From an optimization exercise on the open Yosys and OpenROAD flow, aimed at small area, a short achievable clock period and few clock cycles per item; shortcuts taken in it are not production practice.
RTL that was checked went through simulation tests only; none was proved equivalent to the original.
Not every run is shown, and edits may drop behaviour that the tests do not exercise.
No functional check of the RTL was part of runs 3 to 6.

===== design/flow/config.mk =====
export PLATFORM = sky130hd
export DESIGN_NAME = fast_power
export DESIGN_NICKNAME = fast_power
export VERILOG_FILES = /design/flow/design.v
export SDC_FILE = /design/flow/constraint.sdc
export NUM_CORES = 4
export LEC_CHECK = 0
export ABC_AREA = 1
export CAP_MARGIN = 80
export CORE_MARGIN = 2
export CORE_UTILIZATION = 40
export SLEW_MARGIN = 75

===== design/flow/constraint.sdc =====
create_clock -name core_clock -period 24.0 [get_ports {clk}]
set_input_delay 4.8000 -clock core_clock [delete_from_list [all_inputs] [get_ports {clk}]]
set_output_delay 4.8000 -clock core_clock [all_outputs]
set_load 0.01 [all_outputs]

===== design/flow/design.v =====
module fpu_multiply (
  input  [22:0] x,
  input  [22:0] y,
  output [47:0] p
);
  wire neg0 = y[1];
  wire one0 = y[0] ^ 0;
  wire two0 = (y[1] & ~y[0] & ~0) | (~y[1] & y[0] & 0);
  wire pp0_0 = ((one0 & x[0])) ^ neg0;
  wire pp0_1 = ((one0 & x[1]) | (two0 & x[0])) ^ neg0;
  wire pp0_2 = ((one0 & x[2]) | (two0 & x[1])) ^ neg0;
  wire pp0_3 = ((one0 & x[3]) | (two0 & x[2])) ^ neg0;
  wire pp0_4 = ((one0 & x[4]) | (two0 & x[3])) ^ neg0;
  wire pp0_5 = ((one0 & x[5]) | (two0 & x[4])) ^ neg0;
  wire pp0_6 = ((one0 & x[6]) | (two0 & x[5])) ^ neg0;
  wire pp0_7 = ((one0 & x[7]) | (two0 & x[6])) ^ neg0;
  wire pp0_8 = ((one0 & x[8]) | (two0 & x[7])) ^ neg0;
  wire pp0_9 = ((one0 & x[9]) | (two0 & x[8])) ^ neg0;
  wire pp0_10 = ((one0 & x[10]) | (two0 & x[9])) ^ neg0;
  wire pp0_11 = ((one0 & x[11]) | (two0 & x[10])) ^ neg0;
  wire pp0_12 = ((one0 & x[12]) | (two0 & x[11])) ^ neg0;
  wire pp0_13 = ((one0 & x[13]) | (two0 & x[12])) ^ neg0;
  wire pp0_14 = ((one0 & x[14]) | (two0 & x[13])) ^ neg0;
  wire pp0_15 = ((one0 & x[15]) | (two0 & x[14])) ^ neg0;
  wire pp0_16 = ((one0 & x[16]) | (two0 & x[15])) ^ neg0;
  wire pp0_17 = ((one0 & x[17]) | (two0 & x[16])) ^ neg0;
  wire pp0_18 = ((one0 & x[18]) | (two0 & x[17])) ^ neg0;
  wire pp0_19 = ((one0 & x[19]) | (two0 & x[18])) ^ neg0;
  wire pp0_20 = ((one0 & x[20]) | (two0 & x[19])) ^ neg0;
  wire pp0_21 = ((one0 & x[21]) | (two0 & x[20])) ^ neg0;
  wire pp0_22 = ((one0 & x[22]) | (two0 & x[21])) ^ neg0;
  wire pp0_23 = (one0 | (two0 & x[22])) ^ neg0;
  wire pp0_24 = (two0) ^ neg0;
  wire ns0 = ~neg0;
  wire neg1 = y[3];
  wire one1 = y[2] ^ y[1];
  wire two1 = (y[3] & ~y[2] & ~y[1]) | (~y[3] & y[2] & y[1]);
  wire pp1_0 = ((one1 & x[0])) ^ neg1;
  wire pp1_1 = ((one1 & x[1]) | (two1 & x[0])) ^ neg1;
  wire pp1_2 = ((one1 & x[2]) | (two1 & x[1])) ^ neg1;
  wire pp1_3 = ((one1 & x[3]) | (two1 & x[2])) ^ neg1;
  wire pp1_4 = ((one1 & x[4]) | (two1 & x[3])) ^ neg1;
  wire pp1_5 = ((one1 & x[5]) | (two1 & x[4])) ^ neg1;
  wire pp1_6 = ((one1 & x[6]) | (two1 & x[5])) ^ neg1;
  wire pp1_7 = ((one1 & x[7]) | (two1 & x[6])) ^ neg1;
  wire pp1_8 = ((one1 & x[8]) | (two1 & x[7])) ^ neg1;
  wire pp1_9 = ((one1 & x[9]) | (two1 & x[8])) ^ neg1;
  wire pp1_10 = ((one1 & x[10]) | (two1 & x[9])) ^ neg1;
  wire pp1_11 = ((one1 & x[11]) | (two1 & x[10])) ^ neg1;
  wire pp1_12 = ((one1 & x[12]) | (two1 & x[11])) ^ neg1;
  wire pp1_13 = ((one1 & x[13]) | (two1 & x[12])) ^ neg1;
  wire pp1_14 = ((one1 & x[14]) | (two1 & x[13])) ^ neg1;
  wire pp1_15 = ((one1 & x[15]) | (two1 & x[14])) ^ neg1;
  wire pp1_16 = ((one1 & x[16]) | (two1 & x[15])) ^ neg1;
  wire pp1_17 = ((one1 & x[17]) | (two1 & x[16])) ^ neg1;
  wire pp1_18 = ((one1 & x[18]) | (two1 & x[17])) ^ neg1;
  wire pp1_19 = ((one1 & x[19]) | (two1 & x[18])) ^ neg1;
  wire pp1_20 = ((one1 & x[20]) | (two1 & x[19])) ^ neg1;
  wire pp1_21 = ((one1 & x[21]) | (two1 & x[20])) ^ neg1;
  wire pp1_22 = ((one1 & x[22]) | (two1 & x[21])) ^ neg1;
  wire pp1_23 = (one1 | (two1 & x[22])) ^ neg1;
  wire pp1_24 = (two1) ^ neg1;
  wire ns1 = ~neg1;
  wire neg2 = y[5];
  wire one2 = y[4] ^ y[3];
  wire two2 = (y[5] & ~y[4] & ~y[3]) | (~y[5] & y[4] & y[3]);
  wire pp2_0 = ((one2 & x[0])) ^ neg2;
  wire pp2_1 = ((one2 & x[1]) | (two2 & x[0])) ^ neg2;
  wire pp2_2 = ((one2 & x[2]) | (two2 & x[1])) ^ neg2;
  wire pp2_3 = ((one2 & x[3]) | (two2 & x[2])) ^ neg2;
  wire pp2_4 = ((one2 & x[4]) | (two2 & x[3])) ^ neg2;
  wire pp2_5 = ((one2 & x[5]) | (two2 & x[4])) ^ neg2;
  wire pp2_6 = ((one2 & x[6]) | (two2 & x[5])) ^ neg2;
  wire pp2_7 = ((one2 & x[7]) | (two2 & x[6])) ^ neg2;
  wire pp2_8 = ((one2 & x[8]) | (two2 & x[7])) ^ neg2;
  wire pp2_9 = ((one2 & x[9]) | (two2 & x[8])) ^ neg2;
  wire pp2_10 = ((one2 & x[10]) | (two2 & x[9])) ^ neg2;
  wire pp2_11 = ((one2 & x[11]) | (two2 & x[10])) ^ neg2;
  wire pp2_12 = ((one2 & x[12]) | (two2 & x[11])) ^ neg2;
  wire pp2_13 = ((one2 & x[13]) | (two2 & x[12])) ^ neg2;
  wire pp2_14 = ((one2 & x[14]) | (two2 & x[13])) ^ neg2;
  wire pp2_15 = ((one2 & x[15]) | (two2 & x[14])) ^ neg2;
  wire pp2_16 = ((one2 & x[16]) | (two2 & x[15])) ^ neg2;
  wire pp2_17 = ((one2 & x[17]) | (two2 & x[16])) ^ neg2;
  wire pp2_18 = ((one2 & x[18]) | (two2 & x[17])) ^ neg2;
  wire pp2_19 = ((one2 & x[19]) | (two2 & x[18])) ^ neg2;
  wire pp2_20 = ((one2 & x[20]) | (two2 & x[19])) ^ neg2;
  wire pp2_21 = ((one2 & x[21]) | (two2 & x[20])) ^ neg2;
  wire pp2_22 = ((one2 & x[22]) | (two2 & x[21])) ^ neg2;
  wire pp2_23 = (one2 | (two2 & x[22])) ^ neg2;
  wire pp2_24 = (two2) ^ neg2;
  wire ns2 = ~neg2;
  wire neg3 = y[7];
  wire one3 = y[6] ^ y[5];
  wire two3 = (y[7] & ~y[6] & ~y[5]) | (~y[7] & y[6] & y[5]);
  wire pp3_0 = ((one3 & x[0])) ^ neg3;
  wire pp3_1 = ((one3 & x[1]) | (two3 & x[0])) ^ neg3;
  wire pp3_2 = ((one3 & x[2]) | (two3 & x[1])) ^ neg3;
  wire pp3_3 = ((one3 & x[3]) | (two3 & x[2])) ^ neg3;
  wire pp3_4 = ((one3 & x[4]) | (two3 & x[3])) ^ neg3;
  wire pp3_5 = ((one3 & x[5]) | (two3 & x[4])) ^ neg3;
  wire pp3_6 = ((one3 & x[6]) | (two3 & x[5])) ^ neg3;
  wire pp3_7 = ((one3 & x[7]) | (two3 & x[6])) ^ neg3;
  wire pp3_8 = ((one3 & x[8]) | (two3 & x[7])) ^ neg3;
  wire pp3_9 = ((one3 & x[9]) | (two3 & x[8])) ^ neg3;
  wire pp3_10 = ((one3 & x[10]) | (two3 & x[9])) ^ neg3;
  wire pp3_11 = ((one3 & x[11]) | (two3 & x[10])) ^ neg3;
  wire pp3_12 = ((one3 & x[12]) | (two3 & x[11])) ^ neg3;
  wire pp3_13 = ((one3 & x[13]) | (two3 & x[12])) ^ neg3;
  wire pp3_14 = ((one3 & x[14]) | (two3 & x[13])) ^ neg3;
  wire pp3_15 = ((one3 & x[15]) | (two3 & x[14])) ^ neg3;
  wire pp3_16 = ((one3 & x[16]) | (two3 & x[15])) ^ neg3;
  wire pp3_17 = ((one3 & x[17]) | (two3 & x[16])) ^ neg3;
  wire pp3_18 = ((one3 & x[18]) | (two3 & x[17])) ^ neg3;
  wire pp3_19 = ((one3 & x[19]) | (two3 & x[18])) ^ neg3;
  wire pp3_20 = ((one3 & x[20]) | (two3 & x[19])) ^ neg3;
  wire pp3_21 = ((one3 & x[21]) | (two3 & x[20])) ^ neg3;
  wire pp3_22 = ((one3 & x[22]) | (two3 & x[21])) ^ neg3;
  wire pp3_23 = (one3 | (two3 & x[22])) ^ neg3;
  wire pp3_24 = (two3) ^ neg3;
  wire ns3 = ~neg3;
  wire neg4 = y[9];
  wire one4 = y[8] ^ y[7];
  wire two4 = (y[9] & ~y[8] & ~y[7]) | (~y[9] & y[8] & y[7]);
  wire pp4_0 = ((one4 & x[0])) ^ neg4;
  wire pp4_1 = ((one4 & x[1]) | (two4 & x[0])) ^ neg4;
  wire pp4_2 = ((one4 & x[2]) | (two4 & x[1])) ^ neg4;
  wire pp4_3 = ((one4 & x[3]) | (two4 & x[2])) ^ neg4;
  wire pp4_4 = ((one4 & x[4]) | (two4 & x[3])) ^ neg4;
  wire pp4_5 = ((one4 & x[5]) | (two4 & x[4])) ^ neg4;
  wire pp4_6 = ((one4 & x[6]) | (two4 & x[5])) ^ neg4;
  wire pp4_7 = ((one4 & x[7]) | (two4 & x[6])) ^ neg4;
  wire pp4_8 = ((one4 & x[8]) | (two4 & x[7])) ^ neg4;
  wire pp4_9 = ((one4 & x[9]) | (two4 & x[8])) ^ neg4;
  wire pp4_10 = ((one4 & x[10]) | (two4 & x[9])) ^ neg4;
  wire pp4_11 = ((one4 & x[11]) | (two4 & x[10])) ^ neg4;
  wire pp4_12 = ((one4 & x[12]) | (two4 & x[11])) ^ neg4;
  wire pp4_13 = ((one4 & x[13]) | (two4 & x[12])) ^ neg4;
  wire pp4_14 = ((one4 & x[14]) | (two4 & x[13])) ^ neg4;
  wire pp4_15 = ((one4 & x[15]) | (two4 & x[14])) ^ neg4;
  wire pp4_16 = ((one4 & x[16]) | (two4 & x[15])) ^ neg4;
  wire pp4_17 = ((one4 & x[17]) | (two4 & x[16])) ^ neg4;
  wire pp4_18 = ((one4 & x[18]) | (two4 & x[17])) ^ neg4;
  wire pp4_19 = ((one4 & x[19]) | (two4 & x[18])) ^ neg4;
  wire pp4_20 = ((one4 & x[20]) | (two4 & x[19])) ^ neg4;
  wire pp4_21 = ((one4 & x[21]) | (two4 & x[20])) ^ neg4;
  wire pp4_22 = ((one4 & x[22]) | (two4 & x[21])) ^ neg4;
  wire pp4_23 = (one4 | (two4 & x[22])) ^ neg4;
  wire pp4_24 = (two4) ^ neg4;
  wire ns4 = ~neg4;
  wire neg5 = y[11];
  wire one5 = y[10] ^ y[9];
  wire two5 = (y[11] & ~y[10] & ~y[9]) | (~y[11] & y[10] & y[9]);
  wire pp5_0 = ((one5 & x[0])) ^ neg5;
  wire pp5_1 = ((one5 & x[1]) | (two5 & x[0])) ^ neg5;
  wire pp5_2 = ((one5 & x[2]) | (two5 & x[1])) ^ neg5;
  wire pp5_3 = ((one5 & x[3]) | (two5 & x[2])) ^ neg5;
  wire pp5_4 = ((one5 & x[4]) | (two5 & x[3])) ^ neg5;
  wire pp5_5 = ((one5 & x[5]) | (two5 & x[4])) ^ neg5;
  wire pp5_6 = ((one5 & x[6]) | (two5 & x[5])) ^ neg5;
  wire pp5_7 = ((one5 & x[7]) | (two5 & x[6])) ^ neg5;
  wire pp5_8 = ((one5 & x[8]) | (two5 & x[7])) ^ neg5;
  wire pp5_9 = ((one5 & x[9]) | (two5 & x[8])) ^ neg5;
  wire pp5_10 = ((one5 & x[10]) | (two5 & x[9])) ^ neg5;
  wire pp5_11 = ((one5 & x[11]) | (two5 & x[10])) ^ neg5;
  wire pp5_12 = ((one5 & x[12]) | (two5 & x[11])) ^ neg5;
  wire pp5_13 = ((one5 & x[13]) | (two5 & x[12])) ^ neg5;
  wire pp5_14 = ((one5 & x[14]) | (two5 & x[13])) ^ neg5;
  wire pp5_15 = ((one5 & x[15]) | (two5 & x[14])) ^ neg5;
  wire pp5_16 = ((one5 & x[16]) | (two5 & x[15])) ^ neg5;
  wire pp5_17 = ((one5 & x[17]) | (two5 & x[16])) ^ neg5;
  wire pp5_18 = ((one5 & x[18]) | (two5 & x[17])) ^ neg5;
  wire pp5_19 = ((one5 & x[19]) | (two5 & x[18])) ^ neg5;
  wire pp5_20 = ((one5 & x[20]) | (two5 & x[19])) ^ neg5;
  wire pp5_21 = ((one5 & x[21]) | (two5 & x[20])) ^ neg5;
  wire pp5_22 = ((one5 & x[22]) | (two5 & x[21])) ^ neg5;
  wire pp5_23 = (one5 | (two5 & x[22])) ^ neg5;
  wire pp5_24 = (two5) ^ neg5;
  wire ns5 = ~neg5;
  wire neg6 = y[13];
  wire one6 = y[12] ^ y[11];
  wire two6 = (y[13] & ~y[12] & ~y[11]) | (~y[13] & y[12] & y[11]);
  wire pp6_0 = ((one6 & x[0])) ^ neg6;
  wire pp6_1 = ((one6 & x[1]) | (two6 & x[0])) ^ neg6;
  wire pp6_2 = ((one6 & x[2]) | (two6 & x[1])) ^ neg6;
  wire pp6_3 = ((one6 & x[3]) | (two6 & x[2])) ^ neg6;
  wire pp6_4 = ((one6 & x[4]) | (two6 & x[3])) ^ neg6;
  wire pp6_5 = ((one6 & x[5]) | (two6 & x[4])) ^ neg6;
  wire pp6_6 = ((one6 & x[6]) | (two6 & x[5])) ^ neg6;
  wire pp6_7 = ((one6 & x[7]) | (two6 & x[6])) ^ neg6;
  wire pp6_8 = ((one6 & x[8]) | (two6 & x[7])) ^ neg6;
  wire pp6_9 = ((one6 & x[9]) | (two6 & x[8])) ^ neg6;
  wire pp6_10 = ((one6 & x[10]) | (two6 & x[9])) ^ neg6;
  wire pp6_11 = ((one6 & x[11]) | (two6 & x[10])) ^ neg6;
  wire pp6_12 = ((one6 & x[12]) | (two6 & x[11])) ^ neg6;
  wire pp6_13 = ((one6 & x[13]) | (two6 & x[12])) ^ neg6;
  wire pp6_14 = ((one6 & x[14]) | (two6 & x[13])) ^ neg6;
  wire pp6_15 = ((one6 & x[15]) | (two6 & x[14])) ^ neg6;
  wire pp6_16 = ((one6 & x[16]) | (two6 & x[15])) ^ neg6;
  wire pp6_17 = ((one6 & x[17]) | (two6 & x[16])) ^ neg6;
  wire pp6_18 = ((one6 & x[18]) | (two6 & x[17])) ^ neg6;
  wire pp6_19 = ((one6 & x[19]) | (two6 & x[18])) ^ neg6;
  wire pp6_20 = ((one6 & x[20]) | (two6 & x[19])) ^ neg6;
  wire pp6_21 = ((one6 & x[21]) | (two6 & x[20])) ^ neg6;
  wire pp6_22 = ((one6 & x[22]) | (two6 & x[21])) ^ neg6;
  wire pp6_23 = (one6 | (two6 & x[22])) ^ neg6;
  wire pp6_24 = (two6) ^ neg6;
  wire ns6 = ~neg6;
  wire neg7 = y[15];
  wire one7 = y[14] ^ y[13];
  wire two7 = (y[15] & ~y[14] & ~y[13]) | (~y[15] & y[14] & y[13]);
  wire pp7_0 = ((one7 & x[0])) ^ neg7;
  wire pp7_1 = ((one7 & x[1]) | (two7 & x[0])) ^ neg7;
  wire pp7_2 = ((one7 & x[2]) | (two7 & x[1])) ^ neg7;
  wire pp7_3 = ((one7 & x[3]) | (two7 & x[2])) ^ neg7;
  wire pp7_4 = ((one7 & x[4]) | (two7 & x[3])) ^ neg7;
  wire pp7_5 = ((one7 & x[5]) | (two7 & x[4])) ^ neg7;
  wire pp7_6 = ((one7 & x[6]) | (two7 & x[5])) ^ neg7;
  wire pp7_7 = ((one7 & x[7]) | (two7 & x[6])) ^ neg7;
  wire pp7_8 = ((one7 & x[8]) | (two7 & x[7])) ^ neg7;
  wire pp7_9 = ((one7 & x[9]) | (two7 & x[8])) ^ neg7;
  wire pp7_10 = ((one7 & x[10]) | (two7 & x[9])) ^ neg7;
  wire pp7_11 = ((one7 & x[11]) | (two7 & x[10])) ^ neg7;
  wire pp7_12 = ((one7 & x[12]) | (two7 & x[11])) ^ neg7;
  wire pp7_13 = ((one7 & x[13]) | (two7 & x[12])) ^ neg7;
  wire pp7_14 = ((one7 & x[14]) | (two7 & x[13])) ^ neg7;
  wire pp7_15 = ((one7 & x[15]) | (two7 & x[14])) ^ neg7;
  wire pp7_16 = ((one7 & x[16]) | (two7 & x[15])) ^ neg7;
  wire pp7_17 = ((one7 & x[17]) | (two7 & x[16])) ^ neg7;
  wire pp7_18 = ((one7 & x[18]) | (two7 & x[17])) ^ neg7;
  wire pp7_19 = ((one7 & x[19]) | (two7 & x[18])) ^ neg7;
  wire pp7_20 = ((one7 & x[20]) | (two7 & x[19])) ^ neg7;
  wire pp7_21 = ((one7 & x[21]) | (two7 & x[20])) ^ neg7;
  wire pp7_22 = ((one7 & x[22]) | (two7 & x[21])) ^ neg7;
  wire pp7_23 = (one7 | (two7 & x[22])) ^ neg7;
  wire pp7_24 = (two7) ^ neg7;
  wire ns7 = ~neg7;
  wire neg8 = y[17];
  wire one8 = y[16] ^ y[15];
  wire two8 = (y[17] & ~y[16] & ~y[15]) | (~y[17] & y[16] & y[15]);
  wire pp8_0 = ((one8 & x[0])) ^ neg8;
  wire pp8_1 = ((one8 & x[1]) | (two8 & x[0])) ^ neg8;
  wire pp8_2 = ((one8 & x[2]) | (two8 & x[1])) ^ neg8;
  wire pp8_3 = ((one8 & x[3]) | (two8 & x[2])) ^ neg8;
  wire pp8_4 = ((one8 & x[4]) | (two8 & x[3])) ^ neg8;
  wire pp8_5 = ((one8 & x[5]) | (two8 & x[4])) ^ neg8;
  wire pp8_6 = ((one8 & x[6]) | (two8 & x[5])) ^ neg8;
  wire pp8_7 = ((one8 & x[7]) | (two8 & x[6])) ^ neg8;
  wire pp8_8 = ((one8 & x[8]) | (two8 & x[7])) ^ neg8;
  wire pp8_9 = ((one8 & x[9]) | (two8 & x[8])) ^ neg8;
  wire pp8_10 = ((one8 & x[10]) | (two8 & x[9])) ^ neg8;
  wire pp8_11 = ((one8 & x[11]) | (two8 & x[10])) ^ neg8;
  wire pp8_12 = ((one8 & x[12]) | (two8 & x[11])) ^ neg8;
  wire pp8_13 = ((one8 & x[13]) | (two8 & x[12])) ^ neg8;
  wire pp8_14 = ((one8 & x[14]) | (two8 & x[13])) ^ neg8;
  wire pp8_15 = ((one8 & x[15]) | (two8 & x[14])) ^ neg8;
  wire pp8_16 = ((one8 & x[16]) | (two8 & x[15])) ^ neg8;
  wire pp8_17 = ((one8 & x[17]) | (two8 & x[16])) ^ neg8;
  wire pp8_18 = ((one8 & x[18]) | (two8 & x[17])) ^ neg8;
  wire pp8_19 = ((one8 & x[19]) | (two8 & x[18])) ^ neg8;
  wire pp8_20 = ((one8 & x[20]) | (two8 & x[19])) ^ neg8;
  wire pp8_21 = ((one8 & x[21]) | (two8 & x[20])) ^ neg8;
  wire pp8_22 = ((one8 & x[22]) | (two8 & x[21])) ^ neg8;
  wire pp8_23 = (one8 | (two8 & x[22])) ^ neg8;
  wire pp8_24 = (two8) ^ neg8;
  wire ns8 = ~neg8;
  wire neg9 = y[19];
  wire one9 = y[18] ^ y[17];
  wire two9 = (y[19] & ~y[18] & ~y[17]) | (~y[19] & y[18] & y[17]);
  wire pp9_0 = ((one9 & x[0])) ^ neg9;
  wire pp9_1 = ((one9 & x[1]) | (two9 & x[0])) ^ neg9;
  wire pp9_2 = ((one9 & x[2]) | (two9 & x[1])) ^ neg9;
  wire pp9_3 = ((one9 & x[3]) | (two9 & x[2])) ^ neg9;
  wire pp9_4 = ((one9 & x[4]) | (two9 & x[3])) ^ neg9;
  wire pp9_5 = ((one9 & x[5]) | (two9 & x[4])) ^ neg9;
  wire pp9_6 = ((one9 & x[6]) | (two9 & x[5])) ^ neg9;
  wire pp9_7 = ((one9 & x[7]) | (two9 & x[6])) ^ neg9;
  wire pp9_8 = ((one9 & x[8]) | (two9 & x[7])) ^ neg9;
  wire pp9_9 = ((one9 & x[9]) | (two9 & x[8])) ^ neg9;
  wire pp9_10 = ((one9 & x[10]) | (two9 & x[9])) ^ neg9;
  wire pp9_11 = ((one9 & x[11]) | (two9 & x[10])) ^ neg9;
  wire pp9_12 = ((one9 & x[12]) | (two9 & x[11])) ^ neg9;
  wire pp9_13 = ((one9 & x[13]) | (two9 & x[12])) ^ neg9;
  wire pp9_14 = ((one9 & x[14]) | (two9 & x[13])) ^ neg9;
  wire pp9_15 = ((one9 & x[15]) | (two9 & x[14])) ^ neg9;
  wire pp9_16 = ((one9 & x[16]) | (two9 & x[15])) ^ neg9;
  wire pp9_17 = ((one9 & x[17]) | (two9 & x[16])) ^ neg9;
  wire pp9_18 = ((one9 & x[18]) | (two9 & x[17])) ^ neg9;
  wire pp9_19 = ((one9 & x[19]) | (two9 & x[18])) ^ neg9;
  wire pp9_20 = ((one9 & x[20]) | (two9 & x[19])) ^ neg9;
  wire pp9_21 = ((one9 & x[21]) | (two9 & x[20])) ^ neg9;
  wire pp9_22 = ((one9 & x[22]) | (two9 & x[21])) ^ neg9;
  wire pp9_23 = (one9 | (two9 & x[22])) ^ neg9;
  wire pp9_24 = (two9) ^ neg9;
  wire ns9 = ~neg9;
  wire neg10 = y[21];
  wire one10 = y[20] ^ y[19];
  wire two10 = (y[21] & ~y[20] & ~y[19]) | (~y[21] & y[20] & y[19]);
  wire pp10_0 = ((one10 & x[0])) ^ neg10;
  wire pp10_1 = ((one10 & x[1]) | (two10 & x[0])) ^ neg10;
  wire pp10_2 = ((one10 & x[2]) | (two10 & x[1])) ^ neg10;
  wire pp10_3 = ((one10 & x[3]) | (two10 & x[2])) ^ neg10;
  wire pp10_4 = ((one10 & x[4]) | (two10 & x[3])) ^ neg10;
  wire pp10_5 = ((one10 & x[5]) | (two10 & x[4])) ^ neg10;
  wire pp10_6 = ((one10 & x[6]) | (two10 & x[5])) ^ neg10;
  wire pp10_7 = ((one10 & x[7]) | (two10 & x[6])) ^ neg10;
  wire pp10_8 = ((one10 & x[8]) | (two10 & x[7])) ^ neg10;
  wire pp10_9 = ((one10 & x[9]) | (two10 & x[8])) ^ neg10;
  wire pp10_10 = ((one10 & x[10]) | (two10 & x[9])) ^ neg10;
  wire pp10_11 = ((one10 & x[11]) | (two10 & x[10])) ^ neg10;
  wire pp10_12 = ((one10 & x[12]) | (two10 & x[11])) ^ neg10;
  wire pp10_13 = ((one10 & x[13]) | (two10 & x[12])) ^ neg10;
  wire pp10_14 = ((one10 & x[14]) | (two10 & x[13])) ^ neg10;
  wire pp10_15 = ((one10 & x[15]) | (two10 & x[14])) ^ neg10;
  wire pp10_16 = ((one10 & x[16]) | (two10 & x[15])) ^ neg10;
  wire pp10_17 = ((one10 & x[17]) | (two10 & x[16])) ^ neg10;
  wire pp10_18 = ((one10 & x[18]) | (two10 & x[17])) ^ neg10;
  wire pp10_19 = ((one10 & x[19]) | (two10 & x[18])) ^ neg10;
  wire pp10_20 = ((one10 & x[20]) | (two10 & x[19])) ^ neg10;
  wire pp10_21 = ((one10 & x[21]) | (two10 & x[20])) ^ neg10;
  wire pp10_22 = ((one10 & x[22]) | (two10 & x[21])) ^ neg10;
  wire pp10_23 = (one10 | (two10 & x[22])) ^ neg10;
  wire pp10_24 = (two10) ^ neg10;
  wire ns10 = ~neg10;
  wire neg11 = 1;
  wire one11 = y[22] ^ y[21];
  wire two11 = (1 & ~y[22] & ~y[21]) | (~1 & y[22] & y[21]);
  wire pp11_0 = ((one11 & x[0])) ^ neg11;
  wire pp11_1 = ((one11 & x[1]) | (two11 & x[0])) ^ neg11;
  wire pp11_2 = ((one11 & x[2]) | (two11 & x[1])) ^ neg11;
  wire pp11_3 = ((one11 & x[3]) | (two11 & x[2])) ^ neg11;
  wire pp11_4 = ((one11 & x[4]) | (two11 & x[3])) ^ neg11;
  wire pp11_5 = ((one11 & x[5]) | (two11 & x[4])) ^ neg11;
  wire pp11_6 = ((one11 & x[6]) | (two11 & x[5])) ^ neg11;
  wire pp11_7 = ((one11 & x[7]) | (two11 & x[6])) ^ neg11;
  wire pp11_8 = ((one11 & x[8]) | (two11 & x[7])) ^ neg11;
  wire pp11_9 = ((one11 & x[9]) | (two11 & x[8])) ^ neg11;
  wire pp11_10 = ((one11 & x[10]) | (two11 & x[9])) ^ neg11;
  wire pp11_11 = ((one11 & x[11]) | (two11 & x[10])) ^ neg11;
  wire pp11_12 = ((one11 & x[12]) | (two11 & x[11])) ^ neg11;
  wire pp11_13 = ((one11 & x[13]) | (two11 & x[12])) ^ neg11;
  wire pp11_14 = ((one11 & x[14]) | (two11 & x[13])) ^ neg11;
  wire pp11_15 = ((one11 & x[15]) | (two11 & x[14])) ^ neg11;
  wire pp11_16 = ((one11 & x[16]) | (two11 & x[15])) ^ neg11;
  wire pp11_17 = ((one11 & x[17]) | (two11 & x[16])) ^ neg11;
  wire pp11_18 = ((one11 & x[18]) | (two11 & x[17])) ^ neg11;
  wire pp11_19 = ((one11 & x[19]) | (two11 & x[18])) ^ neg11;
  wire pp11_20 = ((one11 & x[20]) | (two11 & x[19])) ^ neg11;
  wire pp11_21 = ((one11 & x[21]) | (two11 & x[20])) ^ neg11;
  wire pp11_22 = ((one11 & x[22]) | (two11 & x[21])) ^ neg11;
  wire pp11_23 = (one11 | (two11 & x[22])) ^ neg11;
  wire pp11_24 = (two11) ^ neg11;
  wire ns11 = ~neg11;
  wire hs0 = pp0_16 ^ pp1_14;
  wire hc0 = pp0_16 & pp1_14;
  wire hs1 = pp0_17 ^ pp1_15;
  wire hc1 = pp0_17 & pp1_15;
  wire fs2, fc2;
  assign {fc2, fs2} = {1'b0, pp0_18} + {1'b0, pp1_16} + {1'b0, pp2_14};
  wire hs3 = pp3_12 ^ pp4_10;
  wire hc3 = pp3_12 & pp4_10;
  wire fs4, fc4;
  assign {fc4, fs4} = {1'b0, pp0_19} + {1'b0, pp1_17} + {1'b0, pp2_15};
  wire hs5 = pp3_13 ^ pp4_11;
  wire hc5 = pp3_13 & pp4_11;
  wire fs6, fc6;
  assign {fc6, fs6} = {1'b0, pp0_20} + {1'b0, pp1_18} + {1'b0, pp2_16};
  wire fs7, fc7;
  assign {fc7, fs7} = {1'b0, pp3_14} + {1'b0, pp4_12} + {1'b0, pp5_10};
  wire hs8 = pp6_8 ^ pp7_6;
  wire hc8 = pp6_8 & pp7_6;
  wire fs9, fc9;
  assign {fc9, fs9} = {1'b0, pp0_21} + {1'b0, pp1_19} + {1'b0, pp2_17};
  wire fs10, fc10;
  assign {fc10, fs10} = {1'b0, pp3_15} + {1'b0, pp4_13} + {1'b0, pp5_11};
  wire hs11 = pp6_9 ^ pp7_7;
  wire hc11 = pp6_9 & pp7_7;
  wire fs12, fc12;
  assign {fc12, fs12} = {1'b0, pp0_22} + {1'b0, pp1_20} + {1'b0, pp2_18};
  wire fs13, fc13;
  assign {fc13, fs13} = {1'b0, pp3_16} + {1'b0, pp4_14} + {1'b0, pp5_12};
  wire fs14, fc14;
  assign {fc14, fs14} = {1'b0, pp6_10} + {1'b0, pp7_8} + {1'b0, pp8_6};
  wire hs15 = pp9_4 ^ pp10_2;
  wire hc15 = pp9_4 & pp10_2;
  wire fs16, fc16;
  assign {fc16, fs16} = {1'b0, pp0_23} + {1'b0, pp1_21} + {1'b0, pp2_19};
  wire fs17, fc17;
  assign {fc17, fs17} = {1'b0, pp3_17} + {1'b0, pp4_15} + {1'b0, pp5_13};
  wire fs18, fc18;
  assign {fc18, fs18} = {1'b0, pp6_11} + {1'b0, pp7_9} + {1'b0, pp8_7};
  wire hs19 = pp9_5 ^ pp10_3;
  wire hc19 = pp9_5 & pp10_3;
  wire fs20, fc20;
  assign {fc20, fs20} = {1'b0, pp0_24} + {1'b0, pp1_22} + {1'b0, pp2_20};
  wire fs21, fc21;
  assign {fc21, fs21} = {1'b0, pp3_18} + {1'b0, pp4_16} + {1'b0, pp5_14};
  wire fs22, fc22;
  assign {fc22, fs22} = {1'b0, pp6_12} + {1'b0, pp7_10} + {1'b0, pp8_8};
  wire fs23, fc23;
  assign {fc23, fs23} = {1'b0, pp9_6} + {1'b0, pp10_4} + {1'b0, pp11_2};
  wire fs24, fc24;
  assign {fc24, fs24} = {1'b0, pp1_23} + {1'b0, pp2_21} + {1'b0, pp3_19};
  wire fs25, fc25;
  assign {fc25, fs25} = {1'b0, pp4_17} + {1'b0, pp5_15} + {1'b0, pp6_13};
  wire fs26, fc26;
  assign {fc26, fs26} = {1'b0, pp7_11} + {1'b0, pp8_9} + {1'b0, pp9_7};
  wire fs27, fc27;
  assign {fc27, fs27} = {1'b0, pp10_5} + {1'b0, pp11_3} + {1'b0, x[1]};
  wire fs28, fc28;
  assign {fc28, fs28} = {1'b0, pp1_24} + {1'b0, pp2_22} + {1'b0, pp3_20};
  wire fs29, fc29;
  assign {fc29, fs29} = {1'b0, pp4_18} + {1'b0, pp5_16} + {1'b0, pp6_14};
  wire fs30, fc30;
  assign {fc30, fs30} = {1'b0, pp7_12} + {1'b0, pp8_10} + {1'b0, pp9_8};
  wire fs31, fc31;
  assign {fc31, fs31} = {1'b0, pp10_6} + {1'b0, pp11_4} + {1'b0, x[2]};
  wire fs32, fc32;
  assign {fc32, fs32} = {1'b0, ns1} + {1'b0, pp2_23} + {1'b0, pp3_21};
  wire fs33, fc33;
  assign {fc33, fs33} = {1'b0, pp4_19} + {1'b0, pp5_17} + {1'b0, pp6_15};
  wire fs34, fc34;
  assign {fc34, fs34} = {1'b0, pp7_13} + {1'b0, pp8_11} + {1'b0, pp9_9};
  wire fs35, fc35;
  assign {fc35, fs35} = {1'b0, pp10_7} + {1'b0, pp11_5} + {1'b0, x[3]};
  wire fs36, fc36;
  assign {fc36, fs36} = {1'b0, pp2_24} + {1'b0, pp3_22} + {1'b0, pp4_20};
  wire fs37, fc37;
  assign {fc37, fs37} = {1'b0, pp5_18} + {1'b0, pp6_16} + {1'b0, pp7_14};
  wire fs38, fc38;
  assign {fc38, fs38} = {1'b0, pp8_12} + {1'b0, pp9_10} + {1'b0, pp10_8};
  wire hs39 = pp11_6 ^ x[4];
  wire hc39 = pp11_6 & x[4];
  wire fs40, fc40;
  assign {fc40, fs40} = {1'b0, ns2} + {1'b0, pp3_23} + {1'b0, pp4_21};
  wire fs41, fc41;
  assign {fc41, fs41} = {1'b0, pp5_19} + {1'b0, pp6_17} + {1'b0, pp7_15};
  wire fs42, fc42;
  assign {fc42, fs42} = {1'b0, pp8_13} + {1'b0, pp9_11} + {1'b0, pp10_9};
  wire fs43, fc43;
  assign {fc43, fs43} = {1'b0, pp3_24} + {1'b0, pp4_22} + {1'b0, pp5_20};
  wire fs44, fc44;
  assign {fc44, fs44} = {1'b0, pp6_18} + {1'b0, pp7_16} + {1'b0, pp8_14};
  wire hs45 = pp9_12 ^ pp10_10;
  wire hc45 = pp9_12 & pp10_10;
  wire fs46, fc46;
  assign {fc46, fs46} = {1'b0, ns3} + {1'b0, pp4_23} + {1'b0, pp5_21};
  wire fs47, fc47;
  assign {fc47, fs47} = {1'b0, pp6_19} + {1'b0, pp7_17} + {1'b0, pp8_15};
  wire fs48, fc48;
  assign {fc48, fs48} = {1'b0, pp4_24} + {1'b0, pp5_22} + {1'b0, pp6_20};
  wire hs49 = pp7_18 ^ pp8_16;
  wire hc49 = pp7_18 & pp8_16;
  wire fs50, fc50;
  assign {fc50, fs50} = {1'b0, ns4} + {1'b0, pp5_23} + {1'b0, pp6_21};
  wire hs51 = pp5_24 ^ pp6_22;
  wire hc51 = pp5_24 & pp6_22;
  wire hs52 = pp0_10 ^ pp1_8;
  wire hc52 = pp0_10 & pp1_8;
  wire hs53 = pp0_11 ^ pp1_9;
  wire hc53 = pp0_11 & pp1_9;
  wire fs54, fc54;
  assign {fc54, fs54} = {1'b0, pp0_12} + {1'b0, pp1_10} + {1'b0, pp2_8};
  wire hs55 = pp3_6 ^ pp4_4;
  wire hc55 = pp3_6 & pp4_4;
  wire fs56, fc56;
  assign {fc56, fs56} = {1'b0, pp0_13} + {1'b0, pp1_11} + {1'b0, pp2_9};
  wire hs57 = pp3_7 ^ pp4_5;
  wire hc57 = pp3_7 & pp4_5;
  wire fs58, fc58;
  assign {fc58, fs58} = {1'b0, pp0_14} + {1'b0, pp1_12} + {1'b0, pp2_10};
  wire fs59, fc59;
  assign {fc59, fs59} = {1'b0, pp3_8} + {1'b0, pp4_6} + {1'b0, pp5_4};
  wire hs60 = pp6_2 ^ pp7_0;
  wire hc60 = pp6_2 & pp7_0;
  wire fs61, fc61;
  assign {fc61, fs61} = {1'b0, pp0_15} + {1'b0, pp1_13} + {1'b0, pp2_11};
  wire fs62, fc62;
  assign {fc62, fs62} = {1'b0, pp3_9} + {1'b0, pp4_7} + {1'b0, pp5_5};
  wire hs63 = pp6_3 ^ pp7_1;
  wire hc63 = pp6_3 & pp7_1;
  wire fs64, fc64;
  assign {fc64, fs64} = {1'b0, pp2_12} + {1'b0, pp3_10} + {1'b0, pp4_8};
  wire fs65, fc65;
  assign {fc65, fs65} = {1'b0, pp5_6} + {1'b0, pp6_4} + {1'b0, pp7_2};
  wire fs66, fc66;
  assign {fc66, fs66} = {1'b0, pp8_0} + {1'b0, neg8} + {1'b0, hs0};
  wire fs67, fc67;
  assign {fc67, fs67} = {1'b0, pp2_13} + {1'b0, pp3_11} + {1'b0, pp4_9};
  wire fs68, fc68;
  assign {fc68, fs68} = {1'b0, pp5_7} + {1'b0, pp6_5} + {1'b0, pp7_3};
  wire fs69, fc69;
  assign {fc69, fs69} = {1'b0, pp8_1} + {1'b0, hs1} + {1'b0, hc0};
  wire fs70, fc70;
  assign {fc70, fs70} = {1'b0, pp5_8} + {1'b0, pp6_6} + {1'b0, pp7_4};
  wire fs71, fc71;
  assign {fc71, fs71} = {1'b0, pp8_2} + {1'b0, pp9_0} + {1'b0, neg9};
  wire fs72, fc72;
  assign {fc72, fs72} = {1'b0, fs2} + {1'b0, hs3} + {1'b0, hc1};
  wire fs73, fc73;
  assign {fc73, fs73} = {1'b0, pp5_9} + {1'b0, pp6_7} + {1'b0, pp7_5};
  wire fs74, fc74;
  assign {fc74, fs74} = {1'b0, pp8_3} + {1'b0, pp9_1} + {1'b0, fs4};
  wire fs75, fc75;
  assign {fc75, fs75} = {1'b0, hs5} + {1'b0, fc2} + {1'b0, hc3};
  wire fs76, fc76;
  assign {fc76, fs76} = {1'b0, pp8_4} + {1'b0, pp9_2} + {1'b0, pp10_0};
  wire fs77, fc77;
  assign {fc77, fs77} = {1'b0, neg10} + {1'b0, fs6} + {1'b0, fs7};
  wire fs78, fc78;
  assign {fc78, fs78} = {1'b0, hs8} + {1'b0, fc4} + {1'b0, hc5};
  wire fs79, fc79;
  assign {fc79, fs79} = {1'b0, pp8_5} + {1'b0, pp9_3} + {1'b0, pp10_1};
  wire fs80, fc80;
  assign {fc80, fs80} = {1'b0, fs9} + {1'b0, fs10} + {1'b0, hs11};
  wire fs81, fc81;
  assign {fc81, fs81} = {1'b0, fc6} + {1'b0, fc7} + {1'b0, hc8};
  wire fs82, fc82;
  assign {fc82, fs82} = {1'b0, pp11_0} + {1'b0, neg11} + {1'b0, fs12};
  wire fs83, fc83;
  assign {fc83, fs83} = {1'b0, fs13} + {1'b0, fs14} + {1'b0, hs15};
  wire fs84, fc84;
  assign {fc84, fs84} = {1'b0, fc9} + {1'b0, fc10} + {1'b0, hc11};
  wire fs85, fc85;
  assign {fc85, fs85} = {1'b0, pp11_1} + {1'b0, fs16} + {1'b0, fs17};
  wire fs86, fc86;
  assign {fc86, fs86} = {1'b0, fs18} + {1'b0, hs19} + {1'b0, fc12};
  wire fs87, fc87;
  assign {fc87, fs87} = {1'b0, fc13} + {1'b0, fc14} + {1'b0, hc15};
  wire fs88, fc88;
  assign {fc88, fs88} = {1'b0, x[0]} + {1'b0, fs20} + {1'b0, fs21};
  wire fs89, fc89;
  assign {fc89, fs89} = {1'b0, fs22} + {1'b0, fs23} + {1'b0, fc16};
  wire fs90, fc90;
  assign {fc90, fs90} = {1'b0, fc17} + {1'b0, fc18} + {1'b0, hc19};
  wire fs91, fc91;
  assign {fc91, fs91} = {1'b0, neg0} + {1'b0, fs24} + {1'b0, fs25};
  wire fs92, fc92;
  assign {fc92, fs92} = {1'b0, fs26} + {1'b0, fs27} + {1'b0, fc20};
  wire fs93, fc93;
  assign {fc93, fs93} = {1'b0, fc21} + {1'b0, fc22} + {1'b0, fc23};
  wire fs94, fc94;
  assign {fc94, fs94} = {1'b0, neg0} + {1'b0, fs28} + {1'b0, fs29};
  wire fs95, fc95;
  assign {fc95, fs95} = {1'b0, fs30} + {1'b0, fs31} + {1'b0, fc24};
  wire fs96, fc96;
  assign {fc96, fs96} = {1'b0, fc25} + {1'b0, fc26} + {1'b0, fc27};
  wire fs97, fc97;
  assign {fc97, fs97} = {1'b0, ns0} + {1'b0, fs32} + {1'b0, fs33};
  wire fs98, fc98;
  assign {fc98, fs98} = {1'b0, fs34} + {1'b0, fs35} + {1'b0, fc28};
  wire fs99, fc99;
  assign {fc99, fs99} = {1'b0, fc29} + {1'b0, fc30} + {1'b0, fc31};
  wire fs100, fc100;
  assign {fc100, fs100} = {1'b0, 1'b1} + {1'b0, fs36} + {1'b0, fs37};
  wire fs101, fc101;
  assign {fc101, fs101} = {1'b0, fs38} + {1'b0, hs39} + {1'b0, fc32};
  wire fs102, fc102;
  assign {fc102, fs102} = {1'b0, fc33} + {1'b0, fc34} + {1'b0, fc35};
  wire fs103, fc103;
  assign {fc103, fs103} = {1'b0, pp11_7} + {1'b0, x[5]} + {1'b0, fs40};
  wire fs104, fc104;
  assign {fc104, fs104} = {1'b0, fs41} + {1'b0, fs42} + {1'b0, fc36};
  wire fs105, fc105;
  assign {fc105, fs105} = {1'b0, fc37} + {1'b0, fc38} + {1'b0, hc39};
  wire fs106, fc106;
  assign {fc106, fs106} = {1'b0, pp11_8} + {1'b0, x[6]} + {1'b0, 1'b1};
  wire fs107, fc107;
  assign {fc107, fs107} = {1'b0, fs43} + {1'b0, fs44} + {1'b0, hs45};
  wire fs108, fc108;
  assign {fc108, fs108} = {1'b0, fc40} + {1'b0, fc41} + {1'b0, fc42};
  wire fs109, fc109;
  assign {fc109, fs109} = {1'b0, pp9_13} + {1'b0, pp10_11} + {1'b0, pp11_9};
  wire fs110, fc110;
  assign {fc110, fs110} = {1'b0, x[7]} + {1'b0, fs46} + {1'b0, fs47};
  wire fs111, fc111;
  assign {fc111, fs111} = {1'b0, fc43} + {1'b0, fc44} + {1'b0, hc45};
  wire fs112, fc112;
  assign {fc112, fs112} = {1'b0, pp9_14} + {1'b0, pp10_12} + {1'b0, pp11_10};
  wire fs113, fc113;
  assign {fc113, fs113} = {1'b0, x[8]} + {1'b0, 1'b1} + {1'b0, fs48};
  wire fs114, fc114;
  assign {fc114, fs114} = {1'b0, hs49} + {1'b0, fc46} + {1'b0, fc47};
  wire fs115, fc115;
  assign {fc115, fs115} = {1'b0, pp7_19} + {1'b0, pp8_17} + {1'b0, pp9_15};
  wire fs116, fc116;
  assign {fc116, fs116} = {1'b0, pp10_13} + {1'b0, pp11_11} + {1'b0, x[9]};
  wire fs117, fc117;
  assign {fc117, fs117} = {1'b0, fs50} + {1'b0, fc48} + {1'b0, hc49};
  wire fs118, fc118;
  assign {fc118, fs118} = {1'b0, pp7_20} + {1'b0, pp8_18} + {1'b0, pp9_16};
  wire fs119, fc119;
  assign {fc119, fs119} = {1'b0, pp10_14} + {1'b0, pp11_12} + {1'b0, x[10]};
  wire fs120, fc120;
  assign {fc120, fs120} = {1'b0, 1'b1} + {1'b0, hs51} + {1'b0, fc50};
  wire fs121, fc121;
  assign {fc121, fs121} = {1'b0, ns5} + {1'b0, pp6_23} + {1'b0, pp7_21};
  wire fs122, fc122;
  assign {fc122, fs122} = {1'b0, pp8_19} + {1'b0, pp9_17} + {1'b0, pp10_15};
  wire fs123, fc123;
  assign {fc123, fs123} = {1'b0, pp11_13} + {1'b0, x[11]} + {1'b0, hc51};
  wire fs124, fc124;
  assign {fc124, fs124} = {1'b0, pp6_24} + {1'b0, pp7_22} + {1'b0, pp8_20};
  wire fs125, fc125;
  assign {fc125, fs125} = {1'b0, pp9_18} + {1'b0, pp10_16} + {1'b0, pp11_14};
  wire hs126 = x[12] ^ 1'b1;
  wire hc126 = x[12] & 1'b1;
  wire fs127, fc127;
  assign {fc127, fs127} = {1'b0, ns6} + {1'b0, pp7_23} + {1'b0, pp8_21};
  wire fs128, fc128;
  assign {fc128, fs128} = {1'b0, pp9_19} + {1'b0, pp10_17} + {1'b0, pp11_15};
  wire fs129, fc129;
  assign {fc129, fs129} = {1'b0, pp7_24} + {1'b0, pp8_22} + {1'b0, pp9_20};
  wire hs130 = pp10_18 ^ pp11_16;
  wire hc130 = pp10_18 & pp11_16;
  wire fs131, fc131;
  assign {fc131, fs131} = {1'b0, ns7} + {1'b0, pp8_23} + {1'b0, pp9_21};
  wire hs132 = pp8_24 ^ pp9_22;
  wire hc132 = pp8_24 & pp9_22;
  wire hs133 = pp0_6 ^ pp1_4;
  wire hc133 = pp0_6 & pp1_4;
  wire hs134 = pp0_7 ^ pp1_5;
  wire hc134 = pp0_7 & pp1_5;
  wire fs135, fc135;
  assign {fc135, fs135} = {1'b0, pp0_8} + {1'b0, pp1_6} + {1'b0, pp2_4};
  wire hs136 = pp3_2 ^ pp4_0;
  wire hc136 = pp3_2 & pp4_0;
  wire fs137, fc137;
  assign {fc137, fs137} = {1'b0, pp0_9} + {1'b0, pp1_7} + {1'b0, pp2_5};
  wire hs138 = pp3_3 ^ pp4_1;
  wire hc138 = pp3_3 & pp4_1;
  wire fs139, fc139;
  assign {fc139, fs139} = {1'b0, pp2_6} + {1'b0, pp3_4} + {1'b0, pp4_2};
  wire fs140, fc140;
  assign {fc140, fs140} = {1'b0, pp5_0} + {1'b0, neg5} + {1'b0, hs52};
  wire fs141, fc141;
  assign {fc141, fs141} = {1'b0, pp2_7} + {1'b0, pp3_5} + {1'b0, pp4_3};
  wire fs142, fc142;
  assign {fc142, fs142} = {1'b0, pp5_1} + {1'b0, hs53} + {1'b0, hc52};
  wire fs143, fc143;
  assign {fc143, fs143} = {1'b0, pp5_2} + {1'b0, pp6_0} + {1'b0, neg6};
  wire fs144, fc144;
  assign {fc144, fs144} = {1'b0, fs54} + {1'b0, hs55} + {1'b0, hc53};
  wire fs145, fc145;
  assign {fc145, fs145} = {1'b0, pp5_3} + {1'b0, pp6_1} + {1'b0, fs56};
  wire fs146, fc146;
  assign {fc146, fs146} = {1'b0, hs57} + {1'b0, fc54} + {1'b0, hc55};
  wire fs147, fc147;
  assign {fc147, fs147} = {1'b0, neg7} + {1'b0, fs58} + {1'b0, fs59};
  wire fs148, fc148;
  assign {fc148, fs148} = {1'b0, hs60} + {1'b0, fc56} + {1'b0, hc57};
  wire fs149, fc149;
  assign {fc149, fs149} = {1'b0, fs61} + {1'b0, fs62} + {1'b0, hs63};
  wire fs150, fc150;
  assign {fc150, fs150} = {1'b0, fc58} + {1'b0, fc59} + {1'b0, hc60};
  wire fs151, fc151;
  assign {fc151, fs151} = {1'b0, fs64} + {1'b0, fs65} + {1'b0, fs66};
  wire fs152, fc152;
  assign {fc152, fs152} = {1'b0, fc61} + {1'b0, fc62} + {1'b0, hc63};
  wire fs153, fc153;
  assign {fc153, fs153} = {1'b0, fs67} + {1'b0, fs68} + {1'b0, fs69};
  wire fs154, fc154;
  assign {fc154, fs154} = {1'b0, fc64} + {1'b0, fc65} + {1'b0, fc66};
  wire fs155, fc155;
  assign {fc155, fs155} = {1'b0, fs70} + {1'b0, fs71} + {1'b0, fs72};
  wire fs156, fc156;
  assign {fc156, fs156} = {1'b0, fc67} + {1'b0, fc68} + {1'b0, fc69};
  wire fs157, fc157;
  assign {fc157, fs157} = {1'b0, fs73} + {1'b0, fs74} + {1'b0, fs75};
  wire fs158, fc158;
  assign {fc158, fs158} = {1'b0, fc70} + {1'b0, fc71} + {1'b0, fc72};
  wire fs159, fc159;
  assign {fc159, fs159} = {1'b0, fs76} + {1'b0, fs77} + {1'b0, fs78};
  wire fs160, fc160;
  assign {fc160, fs160} = {1'b0, fc73} + {1'b0, fc74} + {1'b0, fc75};
  wire fs161, fc161;
  assign {fc161, fs161} = {1'b0, fs79} + {1'b0, fs80} + {1'b0, fs81};
  wire fs162, fc162;
  assign {fc162, fs162} = {1'b0, fc76} + {1'b0, fc77} + {1'b0, fc78};
  wire fs163, fc163;
  assign {fc163, fs163} = {1'b0, fs82} + {1'b0, fs83} + {1'b0, fs84};
  wire fs164, fc164;
  assign {fc164, fs164} = {1'b0, fc79} + {1'b0, fc80} + {1'b0, fc81};
  wire fs165, fc165;
  assign {fc165, fs165} = {1'b0, fs85} + {1'b0, fs86} + {1'b0, fs87};
  wire fs166, fc166;
  assign {fc166, fs166} = {1'b0, fc82} + {1'b0, fc83} + {1'b0, fc84};
  wire fs167, fc167;
  assign {fc167, fs167} = {1'b0, fs88} + {1'b0, fs89} + {1'b0, fs90};
  wire fs168, fc168;
  assign {fc168, fs168} = {1'b0, fc85} + {1'b0, fc86} + {1'b0, fc87};
  wire fs169, fc169;
  assign {fc169, fs169} = {1'b0, fs91} + {1'b0, fs92} + {1'b0, fs93};
  wire fs170, fc170;
  assign {fc170, fs170} = {1'b0, fc88} + {1'b0, fc89} + {1'b0, fc90};
  wire fs171, fc171;
  assign {fc171, fs171} = {1'b0, fs94} + {1'b0, fs95} + {1'b0, fs96};
  wire fs172, fc172;
  assign {fc172, fs172} = {1'b0, fc91} + {1'b0, fc92} + {1'b0, fc93};
  wire fs173, fc173;
  assign {fc173, fs173} = {1'b0, fs97} + {1'b0, fs98} + {1'b0, fs99};
  wire fs174, fc174;
  assign {fc174, fs174} = {1'b0, fc94} + {1'b0, fc95} + {1'b0, fc96};
  wire fs175, fc175;
  assign {fc175, fs175} = {1'b0, fs100} + {1'b0, fs101} + {1'b0, fs102};
  wire fs176, fc176;
  assign {fc176, fs176} = {1'b0, fc97} + {1'b0, fc98} + {1'b0, fc99};
  wire fs177, fc177;
  assign {fc177, fs177} = {1'b0, fs103} + {1'b0, fs104} + {1'b0, fs105};
  wire fs178, fc178;
  assign {fc178, fs178} = {1'b0, fc100} + {1'b0, fc101} + {1'b0, fc102};
  wire fs179, fc179;
  assign {fc179, fs179} = {1'b0, fs106} + {1'b0, fs107} + {1'b0, fs108};
  wire fs180, fc180;
  assign {fc180, fs180} = {1'b0, fc103} + {1'b0, fc104} + {1'b0, fc105};
  wire fs181, fc181;
  assign {fc181, fs181} = {1'b0, fs109} + {1'b0, fs110} + {1'b0, fs111};
  wire fs182, fc182;
  assign {fc182, fs182} = {1'b0, fc106} + {1'b0, fc107} + {1'b0, fc108};
  wire fs183, fc183;
  assign {fc183, fs183} = {1'b0, fs112} + {1'b0, fs113} + {1'b0, fs114};
  wire fs184, fc184;
  assign {fc184, fs184} = {1'b0, fc109} + {1'b0, fc110} + {1'b0, fc111};
  wire fs185, fc185;
  assign {fc185, fs185} = {1'b0, fs115} + {1'b0, fs116} + {1'b0, fs117};
  wire fs186, fc186;
  assign {fc186, fs186} = {1'b0, fc112} + {1'b0, fc113} + {1'b0, fc114};
  wire fs187, fc187;
  assign {fc187, fs187} = {1'b0, fs118} + {1'b0, fs119} + {1'b0, fs120};
  wire fs188, fc188;
  assign {fc188, fs188} = {1'b0, fc115} + {1'b0, fc116} + {1'b0, fc117};
  wire fs189, fc189;
  assign {fc189, fs189} = {1'b0, fs121} + {1'b0, fs122} + {1'b0, fs123};
  wire fs190, fc190;
  assign {fc190, fs190} = {1'b0, fc118} + {1'b0, fc119} + {1'b0, fc120};
  wire fs191, fc191;
  assign {fc191, fs191} = {1'b0, fs124} + {1'b0, fs125} + {1'b0, hs126};
  wire fs192, fc192;
  assign {fc192, fs192} = {1'b0, fc121} + {1'b0, fc122} + {1'b0, fc123};
  wire fs193, fc193;
  assign {fc193, fs193} = {1'b0, x[13]} + {1'b0, fs127} + {1'b0, fs128};
  wire fs194, fc194;
  assign {fc194, fs194} = {1'b0, fc124} + {1'b0, fc125} + {1'b0, hc126};
  wire fs195, fc195;
  assign {fc195, fs195} = {1'b0, x[14]} + {1'b0, 1'b1} + {1'b0, fs129};
  wire fs196, fc196;
  assign {fc196, fs196} = {1'b0, hs130} + {1'b0, fc127} + {1'b0, fc128};
  wire fs197, fc197;
  assign {fc197, fs197} = {1'b0, pp10_19} + {1'b0, pp11_17} + {1'b0, x[15]};
  wire fs198, fc198;
  assign {fc198, fs198} = {1'b0, fs131} + {1'b0, fc129} + {1'b0, hc130};
  wire fs199, fc199;
  assign {fc199, fs199} = {1'b0, pp10_20} + {1'b0, pp11_18} + {1'b0, x[16]};
  wire fs200, fc200;
  assign {fc200, fs200} = {1'b0, 1'b1} + {1'b0, hs132} + {1'b0, fc131};
  wire fs201, fc201;
  assign {fc201, fs201} = {1'b0, ns8} + {1'b0, pp9_23} + {1'b0, pp10_21};
  wire fs202, fc202;
  assign {fc202, fs202} = {1'b0, pp11_19} + {1'b0, x[17]} + {1'b0, hc132};
  wire fs203, fc203;
  assign {fc203, fs203} = {1'b0, pp9_24} + {1'b0, pp10_22} + {1'b0, pp11_20};
  wire hs204 = x[18] ^ 1'b1;
  wire hc204 = x[18] & 1'b1;
  wire fs205, fc205;
  assign {fc205, fs205} = {1'b0, ns9} + {1'b0, pp10_23} + {1'b0, pp11_21};
  wire hs206 = pp10_24 ^ pp11_22;
  wire hc206 = pp10_24 & pp11_22;
  wire hs207 = pp0_4 ^ pp1_2;
  wire hc207 = pp0_4 & pp1_2;
  wire hs208 = pp0_5 ^ pp1_3;
  wire hc208 = pp0_5 & pp1_3;
  wire fs209, fc209;
  assign {fc209, fs209} = {1'b0, pp2_2} + {1'b0, pp3_0} + {1'b0, neg3};
  wire fs210, fc210;
  assign {fc210, fs210} = {1'b0, pp2_3} + {1'b0, pp3_1} + {1'b0, hs134};
  wire fs211, fc211;
  assign {fc211, fs211} = {1'b0, neg4} + {1'b0, fs135} + {1'b0, hs136};
  wire fs212, fc212;
  assign {fc212, fs212} = {1'b0, fs137} + {1'b0, hs138} + {1'b0, fc135};
  wire fs213, fc213;
  assign {fc213, fs213} = {1'b0, fs139} + {1'b0, fs140} + {1'b0, fc137};
  wire fs214, fc214;
  assign {fc214, fs214} = {1'b0, fs141} + {1'b0, fs142} + {1'b0, fc139};
  wire fs215, fc215;
  assign {fc215, fs215} = {1'b0, fs143} + {1'b0, fs144} + {1'b0, fc141};
  wire fs216, fc216;
  assign {fc216, fs216} = {1'b0, fs145} + {1'b0, fs146} + {1'b0, fc143};
  wire fs217, fc217;
  assign {fc217, fs217} = {1'b0, fs147} + {1'b0, fs148} + {1'b0, fc145};
  wire fs218, fc218;
  assign {fc218, fs218} = {1'b0, fs149} + {1'b0, fs150} + {1'b0, fc147};
  wire fs219, fc219;
  assign {fc219, fs219} = {1'b0, fs151} + {1'b0, fs152} + {1'b0, fc149};
  wire fs220, fc220;
  assign {fc220, fs220} = {1'b0, fs153} + {1'b0, fs154} + {1'b0, fc151};
  wire fs221, fc221;
  assign {fc221, fs221} = {1'b0, fs155} + {1'b0, fs156} + {1'b0, fc153};
  wire fs222, fc222;
  assign {fc222, fs222} = {1'b0, fs157} + {1'b0, fs158} + {1'b0, fc155};
  wire fs223, fc223;
  assign {fc223, fs223} = {1'b0, fs159} + {1'b0, fs160} + {1'b0, fc157};
  wire fs224, fc224;
  assign {fc224, fs224} = {1'b0, fs161} + {1'b0, fs162} + {1'b0, fc159};
  wire fs225, fc225;
  assign {fc225, fs225} = {1'b0, fs163} + {1'b0, fs164} + {1'b0, fc161};
  wire fs226, fc226;
  assign {fc226, fs226} = {1'b0, fs165} + {1'b0, fs166} + {1'b0, fc163};
  wire fs227, fc227;
  assign {fc227, fs227} = {1'b0, fs167} + {1'b0, fs168} + {1'b0, fc165};
  wire fs228, fc228;
  assign {fc228, fs228} = {1'b0, fs169} + {1'b0, fs170} + {1'b0, fc167};
  wire fs229, fc229;
  assign {fc229, fs229} = {1'b0, fs171} + {1'b0, fs172} + {1'b0, fc169};
  wire fs230, fc230;
  assign {fc230, fs230} = {1'b0, fs173} + {1'b0, fs174} + {1'b0, fc171};
  wire fs231, fc231;
  assign {fc231, fs231} = {1'b0, fs175} + {1'b0, fs176} + {1'b0, fc173};
  wire fs232, fc232;
  assign {fc232, fs232} = {1'b0, fs177} + {1'b0, fs178} + {1'b0, fc175};
  wire fs233, fc233;
  assign {fc233, fs233} = {1'b0, fs179} + {1'b0, fs180} + {1'b0, fc177};
  wire fs234, fc234;
  assign {fc234, fs234} = {1'b0, fs181} + {1'b0, fs182} + {1'b0, fc179};
  wire fs235, fc235;
  assign {fc235, fs235} = {1'b0, fs183} + {1'b0, fs184} + {1'b0, fc181};
  wire fs236, fc236;
  assign {fc236, fs236} = {1'b0, fs185} + {1'b0, fs186} + {1'b0, fc183};
  wire fs237, fc237;
  assign {fc237, fs237} = {1'b0, fs187} + {1'b0, fs188} + {1'b0, fc185};
  wire fs238, fc238;
  assign {fc238, fs238} = {1'b0, fs189} + {1'b0, fs190} + {1'b0, fc187};
  wire fs239, fc239;
  assign {fc239, fs239} = {1'b0, fs191} + {1'b0, fs192} + {1'b0, fc189};
  wire fs240, fc240;
  assign {fc240, fs240} = {1'b0, fs193} + {1'b0, fs194} + {1'b0, fc191};
  wire fs241, fc241;
  assign {fc241, fs241} = {1'b0, fs195} + {1'b0, fs196} + {1'b0, fc193};
  wire fs242, fc242;
  assign {fc242, fs242} = {1'b0, fs197} + {1'b0, fs198} + {1'b0, fc195};
  wire fs243, fc243;
  assign {fc243, fs243} = {1'b0, fs199} + {1'b0, fs200} + {1'b0, fc197};
  wire fs244, fc244;
  assign {fc244, fs244} = {1'b0, fs201} + {1'b0, fs202} + {1'b0, fc199};
  wire fs245, fc245;
  assign {fc245, fs245} = {1'b0, fs203} + {1'b0, hs204} + {1'b0, fc201};
  wire fs246, fc246;
  assign {fc246, fs246} = {1'b0, x[19]} + {1'b0, fs205} + {1'b0, fc203};
  wire fs247, fc247;
  assign {fc247, fs247} = {1'b0, x[20]} + {1'b0, 1'b1} + {1'b0, hs206};
  wire fs248, fc248;
  assign {fc248, fs248} = {1'b0, ns10} + {1'b0, pp11_23} + {1'b0, x[21]};
  wire hs249 = pp11_24 ^ x[22];
  wire hc249 = pp11_24 & x[22];
  wire hs250 = pp0_2 ^ pp1_0;
  wire hc250 = pp0_2 & pp1_0;
  wire hs251 = pp0_3 ^ pp1_1;
  wire hc251 = pp0_3 & pp1_1;
  wire fs252, fc252;
  assign {fc252, fs252} = {1'b0, pp2_0} + {1'b0, neg2} + {1'b0, hs207};
  wire fs253, fc253;
  assign {fc253, fs253} = {1'b0, pp2_1} + {1'b0, hs208} + {1'b0, hc207};
  wire fs254, fc254;
  assign {fc254, fs254} = {1'b0, hs133} + {1'b0, fs209} + {1'b0, hc208};
  wire fs255, fc255;
  assign {fc255, fs255} = {1'b0, hc133} + {1'b0, fs210} + {1'b0, fc209};
  wire fs256, fc256;
  assign {fc256, fs256} = {1'b0, hc134} + {1'b0, fs211} + {1'b0, fc210};
  wire fs257, fc257;
  assign {fc257, fs257} = {1'b0, hc136} + {1'b0, fs212} + {1'b0, fc211};
  wire fs258, fc258;
  assign {fc258, fs258} = {1'b0, hc138} + {1'b0, fs213} + {1'b0, fc212};
  wire fs259, fc259;
  assign {fc259, fs259} = {1'b0, fc140} + {1'b0, fs214} + {1'b0, fc213};
  wire fs260, fc260;
  assign {fc260, fs260} = {1'b0, fc142} + {1'b0, fs215} + {1'b0, fc214};
  wire fs261, fc261;
  assign {fc261, fs261} = {1'b0, fc144} + {1'b0, fs216} + {1'b0, fc215};
  wire fs262, fc262;
  assign {fc262, fs262} = {1'b0, fc146} + {1'b0, fs217} + {1'b0, fc216};
  wire fs263, fc263;
  assign {fc263, fs263} = {1'b0, fc148} + {1'b0, fs218} + {1'b0, fc217};
  wire fs264, fc264;
  assign {fc264, fs264} = {1'b0, fc150} + {1'b0, fs219} + {1'b0, fc218};
  wire fs265, fc265;
  assign {fc265, fs265} = {1'b0, fc152} + {1'b0, fs220} + {1'b0, fc219};
  wire fs266, fc266;
  assign {fc266, fs266} = {1'b0, fc154} + {1'b0, fs221} + {1'b0, fc220};
  wire fs267, fc267;
  assign {fc267, fs267} = {1'b0, fc156} + {1'b0, fs222} + {1'b0, fc221};
  wire fs268, fc268;
  assign {fc268, fs268} = {1'b0, fc158} + {1'b0, fs223} + {1'b0, fc222};
  wire fs269, fc269;
  assign {fc269, fs269} = {1'b0, fc160} + {1'b0, fs224} + {1'b0, fc223};
  wire fs270, fc270;
  assign {fc270, fs270} = {1'b0, fc162} + {1'b0, fs225} + {1'b0, fc224};
  wire fs271, fc271;
  assign {fc271, fs271} = {1'b0, fc164} + {1'b0, fs226} + {1'b0, fc225};
  wire fs272, fc272;
  assign {fc272, fs272} = {1'b0, fc166} + {1'b0, fs227} + {1'b0, fc226};
  wire fs273, fc273;
  assign {fc273, fs273} = {1'b0, fc168} + {1'b0, fs228} + {1'b0, fc227};
  wire fs274, fc274;
  assign {fc274, fs274} = {1'b0, fc170} + {1'b0, fs229} + {1'b0, fc228};
  wire fs275, fc275;
  assign {fc275, fs275} = {1'b0, fc172} + {1'b0, fs230} + {1'b0, fc229};
  wire fs276, fc276;
  assign {fc276, fs276} = {1'b0, fc174} + {1'b0, fs231} + {1'b0, fc230};
  wire fs277, fc277;
  assign {fc277, fs277} = {1'b0, fc176} + {1'b0, fs232} + {1'b0, fc231};
  wire fs278, fc278;
  assign {fc278, fs278} = {1'b0, fc178} + {1'b0, fs233} + {1'b0, fc232};
  wire fs279, fc279;
  assign {fc279, fs279} = {1'b0, fc180} + {1'b0, fs234} + {1'b0, fc233};
  wire fs280, fc280;
  assign {fc280, fs280} = {1'b0, fc182} + {1'b0, fs235} + {1'b0, fc234};
  wire fs281, fc281;
  assign {fc281, fs281} = {1'b0, fc184} + {1'b0, fs236} + {1'b0, fc235};
  wire fs282, fc282;
  assign {fc282, fs282} = {1'b0, fc186} + {1'b0, fs237} + {1'b0, fc236};
  wire fs283, fc283;
  assign {fc283, fs283} = {1'b0, fc188} + {1'b0, fs238} + {1'b0, fc237};
  wire fs284, fc284;
  assign {fc284, fs284} = {1'b0, fc190} + {1'b0, fs239} + {1'b0, fc238};
  wire fs285, fc285;
  assign {fc285, fs285} = {1'b0, fc192} + {1'b0, fs240} + {1'b0, fc239};
  wire fs286, fc286;
  assign {fc286, fs286} = {1'b0, fc194} + {1'b0, fs241} + {1'b0, fc240};
  wire fs287, fc287;
  assign {fc287, fs287} = {1'b0, fc196} + {1'b0, fs242} + {1'b0, fc241};
  wire fs288, fc288;
  assign {fc288, fs288} = {1'b0, fc198} + {1'b0, fs243} + {1'b0, fc242};
  wire fs289, fc289;
  assign {fc289, fs289} = {1'b0, fc200} + {1'b0, fs244} + {1'b0, fc243};
  wire fs290, fc290;
  assign {fc290, fs290} = {1'b0, fc202} + {1'b0, fs245} + {1'b0, fc244};
  wire fs291, fc291;
  assign {fc291, fs291} = {1'b0, hc204} + {1'b0, fs246} + {1'b0, fc245};
  wire fs292, fc292;
  assign {fc292, fs292} = {1'b0, fc205} + {1'b0, fs247} + {1'b0, fc246};
  wire fs293, fc293;
  assign {fc293, fs293} = {1'b0, hc206} + {1'b0, fs248} + {1'b0, fc247};
  wire fs294, fc294;
  assign {fc294, fs294} = {1'b0, 1'b1} + {1'b0, hs249} + {1'b0, fc248};
  wire fs295, fc295;
  assign {fc295, fs295} = {1'b0, ns11} + {1'b0, 1'b1} + {1'b0, hc249};
  wire [47:0] ra = {fs295, fs294, fs293, fs292, fs291, fs290, fs289, fs288, fs287, fs286, fs285, fs284, fs283, fs282, fs281, fs280, fs279, fs278, fs277, fs276, fs275, fs274, fs273, fs272, fs271, fs270, fs269, fs268, fs267, fs266, fs265, fs264, fs263, fs262, fs261, fs260, fs259, fs258, fs257, fs256, fs255, fs254, fs253, fs252, hs251, neg1, pp0_1, pp0_0};
  wire [47:0] rb = {fc294, fc293, fc292, fc291, fc290, fc289, fc288, fc287, fc286, fc285, fc284, fc283, fc282, fc281, fc280, fc279, fc278, fc277, fc276, fc275, fc274, fc273, fc272, fc271, fc270, fc269, fc268, fc267, fc266, fc265, fc264, fc263, fc262, fc261, fc260, fc259, fc258, fc257, fc256, fc255, fc254, fc253, fc252, hc251, hc250, hs250, 1'b0, neg0};
  wire [47:0] g0 = ra & rb;
  wire [47:0] t0 = ra ^ rb;
  wire g1_1 = g0[1] | (t0[1] & g0[0]);
  wire p1_1 = t0[1] & t0[0];
  wire g1_3 = g0[3] | (t0[3] & g0[2]);
  wire p1_3 = t0[3] & t0[2];
  wire g1_5 = g0[5] | (t0[5] & g0[4]);
  wire p1_5 = t0[5] & t0[4];
  wire g1_7 = g0[7] | (t0[7] & g0[6]);
  wire p1_7 = t0[7] & t0[6];
  wire g1_9 = g0[9] | (t0[9] & g0[8]);
  wire p1_9 = t0[9] & t0[8];
  wire g1_11 = g0[11] | (t0[11] & g0[10]);
  wire p1_11 = t0[11] & t0[10];
  wire g1_13 = g0[13] | (t0[13] & g0[12]);
  wire p1_13 = t0[13] & t0[12];
  wire g1_15 = g0[15] | (t0[15] & g0[14]);
  wire p1_15 = t0[15] & t0[14];
  wire g1_17 = g0[17] | (t0[17] & g0[16]);
  wire p1_17 = t0[17] & t0[16];
  wire g1_19 = g0[19] | (t0[19] & g0[18]);
  wire p1_19 = t0[19] & t0[18];
  wire g1_21 = g0[21] | (t0[21] & g0[20]);
  wire p1_21 = t0[21] & t0[20];
  wire g1_23 = g0[23] | (t0[23] & g0[22]);
  wire p1_23 = t0[23] & t0[22];
  wire g1_25 = g0[25] | (t0[25] & g0[24]);
  wire p1_25 = t0[25] & t0[24];
  wire g1_27 = g0[27] | (t0[27] & g0[26]);
  wire p1_27 = t0[27] & t0[26];
  wire g1_29 = g0[29] | (t0[29] & g0[28]);
  wire p1_29 = t0[29] & t0[28];
  wire g1_31 = g0[31] | (t0[31] & g0[30]);
  wire p1_31 = t0[31] & t0[30];
  wire g1_33 = g0[33] | (t0[33] & g0[32]);
  wire p1_33 = t0[33] & t0[32];
  wire g1_35 = g0[35] | (t0[35] & g0[34]);
  wire p1_35 = t0[35] & t0[34];
  wire g1_37 = g0[37] | (t0[37] & g0[36]);
  wire p1_37 = t0[37] & t0[36];
  wire g1_39 = g0[39] | (t0[39] & g0[38]);
  wire p1_39 = t0[39] & t0[38];
  wire g1_41 = g0[41] | (t0[41] & g0[40]);
  wire p1_41 = t0[41] & t0[40];
  wire g1_43 = g0[43] | (t0[43] & g0[42]);
  wire p1_43 = t0[43] & t0[42];
  wire g1_45 = g0[45] | (t0[45] & g0[44]);
  wire p1_45 = t0[45] & t0[44];
  wire g1_47 = g0[47] | (t0[47] & g0[46]);
  wire p1_47 = t0[47] & t0[46];
  wire g2_2 = g0[2] | (t0[2] & g1_1);
  wire p2_2 = t0[2] & p1_1;
  wire g2_3 = g1_3 | (p1_3 & g1_1);
  wire p2_3 = p1_3 & p1_1;
  wire g2_6 = g0[6] | (t0[6] & g1_5);
  wire p2_6 = t0[6] & p1_5;
  wire g2_7 = g1_7 | (p1_7 & g1_5);
  wire p2_7 = p1_7 & p1_5;
  wire g2_10 = g0[10] | (t0[10] & g1_9);
  wire p2_10 = t0[10] & p1_9;
  wire g2_11 = g1_11 | (p1_11 & g1_9);
  wire p2_11 = p1_11 & p1_9;
  wire g2_14 = g0[14] | (t0[14] & g1_13);
  wire p2_14 = t0[14] & p1_13;
  wire g2_15 = g1_15 | (p1_15 & g1_13);
  wire p2_15 = p1_15 & p1_13;
  wire g2_18 = g0[18] | (t0[18] & g1_17);
  wire p2_18 = t0[18] & p1_17;
  wire g2_19 = g1_19 | (p1_19 & g1_17);
  wire p2_19 = p1_19 & p1_17;
  wire g2_22 = g0[22] | (t0[22] & g1_21);
  wire p2_22 = t0[22] & p1_21;
  wire g2_23 = g1_23 | (p1_23 & g1_21);
  wire p2_23 = p1_23 & p1_21;
  wire g2_26 = g0[26] | (t0[26] & g1_25);
  wire p2_26 = t0[26] & p1_25;
  wire g2_27 = g1_27 | (p1_27 & g1_25);
  wire p2_27 = p1_27 & p1_25;
  wire g2_30 = g0[30] | (t0[30] & g1_29);
  wire p2_30 = t0[30] & p1_29;
  wire g2_31 = g1_31 | (p1_31 & g1_29);
  wire p2_31 = p1_31 & p1_29;
  wire g2_34 = g0[34] | (t0[34] & g1_33);
  wire p2_34 = t0[34] & p1_33;
  wire g2_35 = g1_35 | (p1_35 & g1_33);
  wire p2_35 = p1_35 & p1_33;
  wire g2_38 = g0[38] | (t0[38] & g1_37);
  wire p2_38 = t0[38] & p1_37;
  wire g2_39 = g1_39 | (p1_39 & g1_37);
  wire p2_39 = p1_39 & p1_37;
  wire g2_42 = g0[42] | (t0[42] & g1_41);
  wire p2_42 = t0[42] & p1_41;
  wire g2_43 = g1_43 | (p1_43 & g1_41);
  wire p2_43 = p1_43 & p1_41;
  wire g2_46 = g0[46] | (t0[46] & g1_45);
  wire p2_46 = t0[46] & p1_45;
  wire g2_47 = g1_47 | (p1_47 & g1_45);
  wire p2_47 = p1_47 & p1_45;
  wire g3_4 = g0[4] | (t0[4] & g2_3);
  wire p3_4 = t0[4] & p2_3;
  wire g3_5 = g1_5 | (p1_5 & g2_3);
  wire p3_5 = p1_5 & p2_3;
  wire g3_6 = g2_6 | (p2_6 & g2_3);
  wire p3_6 = p2_6 & p2_3;
  wire g3_7 = g2_7 | (p2_7 & g2_3);
  wire p3_7 = p2_7 & p2_3;
  wire g3_12 = g0[12] | (t0[12] & g2_11);
  wire p3_12 = t0[12] & p2_11;
  wire g3_13 = g1_13 | (p1_13 & g2_11);
  wire p3_13 = p1_13 & p2_11;
  wire g3_14 = g2_14 | (p2_14 & g2_11);
  wire p3_14 = p2_14 & p2_11;
  wire g3_15 = g2_15 | (p2_15 & g2_11);
  wire p3_15 = p2_15 & p2_11;
  wire g3_20 = g0[20] | (t0[20] & g2_19);
  wire p3_20 = t0[20] & p2_19;
  wire g3_21 = g1_21 | (p1_21 & g2_19);
  wire p3_21 = p1_21 & p2_19;
  wire g3_22 = g2_22 | (p2_22 & g2_19);
  wire p3_22 = p2_22 & p2_19;
  wire g3_23 = g2_23 | (p2_23 & g2_19);
  wire p3_23 = p2_23 & p2_19;
  wire g3_28 = g0[28] | (t0[28] & g2_27);
  wire p3_28 = t0[28] & p2_27;
  wire g3_29 = g1_29 | (p1_29 & g2_27);
  wire p3_29 = p1_29 & p2_27;
  wire g3_30 = g2_30 | (p2_30 & g2_27);
  wire p3_30 = p2_30 & p2_27;
  wire g3_31 = g2_31 | (p2_31 & g2_27);
  wire p3_31 = p2_31 & p2_27;
  wire g3_36 = g0[36] | (t0[36] & g2_35);
  wire p3_36 = t0[36] & p2_35;
  wire g3_37 = g1_37 | (p1_37 & g2_35);
  wire p3_37 = p1_37 & p2_35;
  wire g3_38 = g2_38 | (p2_38 & g2_35);
  wire p3_38 = p2_38 & p2_35;
  wire g3_39 = g2_39 | (p2_39 & g2_35);
  wire p3_39 = p2_39 & p2_35;
  wire g3_44 = g0[44] | (t0[44] & g2_43);
  wire p3_44 = t0[44] & p2_43;
  wire g3_45 = g1_45 | (p1_45 & g2_43);
  wire p3_45 = p1_45 & p2_43;
  wire g3_46 = g2_46 | (p2_46 & g2_43);
  wire p3_46 = p2_46 & p2_43;
  wire g3_47 = g2_47 | (p2_47 & g2_43);
  wire p3_47 = p2_47 & p2_43;
  wire g4_8 = g0[8] | (t0[8] & g3_7);
  wire p4_8 = t0[8] & p3_7;
  wire g4_9 = g1_9 | (p1_9 & g3_7);
  wire p4_9 = p1_9 & p3_7;
  wire g4_10 = g2_10 | (p2_10 & g3_7);
  wire p4_10 = p2_10 & p3_7;
  wire g4_11 = g2_11 | (p2_11 & g3_7);
  wire p4_11 = p2_11 & p3_7;
  wire g4_12 = g3_12 | (p3_12 & g3_7);
  wire p4_12 = p3_12 & p3_7;
  wire g4_13 = g3_13 | (p3_13 & g3_7);
  wire p4_13 = p3_13 & p3_7;
  wire g4_14 = g3_14 | (p3_14 & g3_7);
  wire p4_14 = p3_14 & p3_7;
  wire g4_15 = g3_15 | (p3_15 & g3_7);
  wire p4_15 = p3_15 & p3_7;
  wire g4_24 = g0[24] | (t0[24] & g3_23);
  wire p4_24 = t0[24] & p3_23;
  wire g4_25 = g1_25 | (p1_25 & g3_23);
  wire p4_25 = p1_25 & p3_23;
  wire g4_26 = g2_26 | (p2_26 & g3_23);
  wire p4_26 = p2_26 & p3_23;
  wire g4_27 = g2_27 | (p2_27 & g3_23);
  wire p4_27 = p2_27 & p3_23;
  wire g4_28 = g3_28 | (p3_28 & g3_23);
  wire p4_28 = p3_28 & p3_23;
  wire g4_29 = g3_29 | (p3_29 & g3_23);
  wire p4_29 = p3_29 & p3_23;
  wire g4_30 = g3_30 | (p3_30 & g3_23);
  wire p4_30 = p3_30 & p3_23;
  wire g4_31 = g3_31 | (p3_31 & g3_23);
  wire p4_31 = p3_31 & p3_23;
  wire g4_40 = g0[40] | (t0[40] & g3_39);
  wire p4_40 = t0[40] & p3_39;
  wire g4_41 = g1_41 | (p1_41 & g3_39);
  wire p4_41 = p1_41 & p3_39;
  wire g4_42 = g2_42 | (p2_42 & g3_39);
  wire p4_42 = p2_42 & p3_39;
  wire g4_43 = g2_43 | (p2_43 & g3_39);
  wire p4_43 = p2_43 & p3_39;
  wire g4_44 = g3_44 | (p3_44 & g3_39);
  wire p4_44 = p3_44 & p3_39;
  wire g4_45 = g3_45 | (p3_45 & g3_39);
  wire p4_45 = p3_45 & p3_39;
  wire g4_46 = g3_46 | (p3_46 & g3_39);
  wire p4_46 = p3_46 & p3_39;
  wire g4_47 = g3_47 | (p3_47 & g3_39);
  wire p4_47 = p3_47 & p3_39;
  wire g5_16 = g0[16] | (t0[16] & g4_15);
  wire p5_16 = t0[16] & p4_15;
  wire g5_17 = g1_17 | (p1_17 & g4_15);
  wire p5_17 = p1_17 & p4_15;
  wire g5_18 = g2_18 | (p2_18 & g4_15);
  wire p5_18 = p2_18 & p4_15;
  wire g5_19 = g2_19 | (p2_19 & g4_15);
  wire p5_19 = p2_19 & p4_15;
  wire g5_20 = g3_20 | (p3_20 & g4_15);
  wire p5_20 = p3_20 & p4_15;
  wire g5_21 = g3_21 | (p3_21 & g4_15);
  wire p5_21 = p3_21 & p4_15;
  wire g5_22 = g3_22 | (p3_22 & g4_15);
  wire p5_22 = p3_22 & p4_15;
  wire g5_23 = g3_23 | (p3_23 & g4_15);
  wire p5_23 = p3_23 & p4_15;
  wire g5_24 = g4_24 | (p4_24 & g4_15);
  wire p5_24 = p4_24 & p4_15;
  wire g5_25 = g4_25 | (p4_25 & g4_15);
  wire p5_25 = p4_25 & p4_15;
  wire g5_26 = g4_26 | (p4_26 & g4_15);
  wire p5_26 = p4_26 & p4_15;
  wire g5_27 = g4_27 | (p4_27 & g4_15);
  wire p5_27 = p4_27 & p4_15;
  wire g5_28 = g4_28 | (p4_28 & g4_15);
  wire p5_28 = p4_28 & p4_15;
  wire g5_29 = g4_29 | (p4_29 & g4_15);
  wire p5_29 = p4_29 & p4_15;
  wire g5_30 = g4_30 | (p4_30 & g4_15);
  wire p5_30 = p4_30 & p4_15;
  wire g5_31 = g4_31 | (p4_31 & g4_15);
  wire p5_31 = p4_31 & p4_15;
  wire g6_32 = g0[32] | (t0[32] & g5_31);
  wire p6_32 = t0[32] & p5_31;
  wire g6_33 = g1_33 | (p1_33 & g5_31);
  wire p6_33 = p1_33 & p5_31;
  wire g6_34 = g2_34 | (p2_34 & g5_31);
  wire p6_34 = p2_34 & p5_31;
  wire g6_35 = g2_35 | (p2_35 & g5_31);
  wire p6_35 = p2_35 & p5_31;
  wire g6_36 = g3_36 | (p3_36 & g5_31);
  wire p6_36 = p3_36 & p5_31;
  wire g6_37 = g3_37 | (p3_37 & g5_31);
  wire p6_37 = p3_37 & p5_31;
  wire g6_38 = g3_38 | (p3_38 & g5_31);
  wire p6_38 = p3_38 & p5_31;
  wire g6_39 = g3_39 | (p3_39 & g5_31);
  wire p6_39 = p3_39 & p5_31;
  wire g6_40 = g4_40 | (p4_40 & g5_31);
  wire p6_40 = p4_40 & p5_31;
  wire g6_41 = g4_41 | (p4_41 & g5_31);
  wire p6_41 = p4_41 & p5_31;
  wire g6_42 = g4_42 | (p4_42 & g5_31);
  wire p6_42 = p4_42 & p5_31;
  wire g6_43 = g4_43 | (p4_43 & g5_31);
  wire p6_43 = p4_43 & p5_31;
  wire g6_44 = g4_44 | (p4_44 & g5_31);
  wire p6_44 = p4_44 & p5_31;
  wire g6_45 = g4_45 | (p4_45 & g5_31);
  wire p6_45 = p4_45 & p5_31;
  wire g6_46 = g4_46 | (p4_46 & g5_31);
  wire p6_46 = p4_46 & p5_31;
  wire g6_47 = g4_47 | (p4_47 & g5_31);
  wire p6_47 = p4_47 & p5_31;
  assign p[0] = t0[0];
  assign p[1] = t0[1] ^ g0[0];
  assign p[2] = t0[2] ^ g1_1;
  assign p[3] = t0[3] ^ g2_2;
  assign p[4] = t0[4] ^ g2_3;
  assign p[5] = t0[5] ^ g3_4;
  assign p[6] = t0[6] ^ g3_5;
  assign p[7] = t0[7] ^ g3_6;
  assign p[8] = t0[8] ^ g3_7;
  assign p[9] = t0[9] ^ g4_8;
  assign p[10] = t0[10] ^ g4_9;
  assign p[11] = t0[11] ^ g4_10;
  assign p[12] = t0[12] ^ g4_11;
  assign p[13] = t0[13] ^ g4_12;
  assign p[14] = t0[14] ^ g4_13;
  assign p[15] = t0[15] ^ g4_14;
  assign p[16] = t0[16] ^ g4_15;
  assign p[17] = t0[17] ^ g5_16;
  assign p[18] = t0[18] ^ g5_17;
  assign p[19] = t0[19] ^ g5_18;
  assign p[20] = t0[20] ^ g5_19;
  assign p[21] = t0[21] ^ g5_20;
  assign p[22] = t0[22] ^ g5_21;
  assign p[23] = t0[23] ^ g5_22;
  assign p[24] = t0[24] ^ g5_23;
  assign p[25] = t0[25] ^ g5_24;
  assign p[26] = t0[26] ^ g5_25;
  assign p[27] = t0[27] ^ g5_26;
  assign p[28] = t0[28] ^ g5_27;
  assign p[29] = t0[29] ^ g5_28;
  assign p[30] = t0[30] ^ g5_29;
  assign p[31] = t0[31] ^ g5_30;
  assign p[32] = t0[32] ^ g5_31;
  assign p[33] = t0[33] ^ g6_32;
  assign p[34] = t0[34] ^ g6_33;
  assign p[35] = t0[35] ^ g6_34;
  assign p[36] = t0[36] ^ g6_35;
  assign p[37] = t0[37] ^ g6_36;
  assign p[38] = t0[38] ^ g6_37;
  assign p[39] = t0[39] ^ g6_38;
  assign p[40] = t0[40] ^ g6_39;
  assign p[41] = t0[41] ^ g6_40;
  assign p[42] = t0[42] ^ g6_41;
  assign p[43] = t0[43] ^ g6_42;
  assign p[44] = t0[44] ^ g6_43;
  assign p[45] = t0[45] ^ g6_44;
  assign p[46] = t0[46] ^ g6_45;
  assign p[47] = t0[47] ^ g6_46;
endmodule
module fast_power (
    input             clk,
    input             rst,
    input             start,
    input      [31:0] base,
    input      [31:0] exponent,
    output     [31:0] result,
    output reg        done
);
  reg        busy;
  reg        r_one;    
  reg        op_r;     
  reg [31:0] e;        
  reg        b_s;
  reg  [7:0] b_e;
  reg        b_l;
  reg [22:0] b_f;
  reg        r_s;
  reg  [7:0] r_e;
  reg        r_l;
  reg [22:0] r_f;
  assign result = {r_s, r_e, r_f};
  wire b_den  = ~b_l & (|b_f);           
  wire r_den  = ~r_l & (|r_f);
  wire e_zero = ~(|e);
  wire e_last = ~(|e[31:1]);
  wire        x_s = op_r ? r_s : b_s;
  wire  [7:0] x_e = op_r ? r_e : b_e;
  wire        x_l = op_r ? r_l : b_l;
  wire [22:0] x_f = op_r ? r_f : b_f;
  wire [47:0] p;
  fpu_multiply mul (.x(x_f), .y(b_f), .p(p));
  wire        m_zero = ~(x_l & b_l);
  wire  [7:0] e_hi   = x_e + b_e + 8'd130;           
  wire  [7:0] e_lo   = x_e + b_e + 8'd129;
  wire  [7:0] m_e    = m_zero ? 8'd0 : (p[47] ? e_hi : e_lo);
  wire [22:0] m_f    = m_zero ? 23'd0 : (p[47] ? p[46:24] : p[45:23]);
  wire        m_s    = x_s ^ b_s;
  wire        m_l    = ~m_zero & (p[47] ? (|e_hi) : (|e_lo));
  wire cap      = ~busy & ~done;               
  wire do_bnorm = busy & b_den;
  wire do_rnorm = busy & ~b_den & op_r & r_den;
  wire do_rmul  = busy & ~b_den & op_r & ~r_den;
  wire do_step  = busy & ~b_den & ~op_r & ~e_zero;    
  wire do_copy  = do_step & e[0] & r_one;
  wire finish   = e_zero | ((do_rmul | do_step) & e_last);
  wire [32:0] b_v    = {b_s, b_e, b_l, b_f};
  wire [32:0] r_v    = {r_s, r_e, r_l, r_f};
  wire [32:0] m_v    = {m_s, m_e, m_l, m_f};
  wire [32:0] base_v = {base[31], base[30:23], |base[30:23], base[22:0]};
  wire [32:0] one_v  = {1'b0, 8'd127, 1'b1, 23'd0};
  wire [32:0] b_sh   = {b_s, b_e - 8'd1, b_f, 1'b0};
  wire [32:0] r_sh   = {r_s, r_e - 8'd1, r_f, 1'b0};
  wire b_hold = ~(cap | do_bnorm | do_step);
  wire r_hold = ~(cap | do_rnorm | do_rmul | do_copy);
  wire [32:0] b_n = ({33{cap}} & base_v) | ({33{do_bnorm}} & b_sh) |
                    ({33{do_step}} & m_v) | ({33{b_hold}} & b_v);
  wire [32:0] r_n = ({33{cap}} & one_v) | ({33{do_rnorm}} & r_sh) |
                    ({33{do_rmul}} & m_v) | ({33{do_copy}} & b_v) |
                    ({33{r_hold}} & r_v);
  wire        op_r_n  = cap ? 1'b0 :
                        do_rmul ? 1'b0 :
                        do_step ? (e[1] & ~(r_one & ~e[0])) : op_r;
  wire        r_one_n = cap | (r_one & ~do_copy);
  wire [31:0] e_n     = cap ? exponent : (do_step ? {1'b0, e[31:1]} : e);
  always @(posedge clk) begin
    {b_s, b_e, b_l, b_f} <= b_n;
    {r_s, r_e, r_l, r_f} <= r_n;
    e <= e_n;  op_r <= op_r_n;  r_one <= r_one_n;
  end
  always @(posedge clk) begin
    if (rst) begin
      busy <= 1'b0;
      done <= 1'b0;
    end else if (!busy) begin
      if (done) begin
        if (!start) done <= 1'b0;
      end else if (start) begin
        busy <= 1'b1;
      end
    end else if (!start) begin
      busy <= 1'b0;
    end else if (finish) begin
      busy <= 1'b0;
      done <= 1'b1;
    end
  end
endmodule

===== design/flow/flow/run.sh =====
#!/bin/bash
# Standard layout with two changes: the port buffers are buf_1 cells instead
# of the default delay buffers, and after the standard synthesis the netlist's
# inverters around full adders are removed by flow/fa_polarity.py (a full
# adder with all inputs inverted gives both outputs inverted). Each tool's
# output goes to a log file of its own here.
set -euo pipefail
export BUFFER_PORTS_ARGS="-buffer_cell sky130_fd_sc_hd__buf_1"
bash standard.sh synth > synth.log 2>&1
R=orfs/results/sky130hd/fast_power/base
cp $R/1_2_yosys.v 1_2_yosys.standard.v
python3 flow/fa_polarity.py 1_2_yosys.standard.v $R/1_2_yosys.v > fa_polarity.log 2>&1
rm -f $R/1_synth.odb $R/1_synth.sdc
bash standard.sh > layout.log 2>&1

===== design/flow/flow/fa_polarity.py =====
#!/usr/bin/env python3
"""Remove inverters around full adders in a mapped sky130hd netlist.

A full adder is self-dual: fa(~a, ~b, ~c) gives ~sum and ~carry. Yosys maps
adders with inverters on many of their inputs and outputs. This script looks
through inverters and buffers to the signal that drives them (its "root"),
chooses for each full adder whether it computes its outputs true or inverted
(all three inputs then taken inverted), and takes xor2/xnor2 inputs in
whichever polarity is at hand (swapping xor2 and xnor2 as the parity needs).
Then it builds one inverter for each root whose inverse is still needed.
Registers, ports and every other cell are kept as they are.

usage: fa_polarity.py in.v out.v
"""
import re
import sys

src = open(sys.argv[1]).read()

m = re.search(r'^\s*sky130_fd_sc_hd__\w+\s+\S+\s*\(', src, re.M)
head = src[:m.start()]
body = src[m.start():]
end = body.rindex('endmodule')
tail = body[end:]
body = body[:end]

inst_re = re.compile(r'\s*(sky130_fd_sc_hd__\w+)\s+(\S+)\s*\((.*?)\);', re.S)
pin_re = re.compile(r'\.(\w+)\(\s*([^()]*?)\s*\)')
insts = []
pos = 0
for im in inst_re.finditer(body):
    assert body[pos:im.start()].strip() == '', body[pos:im.start()][:200]
    pos = im.end()
    typ, name, pins = im.group(1), im.group(2), im.group(3)
    insts.append([typ, name, dict(pin_re.findall(pins))])
assert body[pos:].strip() == ''

OUTS = {'X', 'Y', 'Q', 'Q_N', 'SUM', 'COUT', 'HI', 'LO'}

def base(t):
    return t[len('sky130_fd_sc_hd__'):]

def is_inv(t):
    b = base(t)
    return re.fullmatch(r'(clk)?inv_\d+', b) is not None

def is_buf(t):
    b = base(t)
    return re.fullmatch(r'(clk)?buf_\d+', b) is not None

def is_fa(t):
    return re.fullmatch(r'fa_\d+', base(t)) is not None

def is_xor(t):
    return re.fullmatch(r'x(n)?or2_\d+', base(t)) is not None

def is_ha(t):
    return re.fullmatch(r'ha_\d+', base(t)) is not None

# ports: nets named in the module header as inputs/outputs
ports_out = set()
ports_in = set()
for d, rng, names in re.findall(r'^\s*(input|output)\s+(\[\d+:\d+\])?\s*([^;]+);', head, re.M):
    for n in names.split(','):
        n = n.strip()
        if rng:
            hi, lo = map(int, rng[1:-1].split(':'))
            bits = ['%s[%d]' % (n, i) for i in range(min(hi, lo), max(hi, lo) + 1)]
        else:
            bits = [n]
        (ports_out if d == 'output' else ports_in).update(bits)

driver = {}
for k, (t, n, pins) in enumerate(insts):
    for p, net in pins.items():
        if p in OUTS:
            assert net not in driver, net
            driver[net] = (k, p)

# transparent cells: inverters and buffers not driving an output port
transp = set()
for k, (t, n, pins) in enumerate(insts):
    if (is_inv(t) or is_buf(t)):
        out = pins.get('Y', pins.get('X'))
        if out not in ports_out:
            transp.add(k)

def root_of(net):
    """(root net, polarity) of a net seen through transparent cells."""
    pol = 0
    while net in driver and driver[net][0] in transp:
        k = driver[net][0]
        t, _, pins = insts[k]
        if is_inv(t):
            pol ^= 1
        net = pins['A']
    return net, pol

fa_ids = [k for k, (t, n, p) in enumerate(insts) if is_fa(t)]
xor_ids = [k for k, (t, n, p) in enumerate(insts) if is_xor(t)]
fa_of_root = {}
for k in fa_ids:
    pins = insts[k][2]
    fa_of_root[pins['SUM']] = k
    fa_of_root[pins['COUT']] = k
xor_out = {insts[k][2]['X' if 'X' in insts[k][2] else 'Y'] for k in xor_ids}
ha_ids = [k for k, (t, n, p) in enumerate(insts) if is_ha(t)]
for k in ha_ids:
    xor_out.add(insts[k][2]['SUM'])
    xor_out.add(insts[k][2]['COUT'])

# consumers: (root, needed polarity, kind, fa index or None)
# kind 'fix' needs the polarity; 'fa' toggles with the adder's flip;
# 'any' (xor inputs) takes either.
cons = {}
for k, (t, n, pins) in enumerate(insts):
    if k in transp:
        continue
    for p, net in pins.items():
        if p in OUTS or net == '' or net.startswith("1'b"):
            continue
        r, pol = root_of(net)
        if is_fa(t):
            kind = 'fa'
        elif is_xor(t) or is_ha(t):
            kind = 'any'
        else:
            kind = 'fix'
        cons.setdefault(r, []).append((pol, kind, k))
for net in ports_out:
    if net in driver and driver[net][0] in transp:
        raise SystemExit('output port driven by a transparent cell')

flip = {k: 0 for k in fa_ids}

def produced(r):
    k = fa_of_root.get(r)
    return flip[k] if k is not None else 0

def root_cost(r):
    need = set()
    for pol, kind, k in cons.get(r, []):
        if kind == 'any':
            continue
        if kind == 'fa':
            pol ^= flip[k]
        need.add(pol)
    if r in xor_out:
        return 0 if len(need) <= 1 else 1
    return 1 if (need - {produced(r)}) else 0

roots_of_fa = {}
for r, lst in cons.items():
    for pol, kind, k in lst:
        if kind == 'fa':
            roots_of_fa.setdefault(k, set()).add(r)
for k in fa_ids:
    pins = insts[k][2]
    roots_of_fa.setdefault(k, set()).update([pins['SUM'], pins['COUT']])

def total():
    return sum(root_cost(r) for r in cons)

before = total()
improved = True
rounds = 0
while improved and rounds < 50:
    improved = False
    rounds += 1
    for k in fa_ids:
        rs = roots_of_fa[k]
        c0 = sum(root_cost(r) for r in rs)
        flip[k] ^= 1
        c1 = sum(root_cost(r) for r in rs)
        if c1 < c0:
            improved = True
        else:
            flip[k] ^= 1
after = total()

# choose the polarity each xor output carries (the one its fixed users want)
xpol = {}
for r in xor_out:
    need = set()
    for pol, kind, k in cons.get(r, []):
        if kind == 'any':
            continue
        if kind == 'fa':
            pol ^= flip[k]
        need.add(pol)
    xpol[r] = 1 if need == {1} else 0

def avail(r):
    return xpol[r] if r in xpol else produced(r)

# rebuild
inv_net = {}
new_insts = []
counter = [0]

def get(r, pol):
    """net carrying root r at polarity pol (relative to the original)."""
    if pol == avail(r):
        return r
    if r not in inv_net:
        counter[0] += 1
        net = 'fapol_n%d' % counter[0]
        inv_net[r] = net
        new_insts.append(['sky130_fd_sc_hd__inv_1', 'fapol_i%d' % counter[0], {'A': r, 'Y': net}])
    return inv_net[r]

out_insts = []
for k, (t, n, pins) in enumerate(insts):
    if k in transp:
        continue
    newp = {}
    if is_xor(t):
        par = 0 if base(t).startswith('xor') else 1
        for p, net in pins.items():
            if p in OUTS:
                continue
            r, pol = root_of(net)
            newp[p] = r
            par ^= pol ^ avail(r)
        o = 'X' if 'X' in pins else 'Y'
        par ^= xpol[pins[o]]
        newp[o] = pins[o]
        drive = re.search(r'_(\d+)$', t).group(1)
        nt = 'sky130_fd_sc_hd__%s2_%s' % ('xnor' if par else 'xor', drive)
        onew = 'Y' if par else 'X'
        newp = {('A' if p == 'A' else 'B' if p == 'B' else onew): v for p, v in newp.items()}
        out_insts.append([nt, n, newp])
        continue
    if is_ha(t):
        # half adder: sum as xor2/xnor2, carry as a two-input gate, each
        # taking its inputs and giving its output in the polarity at hand
        d = {}
        ins = {}
        for p in ('A', 'B'):
            r, pol = root_of(pins[p])
            ins[p] = r
            d[p] = pol ^ avail(r)
        so, co = pins['SUM'], pins['COUT']
        par = d['A'] ^ d['B'] ^ xpol[so]
        if par:
            out_insts.append(['sky130_fd_sc_hd__xnor2_1', n + '_hs', {'A': ins['A'], 'B': ins['B'], 'Y': so}])
        else:
            out_insts.append(['sky130_fd_sc_hd__xor2_1', n + '_hs', {'A': ins['A'], 'B': ins['B'], 'X': so}])
        po = xpol[co]
        a, b = ins['A'], ins['B']
        if d['A'] == 0 and d['B'] == 1:
            a, b = b, a
            da, db = 1, 0
        else:
            da, db = d['A'], d['B']
        if (da, db) == (0, 0):
            cell = ('nand2_1', {'A': a, 'B': b, 'Y': co}) if po else ('and2_0', {'A': a, 'B': b, 'X': co})
        elif (da, db) == (1, 1):
            cell = ('or2_0', {'A': a, 'B': b, 'X': co}) if po else ('nor2_1', {'A': a, 'B': b, 'Y': co})
        else:
            # a holds the inverted input
            cell = ('nand2b_1', {'A_N': a, 'B': b, 'Y': co}) if po else ('nor2b_1', {'A': a, 'B_N': b, 'Y': co})
        out_insts.append(['sky130_fd_sc_hd__' + cell[0], n + '_hc', cell[1]])
        continue
    f = flip.get(k, 0) if is_fa(t) else 0
    for p, net in pins.items():
        if p in OUTS or net == '' or net.startswith("1'b"):
            newp[p] = net
            continue
        r, pol = root_of(net)
        newp[p] = get(r, pol ^ f)
    out_insts.append([t, n, newp])
out_insts += new_insts

# wires: keep the header's declarations, add the new nets
decl = set(re.findall(r'^\s*wire\s+(?:\[\d+:\d+\]\s*)?(\S+?)\s*;', head, re.M))
extra = [v for v in inv_net.values() if v not in decl]
lines = [head.rstrip('\n')]
for v in extra:
    lines.append('  wire %s;' % v)
for t, n, pins in out_insts:
    pl = ',\n'.join('    .%s(%s%s)' % (p, v, ' ' if v.startswith('\\') else '')
                    for p, v in pins.items())
    lines.append('  %s %s (\n%s\n  );' % (t, n, pl))
lines.append(tail)
open(sys.argv[2], 'w').write('\n'.join(lines))
ninv0 = sum(1 for k in transp if is_inv(insts[k][0]))
nbuf0 = sum(1 for k in transp if is_buf(insts[k][0]))
print('inverters removed %d, buffers removed %d, inverters added %d; '
      'roots needing an inverse %d -> %d; adders flipped %d in %d rounds'
      % (ninv0, nbuf0, len(new_insts), before, after, sum(flip.values()), rounds))
print('half adders split %d' % len(ha_ids))

===== design/flow/standard.sh =====
#!/bin/bash
# synth_recipe.tcl (not shown) runs the flow's synth.tcl, then flattens the netlist and writes it again
# the make line also repeats each setting of config.mk as NAME=value (left out here)
make -C /OpenROAD-flow-scripts/flow DESIGN_CONFIG=/design/flow/config.mk WORK_HOME=/design/flow/orfs CLKGATE_MAP_FILE= SYNTH_SCRIPT=/design/flow/synth_recipe.tcl "${@:-finish}"

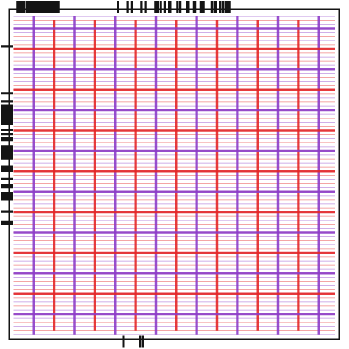
Fig. 1. Supply network (run 1).
Scale: 1.5 px per um. Pins as bars on the die edge.
- VSS: purple
- VDD: red
- met1 rails: 79
- met5 straps: 15
- rows: 78

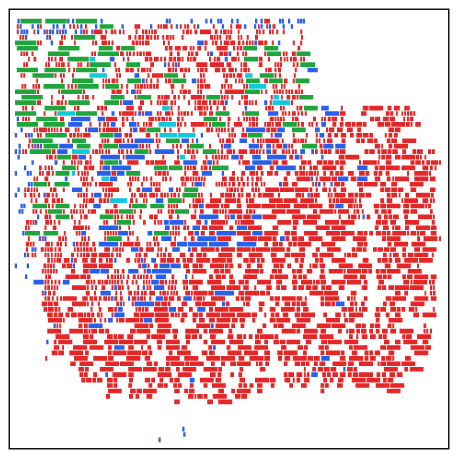
Fig. 2. Placed cells, one color a class (run 1).
Scale: 2 px per um.
- remaining buffers and delay cells: blue (cells 271)
- registers: green (cells 102)
- clock drivers and dummy loads: cyan (cells 16)
- remaining logic cells: red (cells 2305)

==> summary.md, run 1 <==
Following the worst setup path forward leads to its endpoint at b_l. The number of placement rows came out at 78. During I/O placement, the number of pins put on the boundary was 100. The average via count per standard cell was 5.860.

Summing over every cut layer, the via total after detailed routing is 19302. The worst setup path is of the flip-flop to flip-flop kind. Post-CTS timing repair inserted 0 buffers for setup. The final cell count without fillers is 3294.

For this block, the routed nets add up to 68.41 mm of wire. The net count of the finished layout is 3005. The run finished with no timing, DRC or antenna violations.

The tools report the post-placement cell count as 3234. The floorplan step defined a die boundary enclosing 47980 um2. The logs give 21400 um2 for the cell area after placement and 16.87 ns for the worst reg-to-reg setup slack. The total negative setup slack was 0 ns. Based on the critical path, the design can be clocked at up to 140.3 MHz. After the first detailed-routing iteration, the DRC count stood at 1854. The longest individual stage delay on the worst path works out to 0.58 ns. TritonCTS built the clock tree.

The post-CTS resize count is 0. The tools report the endpoint kind of the worst setup timing path as a flip-flop. Timing analysis after detailed placement gives a worst setup slack of 16.94 ns. The die is 219.1 um wide.

Relative max-transition margin: 74.58%. Growth of design area from synthesis to finish: 20.96%. The slew at the pin closest to its max-slew limit came out at 0.3813 ns. Setup violations remaining at the end of the flow were counted as 0.

Once the floorplan was initialized, standard cells occupied 40.68% of the core. The endpoint identified for the worst register-to-register timing path is b_l. Initial antenna violation count: 0. Setup repair after global routing left no endpoint under its margin. The tools report the TritonCTS sink count as 102.

For this run, design rule violations remaining after detail routing come to 0. Global routing finished with a remaining overflow of 0. Leaving out fill and tap cells, the most frequent cell in the layout is sky130_fd_sc_hd__nand2_1.

Detailed-route wire length per cell: 20.77 um. In the global route stage, overall resource usage came out at 28.52%. In this run the worst path has a maximum fanout of 32.

The largest individual stage delay along the critical path comes from the cell sky130_fd_sc_hd__fa_1. After technology mapping, the gate count stands at 2408. STA classifies the critical path startpoint as a flip-flop. The top cell types in the final layout, fill and taps aside, are sky130_fd_sc_hd__nand2_1 (620), sky130_fd_sc_hd__o22ai_1 (266), sky130_fd_sc_hd__fa_1 (249).

For the final count of pins violating max slew, the log shows 0. The congestion estimate from routability-driven global placement came to 0.9013. The number of search-and-repair iterations in the first detailed-routing pass was 6. Class of the worst hold path: flip-flop to flip-flop. When the netlist entered floorplanning its net count stood at 2724. The data required time of the critical path was 24.25 ns; the level count of the clock H-tree was 3. The register clock-pin slew on the reported worst setup and hold paths is 0.08 ns. The tools report the launching instance or port of the critical path as op_r. Entering global routing, the biggest net connects 45 pins.

The number of antenna diodes in the final layout is 0. Number of buffers added by the clock tree synthesis step: 9. The number of cells on the worst reg-to-reg path is 29.

For the finished layout, the period the worst path requires is 7.129 ns. The quantity of I/O buffers inserted on ports is 99. The run gives 1 as the total of warnings raised by yosys. The mean instance size in the synthesized netlist came out at 7.682 um2. The final cell area excluding filler cells came out at 22380 um2. Final hold analysis gives a worst-case slack of 0.5149 ns. After legalization and detailed placement, the total HPWL measured 49.58 mm. The post-route netlist has 9.614% of its cells at a drive strength greater than 1. The most numerous cell type found on the critical path is sky130_fd_sc_hd__nand2_1. Counting the fill cells in the layout gives 4448. The longest clock path from root to sink contains 2 buffers. The clock reaches the later pin of the worst-skew pair after 0.36 ns. The worst register-to-register path begins at op_r.
Testbench counts for the RTL of run 1, summed over its fixed seeds: cycles 59,928, items 2,400.
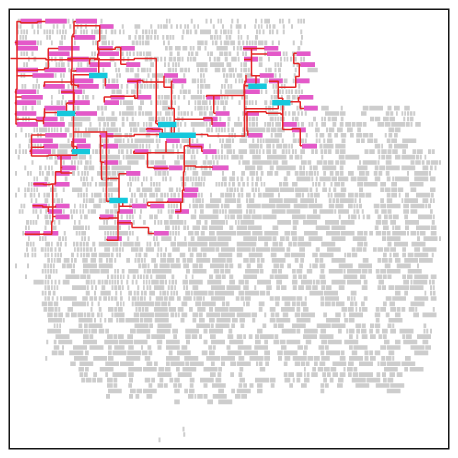
Fig. 3. Routed clock nets over the placement (run 1).
Scale: 2 px per um.
- clock-net drivers: cyan (count 9)
- clock wires: red (length 1420 um)
- flip-flops: magenta (count 102)
- routed clock nets: 10

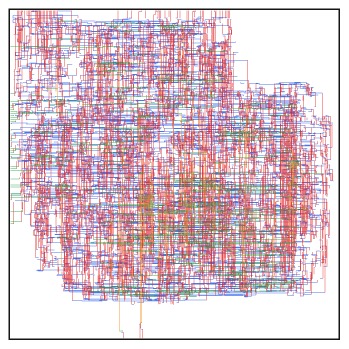
Fig. 4. Metal layers overlaid (run 1).
Scale: 1.5 px per um.
- M1: blue (wire length 27.9 mm)
- M2: red (wire length 32.1 mm)
- M3: green (wire length 5860 um)
- M4: orange (wire length 2530 um)

[run 1: metrics by stage]
| step | util, % |
|---|---|
| global route | 49.20 |
| global placement | 44.35 |
| CTS | 47.69 |
| finish | 49.20 |
| floorplan | - |
| detailed placement | 47.05 |
[run 1: registers in the layout, summed over array words and instances (netlist names)]
| signal | count |
|---|---|
| b_e | 8 |
| b_f | 23 |
| b_l | 1 |
| b_s | 1 |
| busy | 1 |
| done | 1 |
| e | 32 |
| op_r | 1 |
| r_e | 8 |
| r_f | 23 |
| r_l | 1 |
| r_one | 1 |
| r_s | 1 |
[run 1: worst min path at each step]
stage | depth (start not counted) | from | end | slack, ns
6_report | 2 | r_s | r_s | 0.51
5_1_grt | 2 | r_s | r_s | 0.54
4_1_cts | 2 | r_s | r_s | 0.52
3_5_place_dp | 2 | r_s | r_s | 0.50
3_3_place_gp | 2 | r_s | r_s | 0.49
2_1_floorplan | 2 | r_s | r_s | 0.47
[run 1: per-layer routing]
| layer | global-route usage [%] | vias up | share of wire (%) |
|---|---|---|---|
| met2 | 46.65 | 980 | 47 |
| met4 | 11.15 | 0 | 3.7 |
| met5 | 0 | - | 0 |
| li1 | - | 8688 | - |
| met1 | 37.82 | 9446 | 41 |
| met3 | 4.546 | 188 | 8.6 |
[run 1: worst max-delay path: cells and delay by family (launching register included)]
| family | cells | cell delay, ns |
|---|---|---|
| fa+ha+maj | 5 | 2.57 |
| buf+inv | 7 | 1.51 |
| simple gates | 11 | 1.42 |
| compound gates | 4 | 0.76 |
| xor+xnor | 2 | 0.37 |
| flops | 1 | 0.35 |
[run 1: layout make-up]
class,instances,area [um2],area share (%)
multi-input cells,2107,15760,70.44
repair buffers,271,2421,10.82
flip-flops and latches,102,2385,10.66
inverters,198,768.2,3.433
well taps,600,750.7,3.355
clock buffers,9,225.2,1.006
clock inverters,7,65.06,0.2908
Fig. 5: run 1, full-chip view from the flow's report step
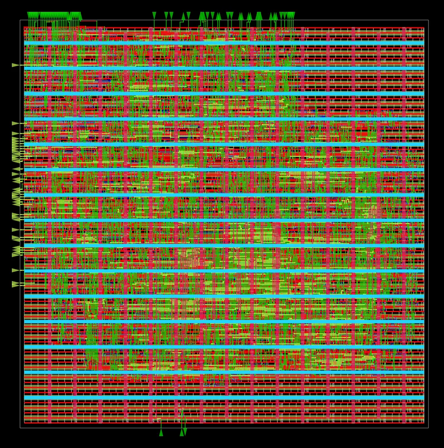

==> inputs of run 2 (changes only) <==
--- a/design/flow/config.mk
+++ b/design/flow/config.mk
@@ -6,7 +6,7 @@
 export NUM_CORES = 4
 export LEC_CHECK = 0
 export ABC_AREA = 1
-export CAP_MARGIN = 80
+export CAP_MARGIN = 60
 export CORE_MARGIN = 2
 export CORE_UTILIZATION = 40
 export SLEW_MARGIN = 75
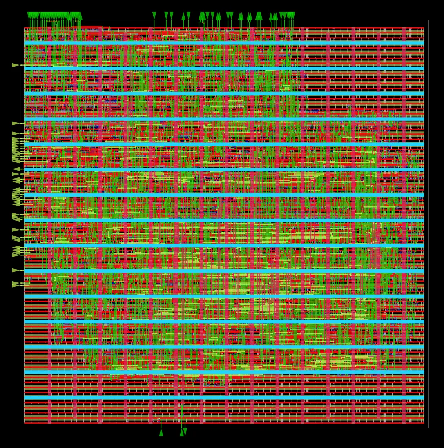
Fig. 6. Full-chip view from the flow's report step (run 2).
final cell utilization of the core: 46.96%
area of the die: 47980 um2
num ports: 100

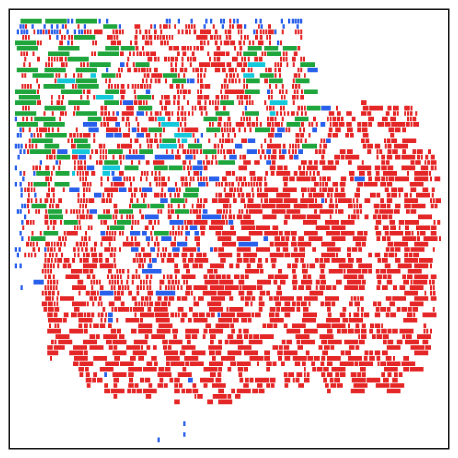
Fig. 7. Placed cells, one color a class (run 2).
Scale: 2 px per um.
- registers: green (cells 102)
- clock drivers and dummy loads: cyan (cells 16)
- remaining logic cells: red (cells 2305)
- remaining buffers and delay cells: blue (cells 186)

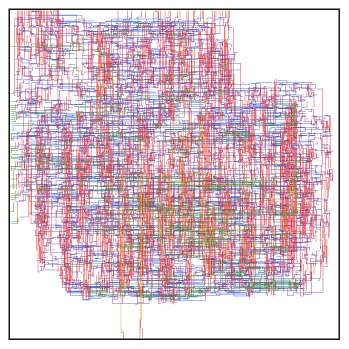
Fig. 8. Metal layers overlaid (run 2).
Scale: 1.5 px per um.
- M3: green (wire length 5530 um)
- M4: orange (wire length 2530 um)
- M2: red (wire length 31.4 mm)
- M1: blue (wire length 27.9 mm)

==> run 2 against run 1 <==
  * Routed wire length shrank 1.5%
  * Sequential share of layout area increased by 0.51 points
  * Synthesized area unchanged
  * Worst setup slack worse by 0.069 ns
  * Non-clock buffer count decreased by 85
  * Design area shrank 4.6%
  * Die area stayed put
  * Still clean on timing, DRC and antenna
  * Utilization fell by 2.2 points
  * Worst hold slack got worse by 0.00095 ns
  * Clock-buffer cell count stayed put
  * Via count fell by 2.5%
==> summary.md, run 2 <==
The clock passes through at most 2 buffers. The final critical-path setup slack is 16.80 ns. Count of hold-fix buffers inserted at cts: 0. The flow ran to the end and the layout has no timing, DRC or antenna violations. For the netlist area before placement, the log shows 18500 um2. Prior to clock tree synthesis, the placed netlist has a worst setup slack of 16.87 ns. The die span in y is 219.1 um. The relative max-transition margin is 74.32%, and the fraction of layout instances using a drive strength above 1 is 8.049%. The insertion delay to the later sink of the worst-skew pair was 0.36 ns; the global routing usage summed across all routing layers was 28.28%. Number of diodes added for antenna fixing: 0.

For the achievable clock frequency, the log shows 138.9 MHz. The endpoint kind of the worst setup timing path is a flip-flop. The last weighted congestion value of the routability-driven placer was 0.9013.

The post-CTS setup buffer count is 0, and the wire length after detailed routing is 67.38 mm. Number of global-route vias before repair: 18876. The total negative setup slack is 0 ns, and the final count of pins violating max slew is 0. The count of endpoints failing hold in the final timing report is 0. The average via count per standard cell works out to 5.865.

The final count of negative-setup-slack endpoints is 0, and the met1 demand-to-capacity share in global routing is 38.14%. For met2 alone, demand over resource in global routing was 45.71%. The first global-routing pass estimated 105.7 mm of wire. Subtracting the final worst setup slack from the clock period gives 7.198 ns. For the worst setup path, the data required time is 24.25 ns. The region available for standard cell placement spans 45480 um2. The net count of the finished layout is 2920.

Leaving out fill and tap cells, the most frequent cells in the layout are sky130_fd_sc_hd__nand2_1 (620), sky130_fd_sc_hd__o22ai_1 (266), sky130_fd_sc_hd__fa_1 (249). The worst path uses 29.99% of the clock period. Largest register by flop count: e. The quantity of I/O buffers inserted on ports was 99.

Leaving out fill and tap cells, the most frequent cell in the layout is sky130_fd_sc_hd__nand2_1. Longest individual stage delay on the worst path: 0.62 ns. The global routing stage identified its most utilized layer as met2. After detailed routing, the average wire length per cell comes to 21.00 um. The number of buffers added by the clock tree synthesis step is 9, and the net count after synthesis is 2724.

For the pin with the worst max-slew slack, the measured transition is 0.3852 ns. A synthesized cell averages 7.682 um2. Critical path startpoint category: a flip-flop.

The logs give 0 for the number of DRC violations after detailed routing and 1765 for the detailed router's first-iteration violation count. The floorplan has 78 rows. Setup repair after global routing left no endpoint under its margin. TritonCTS built the clock tree. For this configuration, the core starts out at a cell density of 40.68%. Clock-pin slew was measured on the worst setup and hold paths at 0.08 ns.

The growth of design area from synthesis to finish was 15.45%; the number of flip-flops in the largest register was 32. The worst hold path belongs to the class flip-flop to flip-flop. Global routing consumed, on the met3 layer, 4.352% of the routing resources. The initial antenna violation count was 0.

The slowest stage of the critical path is the sky130_fd_sc_hd__fa_1 cell. The total of warnings raised by yosys was 1. The count of nets left with antenna violations once routing finished came out at 0. Along the worst path, the maximum fanout reaches 19.

For the clock skew, the log shows 0.01686 ns. Across the run, the number of max-cap violations was 0. The pre-antenna-repair detailed-routing pass consisted of 5 iterations. The tree built by TritonCTS fans out to 102 sinks. The horizontal extent of the die was 219.1 um. For the count of mapped cells out of synthesis, the log shows 2408. Global routing finished with a remaining overflow of 0. The clock tree root driver cell is sky130_fd_sc_hd__clkbuf_16.

The critical path is of the flip-flop to flip-flop type. Entering global routing, the biggest net connects 47 pins. Post-CTS repair changed the size of 0 cells.

The level count of the clock H-tree was 3. The logs give 7.45 ns for the arrival time of the worst setup path and 18822 for the overall via count from detail_route. Summed over all nets, the half-perimeter wirelength after detailed placement is 47.07 mm.
[run 2: cell type report]
class                           instances  area (um2)
Tap cell                              600       750.7
Sequential cell                       102        2385
Inverter                              198       768.2
Fill cell                            4578       24120
Clock buffer                            9       225.2
Clock inverter                          7       70.07
Timing Repair Buffer                  186        1358
Multi-Input combinational cell       2107       15800
[run 2: path summary, 6_finish.rpt]
| path | from | endpoint | slack (ns) | cells past startpoint |
|---|---|---|---|---|
| worst max-delay path | op_r | b_f[9] | 16.80 | 29 |
| worst min-delay path | r_s | r_s | 0.51 | 2 |
| worst min register to register | r_s | r_s | 0.51 | 2 |
| worst max register to register | op_r | b_f[9] | 16.80 | 29 |
[run 2: per-layer routing]
metal | wire length (um) | share of wire [%]
met2 | 31410 | 47
met4 | 2525 | 3.7
met5 | 0 | 0
met1 | 27910 | 41
met3 | 5526 | 8.2
[run 2: through the flow]
stage                     utilization, %  cell area [um2]  hold slack, ns  instances
final                              46.96            21360          0.5139       3209
after floorplan                        -            18500          0.4688       2408
after detailed placement           45.67            20770          0.4989       3184
after global routing               46.96            21360          0.5504       3209
after CTS                          46.32            21070          0.5203       3200
after global placement             44.35            20170          0.4866       3160
[run 2: critical path: cells and delay by family (launching register included)]
family	cells	cell delay, ns
DFF	1	0.52
AOI/OAI and AO/OA	4	0.43
and+or+nand+nor	9	1.06
buffers and inverters	7	1.34
adders and majority gates	6	2.97
xor gates and xnor gates	3	0.72
Fig. 9: run 2, routed clock nets over the placement
Scale: 2 px per um.
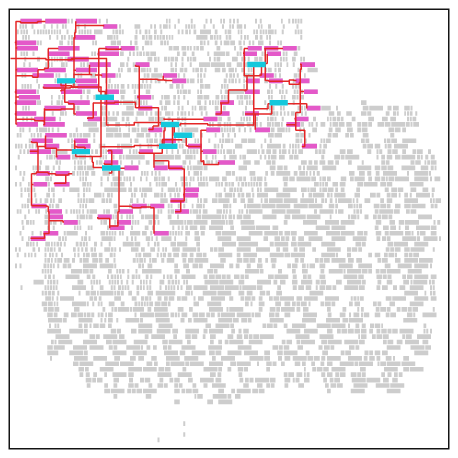

==> inputs of run 3 (changes only) <==
--- a/design/flow/design.v
+++ b/design/flow/design.v
@@ -1281,7 +1281,7 @@
   wire        x_s = op_r ? r_s : b_s;
   wire  [7:0] x_e = op_r ? r_e : b_e;
   wire        x_l = op_r ? r_l : b_l;
-  wire [22:0] x_f = op_r ? r_f : b_f;
+  reg  [22:0] x_f;
   wire [47:0] p;
   fpu_multiply mul (.x(x_f), .y(b_f), .p(p));
   wire        m_zero = ~(x_l & b_l);
@@ -1312,6 +1312,12 @@
   wire [32:0] r_n = ({33{cap}} & one_v) | ({33{do_rnorm}} & r_sh) |
                     ({33{do_rmul}} & m_v) | ({33{do_copy}} & b_v) |
                     ({33{r_hold}} & r_v);
+  wire        x_m   = do_step & ~op_r_n;
+  wire [32:0] b_ea  = ({33{cap}} & base_v) | ({33{do_bnorm}} & b_sh) | ({33{~cap & ~do_bnorm}} & b_v);
+  wire [32:0] r_ea  = ({33{cap}} & one_v) | ({33{do_rnorm}} & r_sh) | ({33{do_copy}} & b_v) |
+                      ({33{~cap & ~do_rnorm & ~do_copy}} & r_v);
+  wire [22:0] x_ea  = op_r_n ? r_ea[22:0] : b_ea[22:0];
+  wire [22:0] x_n   = x_m ? m_v[22:0] : x_ea;
   wire        op_r_n  = cap ? 1'b0 :
                         do_rmul ? 1'b0 :
                         do_step ? (e[1] & ~(r_one & ~e[0])) : op_r;
@@ -1321,6 +1327,7 @@
     {b_s, b_e, b_l, b_f} <= b_n;
     {r_s, r_e, r_l, r_f} <= r_n;
     e <= e_n;  op_r <= op_r_n;  r_one <= r_one_n;
+    x_f <= x_n;
   end
   always @(posedge clk) begin
     if (rst) begin
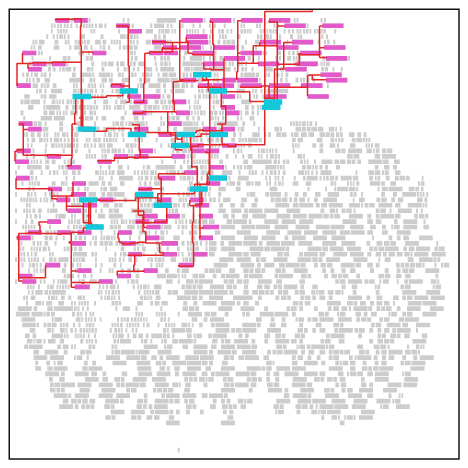
Fig. 10. Routed clock nets over the placement (run 3).
Scale: 2 px per um.
- flip-flops: magenta (count 125)
- clock wires: red (length 2090 um)
- clock-net drivers: cyan (count 17)
- routed clock nets: 18

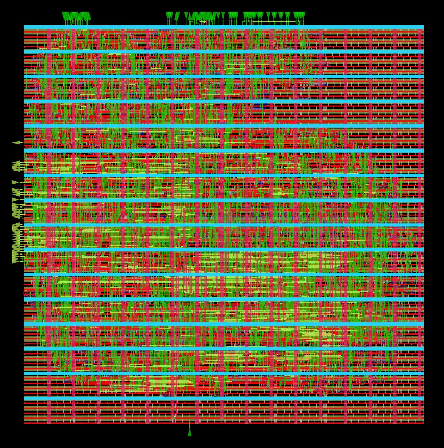
Fig. 11. Full-chip view from the flow's report step (run 3).
height of the die: 224.1 um
area of the die: 50230 um2
number of standard cells in the layout, taps in and fillers out: 3311
final design instance area without fill: 22480 um2

==> run 3 against run 2 <==
  * Register-to-register slack barely moved
  * Final cell count increased by 3.2%
  * Non-clock buffer count shrank 14
  * Utilization rose by 0.12 points
  * Worst setup slack worse by 0.0061 ns
  * Die area up 4.7%
  * Design area grew 5.2%
==> summary.md, run 3 <==
The run finished with no timing, DRC or antenna violations. Once the floorplan was initialized, standard cells occupied 40.59% of the core. For the pin with the worst max-slew slack, the measured transition is 0.3993 ns.

The critical path in this run is classified as flip-flop to flip-flop. The worst register-to-register path has a setup slack of 16.80 ns. The congestion estimate from routability-driven global placement came to 0.8882. The startpoint identified for the worst register-to-register timing path is b_f[1].

The max-cap violation count came out at 0. The largest register by flop count is e. The tools report the number of DRC violations after detailed routing as 0. For the worst setup path, the data arrival time is 7.52 ns. The final antenna-violating net count was 0.

For the initial antenna violation count, the log shows 0. The final layout contains routed wiring with a total length of 71.42 mm. In the layout the commonest cells are sky130_fd_sc_hd__nand2_1 (611), sky130_fd_sc_hd__o22ai_1 (272), sky130_fd_sc_hd__fa_1 (249). After clock tree synthesis, the clock-pin slew on the worst setup and hold paths is 0.06 ns. The worst setup path is captured at a flip-flop. The run gives 0.01498 ns as the clock skew.

The achievable clock frequency is 138.8 MHz, and the average via count per standard cell is 5.951. For the post-CTS resize count, the log shows 0. The logs give 5 for the number of search-and-repair iterations in the first detailed-routing pass and 0 for the count of hold-fix buffers inserted at cts.

Slowest stage cell on the critical path: sky130_fd_sc_hd__fa_1. The run gives 20180 as the number of global-route vias before repair. The total of warnings raised by yosys was 1; the detailed router's first-iteration violation count was 2043. The maximum number of pins on one net before global-route repair is 46. The cell that appears most often on the critical path is sky130_fd_sc_hd__nand2_1. The count of endpoints failing hold in the final timing report was 0. Summing over every cut layer, the via total after detailed routing is 19703. The quantity of I/O buffers inserted on ports is 99. The total area inside the core boundary comes to 47750 um2.

After global routing the overflow that remains totals 0. The level count of the clock H-tree is 4, and the final critical-path required period is 7.204 ns. In this run the critical register-to-register path is captured at r_f[8]. The tools report the final count of pins violating max slew as 0. The worst register-to-register path has a depth of 27. In the final layout, the share of cells above drive strength 1 is 7.270%. In this run the core area contains 80 standard-cell rows. Headroom to the max-slew limit came out at 73.36%. Buffers inserted during clock tree synthesis total 17. The most common library cell in the layout ignoring fill and taps is sky130_fd_sc_hd__nand2_1. In the global route stage, overall resource usage came out at 28.67%.

Once placement completed, the tool counted placed cells totaling 3275. Mean instance size in the synthesized netlist: 7.775 um2. Setup violations remaining at the end of the flow were counted as 0. The run gives 0 as the post-CTS setup buffer count. The critical path starts at b_f[1].

In this run the worst path has a maximum fanout of 27. Worst setup path endpoint: r_f[8]. The wire length of the first global-routing pass is 112.5 mm. In this run the horizontal extent of the chip is 224.1 um.

The tightest min-delay check is of the flip-flop to flip-flop type. The critical path runs through a total of 27 cells.

In this design, the largest share of critical-path delay is due to adder cells. For the count of pins on the block boundary, the log shows 100. The smallest hold slack is 0.4803 ns, and the detailed-route wire length per cell is 21.57 um. The number of buffers and inverters on the critical path is 4.

The logs give 49.79 mm for the detailed-placement wirelength estimate and 19380 um2 for the netlist area before placement. In the finished design, the share of the clock period the worst path needs comes to 30.02%. After the last flow step, the layout net total stands at 2999. Synthesis produced a netlist with a net count of 2809. The logs give 2 for the largest buffer count on any clock path and 24.32 ns for the data required time of the critical path. The area growth from synthesis to layout is 15.96%. In this design, the stage delay of the slowest critical-path cell is 0.53 ns. Clock tree synthesis selected as its root buffer the cell sky130_fd_sc_hd__clkbuf_16. The number of flip-flops in the largest register is 32, and the number of diodes added for antenna fixing is 0.

Setup repair after global routing left no endpoint under its margin. Synthesis produced 2493 cells. STA classifies the critical path startpoint as a flip-flop.

The run gives 0.43 ns as the insertion delay to the later sink of the worst-skew pair. TritonCTS built the clock tree. The TritonCTS sink count was 125; the total negative setup slack was 0 ns.
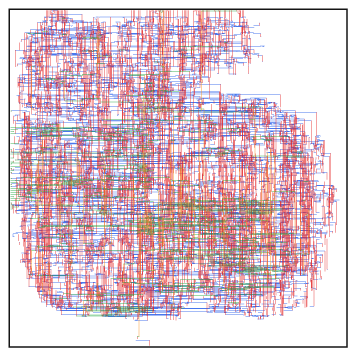
Fig. 12. Metal layers overlaid (run 3).
Scale: 1.5 px per um.
- M3: green (wire length 5840 um)
- M1: blue (wire length 29.0 mm)
- M4: orange (wire length 3110 um)
- M2: red (wire length 33.4 mm)

## run 3: cell count changes in the layout (fill, tap and decap cells not counted), sizes merged, moves of 7 or more
cell / change
nor2: -15
dfxtp: +23
buf: -13
o21ai: +48
nand3: -19
a31oi: +23
nand4: +29
clkbuf: +8
nand2: -8
nor4: -7
xor2: -7
## run 3: per-layer routing
metal	part of all wire, %	global-route usage [%]	wire length [um]
met5	0	0.1955	0
met4	4.4	11.68	3108
met3	8.2	4.591	5844
met2	47	47.09	33430
met1	41	37.67	29030
## run 3: through the flow
stage | worst slack (ns) | instance area, um2 | utilization, %
2_1_floorplan | 16.61 | 19380 | -
3_3_place_gp | 15.94 | 20920 | 43.82
5_1_grt | 16.41 | 22480 | 47.08
3_5_place_dp | 16.68 | 21610 | 45.25
4_1_cts | 16.61 | 22240 | 46.59
6_report | 16.80 | 22480 | 47.08
## run 3: worst min-delay path by stage
stage	startpoint	to	cells after the start
3_5_place_dp	b_s	b_s	2
2_1_floorplan	b_s	b_s	2
3_3_place_gp	b_s	b_s	2
5_1_grt	b_s	b_s	2
4_1_cts	b_s	b_s	2
6_report	b_s	b_s	2
## run 3: area by class of cell
class,instances,area [um2]
Timing Repair Buffer,172,1282
Clock buffer,18,429.2
Inverter,202,795.8
Sequential cell,125,2844
Clock inverter,14,206.4
Multi-Input combinational cell,2165,16150
Tap cell,615,769.5
Fill cell,4698,25270
## run 3: tightest hold or removal path, delay by kind of cell (launching register included)
family | cells | cell delay, ns
and+or+nand+nor | 2 | 0.11
DFF | 1 | 0.33
Fig. 13: run 3, supply network
Scale: 1.5 px per um. Pins as bars on the die edge.
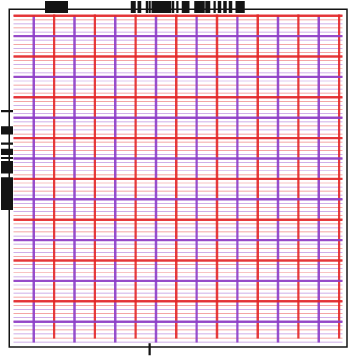

==> inputs of run 4 (changes only) <==
--- a/design/flow/design.v
+++ b/design/flow/design.v
@@ -1,11 +1,55 @@
+module fpu_booth (
+  input  [22:0] y,
+  output [10:0] neg,
+  output [11:0] one,
+  output [11:0] two
+);
+  assign neg[0] = y[1];
+  assign one[0] = y[0] ^ 1'b0;
+  assign two[0] = (y[1] & ~y[0] & ~1'b0) | (~y[1] & y[0] & 1'b0);
+  assign neg[1] = y[3];
+  assign one[1] = y[2] ^ y[1];
+  assign two[1] = (y[3] & ~y[2] & ~y[1]) | (~y[3] & y[2] & y[1]);
+  assign neg[2] = y[5];
+  assign one[2] = y[4] ^ y[3];
+  assign two[2] = (y[5] & ~y[4] & ~y[3]) | (~y[5] & y[4] & y[3]);
+  assign neg[3] = y[7];
+  assign one[3] = y[6] ^ y[5];
+  assign two[3] = (y[7] & ~y[6] & ~y[5]) | (~y[7] & y[6] & y[5]);
+  assign neg[4] = y[9];
+  assign one[4] = y[8] ^ y[7];
+  assign two[4] = (y[9] & ~y[8] & ~y[7]) | (~y[9] & y[8] & y[7]);
+  assign neg[5] = y[11];
+  assign one[5] = y[10] ^ y[9];
+  assign two[5] = (y[11] & ~y[10] & ~y[9]) | (~y[11] & y[10] & y[9]);
+  assign neg[6] = y[13];
+  assign one[6] = y[12] ^ y[11];
+  assign two[6] = (y[13] & ~y[12] & ~y[11]) | (~y[13] & y[12] & y[11]);
+  assign neg[7] = y[15];
+  assign one[7] = y[14] ^ y[13];
+  assign two[7] = (y[15] & ~y[14] & ~y[13]) | (~y[15] & y[14] & y[13]);
+  assign neg[8] = y[17];
+  assign one[8] = y[16] ^ y[15];
+  assign two[8] = (y[17] & ~y[16] & ~y[15]) | (~y[17] & y[16] & y[15]);
+  assign neg[9] = y[19];
+  assign one[9] = y[18] ^ y[17];
+  assign two[9] = (y[19] & ~y[18] & ~y[17]) | (~y[19] & y[18] & y[17]);
+  assign neg[10] = y[21];
+  assign one[10] = y[20] ^ y[19];
+  assign two[10] = (y[21] & ~y[20] & ~y[19]) | (~y[21] & y[20] & y[19]);
+  assign one[11] = y[22] ^ y[21];
+  assign two[11] = (1'b1 & ~y[22] & ~y[21]) | (~1'b1 & y[22] & y[21]);
+endmodule
 module fpu_multiply (
   input  [22:0] x,
-  input  [22:0] y,
+  input  [10:0] neg,
+  input  [11:0] one,
+  input  [11:0] two,
   output [47:0] p
 );
-  wire neg0 = y[1];
-  wire one0 = y[0] ^ 0;
-  wire two0 = (y[1] & ~y[0] & ~0) | (~y[1] & y[0] & 0);
+  wire neg0 = neg[0];
+  wire one0 = one[0];
+  wire two0 = two[0];
   wire pp0_0 = ((one0 & x[0])) ^ neg0;
   wire pp0_1 = ((one0 & x[1]) | (two0 & x[0])) ^ neg0;
   wire pp0_2 = ((one0 & x[2]) | (two0 & x[1])) ^ neg0;
@@ -32,9 +76,9 @@
   wire pp0_23 = (one0 | (two0 & x[22])) ^ neg0;
   wire pp0_24 = (two0) ^ neg0;
   wire ns0 = ~neg0;
-  wire neg1 = y[3];
-  wire one1 = y[2] ^ y[1];
-  wire two1 = (y[3] & ~y[2] & ~y[1]) | (~y[3] & y[2] & y[1]);
+  wire neg1 = neg[1];
+  wire one1 = one[1];
+  wire two1 = two[1];
   wire pp1_0 = ((one1 & x[0])) ^ neg1;
   wire pp1_1 = ((one1 & x[1]) | (two1 & x[0])) ^ neg1;
   wire pp1_2 = ((one1 & x[2]) | (two1 & x[1])) ^ neg1;
@@ -61,9 +105,9 @@
   wire pp1_23 = (one1 | (two1 & x[22])) ^ neg1;
   wire pp1_24 = (two1) ^ neg1;
   wire ns1 = ~neg1;
-  wire neg2 = y[5];
-  wire one2 = y[4] ^ y[3];
-  wire two2 = (y[5] & ~y[4] & ~y[3]) | (~y[5] & y[4] & y[3]);
+  wire neg2 = neg[2];
+  wire one2 = one[2];
+  wire two2 = two[2];
   wire pp2_0 = ((one2 & x[0])) ^ neg2;
   wire pp2_1 = ((one2 & x[1]) | (two2 & x[0])) ^ neg2;
   wire pp2_2 = ((one2 & x[2]) | (two2 & x[1])) ^ neg2;
@@ -90,9 +134,9 @@
   wire pp2_23 = (one2 | (two2 & x[22])) ^ neg2;
   wire pp2_24 = (two2) ^ neg2;
   wire ns2 = ~neg2;
-  wire neg3 = y[7];
-  wire one3 = y[6] ^ y[5];
-  wire two3 = (y[7] & ~y[6] & ~y[5]) | (~y[7] & y[6] & y[5]);
+  wire neg3 = neg[3];
+  wire one3 = one[3];
+  wire two3 = two[3];
   wire pp3_0 = ((one3 & x[0])) ^ neg3;
   wire pp3_1 = ((one3 & x[1]) | (two3 & x[0])) ^ neg3;
   wire pp3_2 = ((one3 & x[2]) | (two3 & x[1])) ^ neg3;
@@ -119,9 +163,9 @@
   wire pp3_23 = (one3 | (two3 & x[22])) ^ neg3;
   wire pp3_24 = (two3) ^ neg3;
   wire ns3 = ~neg3;
-  wire neg4 = y[9];
-  wire one4 = y[8] ^ y[7];
-  wire two4 = (y[9] & ~y[8] & ~y[7]) | (~y[9] & y[8] & y[7]);
+  wire neg4 = neg[4];
+  wire one4 = one[4];
+  wire two4 = two[4];
   wire pp4_0 = ((one4 & x[0])) ^ neg4;
   wire pp4_1 = ((one4 & x[1]) | (two4 & x[0])) ^ neg4;
   wire pp4_2 = ((one4 & x[2]) | (two4 & x[1])) ^ neg4;
@@ -148,9 +192,9 @@
   wire pp4_23 = (one4 | (two4 & x[22])) ^ neg4;
   wire pp4_24 = (two4) ^ neg4;
   wire ns4 = ~neg4;
-  wire neg5 = y[11];
-  wire one5 = y[10] ^ y[9];
-  wire two5 = (y[11] & ~y[10] & ~y[9]) | (~y[11] & y[10] & y[9]);
+  wire neg5 = neg[5];
+  wire one5 = one[5];
+  wire two5 = two[5];
   wire pp5_0 = ((one5 & x[0])) ^ neg5;
   wire pp5_1 = ((one5 & x[1]) | (two5 & x[0])) ^ neg5;
   wire pp5_2 = ((one5 & x[2]) | (two5 & x[1])) ^ neg5;
@@ -177,9 +221,9 @@
   wire pp5_23 = (one5 | (two5 & x[22])) ^ neg5;
   wire pp5_24 = (two5) ^ neg5;
   wire ns5 = ~neg5;
-  wire neg6 = y[13];
-  wire one6 = y[12] ^ y[11];
-  wire two6 = (y[13] & ~y[12] & ~y[11]) | (~y[13] & y[12] & y[11]);
+  wire neg6 = neg[6];
+  wire one6 = one[6];
+  wire two6 = two[6];
   wire pp6_0 = ((one6 & x[0])) ^ neg6;
   wire pp6_1 = ((one6 & x[1]) | (two6 & x[0])) ^ neg6;
   wire pp6_2 = ((one6 & x[2]) | (two6 & x[1])) ^ neg6;
@@ -206,9 +250,9 @@
   wire pp6_23 = (one6 | (two6 & x[22])) ^ neg6;
   wire pp6_24 = (two6) ^ neg6;
   wire ns6 = ~neg6;
-  wire neg7 = y[15];
-  wire one7 = y[14] ^ y[13];
-  wire two7 = (y[15] & ~y[14] & ~y[13]) | (~y[15] & y[14] & y[13]);
+  wire neg7 = neg[7];
+  wire one7 = one[7];
+  wire two7 = two[7];
   wire pp7_0 = ((one7 & x[0])) ^ neg7;
   wire pp7_1 = ((one7 & x[1]) | (two7 & x[0])) ^ neg7;
   wire pp7_2 = ((one7 & x[2]) | (two7 & x[1])) ^ neg7;
@@ -235,9 +279,9 @@
   wire pp7_23 = (one7 | (two7 & x[22])) ^ neg7;
   wire pp7_24 = (two7) ^ neg7;
   wire ns7 = ~neg7;
-  wire neg8 = y[17];
-  wire one8 = y[16] ^ y[15];
-  wire two8 = (y[17] & ~y[16] & ~y[15]) | (~y[17] & y[16] & y[15]);
+  wire neg8 = neg[8];
+  wire one8 = one[8];
+  wire two8 = two[8];
   wire pp8_0 = ((one8 & x[0])) ^ neg8;
   wire pp8_1 = ((one8 & x[1]) | (two8 & x[0])) ^ neg8;
   wire pp8_2 = ((one8 & x[2]) | (two8 & x[1])) ^ neg8;
@@ -264,9 +308,9 @@
   wire pp8_23 = (one8 | (two8 & x[22])) ^ neg8;
   wire pp8_24 = (two8) ^ neg8;
   wire ns8 = ~neg8;
-  wire neg9 = y[19];
-  wire one9 = y[18] ^ y[17];
-  wire two9 = (y[19] & ~y[18] & ~y[17]) | (~y[19] & y[18] & y[17]);
+  wire neg9 = neg[9];
+  wire one9 = one[9];
+  wire two9 = two[9];
   wire pp9_0 = ((one9 & x[0])) ^ neg9;
   wire pp9_1 = ((one9 & x[1]) | (two9 & x[0])) ^ neg9;
   wire pp9_2 = ((one9 & x[2]) | (two9 & x[1])) ^ neg9;
@@ -293,9 +337,9 @@
   wire pp9_23 = (one9 | (two9 & x[22])) ^ neg9;
   wire pp9_24 = (two9) ^ neg9;
   wire ns9 = ~neg9;
-  wire neg10 = y[21];
-  wire one10 = y[20] ^ y[19];
-  wire two10 = (y[21] & ~y[20] & ~y[19]) | (~y[21] & y[20] & y[19]);
+  wire neg10 = neg[10];
+  wire one10 = one[10];
+  wire two10 = two[10];
   wire pp10_0 = ((one10 & x[0])) ^ neg10;
   wire pp10_1 = ((one10 & x[1]) | (two10 & x[0])) ^ neg10;
   wire pp10_2 = ((one10 & x[2]) | (two10 & x[1])) ^ neg10;
@@ -322,9 +366,9 @@
   wire pp10_23 = (one10 | (two10 & x[22])) ^ neg10;
   wire pp10_24 = (two10) ^ neg10;
   wire ns10 = ~neg10;
-  wire neg11 = 1;
-  wire one11 = y[22] ^ y[21];
-  wire two11 = (1 & ~y[22] & ~y[21]) | (~1 & y[22] & y[21]);
+  wire neg11 = 1'b1;
+  wire one11 = one[11];
+  wire two11 = two[11];
   wire pp11_0 = ((one11 & x[0])) ^ neg11;
   wire pp11_1 = ((one11 & x[1]) | (two11 & x[0])) ^ neg11;
   wire pp11_2 = ((one11 & x[2]) | (two11 & x[1])) ^ neg11;
@@ -1282,8 +1326,11 @@
   wire  [7:0] x_e = op_r ? r_e : b_e;
   wire        x_l = op_r ? r_l : b_l;
   reg  [22:0] x_f;
+  reg  [10:0] b_neg;
+  reg  [11:0] b_one;
+  reg  [11:0] b_two;
   wire [47:0] p;
-  fpu_multiply mul (.x(x_f), .y(b_f), .p(p));
+  fpu_multiply mul (.x(x_f), .neg(b_neg), .one(b_one), .two(b_two), .p(p));
   wire        m_zero = ~(x_l & b_l);
   wire  [7:0] e_hi   = x_e + b_e + 8'd130;           
   wire  [7:0] e_lo   = x_e + b_e + 8'd129;
@@ -1318,6 +1365,12 @@
                       ({33{~cap & ~do_rnorm & ~do_copy}} & r_v);
   wire [22:0] x_ea  = op_r_n ? r_ea[22:0] : b_ea[22:0];
   wire [22:0] x_n   = x_m ? m_v[22:0] : x_ea;
+  wire [10:0] ea_neg, hi_neg, lo_neg;
+  wire [11:0] ea_one, hi_one, lo_one;
+  wire [11:0] ea_two, hi_two, lo_two;
+  fpu_booth enc_ea (.y(b_ea[22:0]), .neg(ea_neg), .one(ea_one), .two(ea_two));
+  fpu_booth enc_hi (.y(p[46:24]), .neg(hi_neg), .one(hi_one), .two(hi_two));
+  fpu_booth enc_lo (.y(p[45:23]), .neg(lo_neg), .one(lo_one), .two(lo_two));
   wire        op_r_n  = cap ? 1'b0 :
                         do_rmul ? 1'b0 :
                         do_step ? (e[1] & ~(r_one & ~e[0])) : op_r;
@@ -1328,6 +1381,9 @@
     {r_s, r_e, r_l, r_f} <= r_n;
     e <= e_n;  op_r <= op_r_n;  r_one <= r_one_n;
     x_f <= x_n;
+    b_neg <= do_step ? (p[47] ? hi_neg : lo_neg) : ea_neg;
+    b_one <= do_step ? (p[47] ? hi_one : lo_one) : ea_one;
+    b_two <= do_step ? (p[47] ? hi_two : lo_two) : ea_two;
   end
   always @(posedge clk) begin
     if (rst) begin
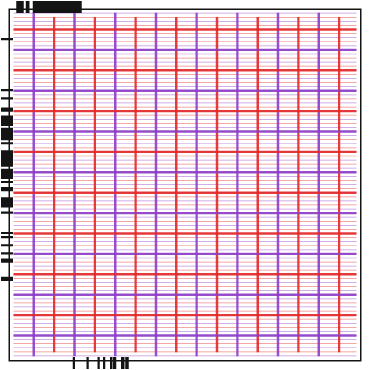
Fig. 14. Supply network (run 4).
Scale: 1.5 px per um. Pins as bars on the die edge.
- VDD: red
- VSS: purple
- met1 rails: 85
- signal pins: 100
- rows: 84

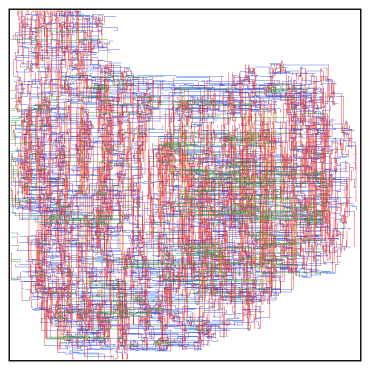
Fig. 15. Metal layers overlaid (run 4).
Scale: 1.5 px per um.
- M3: green (wire length 6440 um)
- M1: blue (wire length 31.3 mm)
- M2: red (wire length 35.3 mm)
- M4: orange (wire length 2840 um)

==> run 4 against run 3 <==
  * Critical path depth decreased by 2
  * Design area increased by 7.2%
  * Die area increased by 8.4%
  * Critical path type unchanged
  * Critical endpoint is now x_f[17]
==> summary.md, run 4 <==
After clock tree synthesis, the flow added hold-fix buffers numbering 0. Row generation in the floorplan step produced 84 rows. The tools report the arrival time of the worst setup path as 7.24 ns.

Across all register-to-register paths, the minimum setup slack is 17.05 ns. At the pin with the least slew margin, the transition time is 0.3894 ns. For the final routed database, the setup TNS stands at 0 ns.

The number of global-route vias before repair was 20991. The final critical-path required period works out to 6.950 ns. In this run the deepest clock path goes through 2 buffers.

For the final antenna-violating net count, the log shows 0. In the final routed layout, each cell accounts on average for 21.12 um. Startpoint-to-endpoint class of the critical path: flip-flop to flip-flop. The number of DRC violations after detailed routing is 0, and the netlist area before placement is 21040 um2. After clock tree synthesis, the setup repair step added 0 buffers. The final critical path takes up 28.96% of the cycle. Once the floorplan was initialized, standard cells occupied 40.27% of the core. Setup violations remaining at the end of the flow were counted as 0. Register clock-pin slew on the reported worst setup and hold paths: 0.09 ns.

Class of the worst hold path: flip-flop to flip-flop. The run finished with no timing, DRC or antenna violations. Counting every sink on the clock net gives 160. The run gives 0 as the final count of pins violating max slew. Global routing consumed, on the met2 layer, 45.73% of the routing resources.

The area of the die was 54440 um2; the met1 demand-to-capacity share in global routing was 36.48%. The growth of design area from synthesis to finish is 14.58%, and the average via count per standard cell is 5.835. The detailed router placed 20946 vias in this run. The tools report the post-placement cell count as 3556. Entering global routing, the biggest net connects 49 pins. Setup repair after global routing left no endpoint under its margin. The mean instance size in the synthesized netlist is 7.748 um2, and the wire length after detailed routing is 75.80 mm.

Along the worst path, the maximum fanout reaches 48. 100 I/O pins were placed. Largest register by flop count: e.

After global routing the overflow that remains totals 0. Data on the critical path is required at its endpoint by 24.29 ns. The final cell count without fillers came out at 3590. Routability-driven placement finished with a final weighted congestion of 0.9438.

The number of diodes added for antenna fixing came out at 0. The run gives 54.35 mm as the detailed-placement wirelength estimate. STA classifies the critical path endpoint as a flip-flop. In this run, post-CTS repair resized a total of 0 instances. The count of mapped cells out of synthesis is 2715. The most common library cell in the layout ignoring fill and taps is sky130_fd_sc_hd__nand2_1. The net count after synthesis came out at 3031.

The clock tree root driver cell is sky130_fd_sc_hd__clkbuf_16. The first routing iteration left 2058 violations. The count of endpoints failing hold in the final timing report is 0, and the horizontal extent of the die is 233.3 um.

Clock tree synthesis inserted a total of 17 buffers. The worst setup path is launched from a flip-flop. Global routing used 27.96% of the available tracks.

At the later pin of the worst-skew pair, clock insertion delay measures 0.46 ns. In this run the number of H-tree levels came out at 4. TritonCTS built the clock tree. For this run, the detailed router's first-pass iteration total came to 7. The clock skew is 0.01930 ns.

In this run the most used layer during global routing was met2. In this run the tightest slew margin relative to its limit is 74.04%. Across the run, the number of max-cap violations was 0.

The number of flip-flops in the largest register works out to 32. In the global route stage, met3 resource usage came out at 5.396%. The post-layout net count was 3205. The achievable clock frequency is 143.9 MHz, and the fraction of layout instances using a drive strength above 1 is 7.753%. The standard cell core area came out at 52240 um2. The library cells used most frequently in the layout, excluding fill and tap cells, are sky130_fd_sc_hd__nand2_1 (633), sky130_fd_sc_hd__o22ai_1 (272), sky130_fd_sc_hd__fa_1 (249). The total of warnings raised by yosys is 1.

Initial antenna violation count: 0. In this run the tool buffered the top-level ports with 99 buffer cells. Wire length of the first global-routing pass: 117.9 mm.
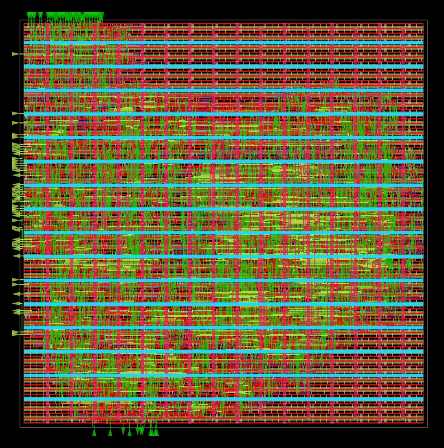
Fig. 16. Full-chip view from the flow's report step (run 4).
final design instance area without fill: 24100 um2
height of the die: 233.3 um
final cell utilization of the core: 46.14%

-- run 4: layout make-up --
type	instances	area (um2)
Tap cell	688	860.8
Clock buffer	17	425.4
Timing Repair Buffer	156	1005
Multi-Input combinational cell	2295	17070
Inverter	259	1057
Sequential cell	160	3536
Clock inverter	15	153.9
Fill cell	5149	28130
-- run 4: worst max-delay path, stage by stage, from the launching register on --
cell and delay [ns]:
sky130_fd_sc_hd__dfxtp_1 0.47, sky130_fd_sc_hd__clkinv_1 0.39, sky130_fd_sc_hd__buf_4 0.35, sky130_fd_sc_hd__o22ai_1 0.20, sky130_fd_sc_hd__xnor2_1 0.12, sky130_fd_sc_hd__fa_1 0.58, sky130_fd_sc_hd__fa_1 0.44, sky130_fd_sc_hd__fa_1 0.47
sky130_fd_sc_hd__fa_1 0.50, sky130_fd_sc_hd__fa_1 0.62, sky130_fd_sc_hd__xor2_4 0.36, sky130_fd_sc_hd__nand2_1 0.16, sky130_fd_sc_hd__nor2_2 0.27, sky130_fd_sc_hd__nand2_1 0.11, sky130_fd_sc_hd__nor2_1 0.14, sky130_fd_sc_hd__nand2_2 0.08
sky130_fd_sc_hd__nand2_4 0.20, sky130_fd_sc_hd__nand3_2 0.11, sky130_fd_sc_hd__nand2_1 0.09, sky130_fd_sc_hd__nand2_1 0.13, sky130_fd_sc_hd__nand2_8 0.29, sky130_fd_sc_hd__nand2_1 0.15, sky130_fd_sc_hd__o21ai_1 0.19, sky130_fd_sc_hd__nor2_1 0.09
sky130_fd_sc_hd__nand2_1 0.07, sky130_fd_sc_hd__nand2_1 0.16
-- run 4: path summary, 6_finish.rpt --
kind / from / endpoint / cells after the start
min: b_s / b_s / 2
max: b_one[10] / x_f[17] / 25
max reg2reg: b_one[10] / x_f[17] / 25
min reg2reg: b_s / b_s / 2
-- run 4: routing by layer --
layer	routed length (um)	vias to the layer above
li1	-	9531
met1	31250	10111
met2	35270	1090
met3	6442	214
met4	2837	0
met5	0	-
-- run 4: stage by stage --
step / area (um2) / hold WS, ns / setup WS, ns
after global placement: 22590 / 0.4707 / 16.33
after global routing: 24100 / 0.5426 / 16.65
after CTS: 23840 / 0.5034 / 17.34
final: 24100 / 0.5052 / 17.05
after detailed placement: 23260 / 0.4851 / 17.34
after floorplan: 21040 / 0.4559 / 17.77
Fig. 17: run 4, placed cells, one color a class
Scale: 2 px per um.
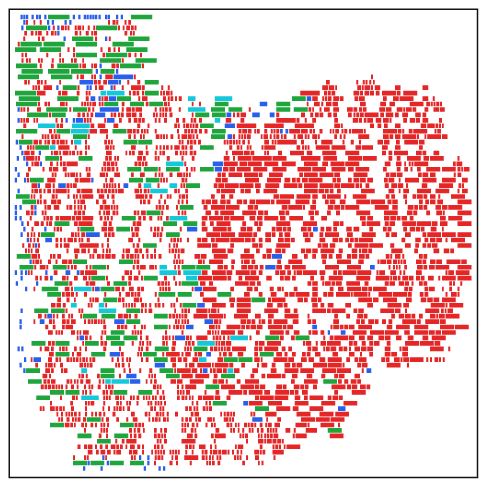

--- run 5: outline of the changes from run 4 ---
design/flow/design.v: 1405 -> 1328 lines; modules unchanged: 0
  fpu_multiply: edited, 1256 -> 1240 lines
  fast_power: edited, 107 -> 88 lines
  removed: fpu_booth
==> module fast_power as of run 5 <==
module fast_power (
    input             clk,
    input             rst,
    input             start,
    input      [31:0] base,
    input      [31:0] exponent,
    output     [31:0] result,
    output reg        done
);
  reg        busy;
  reg        r_one;    
  reg        op_r;     
  reg [31:0] e;        
  reg        b_s;
  reg  [7:0] b_e;
  reg        b_l;
  reg [22:0] b_f;
  reg        r_s;
  reg  [7:0] r_e;
  reg        r_l;
  reg [22:0] r_f;
  assign result = {r_s, r_e, r_f};
  wire b_den  = ~b_l & (|b_f);           
  wire r_den  = ~r_l & (|r_f);
  wire e_zero = ~(|e);
  wire e_last = ~(|e[31:1]);
  wire        x_s = op_r ? r_s : b_s;
  wire  [7:0] x_e = op_r ? r_e : b_e;
  wire        x_l = op_r ? r_l : b_l;
  wire [22:0] x_f = op_r ? r_f : b_f;
  wire [47:0] p;
  fpu_multiply mul (.x(x_f), .y(b_f), .p(p));
  wire        m_zero = ~(x_l & b_l);
  wire  [7:0] e_hi   = x_e + b_e + 8'd130;           
  wire  [7:0] e_lo   = x_e + b_e + 8'd129;
  wire  [7:0] m_e    = m_zero ? 8'd0 : (p[47] ? e_hi : e_lo);
  wire [22:0] m_f    = m_zero ? 23'd0 : (p[47] ? p[46:24] : p[45:23]);
  wire        m_s    = x_s ^ b_s;
  wire        m_l    = ~m_zero & (p[47] ? (|e_hi) : (|e_lo));
  wire cap      = ~busy & ~done;               
  wire do_bnorm = busy & b_den;
  wire do_rnorm = busy & ~b_den & op_r & r_den;
  wire do_rmul  = busy & ~b_den & op_r & ~r_den;
  wire do_step  = busy & ~b_den & ~op_r & ~e_zero;    
  wire do_copy  = do_step & e[0] & r_one;
  wire finish   = e_zero | ((do_rmul | do_step) & e_last);
  wire [32:0] b_v    = {b_s, b_e, b_l, b_f};
  wire [32:0] r_v    = {r_s, r_e, r_l, r_f};
  wire [32:0] m_v    = {m_s, m_e, m_l, m_f};
  wire [32:0] base_v = {base[31], base[30:23], |base[30:23], base[22:0]};
  wire [32:0] one_v  = {1'b0, 8'd127, 1'b1, 23'd0};
  wire [32:0] b_sh   = {b_s, b_e - 8'd1, b_f, 1'b0};
  wire [32:0] r_sh   = {r_s, r_e - 8'd1, r_f, 1'b0};
  wire b_hold = ~(cap | do_bnorm | do_step);
  wire r_hold = ~(cap | do_rnorm | do_rmul | do_copy);
  wire [32:0] b_n = ({33{cap}} & base_v) | ({33{do_bnorm}} & b_sh) |
                    ({33{do_step}} & m_v) | ({33{b_hold}} & b_v);
  wire [32:0] r_n = ({33{cap}} & one_v) | ({33{do_rnorm}} & r_sh) |
                    ({33{do_rmul}} & m_v) | ({33{do_copy}} & b_v) |
                    ({33{r_hold}} & r_v);
  wire        op_r_n  = cap ? 1'b0 :
                        do_rmul ? 1'b0 :
                        do_step ? (e[1] & ~(r_one & ~e[0])) : op_r;
  wire        r_one_n = cap | (r_one & ~do_copy);
  wire [31:0] e_n     = cap ? exponent : (do_step ? {1'b0, e[31:1]} : e);
  always @(posedge clk) begin
    {b_s, b_e, b_l, b_f} <= b_n;
    {r_s, r_e, r_l, r_f} <= r_n;
    e <= e_n;  op_r <= op_r_n;  r_one <= r_one_n;
  end
  always @(posedge clk) begin
    if (rst) begin
      busy <= 1'b0;
      done <= 1'b0;
    end else if (!busy) begin
      if (done) begin
        if (!start) done <= 1'b0;
      end else if (start) begin
        busy <= 1'b1;
      end
    end else if (!start) begin
      busy <= 1'b0;
    end else if (finish) begin
      busy <= 1'b0;
      done <= 1'b1;
    end
  end
endmodule
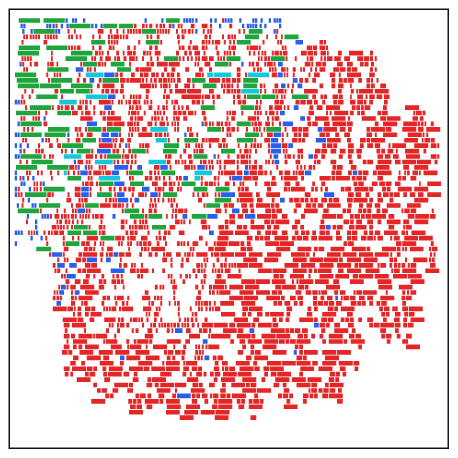
Fig. 18. Placed cells, one color a class (run 5).
Scale: 2 px per um.
- remaining logic cells: red (cells 2252)
- registers: green (cells 102)
- clock drivers and dummy loads: cyan (cells 16)
- remaining buffers and delay cells: blue (cells 183)

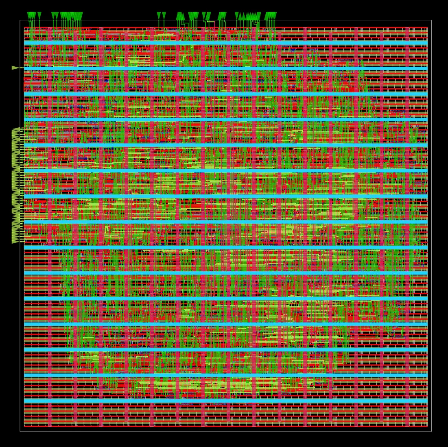
Fig. 19. Full-chip view from the flow's report step (run 5).
final design instance area without fill: 21440 um2
final cell utilization of the core: 47.14%
cell row count: 78
overall die width: 218.8 um

==> run 5 against run 4 <==
  * Worst hold slack gained 0.0024 ns
  * Maximum frequency fell by 8.9%
  * First-iteration DRC count is 11% lower
  * Die area shrank 12%
  * Non-clock buffer count is 27 higher
  * Sequential share of layout area fell by 3.5 points
==> summary.md, run 5 <==
Using the TritonRoute via totals, the vias-per-cell ratio works out to 5.872. Hold repair after CTS inserted 0 buffers. The number of flip-flops in the largest register works out to 32. Capture instance of the worst register-to-register path: b_f[19]. The reg-to-reg startpoint was op_r. Global routing used 28.64% of the available tracks across all layers. Dividing the final minimum period by the clock period gives 31.79%.

The cell that appears most often on the critical path is sky130_fd_sc_hd__nand2_1. The largest single stage delay on the critical path is 0.53 ns. At the pin with the least slew margin, the transition time is 0.3829 ns. The final antenna-violating net count came out at 0. TritonCTS sink count: 102. The number of antenna diodes in the final layout is 0. The fraction of layout instances using a drive strength above 1 was 8.892%. The class of the worst hold path was flip-flop to flip-flop. The growth of design area from synthesis to finish came out at 16.18%. The area of the die is 47870 um2. At the worst endpoint, the arrival time is 7.88 ns. The number of global-route vias before repair was 18605; the residual overflow from global routing was 0.

The logs give 0 for the post-CTS setup buffer count and 16.37 ns for the worst reg-to-reg setup slack. The register clock-pin slew on the reported worst setup and hold paths works out to 0.08 ns. Once the floorplan was initialized, standard cells occupied 40.58% of the core. The tools report the relative max-transition margin as 74.38%. Startpoint of the worst hold path: b_s. The max-cap violation count is 0, and the count of endpoints failing hold in the final timing report is 0. The logs give 18450 um2 for the netlist area before placement and 9 for the number of buffers added by the clock tree synthesis step.

Slowest stage cell on the critical path: sky130_fd_sc_hd__fa_1. The cell count after synthesis came out at 2355. Counting cells, the worst reg-to-reg path comes to 35. The run gives 18513 as the overall via count from detail_route. The clock tree root driver cell is sky130_fd_sc_hd__clkbuf_16.

In the layout the commonest cells are sky130_fd_sc_hd__nand2_1 (510), sky130_fd_sc_hd__o22ai_1 (258), sky130_fd_sc_hd__fa_1 (249). In the routed design, unresolved DRC markers number 0. Tracing the worst setup path back leads to its startpoint at op_r.

The run gives 131.1 MHz as the achievable clock frequency. The logs give 0.01278 ns for the clock skew and 6 for the number of search-and-repair iterations in the first detailed-routing pass. The final count of negative-setup-slack endpoints was 0. The detailed-route wire length per cell was 21.62 um; the initial antenna violation count was 0. The worst setup path is captured at a flip-flop. The worst hold path terminates at b_s.

The tools report the wire length of the first global-routing pass as 106.4 mm. For the worst setup path, the data required time is 24.25 ns. The H-tree generated during clock tree synthesis spans 3 levels.

Counting every net in the synthesized netlist gives 2671. In this run, the number of DRC markers left after iteration 0 of detailed routing was 1831. The quantity of I/O buffers inserted on ports was 99; the detailed-placement wirelength estimate was 50.12 mm. The number of cells on the worst hold path works out to 2. The logs give 0 for the final count of pins violating max slew and 2864 for the post-layout net count.

TritonCTS built the clock tree. The worst path needs 7.630 ns of the cycle, external delays included. The count of pins on the block boundary came out at 100. After routing, the total negative slack on setup checks comes to 0 ns. The tools report the largest buffer count on any clock path as 2. The most common library cell in the layout ignoring fill and taps was sky130_fd_sc_hd__nand2_1. Of all nets on the critical path, the largest fanout is 30. Counting flops per register, the top entry is e. Setup repair after global routing left no endpoint under its margin. Wires add up to 68.17 mm.

The standard cell core area came out at 45480 um2. The flow ran to the end and the layout has no timing, DRC or antenna violations. The total of warnings raised by yosys came out at 1. The setup path with the least slack is of type flip-flop to flip-flop. The critical path startpoint category is a flip-flop.

The clock reaches the later pin of the worst-skew pair after 0.36 ns. Entering global routing, the biggest net connects 45 pins. At the end of routability-driven placement, the weighted congestion stood at 0.9617. A synthesized cell averages 7.836 um2. The run gives 0 as the post-CTS resize count.
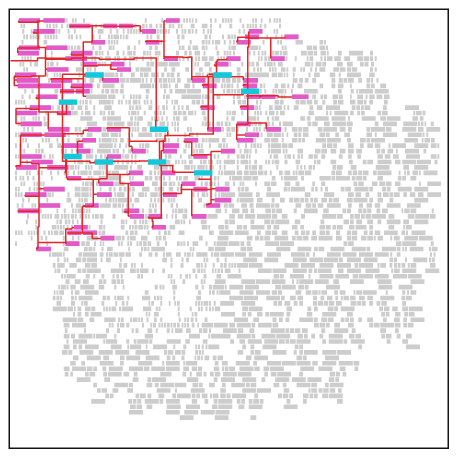
Fig. 20. Routed clock nets over the placement (run 5).
Scale: 2 px per um.
- flip-flops: magenta (count 102)
- clock-net drivers: cyan (count 9)
- clock wires: red (length 1490 um)
- routed clock nets: 10

==> run 5: worst max-delay path by stage <==
| stage | to | cells after the start |
|---|---|---|
| 2_1_floorplan | b_f[19] | 32 |
| 3_3_place_gp | r_f[19] | 34 |
| 3_5_place_dp | r_f[18] | 33 |
| 4_1_cts | r_f[18] | 33 |
| 5_1_grt | r_f[18] | 33 |
| 6_report | b_f[19] | 35 |
==> run 5: area by class of cell <==
class	count	area (um2)
fill	4653	24040
multi-input combinational	2072	16000
sequential	102	2387
timing repair buffer	183	1251
tap	600	750.7
inverter	180	700.7
clock buffer	9	225.2
clock inverter	7	128.9
==> run 5: layer usage <==
layer	up-vias	part of all wire [%]	GRT usage, %
met1	9023	40	37.52
met2	902	48	47.67
li1	8426	-	-
met5	-	0	0
met4	0	4.2	11.15
met3	162	8.4	4.255
==> run 5: critical path, delay by kind of cell (launching register included) <==
family / cells / cell delay, ns
buffers and inverters: 7 / 1.22
AND/OR/NAND/NOR: 14 / 1.59
AO/OA/AOI/OAI: 5 / 0.66
adder cells (fa/ha/maj): 6 / 2.88
flip-flops: 1 / 0.52
XOR/XNOR: 3 / 0.62
==> run 5: stage by stage <==
step                worst slack (ns)  hold slack (ns)  cells  instance area [um2]
floorplan                      16.07           0.4773   2355                18450
CTS                            16.33           0.5099   3148                21180
detailed placement             16.36           0.5050   3132                20820
finish                         16.37           0.5075   3153                21440
global placement               15.95           0.4975   3107                20100
global route                   15.91           0.5270   3153                21440
Fig. 21: run 5, metal layers overlaid
Scale: 1.5 px per um.
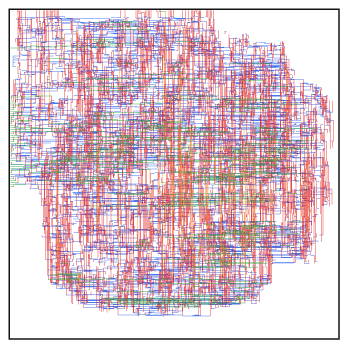

==> inputs of run 6 (changes only) <==
--- a/design/flow/design.v
+++ b/design/flow/design.v
@@ -993,202 +993,118 @@
   wire pt22 = pt21 & pt10;
   wire g23_1 = g0[23] | (t0[23] & gt22);
   wire p23_1 = t0[23] & 1'b0;
-  wire g23_2 = g0[24] | (t0[24] & g0[23]);
-  wire p23_2 = t0[24] & t0[23];
   wire g23_3 = g0[25] | (t0[25] & g0[24]);
   wire p23_3 = t0[25] & t0[24];
-  wire g23_4 = g0[26] | (t0[26] & g0[25]);
-  wire p23_4 = t0[26] & t0[25];
   wire g23_5 = g0[27] | (t0[27] & g0[26]);
   wire p23_5 = t0[27] & t0[26];
-  wire g23_6 = g0[28] | (t0[28] & g0[27]);
-  wire p23_6 = t0[28] & t0[27];
   wire g23_7 = g0[29] | (t0[29] & g0[28]);
   wire p23_7 = t0[29] & t0[28];
-  wire g23_8 = g0[30] | (t0[30] & g0[29]);
-  wire p23_8 = t0[30] & t0[29];
   wire g23_9 = g0[31] | (t0[31] & g0[30]);
   wire p23_9 = t0[31] & t0[30];
-  wire g23_10 = g0[32] | (t0[32] & g0[31]);
-  wire p23_10 = t0[32] & t0[31];
   wire g23_11 = g0[33] | (t0[33] & g0[32]);
   wire p23_11 = t0[33] & t0[32];
-  wire g23_12 = g0[34] | (t0[34] & g0[33]);
-  wire p23_12 = t0[34] & t0[33];
   wire g23_13 = g0[35] | (t0[35] & g0[34]);
   wire p23_13 = t0[35] & t0[34];
-  wire g23_14 = g0[36] | (t0[36] & g0[35]);
-  wire p23_14 = t0[36] & t0[35];
   wire g23_15 = g0[37] | (t0[37] & g0[36]);
   wire p23_15 = t0[37] & t0[36];
-  wire g23_16 = g0[38] | (t0[38] & g0[37]);
-  wire p23_16 = t0[38] & t0[37];
   wire g23_17 = g0[39] | (t0[39] & g0[38]);
   wire p23_17 = t0[39] & t0[38];
-  wire g23_18 = g0[40] | (t0[40] & g0[39]);
-  wire p23_18 = t0[40] & t0[39];
   wire g23_19 = g0[41] | (t0[41] & g0[40]);
   wire p23_19 = t0[41] & t0[40];
-  wire g23_20 = g0[42] | (t0[42] & g0[41]);
-  wire p23_20 = t0[42] & t0[41];
   wire g23_21 = g0[43] | (t0[43] & g0[42]);
   wire p23_21 = t0[43] & t0[42];
-  wire g23_22 = g0[44] | (t0[44] & g0[43]);
-  wire p23_22 = t0[44] & t0[43];
   wire g23_23 = g0[45] | (t0[45] & g0[44]);
   wire p23_23 = t0[45] & t0[44];
-  wire g23_24 = g0[46] | (t0[46] & g0[45]);
-  wire p23_24 = t0[46] & t0[45];
   wire g23_25 = g0[47] | (t0[47] & g0[46]);
   wire p23_25 = t0[47] & t0[46];
-  wire g24_2 = g23_2 | (p23_2 & gt22);
-  wire p24_2 = p23_2 & 1'b0;
+  wire g24_2 = g0[24] | (t0[24] & g23_1);
+  wire p24_2 = t0[24] & p23_1;
   wire g24_3 = g23_3 | (p23_3 & g23_1);
   wire p24_3 = p23_3 & p23_1;
-  wire g24_4 = g23_4 | (p23_4 & g23_2);
-  wire p24_4 = p23_4 & p23_2;
-  wire g24_5 = g23_5 | (p23_5 & g23_3);
-  wire p24_5 = p23_5 & p23_3;
-  wire g24_6 = g23_6 | (p23_6 & g23_4);
-  wire p24_6 = p23_6 & p23_4;
+  wire g24_6 = g0[28] | (t0[28] & g23_5);
+  wire p24_6 = t0[28] & p23_5;
   wire g24_7 = g23_7 | (p23_7 & g23_5);
   wire p24_7 = p23_7 & p23_5;
-  wire g24_8 = g23_8 | (p23_8 & g23_6);
-  wire p24_8 = p23_8 & p23_6;
-  wire g24_9 = g23_9 | (p23_9 & g23_7);
-  wire p24_9 = p23_9 & p23_7;
-  wire g24_10 = g23_10 | (p23_10 & g23_8);
-  wire p24_10 = p23_10 & p23_8;
+  wire g24_10 = g0[32] | (t0[32] & g23_9);
+  wire p24_10 = t0[32] & p23_9;
   wire g24_11 = g23_11 | (p23_11 & g23_9);
   wire p24_11 = p23_11 & p23_9;
-  wire g24_12 = g23_12 | (p23_12 & g23_10);
-  wire p24_12 = p23_12 & p23_10;
-  wire g24_13 = g23_13 | (p23_13 & g23_11);
-  wire p24_13 = p23_13 & p23_11;
-  wire g24_14 = g23_14 | (p23_14 & g23_12);
-  wire p24_14 = p23_14 & p23_12;
+  wire g24_14 = g0[36] | (t0[36] & g23_13);
+  wire p24_14 = t0[36] & p23_13;
   wire g24_15 = g23_15 | (p23_15 & g23_13);
   wire p24_15 = p23_15 & p23_13;
-  wire g24_16 = g23_16 | (p23_16 & g23_14);
-  wire p24_16 = p23_16 & p23_14;
-  wire g24_17 = g23_17 | (p23_17 & g23_15);
-  wire p24_17 = p23_17 & p23_15;
-  wire g24_18 = g23_18 | (p23_18 & g23_16);
-  wire p24_18 = p23_18 & p23_16;
+  wire g24_18 = g0[40] | (t0[40] & g23_17);
+  wire p24_18 = t0[40] & p23_17;
   wire g24_19 = g23_19 | (p23_19 & g23_17);
   wire p24_19 = p23_19 & p23_17;
-  wire g24_20 = g23_20 | (p23_20 & g23_18);
-  wire p24_20 = p23_20 & p23_18;
-  wire g24_21 = g23_21 | (p23_21 & g23_19);
-  wire p24_21 = p23_21 & p23_19;
-  wire g24_22 = g23_22 | (p23_22 & g23_20);
-  wire p24_22 = p23_22 & p23_20;
+  wire g24_22 = g0[44] | (t0[44] & g23_21);
+  wire p24_22 = t0[44] & p23_21;
   wire g24_23 = g23_23 | (p23_23 & g23_21);
   wire p24_23 = p23_23 & p23_21;
-  wire g24_24 = g23_24 | (p23_24 & g23_22);
-  wire p24_24 = p23_24 & p23_22;
-  wire g24_25 = g23_25 | (p23_25 & g23_23);
-  wire p24_25 = p23_25 & p23_23;
-  wire g25_4 = g24_4 | (p24_4 & gt22);
-  wire p25_4 = p24_4 & 1'b0;
-  wire g25_5 = g24_5 | (p24_5 & g23_1);
-  wire p25_5 = p24_5 & p23_1;
-  wire g25_6 = g24_6 | (p24_6 & g24_2);
-  wire p25_6 = p24_6 & p24_2;
+  wire g25_4 = g0[26] | (t0[26] & g24_3);
+  wire p25_4 = t0[26] & p24_3;
+  wire g25_5 = g23_5 | (p23_5 & g24_3);
+  wire p25_5 = p23_5 & p24_3;
+  wire g25_6 = g24_6 | (p24_6 & g24_3);
+  wire p25_6 = p24_6 & p24_3;
   wire g25_7 = g24_7 | (p24_7 & g24_3);
   wire p25_7 = p24_7 & p24_3;
-  wire g25_8 = g24_8 | (p24_8 & g24_4);
-  wire p25_8 = p24_8 & p24_4;
-  wire g25_9 = g24_9 | (p24_9 & g24_5);
-  wire p25_9 = p24_9 & p24_5;
-  wire g25_10 = g24_10 | (p24_10 & g24_6);
-  wire p25_10 = p24_10 & p24_6;
-  wire g25_11 = g24_11 | (p24_11 & g24_7);
-  wire p25_11 = p24_11 & p24_7;
-  wire g25_12 = g24_12 | (p24_12 & g24_8);
-  wire p25_12 = p24_12 & p24_8;
-  wire g25_13 = g24_13 | (p24_13 & g24_9);
-  wire p25_13 = p24_13 & p24_9;
-  wire g25_14 = g24_14 | (p24_14 & g24_10);
-  wire p25_14 = p24_14 & p24_10;
+  wire g25_12 = g0[34] | (t0[34] & g24_11);
+  wire p25_12 = t0[34] & p24_11;
+  wire g25_13 = g23_13 | (p23_13 & g24_11);
+  wire p25_13 = p23_13 & p24_11;
+  wire g25_14 = g24_14 | (p24_14 & g24_11);
+  wire p25_14 = p24_14 & p24_11;
   wire g25_15 = g24_15 | (p24_15 & g24_11);
   wire p25_15 = p24_15 & p24_11;
-  wire g25_16 = g24_16 | (p24_16 & g24_12);
-  wire p25_16 = p24_16 & p24_12;
-  wire g25_17 = g24_17 | (p24_17 & g24_13);
-  wire p25_17 = p24_17 & p24_13;
-  wire g25_18 = g24_18 | (p24_18 & g24_14);
-  wire p25_18 = p24_18 & p24_14;
-  wire g25_19 = g24_19 | (p24_19 & g24_15);
-  wire p25_19 = p24_19 & p24_15;
-  wire g25_20 = g24_20 | (p24_20 & g24_16);
-  wire p25_20 = p24_20 & p24_16;
-  wire g25_21 = g24_21 | (p24_21 & g24_17);
-  wire p25_21 = p24_21 & p24_17;
-  wire g25_22 = g24_22 | (p24_22 & g24_18);
-  wire p25_22 = p24_22 & p24_18;
+  wire g25_20 = g0[42] | (t0[42] & g24_19);
+  wire p25_20 = t0[42] & p24_19;
+  wire g25_21 = g23_21 | (p23_21 & g24_19);
+  wire p25_21 = p23_21 & p24_19;
+  wire g25_22 = g24_22 | (p24_22 & g24_19);
+  wire p25_22 = p24_22 & p24_19;
   wire g25_23 = g24_23 | (p24_23 & g24_19);
   wire p25_23 = p24_23 & p24_19;
-  wire g25_24 = g24_24 | (p24_24 & g24_20);
-  wire p25_24 = p24_24 & p24_20;
-  wire g25_25 = g24_25 | (p24_25 & g24_21);
-  wire p25_25 = p24_25 & p24_21;
-  wire g26_8 = g25_8 | (p25_8 & gt22);
-  wire p26_8 = p25_8 & 1'b0;
-  wire g26_9 = g25_9 | (p25_9 & g23_1);
-  wire p26_9 = p25_9 & p23_1;
-  wire g26_10 = g25_10 | (p25_10 & g24_2);
-  wire p26_10 = p25_10 & p24_2;
-  wire g26_11 = g25_11 | (p25_11 & g24_3);
-  wire p26_11 = p25_11 & p24_3;
-  wire g26_12 = g25_12 | (p25_12 & g25_4);
-  wire p26_12 = p25_12 & p25_4;
-  wire g26_13 = g25_13 | (p25_13 & g25_5);
-  wire p26_13 = p25_13 & p25_5;
-  wire g26_14 = g25_14 | (p25_14 & g25_6);
-  wire p26_14 = p25_14 & p25_6;
+  wire g26_8 = g0[30] | (t0[30] & g25_7);
+  wire p26_8 = t0[30] & p25_7;
+  wire g26_9 = g23_9 | (p23_9 & g25_7);
+  wire p26_9 = p23_9 & p25_7;
+  wire g26_10 = g24_10 | (p24_10 & g25_7);
+  wire p26_10 = p24_10 & p25_7;
+  wire g26_11 = g24_11 | (p24_11 & g25_7);
+  wire p26_11 = p24_11 & p25_7;
+  wire g26_12 = g25_12 | (p25_12 & g25_7);
+  wire p26_12 = p25_12 & p25_7;
+  wire g26_13 = g25_13 | (p25_13 & g25_7);
+  wire p26_13 = p25_13 & p25_7;
+  wire g26_14 = g25_14 | (p25_14 & g25_7);
+  wire p26_14 = p25_14 & p25_7;
   wire g26_15 = g25_15 | (p25_15 & g25_7);
   wire p26_15 = p25_15 & p25_7;
-  wire g26_16 = g25_16 | (p25_16 & g25_8);
-  wire p26_16 = p25_16 & p25_8;
-  wire g26_17 = g25_17 | (p25_17 & g25_9);
-  wire p26_17 = p25_17 & p25_9;
-  wire g26_18 = g25_18 | (p25_18 & g25_10);
-  wire p26_18 = p25_18 & p25_10;
-  wire g26_19 = g25_19 | (p25_19 & g25_11);
-  wire p26_19 = p25_19 & p25_11;
-  wire g26_20 = g25_20 | (p25_20 & g25_12);
-  wire p26_20 = p25_20 & p25_12;
-  wire g26_21 = g25_21 | (p25_21 & g25_13);
-  wire p26_21 = p25_21 & p25_13;
-  wire g26_22 = g25_22 | (p25_22 & g25_14);
-  wire p26_22 = p25_22 & p25_14;
-  wire g26_23 = g25_23 | (p25_23 & g25_15);
-  wire p26_23 = p25_23 & p25_15;
-  wire g26_24 = g25_24 | (p25_24 & g25_16);
-  wire p26_24 = p25_24 & p25_16;
-  wire g26_25 = g25_25 | (p25_25 & g25_17);
-  wire p26_25 = p25_25 & p25_17;
-  wire g27_16 = g26_16 | (p26_16 & gt22);
-  wire p27_16 = p26_16 & 1'b0;
-  wire g27_17 = g26_17 | (p26_17 & g23_1);
-  wire p27_17 = p26_17 & p23_1;
-  wire g27_18 = g26_18 | (p26_18 & g24_2);
-  wire p27_18 = p26_18 & p24_2;
-  wire g27_19 = g26_19 | (p26_19 & g24_3);
-  wire p27_19 = p26_19 & p24_3;
-  wire g27_20 = g26_20 | (p26_20 & g25_4);
-  wire p27_20 = p26_20 & p25_4;
-  wire g27_21 = g26_21 | (p26_21 & g25_5);
-  wire p27_21 = p26_21 & p25_5;
-  wire g27_22 = g26_22 | (p26_22 & g25_6);
-  wire p27_22 = p26_22 & p25_6;
-  wire g27_23 = g26_23 | (p26_23 & g25_7);
-  wire p27_23 = p26_23 & p25_7;
-  wire g27_24 = g26_24 | (p26_24 & g26_8);
-  wire p27_24 = p26_24 & p26_8;
-  wire g27_25 = g26_25 | (p26_25 & g26_9);
-  wire p27_25 = p26_25 & p26_9;
+  wire g26_24 = g0[46] | (t0[46] & g25_23);
+  wire p26_24 = t0[46] & p25_23;
+  wire g26_25 = g23_25 | (p23_25 & g25_23);
+  wire p26_25 = p23_25 & p25_23;
+  wire g27_16 = g0[38] | (t0[38] & g26_15);
+  wire p27_16 = t0[38] & p26_15;
+  wire g27_17 = g23_17 | (p23_17 & g26_15);
+  wire p27_17 = p23_17 & p26_15;
+  wire g27_18 = g24_18 | (p24_18 & g26_15);
+  wire p27_18 = p24_18 & p26_15;
+  wire g27_19 = g24_19 | (p24_19 & g26_15);
+  wire p27_19 = p24_19 & p26_15;
+  wire g27_20 = g25_20 | (p25_20 & g26_15);
+  wire p27_20 = p25_20 & p26_15;
+  wire g27_21 = g25_21 | (p25_21 & g26_15);
+  wire p27_21 = p25_21 & p26_15;
+  wire g27_22 = g25_22 | (p25_22 & g26_15);
+  wire p27_22 = p25_22 & p26_15;
+  wire g27_23 = g25_23 | (p25_23 & g26_15);
+  wire p27_23 = p25_23 & p26_15;
+  wire g27_24 = g26_24 | (p26_24 & g26_15);
+  wire p27_24 = p26_24 & p26_15;
+  wire g27_25 = g26_25 | (p26_25 & g26_15);
+  wire p27_25 = p26_25 & p26_15;
   assign p[0] = 1'b0;
   assign p[1] = 1'b0;
   assign p[2] = 1'b0;
==> design/flow/run.sh (new file) <==
#!/bin/bash
# synth_recipe.tcl (not shown) runs the flow's synth.tcl, then flattens the netlist and writes it again
# the make line also repeats each setting of config.mk as NAME=value (left out here)
make -C /OpenROAD-flow-scripts/flow DESIGN_CONFIG=/design/flow/config.mk WORK_HOME=/design/flow/orfs CLKGATE_MAP_FILE= SYNTH_SCRIPT=/design/flow/synth_recipe.tcl finish
removed: design/flow/flow/run.sh
removed: design/flow/flow/fa_polarity.py
removed: design/flow/standard.sh
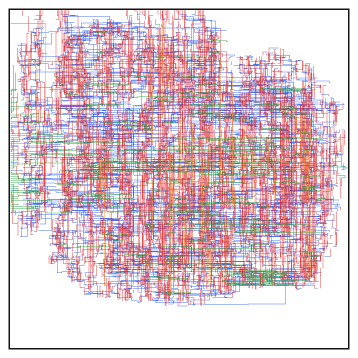
Fig. 22. Metal layers overlaid (run 6).
Scale: 1.5 px per um.
- M1: blue (wire length 27.5 mm)
- M3: green (wire length 5920 um)
- M5: purple (wire length 14.7 um)
- M4: orange (wire length 3140 um)
- M2: red (wire length 32.1 mm)

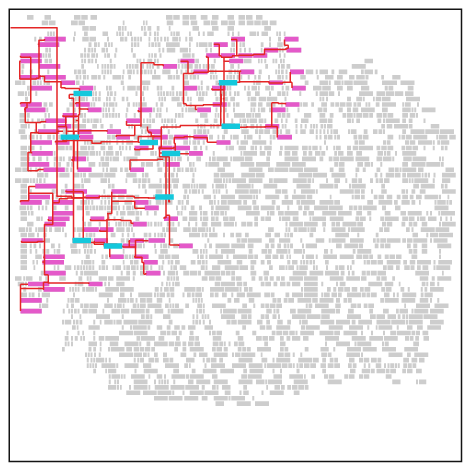
Fig. 23. Routed clock nets over the placement (run 6).
Scale: 2 px per um.
- flip-flops: magenta (count 102)
- clock-net drivers: cyan (count 9)
- clock wires: red (length 1580 um)
- routed clock nets: 10

==> run 6 against run 5 <==
  * Critical endpoint is now b_l
  * Synthesized cell count increased by 8.0%
  * Clock-buffer cell count unchanged
  * Routed wire length increased by 0.77%
  * Clock skew increased by 0.0044 ns
==> summary.md, run 6 <==
The run finished with no timing, DRC or antenna violations. Total of warnings raised by yosys: 1. For this run, design rule violations remaining after detail routing come to 0. In this run, the number of DRC markers left after iteration 0 of detailed routing was 1780. The longest individual stage delay on the worst path was 0.51 ns. Leaving out fill and tap cells, the most frequent cells in the layout are sky130_fd_sc_hd__nand2_1 (438), sky130_fd_sc_hd__inv_1 (367), sky130_fd_sc_hd__o22ai_1 (266). The floorplan step set the die height to 225.4 um. The critical path is of the flip-flop to flip-flop type.

The clock arrives with 0.01714 ns of skew. The launching instance or port of the critical path is b_f[13]. The congestion estimate from routability-driven global placement came to 0.9332. Across the run, the number of max-cap violations was 0. Detailed-route wire length per cell: 21.62 um. Ranked by flip-flop count, first place goes to e. The initial antenna violation count is 1, and the peak fanout along the critical path is 34. In this run the clock root is driven by a sky130_fd_sc_hd__clkbuf_16. The quantity of I/O buffers inserted on ports is 99.

STA classifies the critical path endpoint as a flip-flop. Prior to clock tree synthesis, the placed netlist has a worst setup slack of 16.45 ns. The path class of the tightest hold or removal check is flip-flop to flip-flop. The worst path in the final design needs a cycle of 7.586 ns, including I/O delays and setup.

For the smallest hold slack, the log shows 0.4817 ns. The net count of the finished layout is 2969. TritonCTS built the clock tree. The first global-routing pass estimated 107.2 mm of wire. The mean instance size in the synthesized netlist was 7.707 um2; the slew at the pin closest to its max-slew limit was 0.4038 ns. Setup repair after global routing left no endpoint under its margin.

Summed over all layers, the global routing overflow is 0. For the area of the die, the log shows 50800 um2. The effective utilization at floorplan is 40.30%, and the register clock-pin slew on the reported worst setup and hold paths is 0.08 ns. Fraction of layout instances using a drive strength above 1: 7.593%.

The horizontal extent of the die was 225.4 um; the netlist area before placement was 19610 um2. The area growth from synthesis to layout is 12.16%. The global routing usage on met2 is 45.59%. Hold repair after CTS inserted 0 buffers. The clock tree synthesis step divided the H-tree into 3 levels. The final antenna-violating net count was 0; the largest buffer count on any clock path was 2.

For this run, the total global-route usage over all layers was measured as 27.27%.

Data on the critical path arrives at its endpoint at 7.85 ns. Global routing used 4.967% of the available met3 tracks. The count of mapped cells out of synthesis was 2544. Post-CTS resize count: 0.

Adding up every negative setup slack in the final design gives 0 ns. The worst pin sits at a relative slew slack of 72.80%. The number of diodes added for antenna fixing was 0; the wire length after detailed routing was 68.70 mm. The worst path meets setup with 16.41 ns of slack. The worst path uses 31.61% of the clock period.

In this run, CTS created clock tree buffers numbering 9. Post-CTS setup buffer count: 0. Global routing used 34.23% of the available met1 tracks.

When the netlist entered floorplanning its net count stood at 2963. met2 is the most crowded layer.

The data required time of the critical path is 24.26 ns, and the standard cell core area is 48650 um2. Number of placement rows: 81. The count of endpoints failing hold in the final timing report was 0; the overall via count from detail_route was 18611.

Leaving out fill and tap cells, the most frequent cell in the layout is sky130_fd_sc_hd__nand2_1. The achievable clock frequency is 131.8 MHz. The slowest stage of the critical path belongs to the cell sky130_fd_sc_hd__fa_1.

Most used cell along the critical path: sky130_fd_sc_hd__fa_1. The first detailed-routing pass ran for 6 iterations. The critical path startpoint category is a flip-flop. The tree built by TritonCTS fans out to 102 sinks. Detailed placement finished with a half-perimeter wire length of 49.73 mm.

During I/O placement, the number of pins put on the boundary was 100.
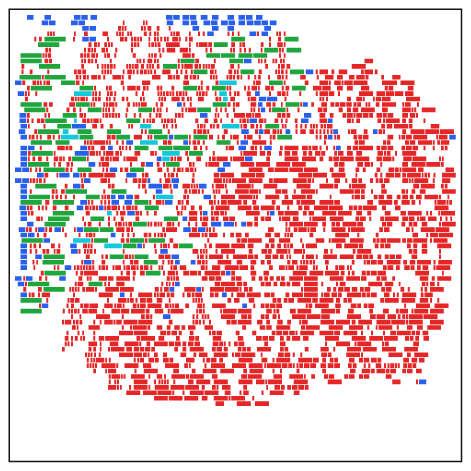
Fig. 24. Placed cells, one color a class (run 6).
Scale: 2 px per um.
- clock drivers and dummy loads: cyan (cells 16)
- remaining logic cells: red (cells 2264)
- registers: green (cells 102)
- remaining buffers and delay cells: blue (cells 173)

## run 6: path summary, 6_finish.rpt
kind | to | slack [ns] | depth (start not counted)
worst min-delay path | r_s | 0.48 | 2
worst min register to register | r_s | 0.48 | 2
worst max register to register | b_l | 16.41 | 38
worst max-delay path | b_l | 16.41 | 38
## run 6: layout make-up
cell class                      instances  area (um2)
Multi-Input combinational cell       1872       15290
Fill cell                            4847       26660
Clock buffer                            9       225.2
Clock inverter                          7       67.56
Sequential cell                       102        2376
Inverter                              392        1520
Tap cell                              622       778.2
Timing Repair Buffer                  173        1735
## run 6: metal layers
metal | vias to the layer above | share of wire, %
li1 | 8369 | -
met1 | 9142 | 40
met2 | 911 | 47
met3 | 187 | 8.6
met4 | 2 | 4.6
met5 | - | 0.020
## run 6: metrics by stage
| step | instances | utilization, % | area, um2 |
|---|---|---|---|
| 6_report | 3177 | 45.21 | 21990 |
| 5_1_grt | 3177 | 45.21 | 21990 |
| 4_1_cts | 3175 | 44.98 | 21880 |
| 3_5_place_dp | 3159 | 44.38 | 21590 |
| 3_3_place_gp | 3148 | 43.50 | 21160 |
| 2_1_floorplan | 2544 | - | 19610 |
## run 6: logic make-up after synthesis
| family | Yosys count | synth area share [%] |
|---|---|---|
| adder cells (fa/ha/maj) | 352 | 32.15 |
| buffers and inverters | 570 | 11.65 |
| XOR/XNOR | 279 | 12.46 |
| multiplexers | 2 | 0.1021 |
| flip-flops | 102 | 12.05 |
| AND/OR/NAND/NOR | 756 | 17.01 |
| AO/OA/AOI/OAI | 483 | 14.57 |
## run 6: critical path: cells and delay by family, from the launching register on
family                   cells  cell delay (ns)
buffers and inverters        9             1.24
adder cells (fa/ha/maj)      7             3.13
AND/OR/NAND/NOR             17             2.01
flip-flops                   1             0.31
AO/OA/AOI/OAI                4             0.52
XOR/XNOR                     1             0.20

==> what the ideal ports hide <==
No port has a modelled driver above. Below, the same layouts with a new extraction and two added sets of constraints.
Step 1: set_driving_cell puts a clkbuf_16 on clk and a buf_2 on each other input, an assumption about the parent block.
Step 2 moves the port delays by t, midway between the first and last clock arrival at a register: inputs arrive t later, outputs are due t later. That takes back most of the time a late clock gives input paths.
Slacks: ideal ports / drivers / drivers and shift; pairs: ideal ports / drivers.
run	t (ns)	slack for setup (ns)	worst setup path at the end	worst register clock-pin slew, ns
run 1	0.402	16.871 / 16.871 / 16.871	register to register	0.08 / 0.08
run 2	0.395	16.802 / 16.802 / 16.802	register to register	0.08 / 0.08
run 3	0.475	16.796 / 16.796 / 16.796	register to register	0.07 / 0.07
run 4	0.499	17.050 / 17.050 / 17.050	register to register	0.09 / 0.09
run 5	0.397	16.370 / 16.370 / 16.370	register to register	0.08 / 0.08
run 6	0.412	16.414 / 16.414 / 16.414	register to register	0.08 / 0.08
After both steps setup and hold are still met in every run listed.
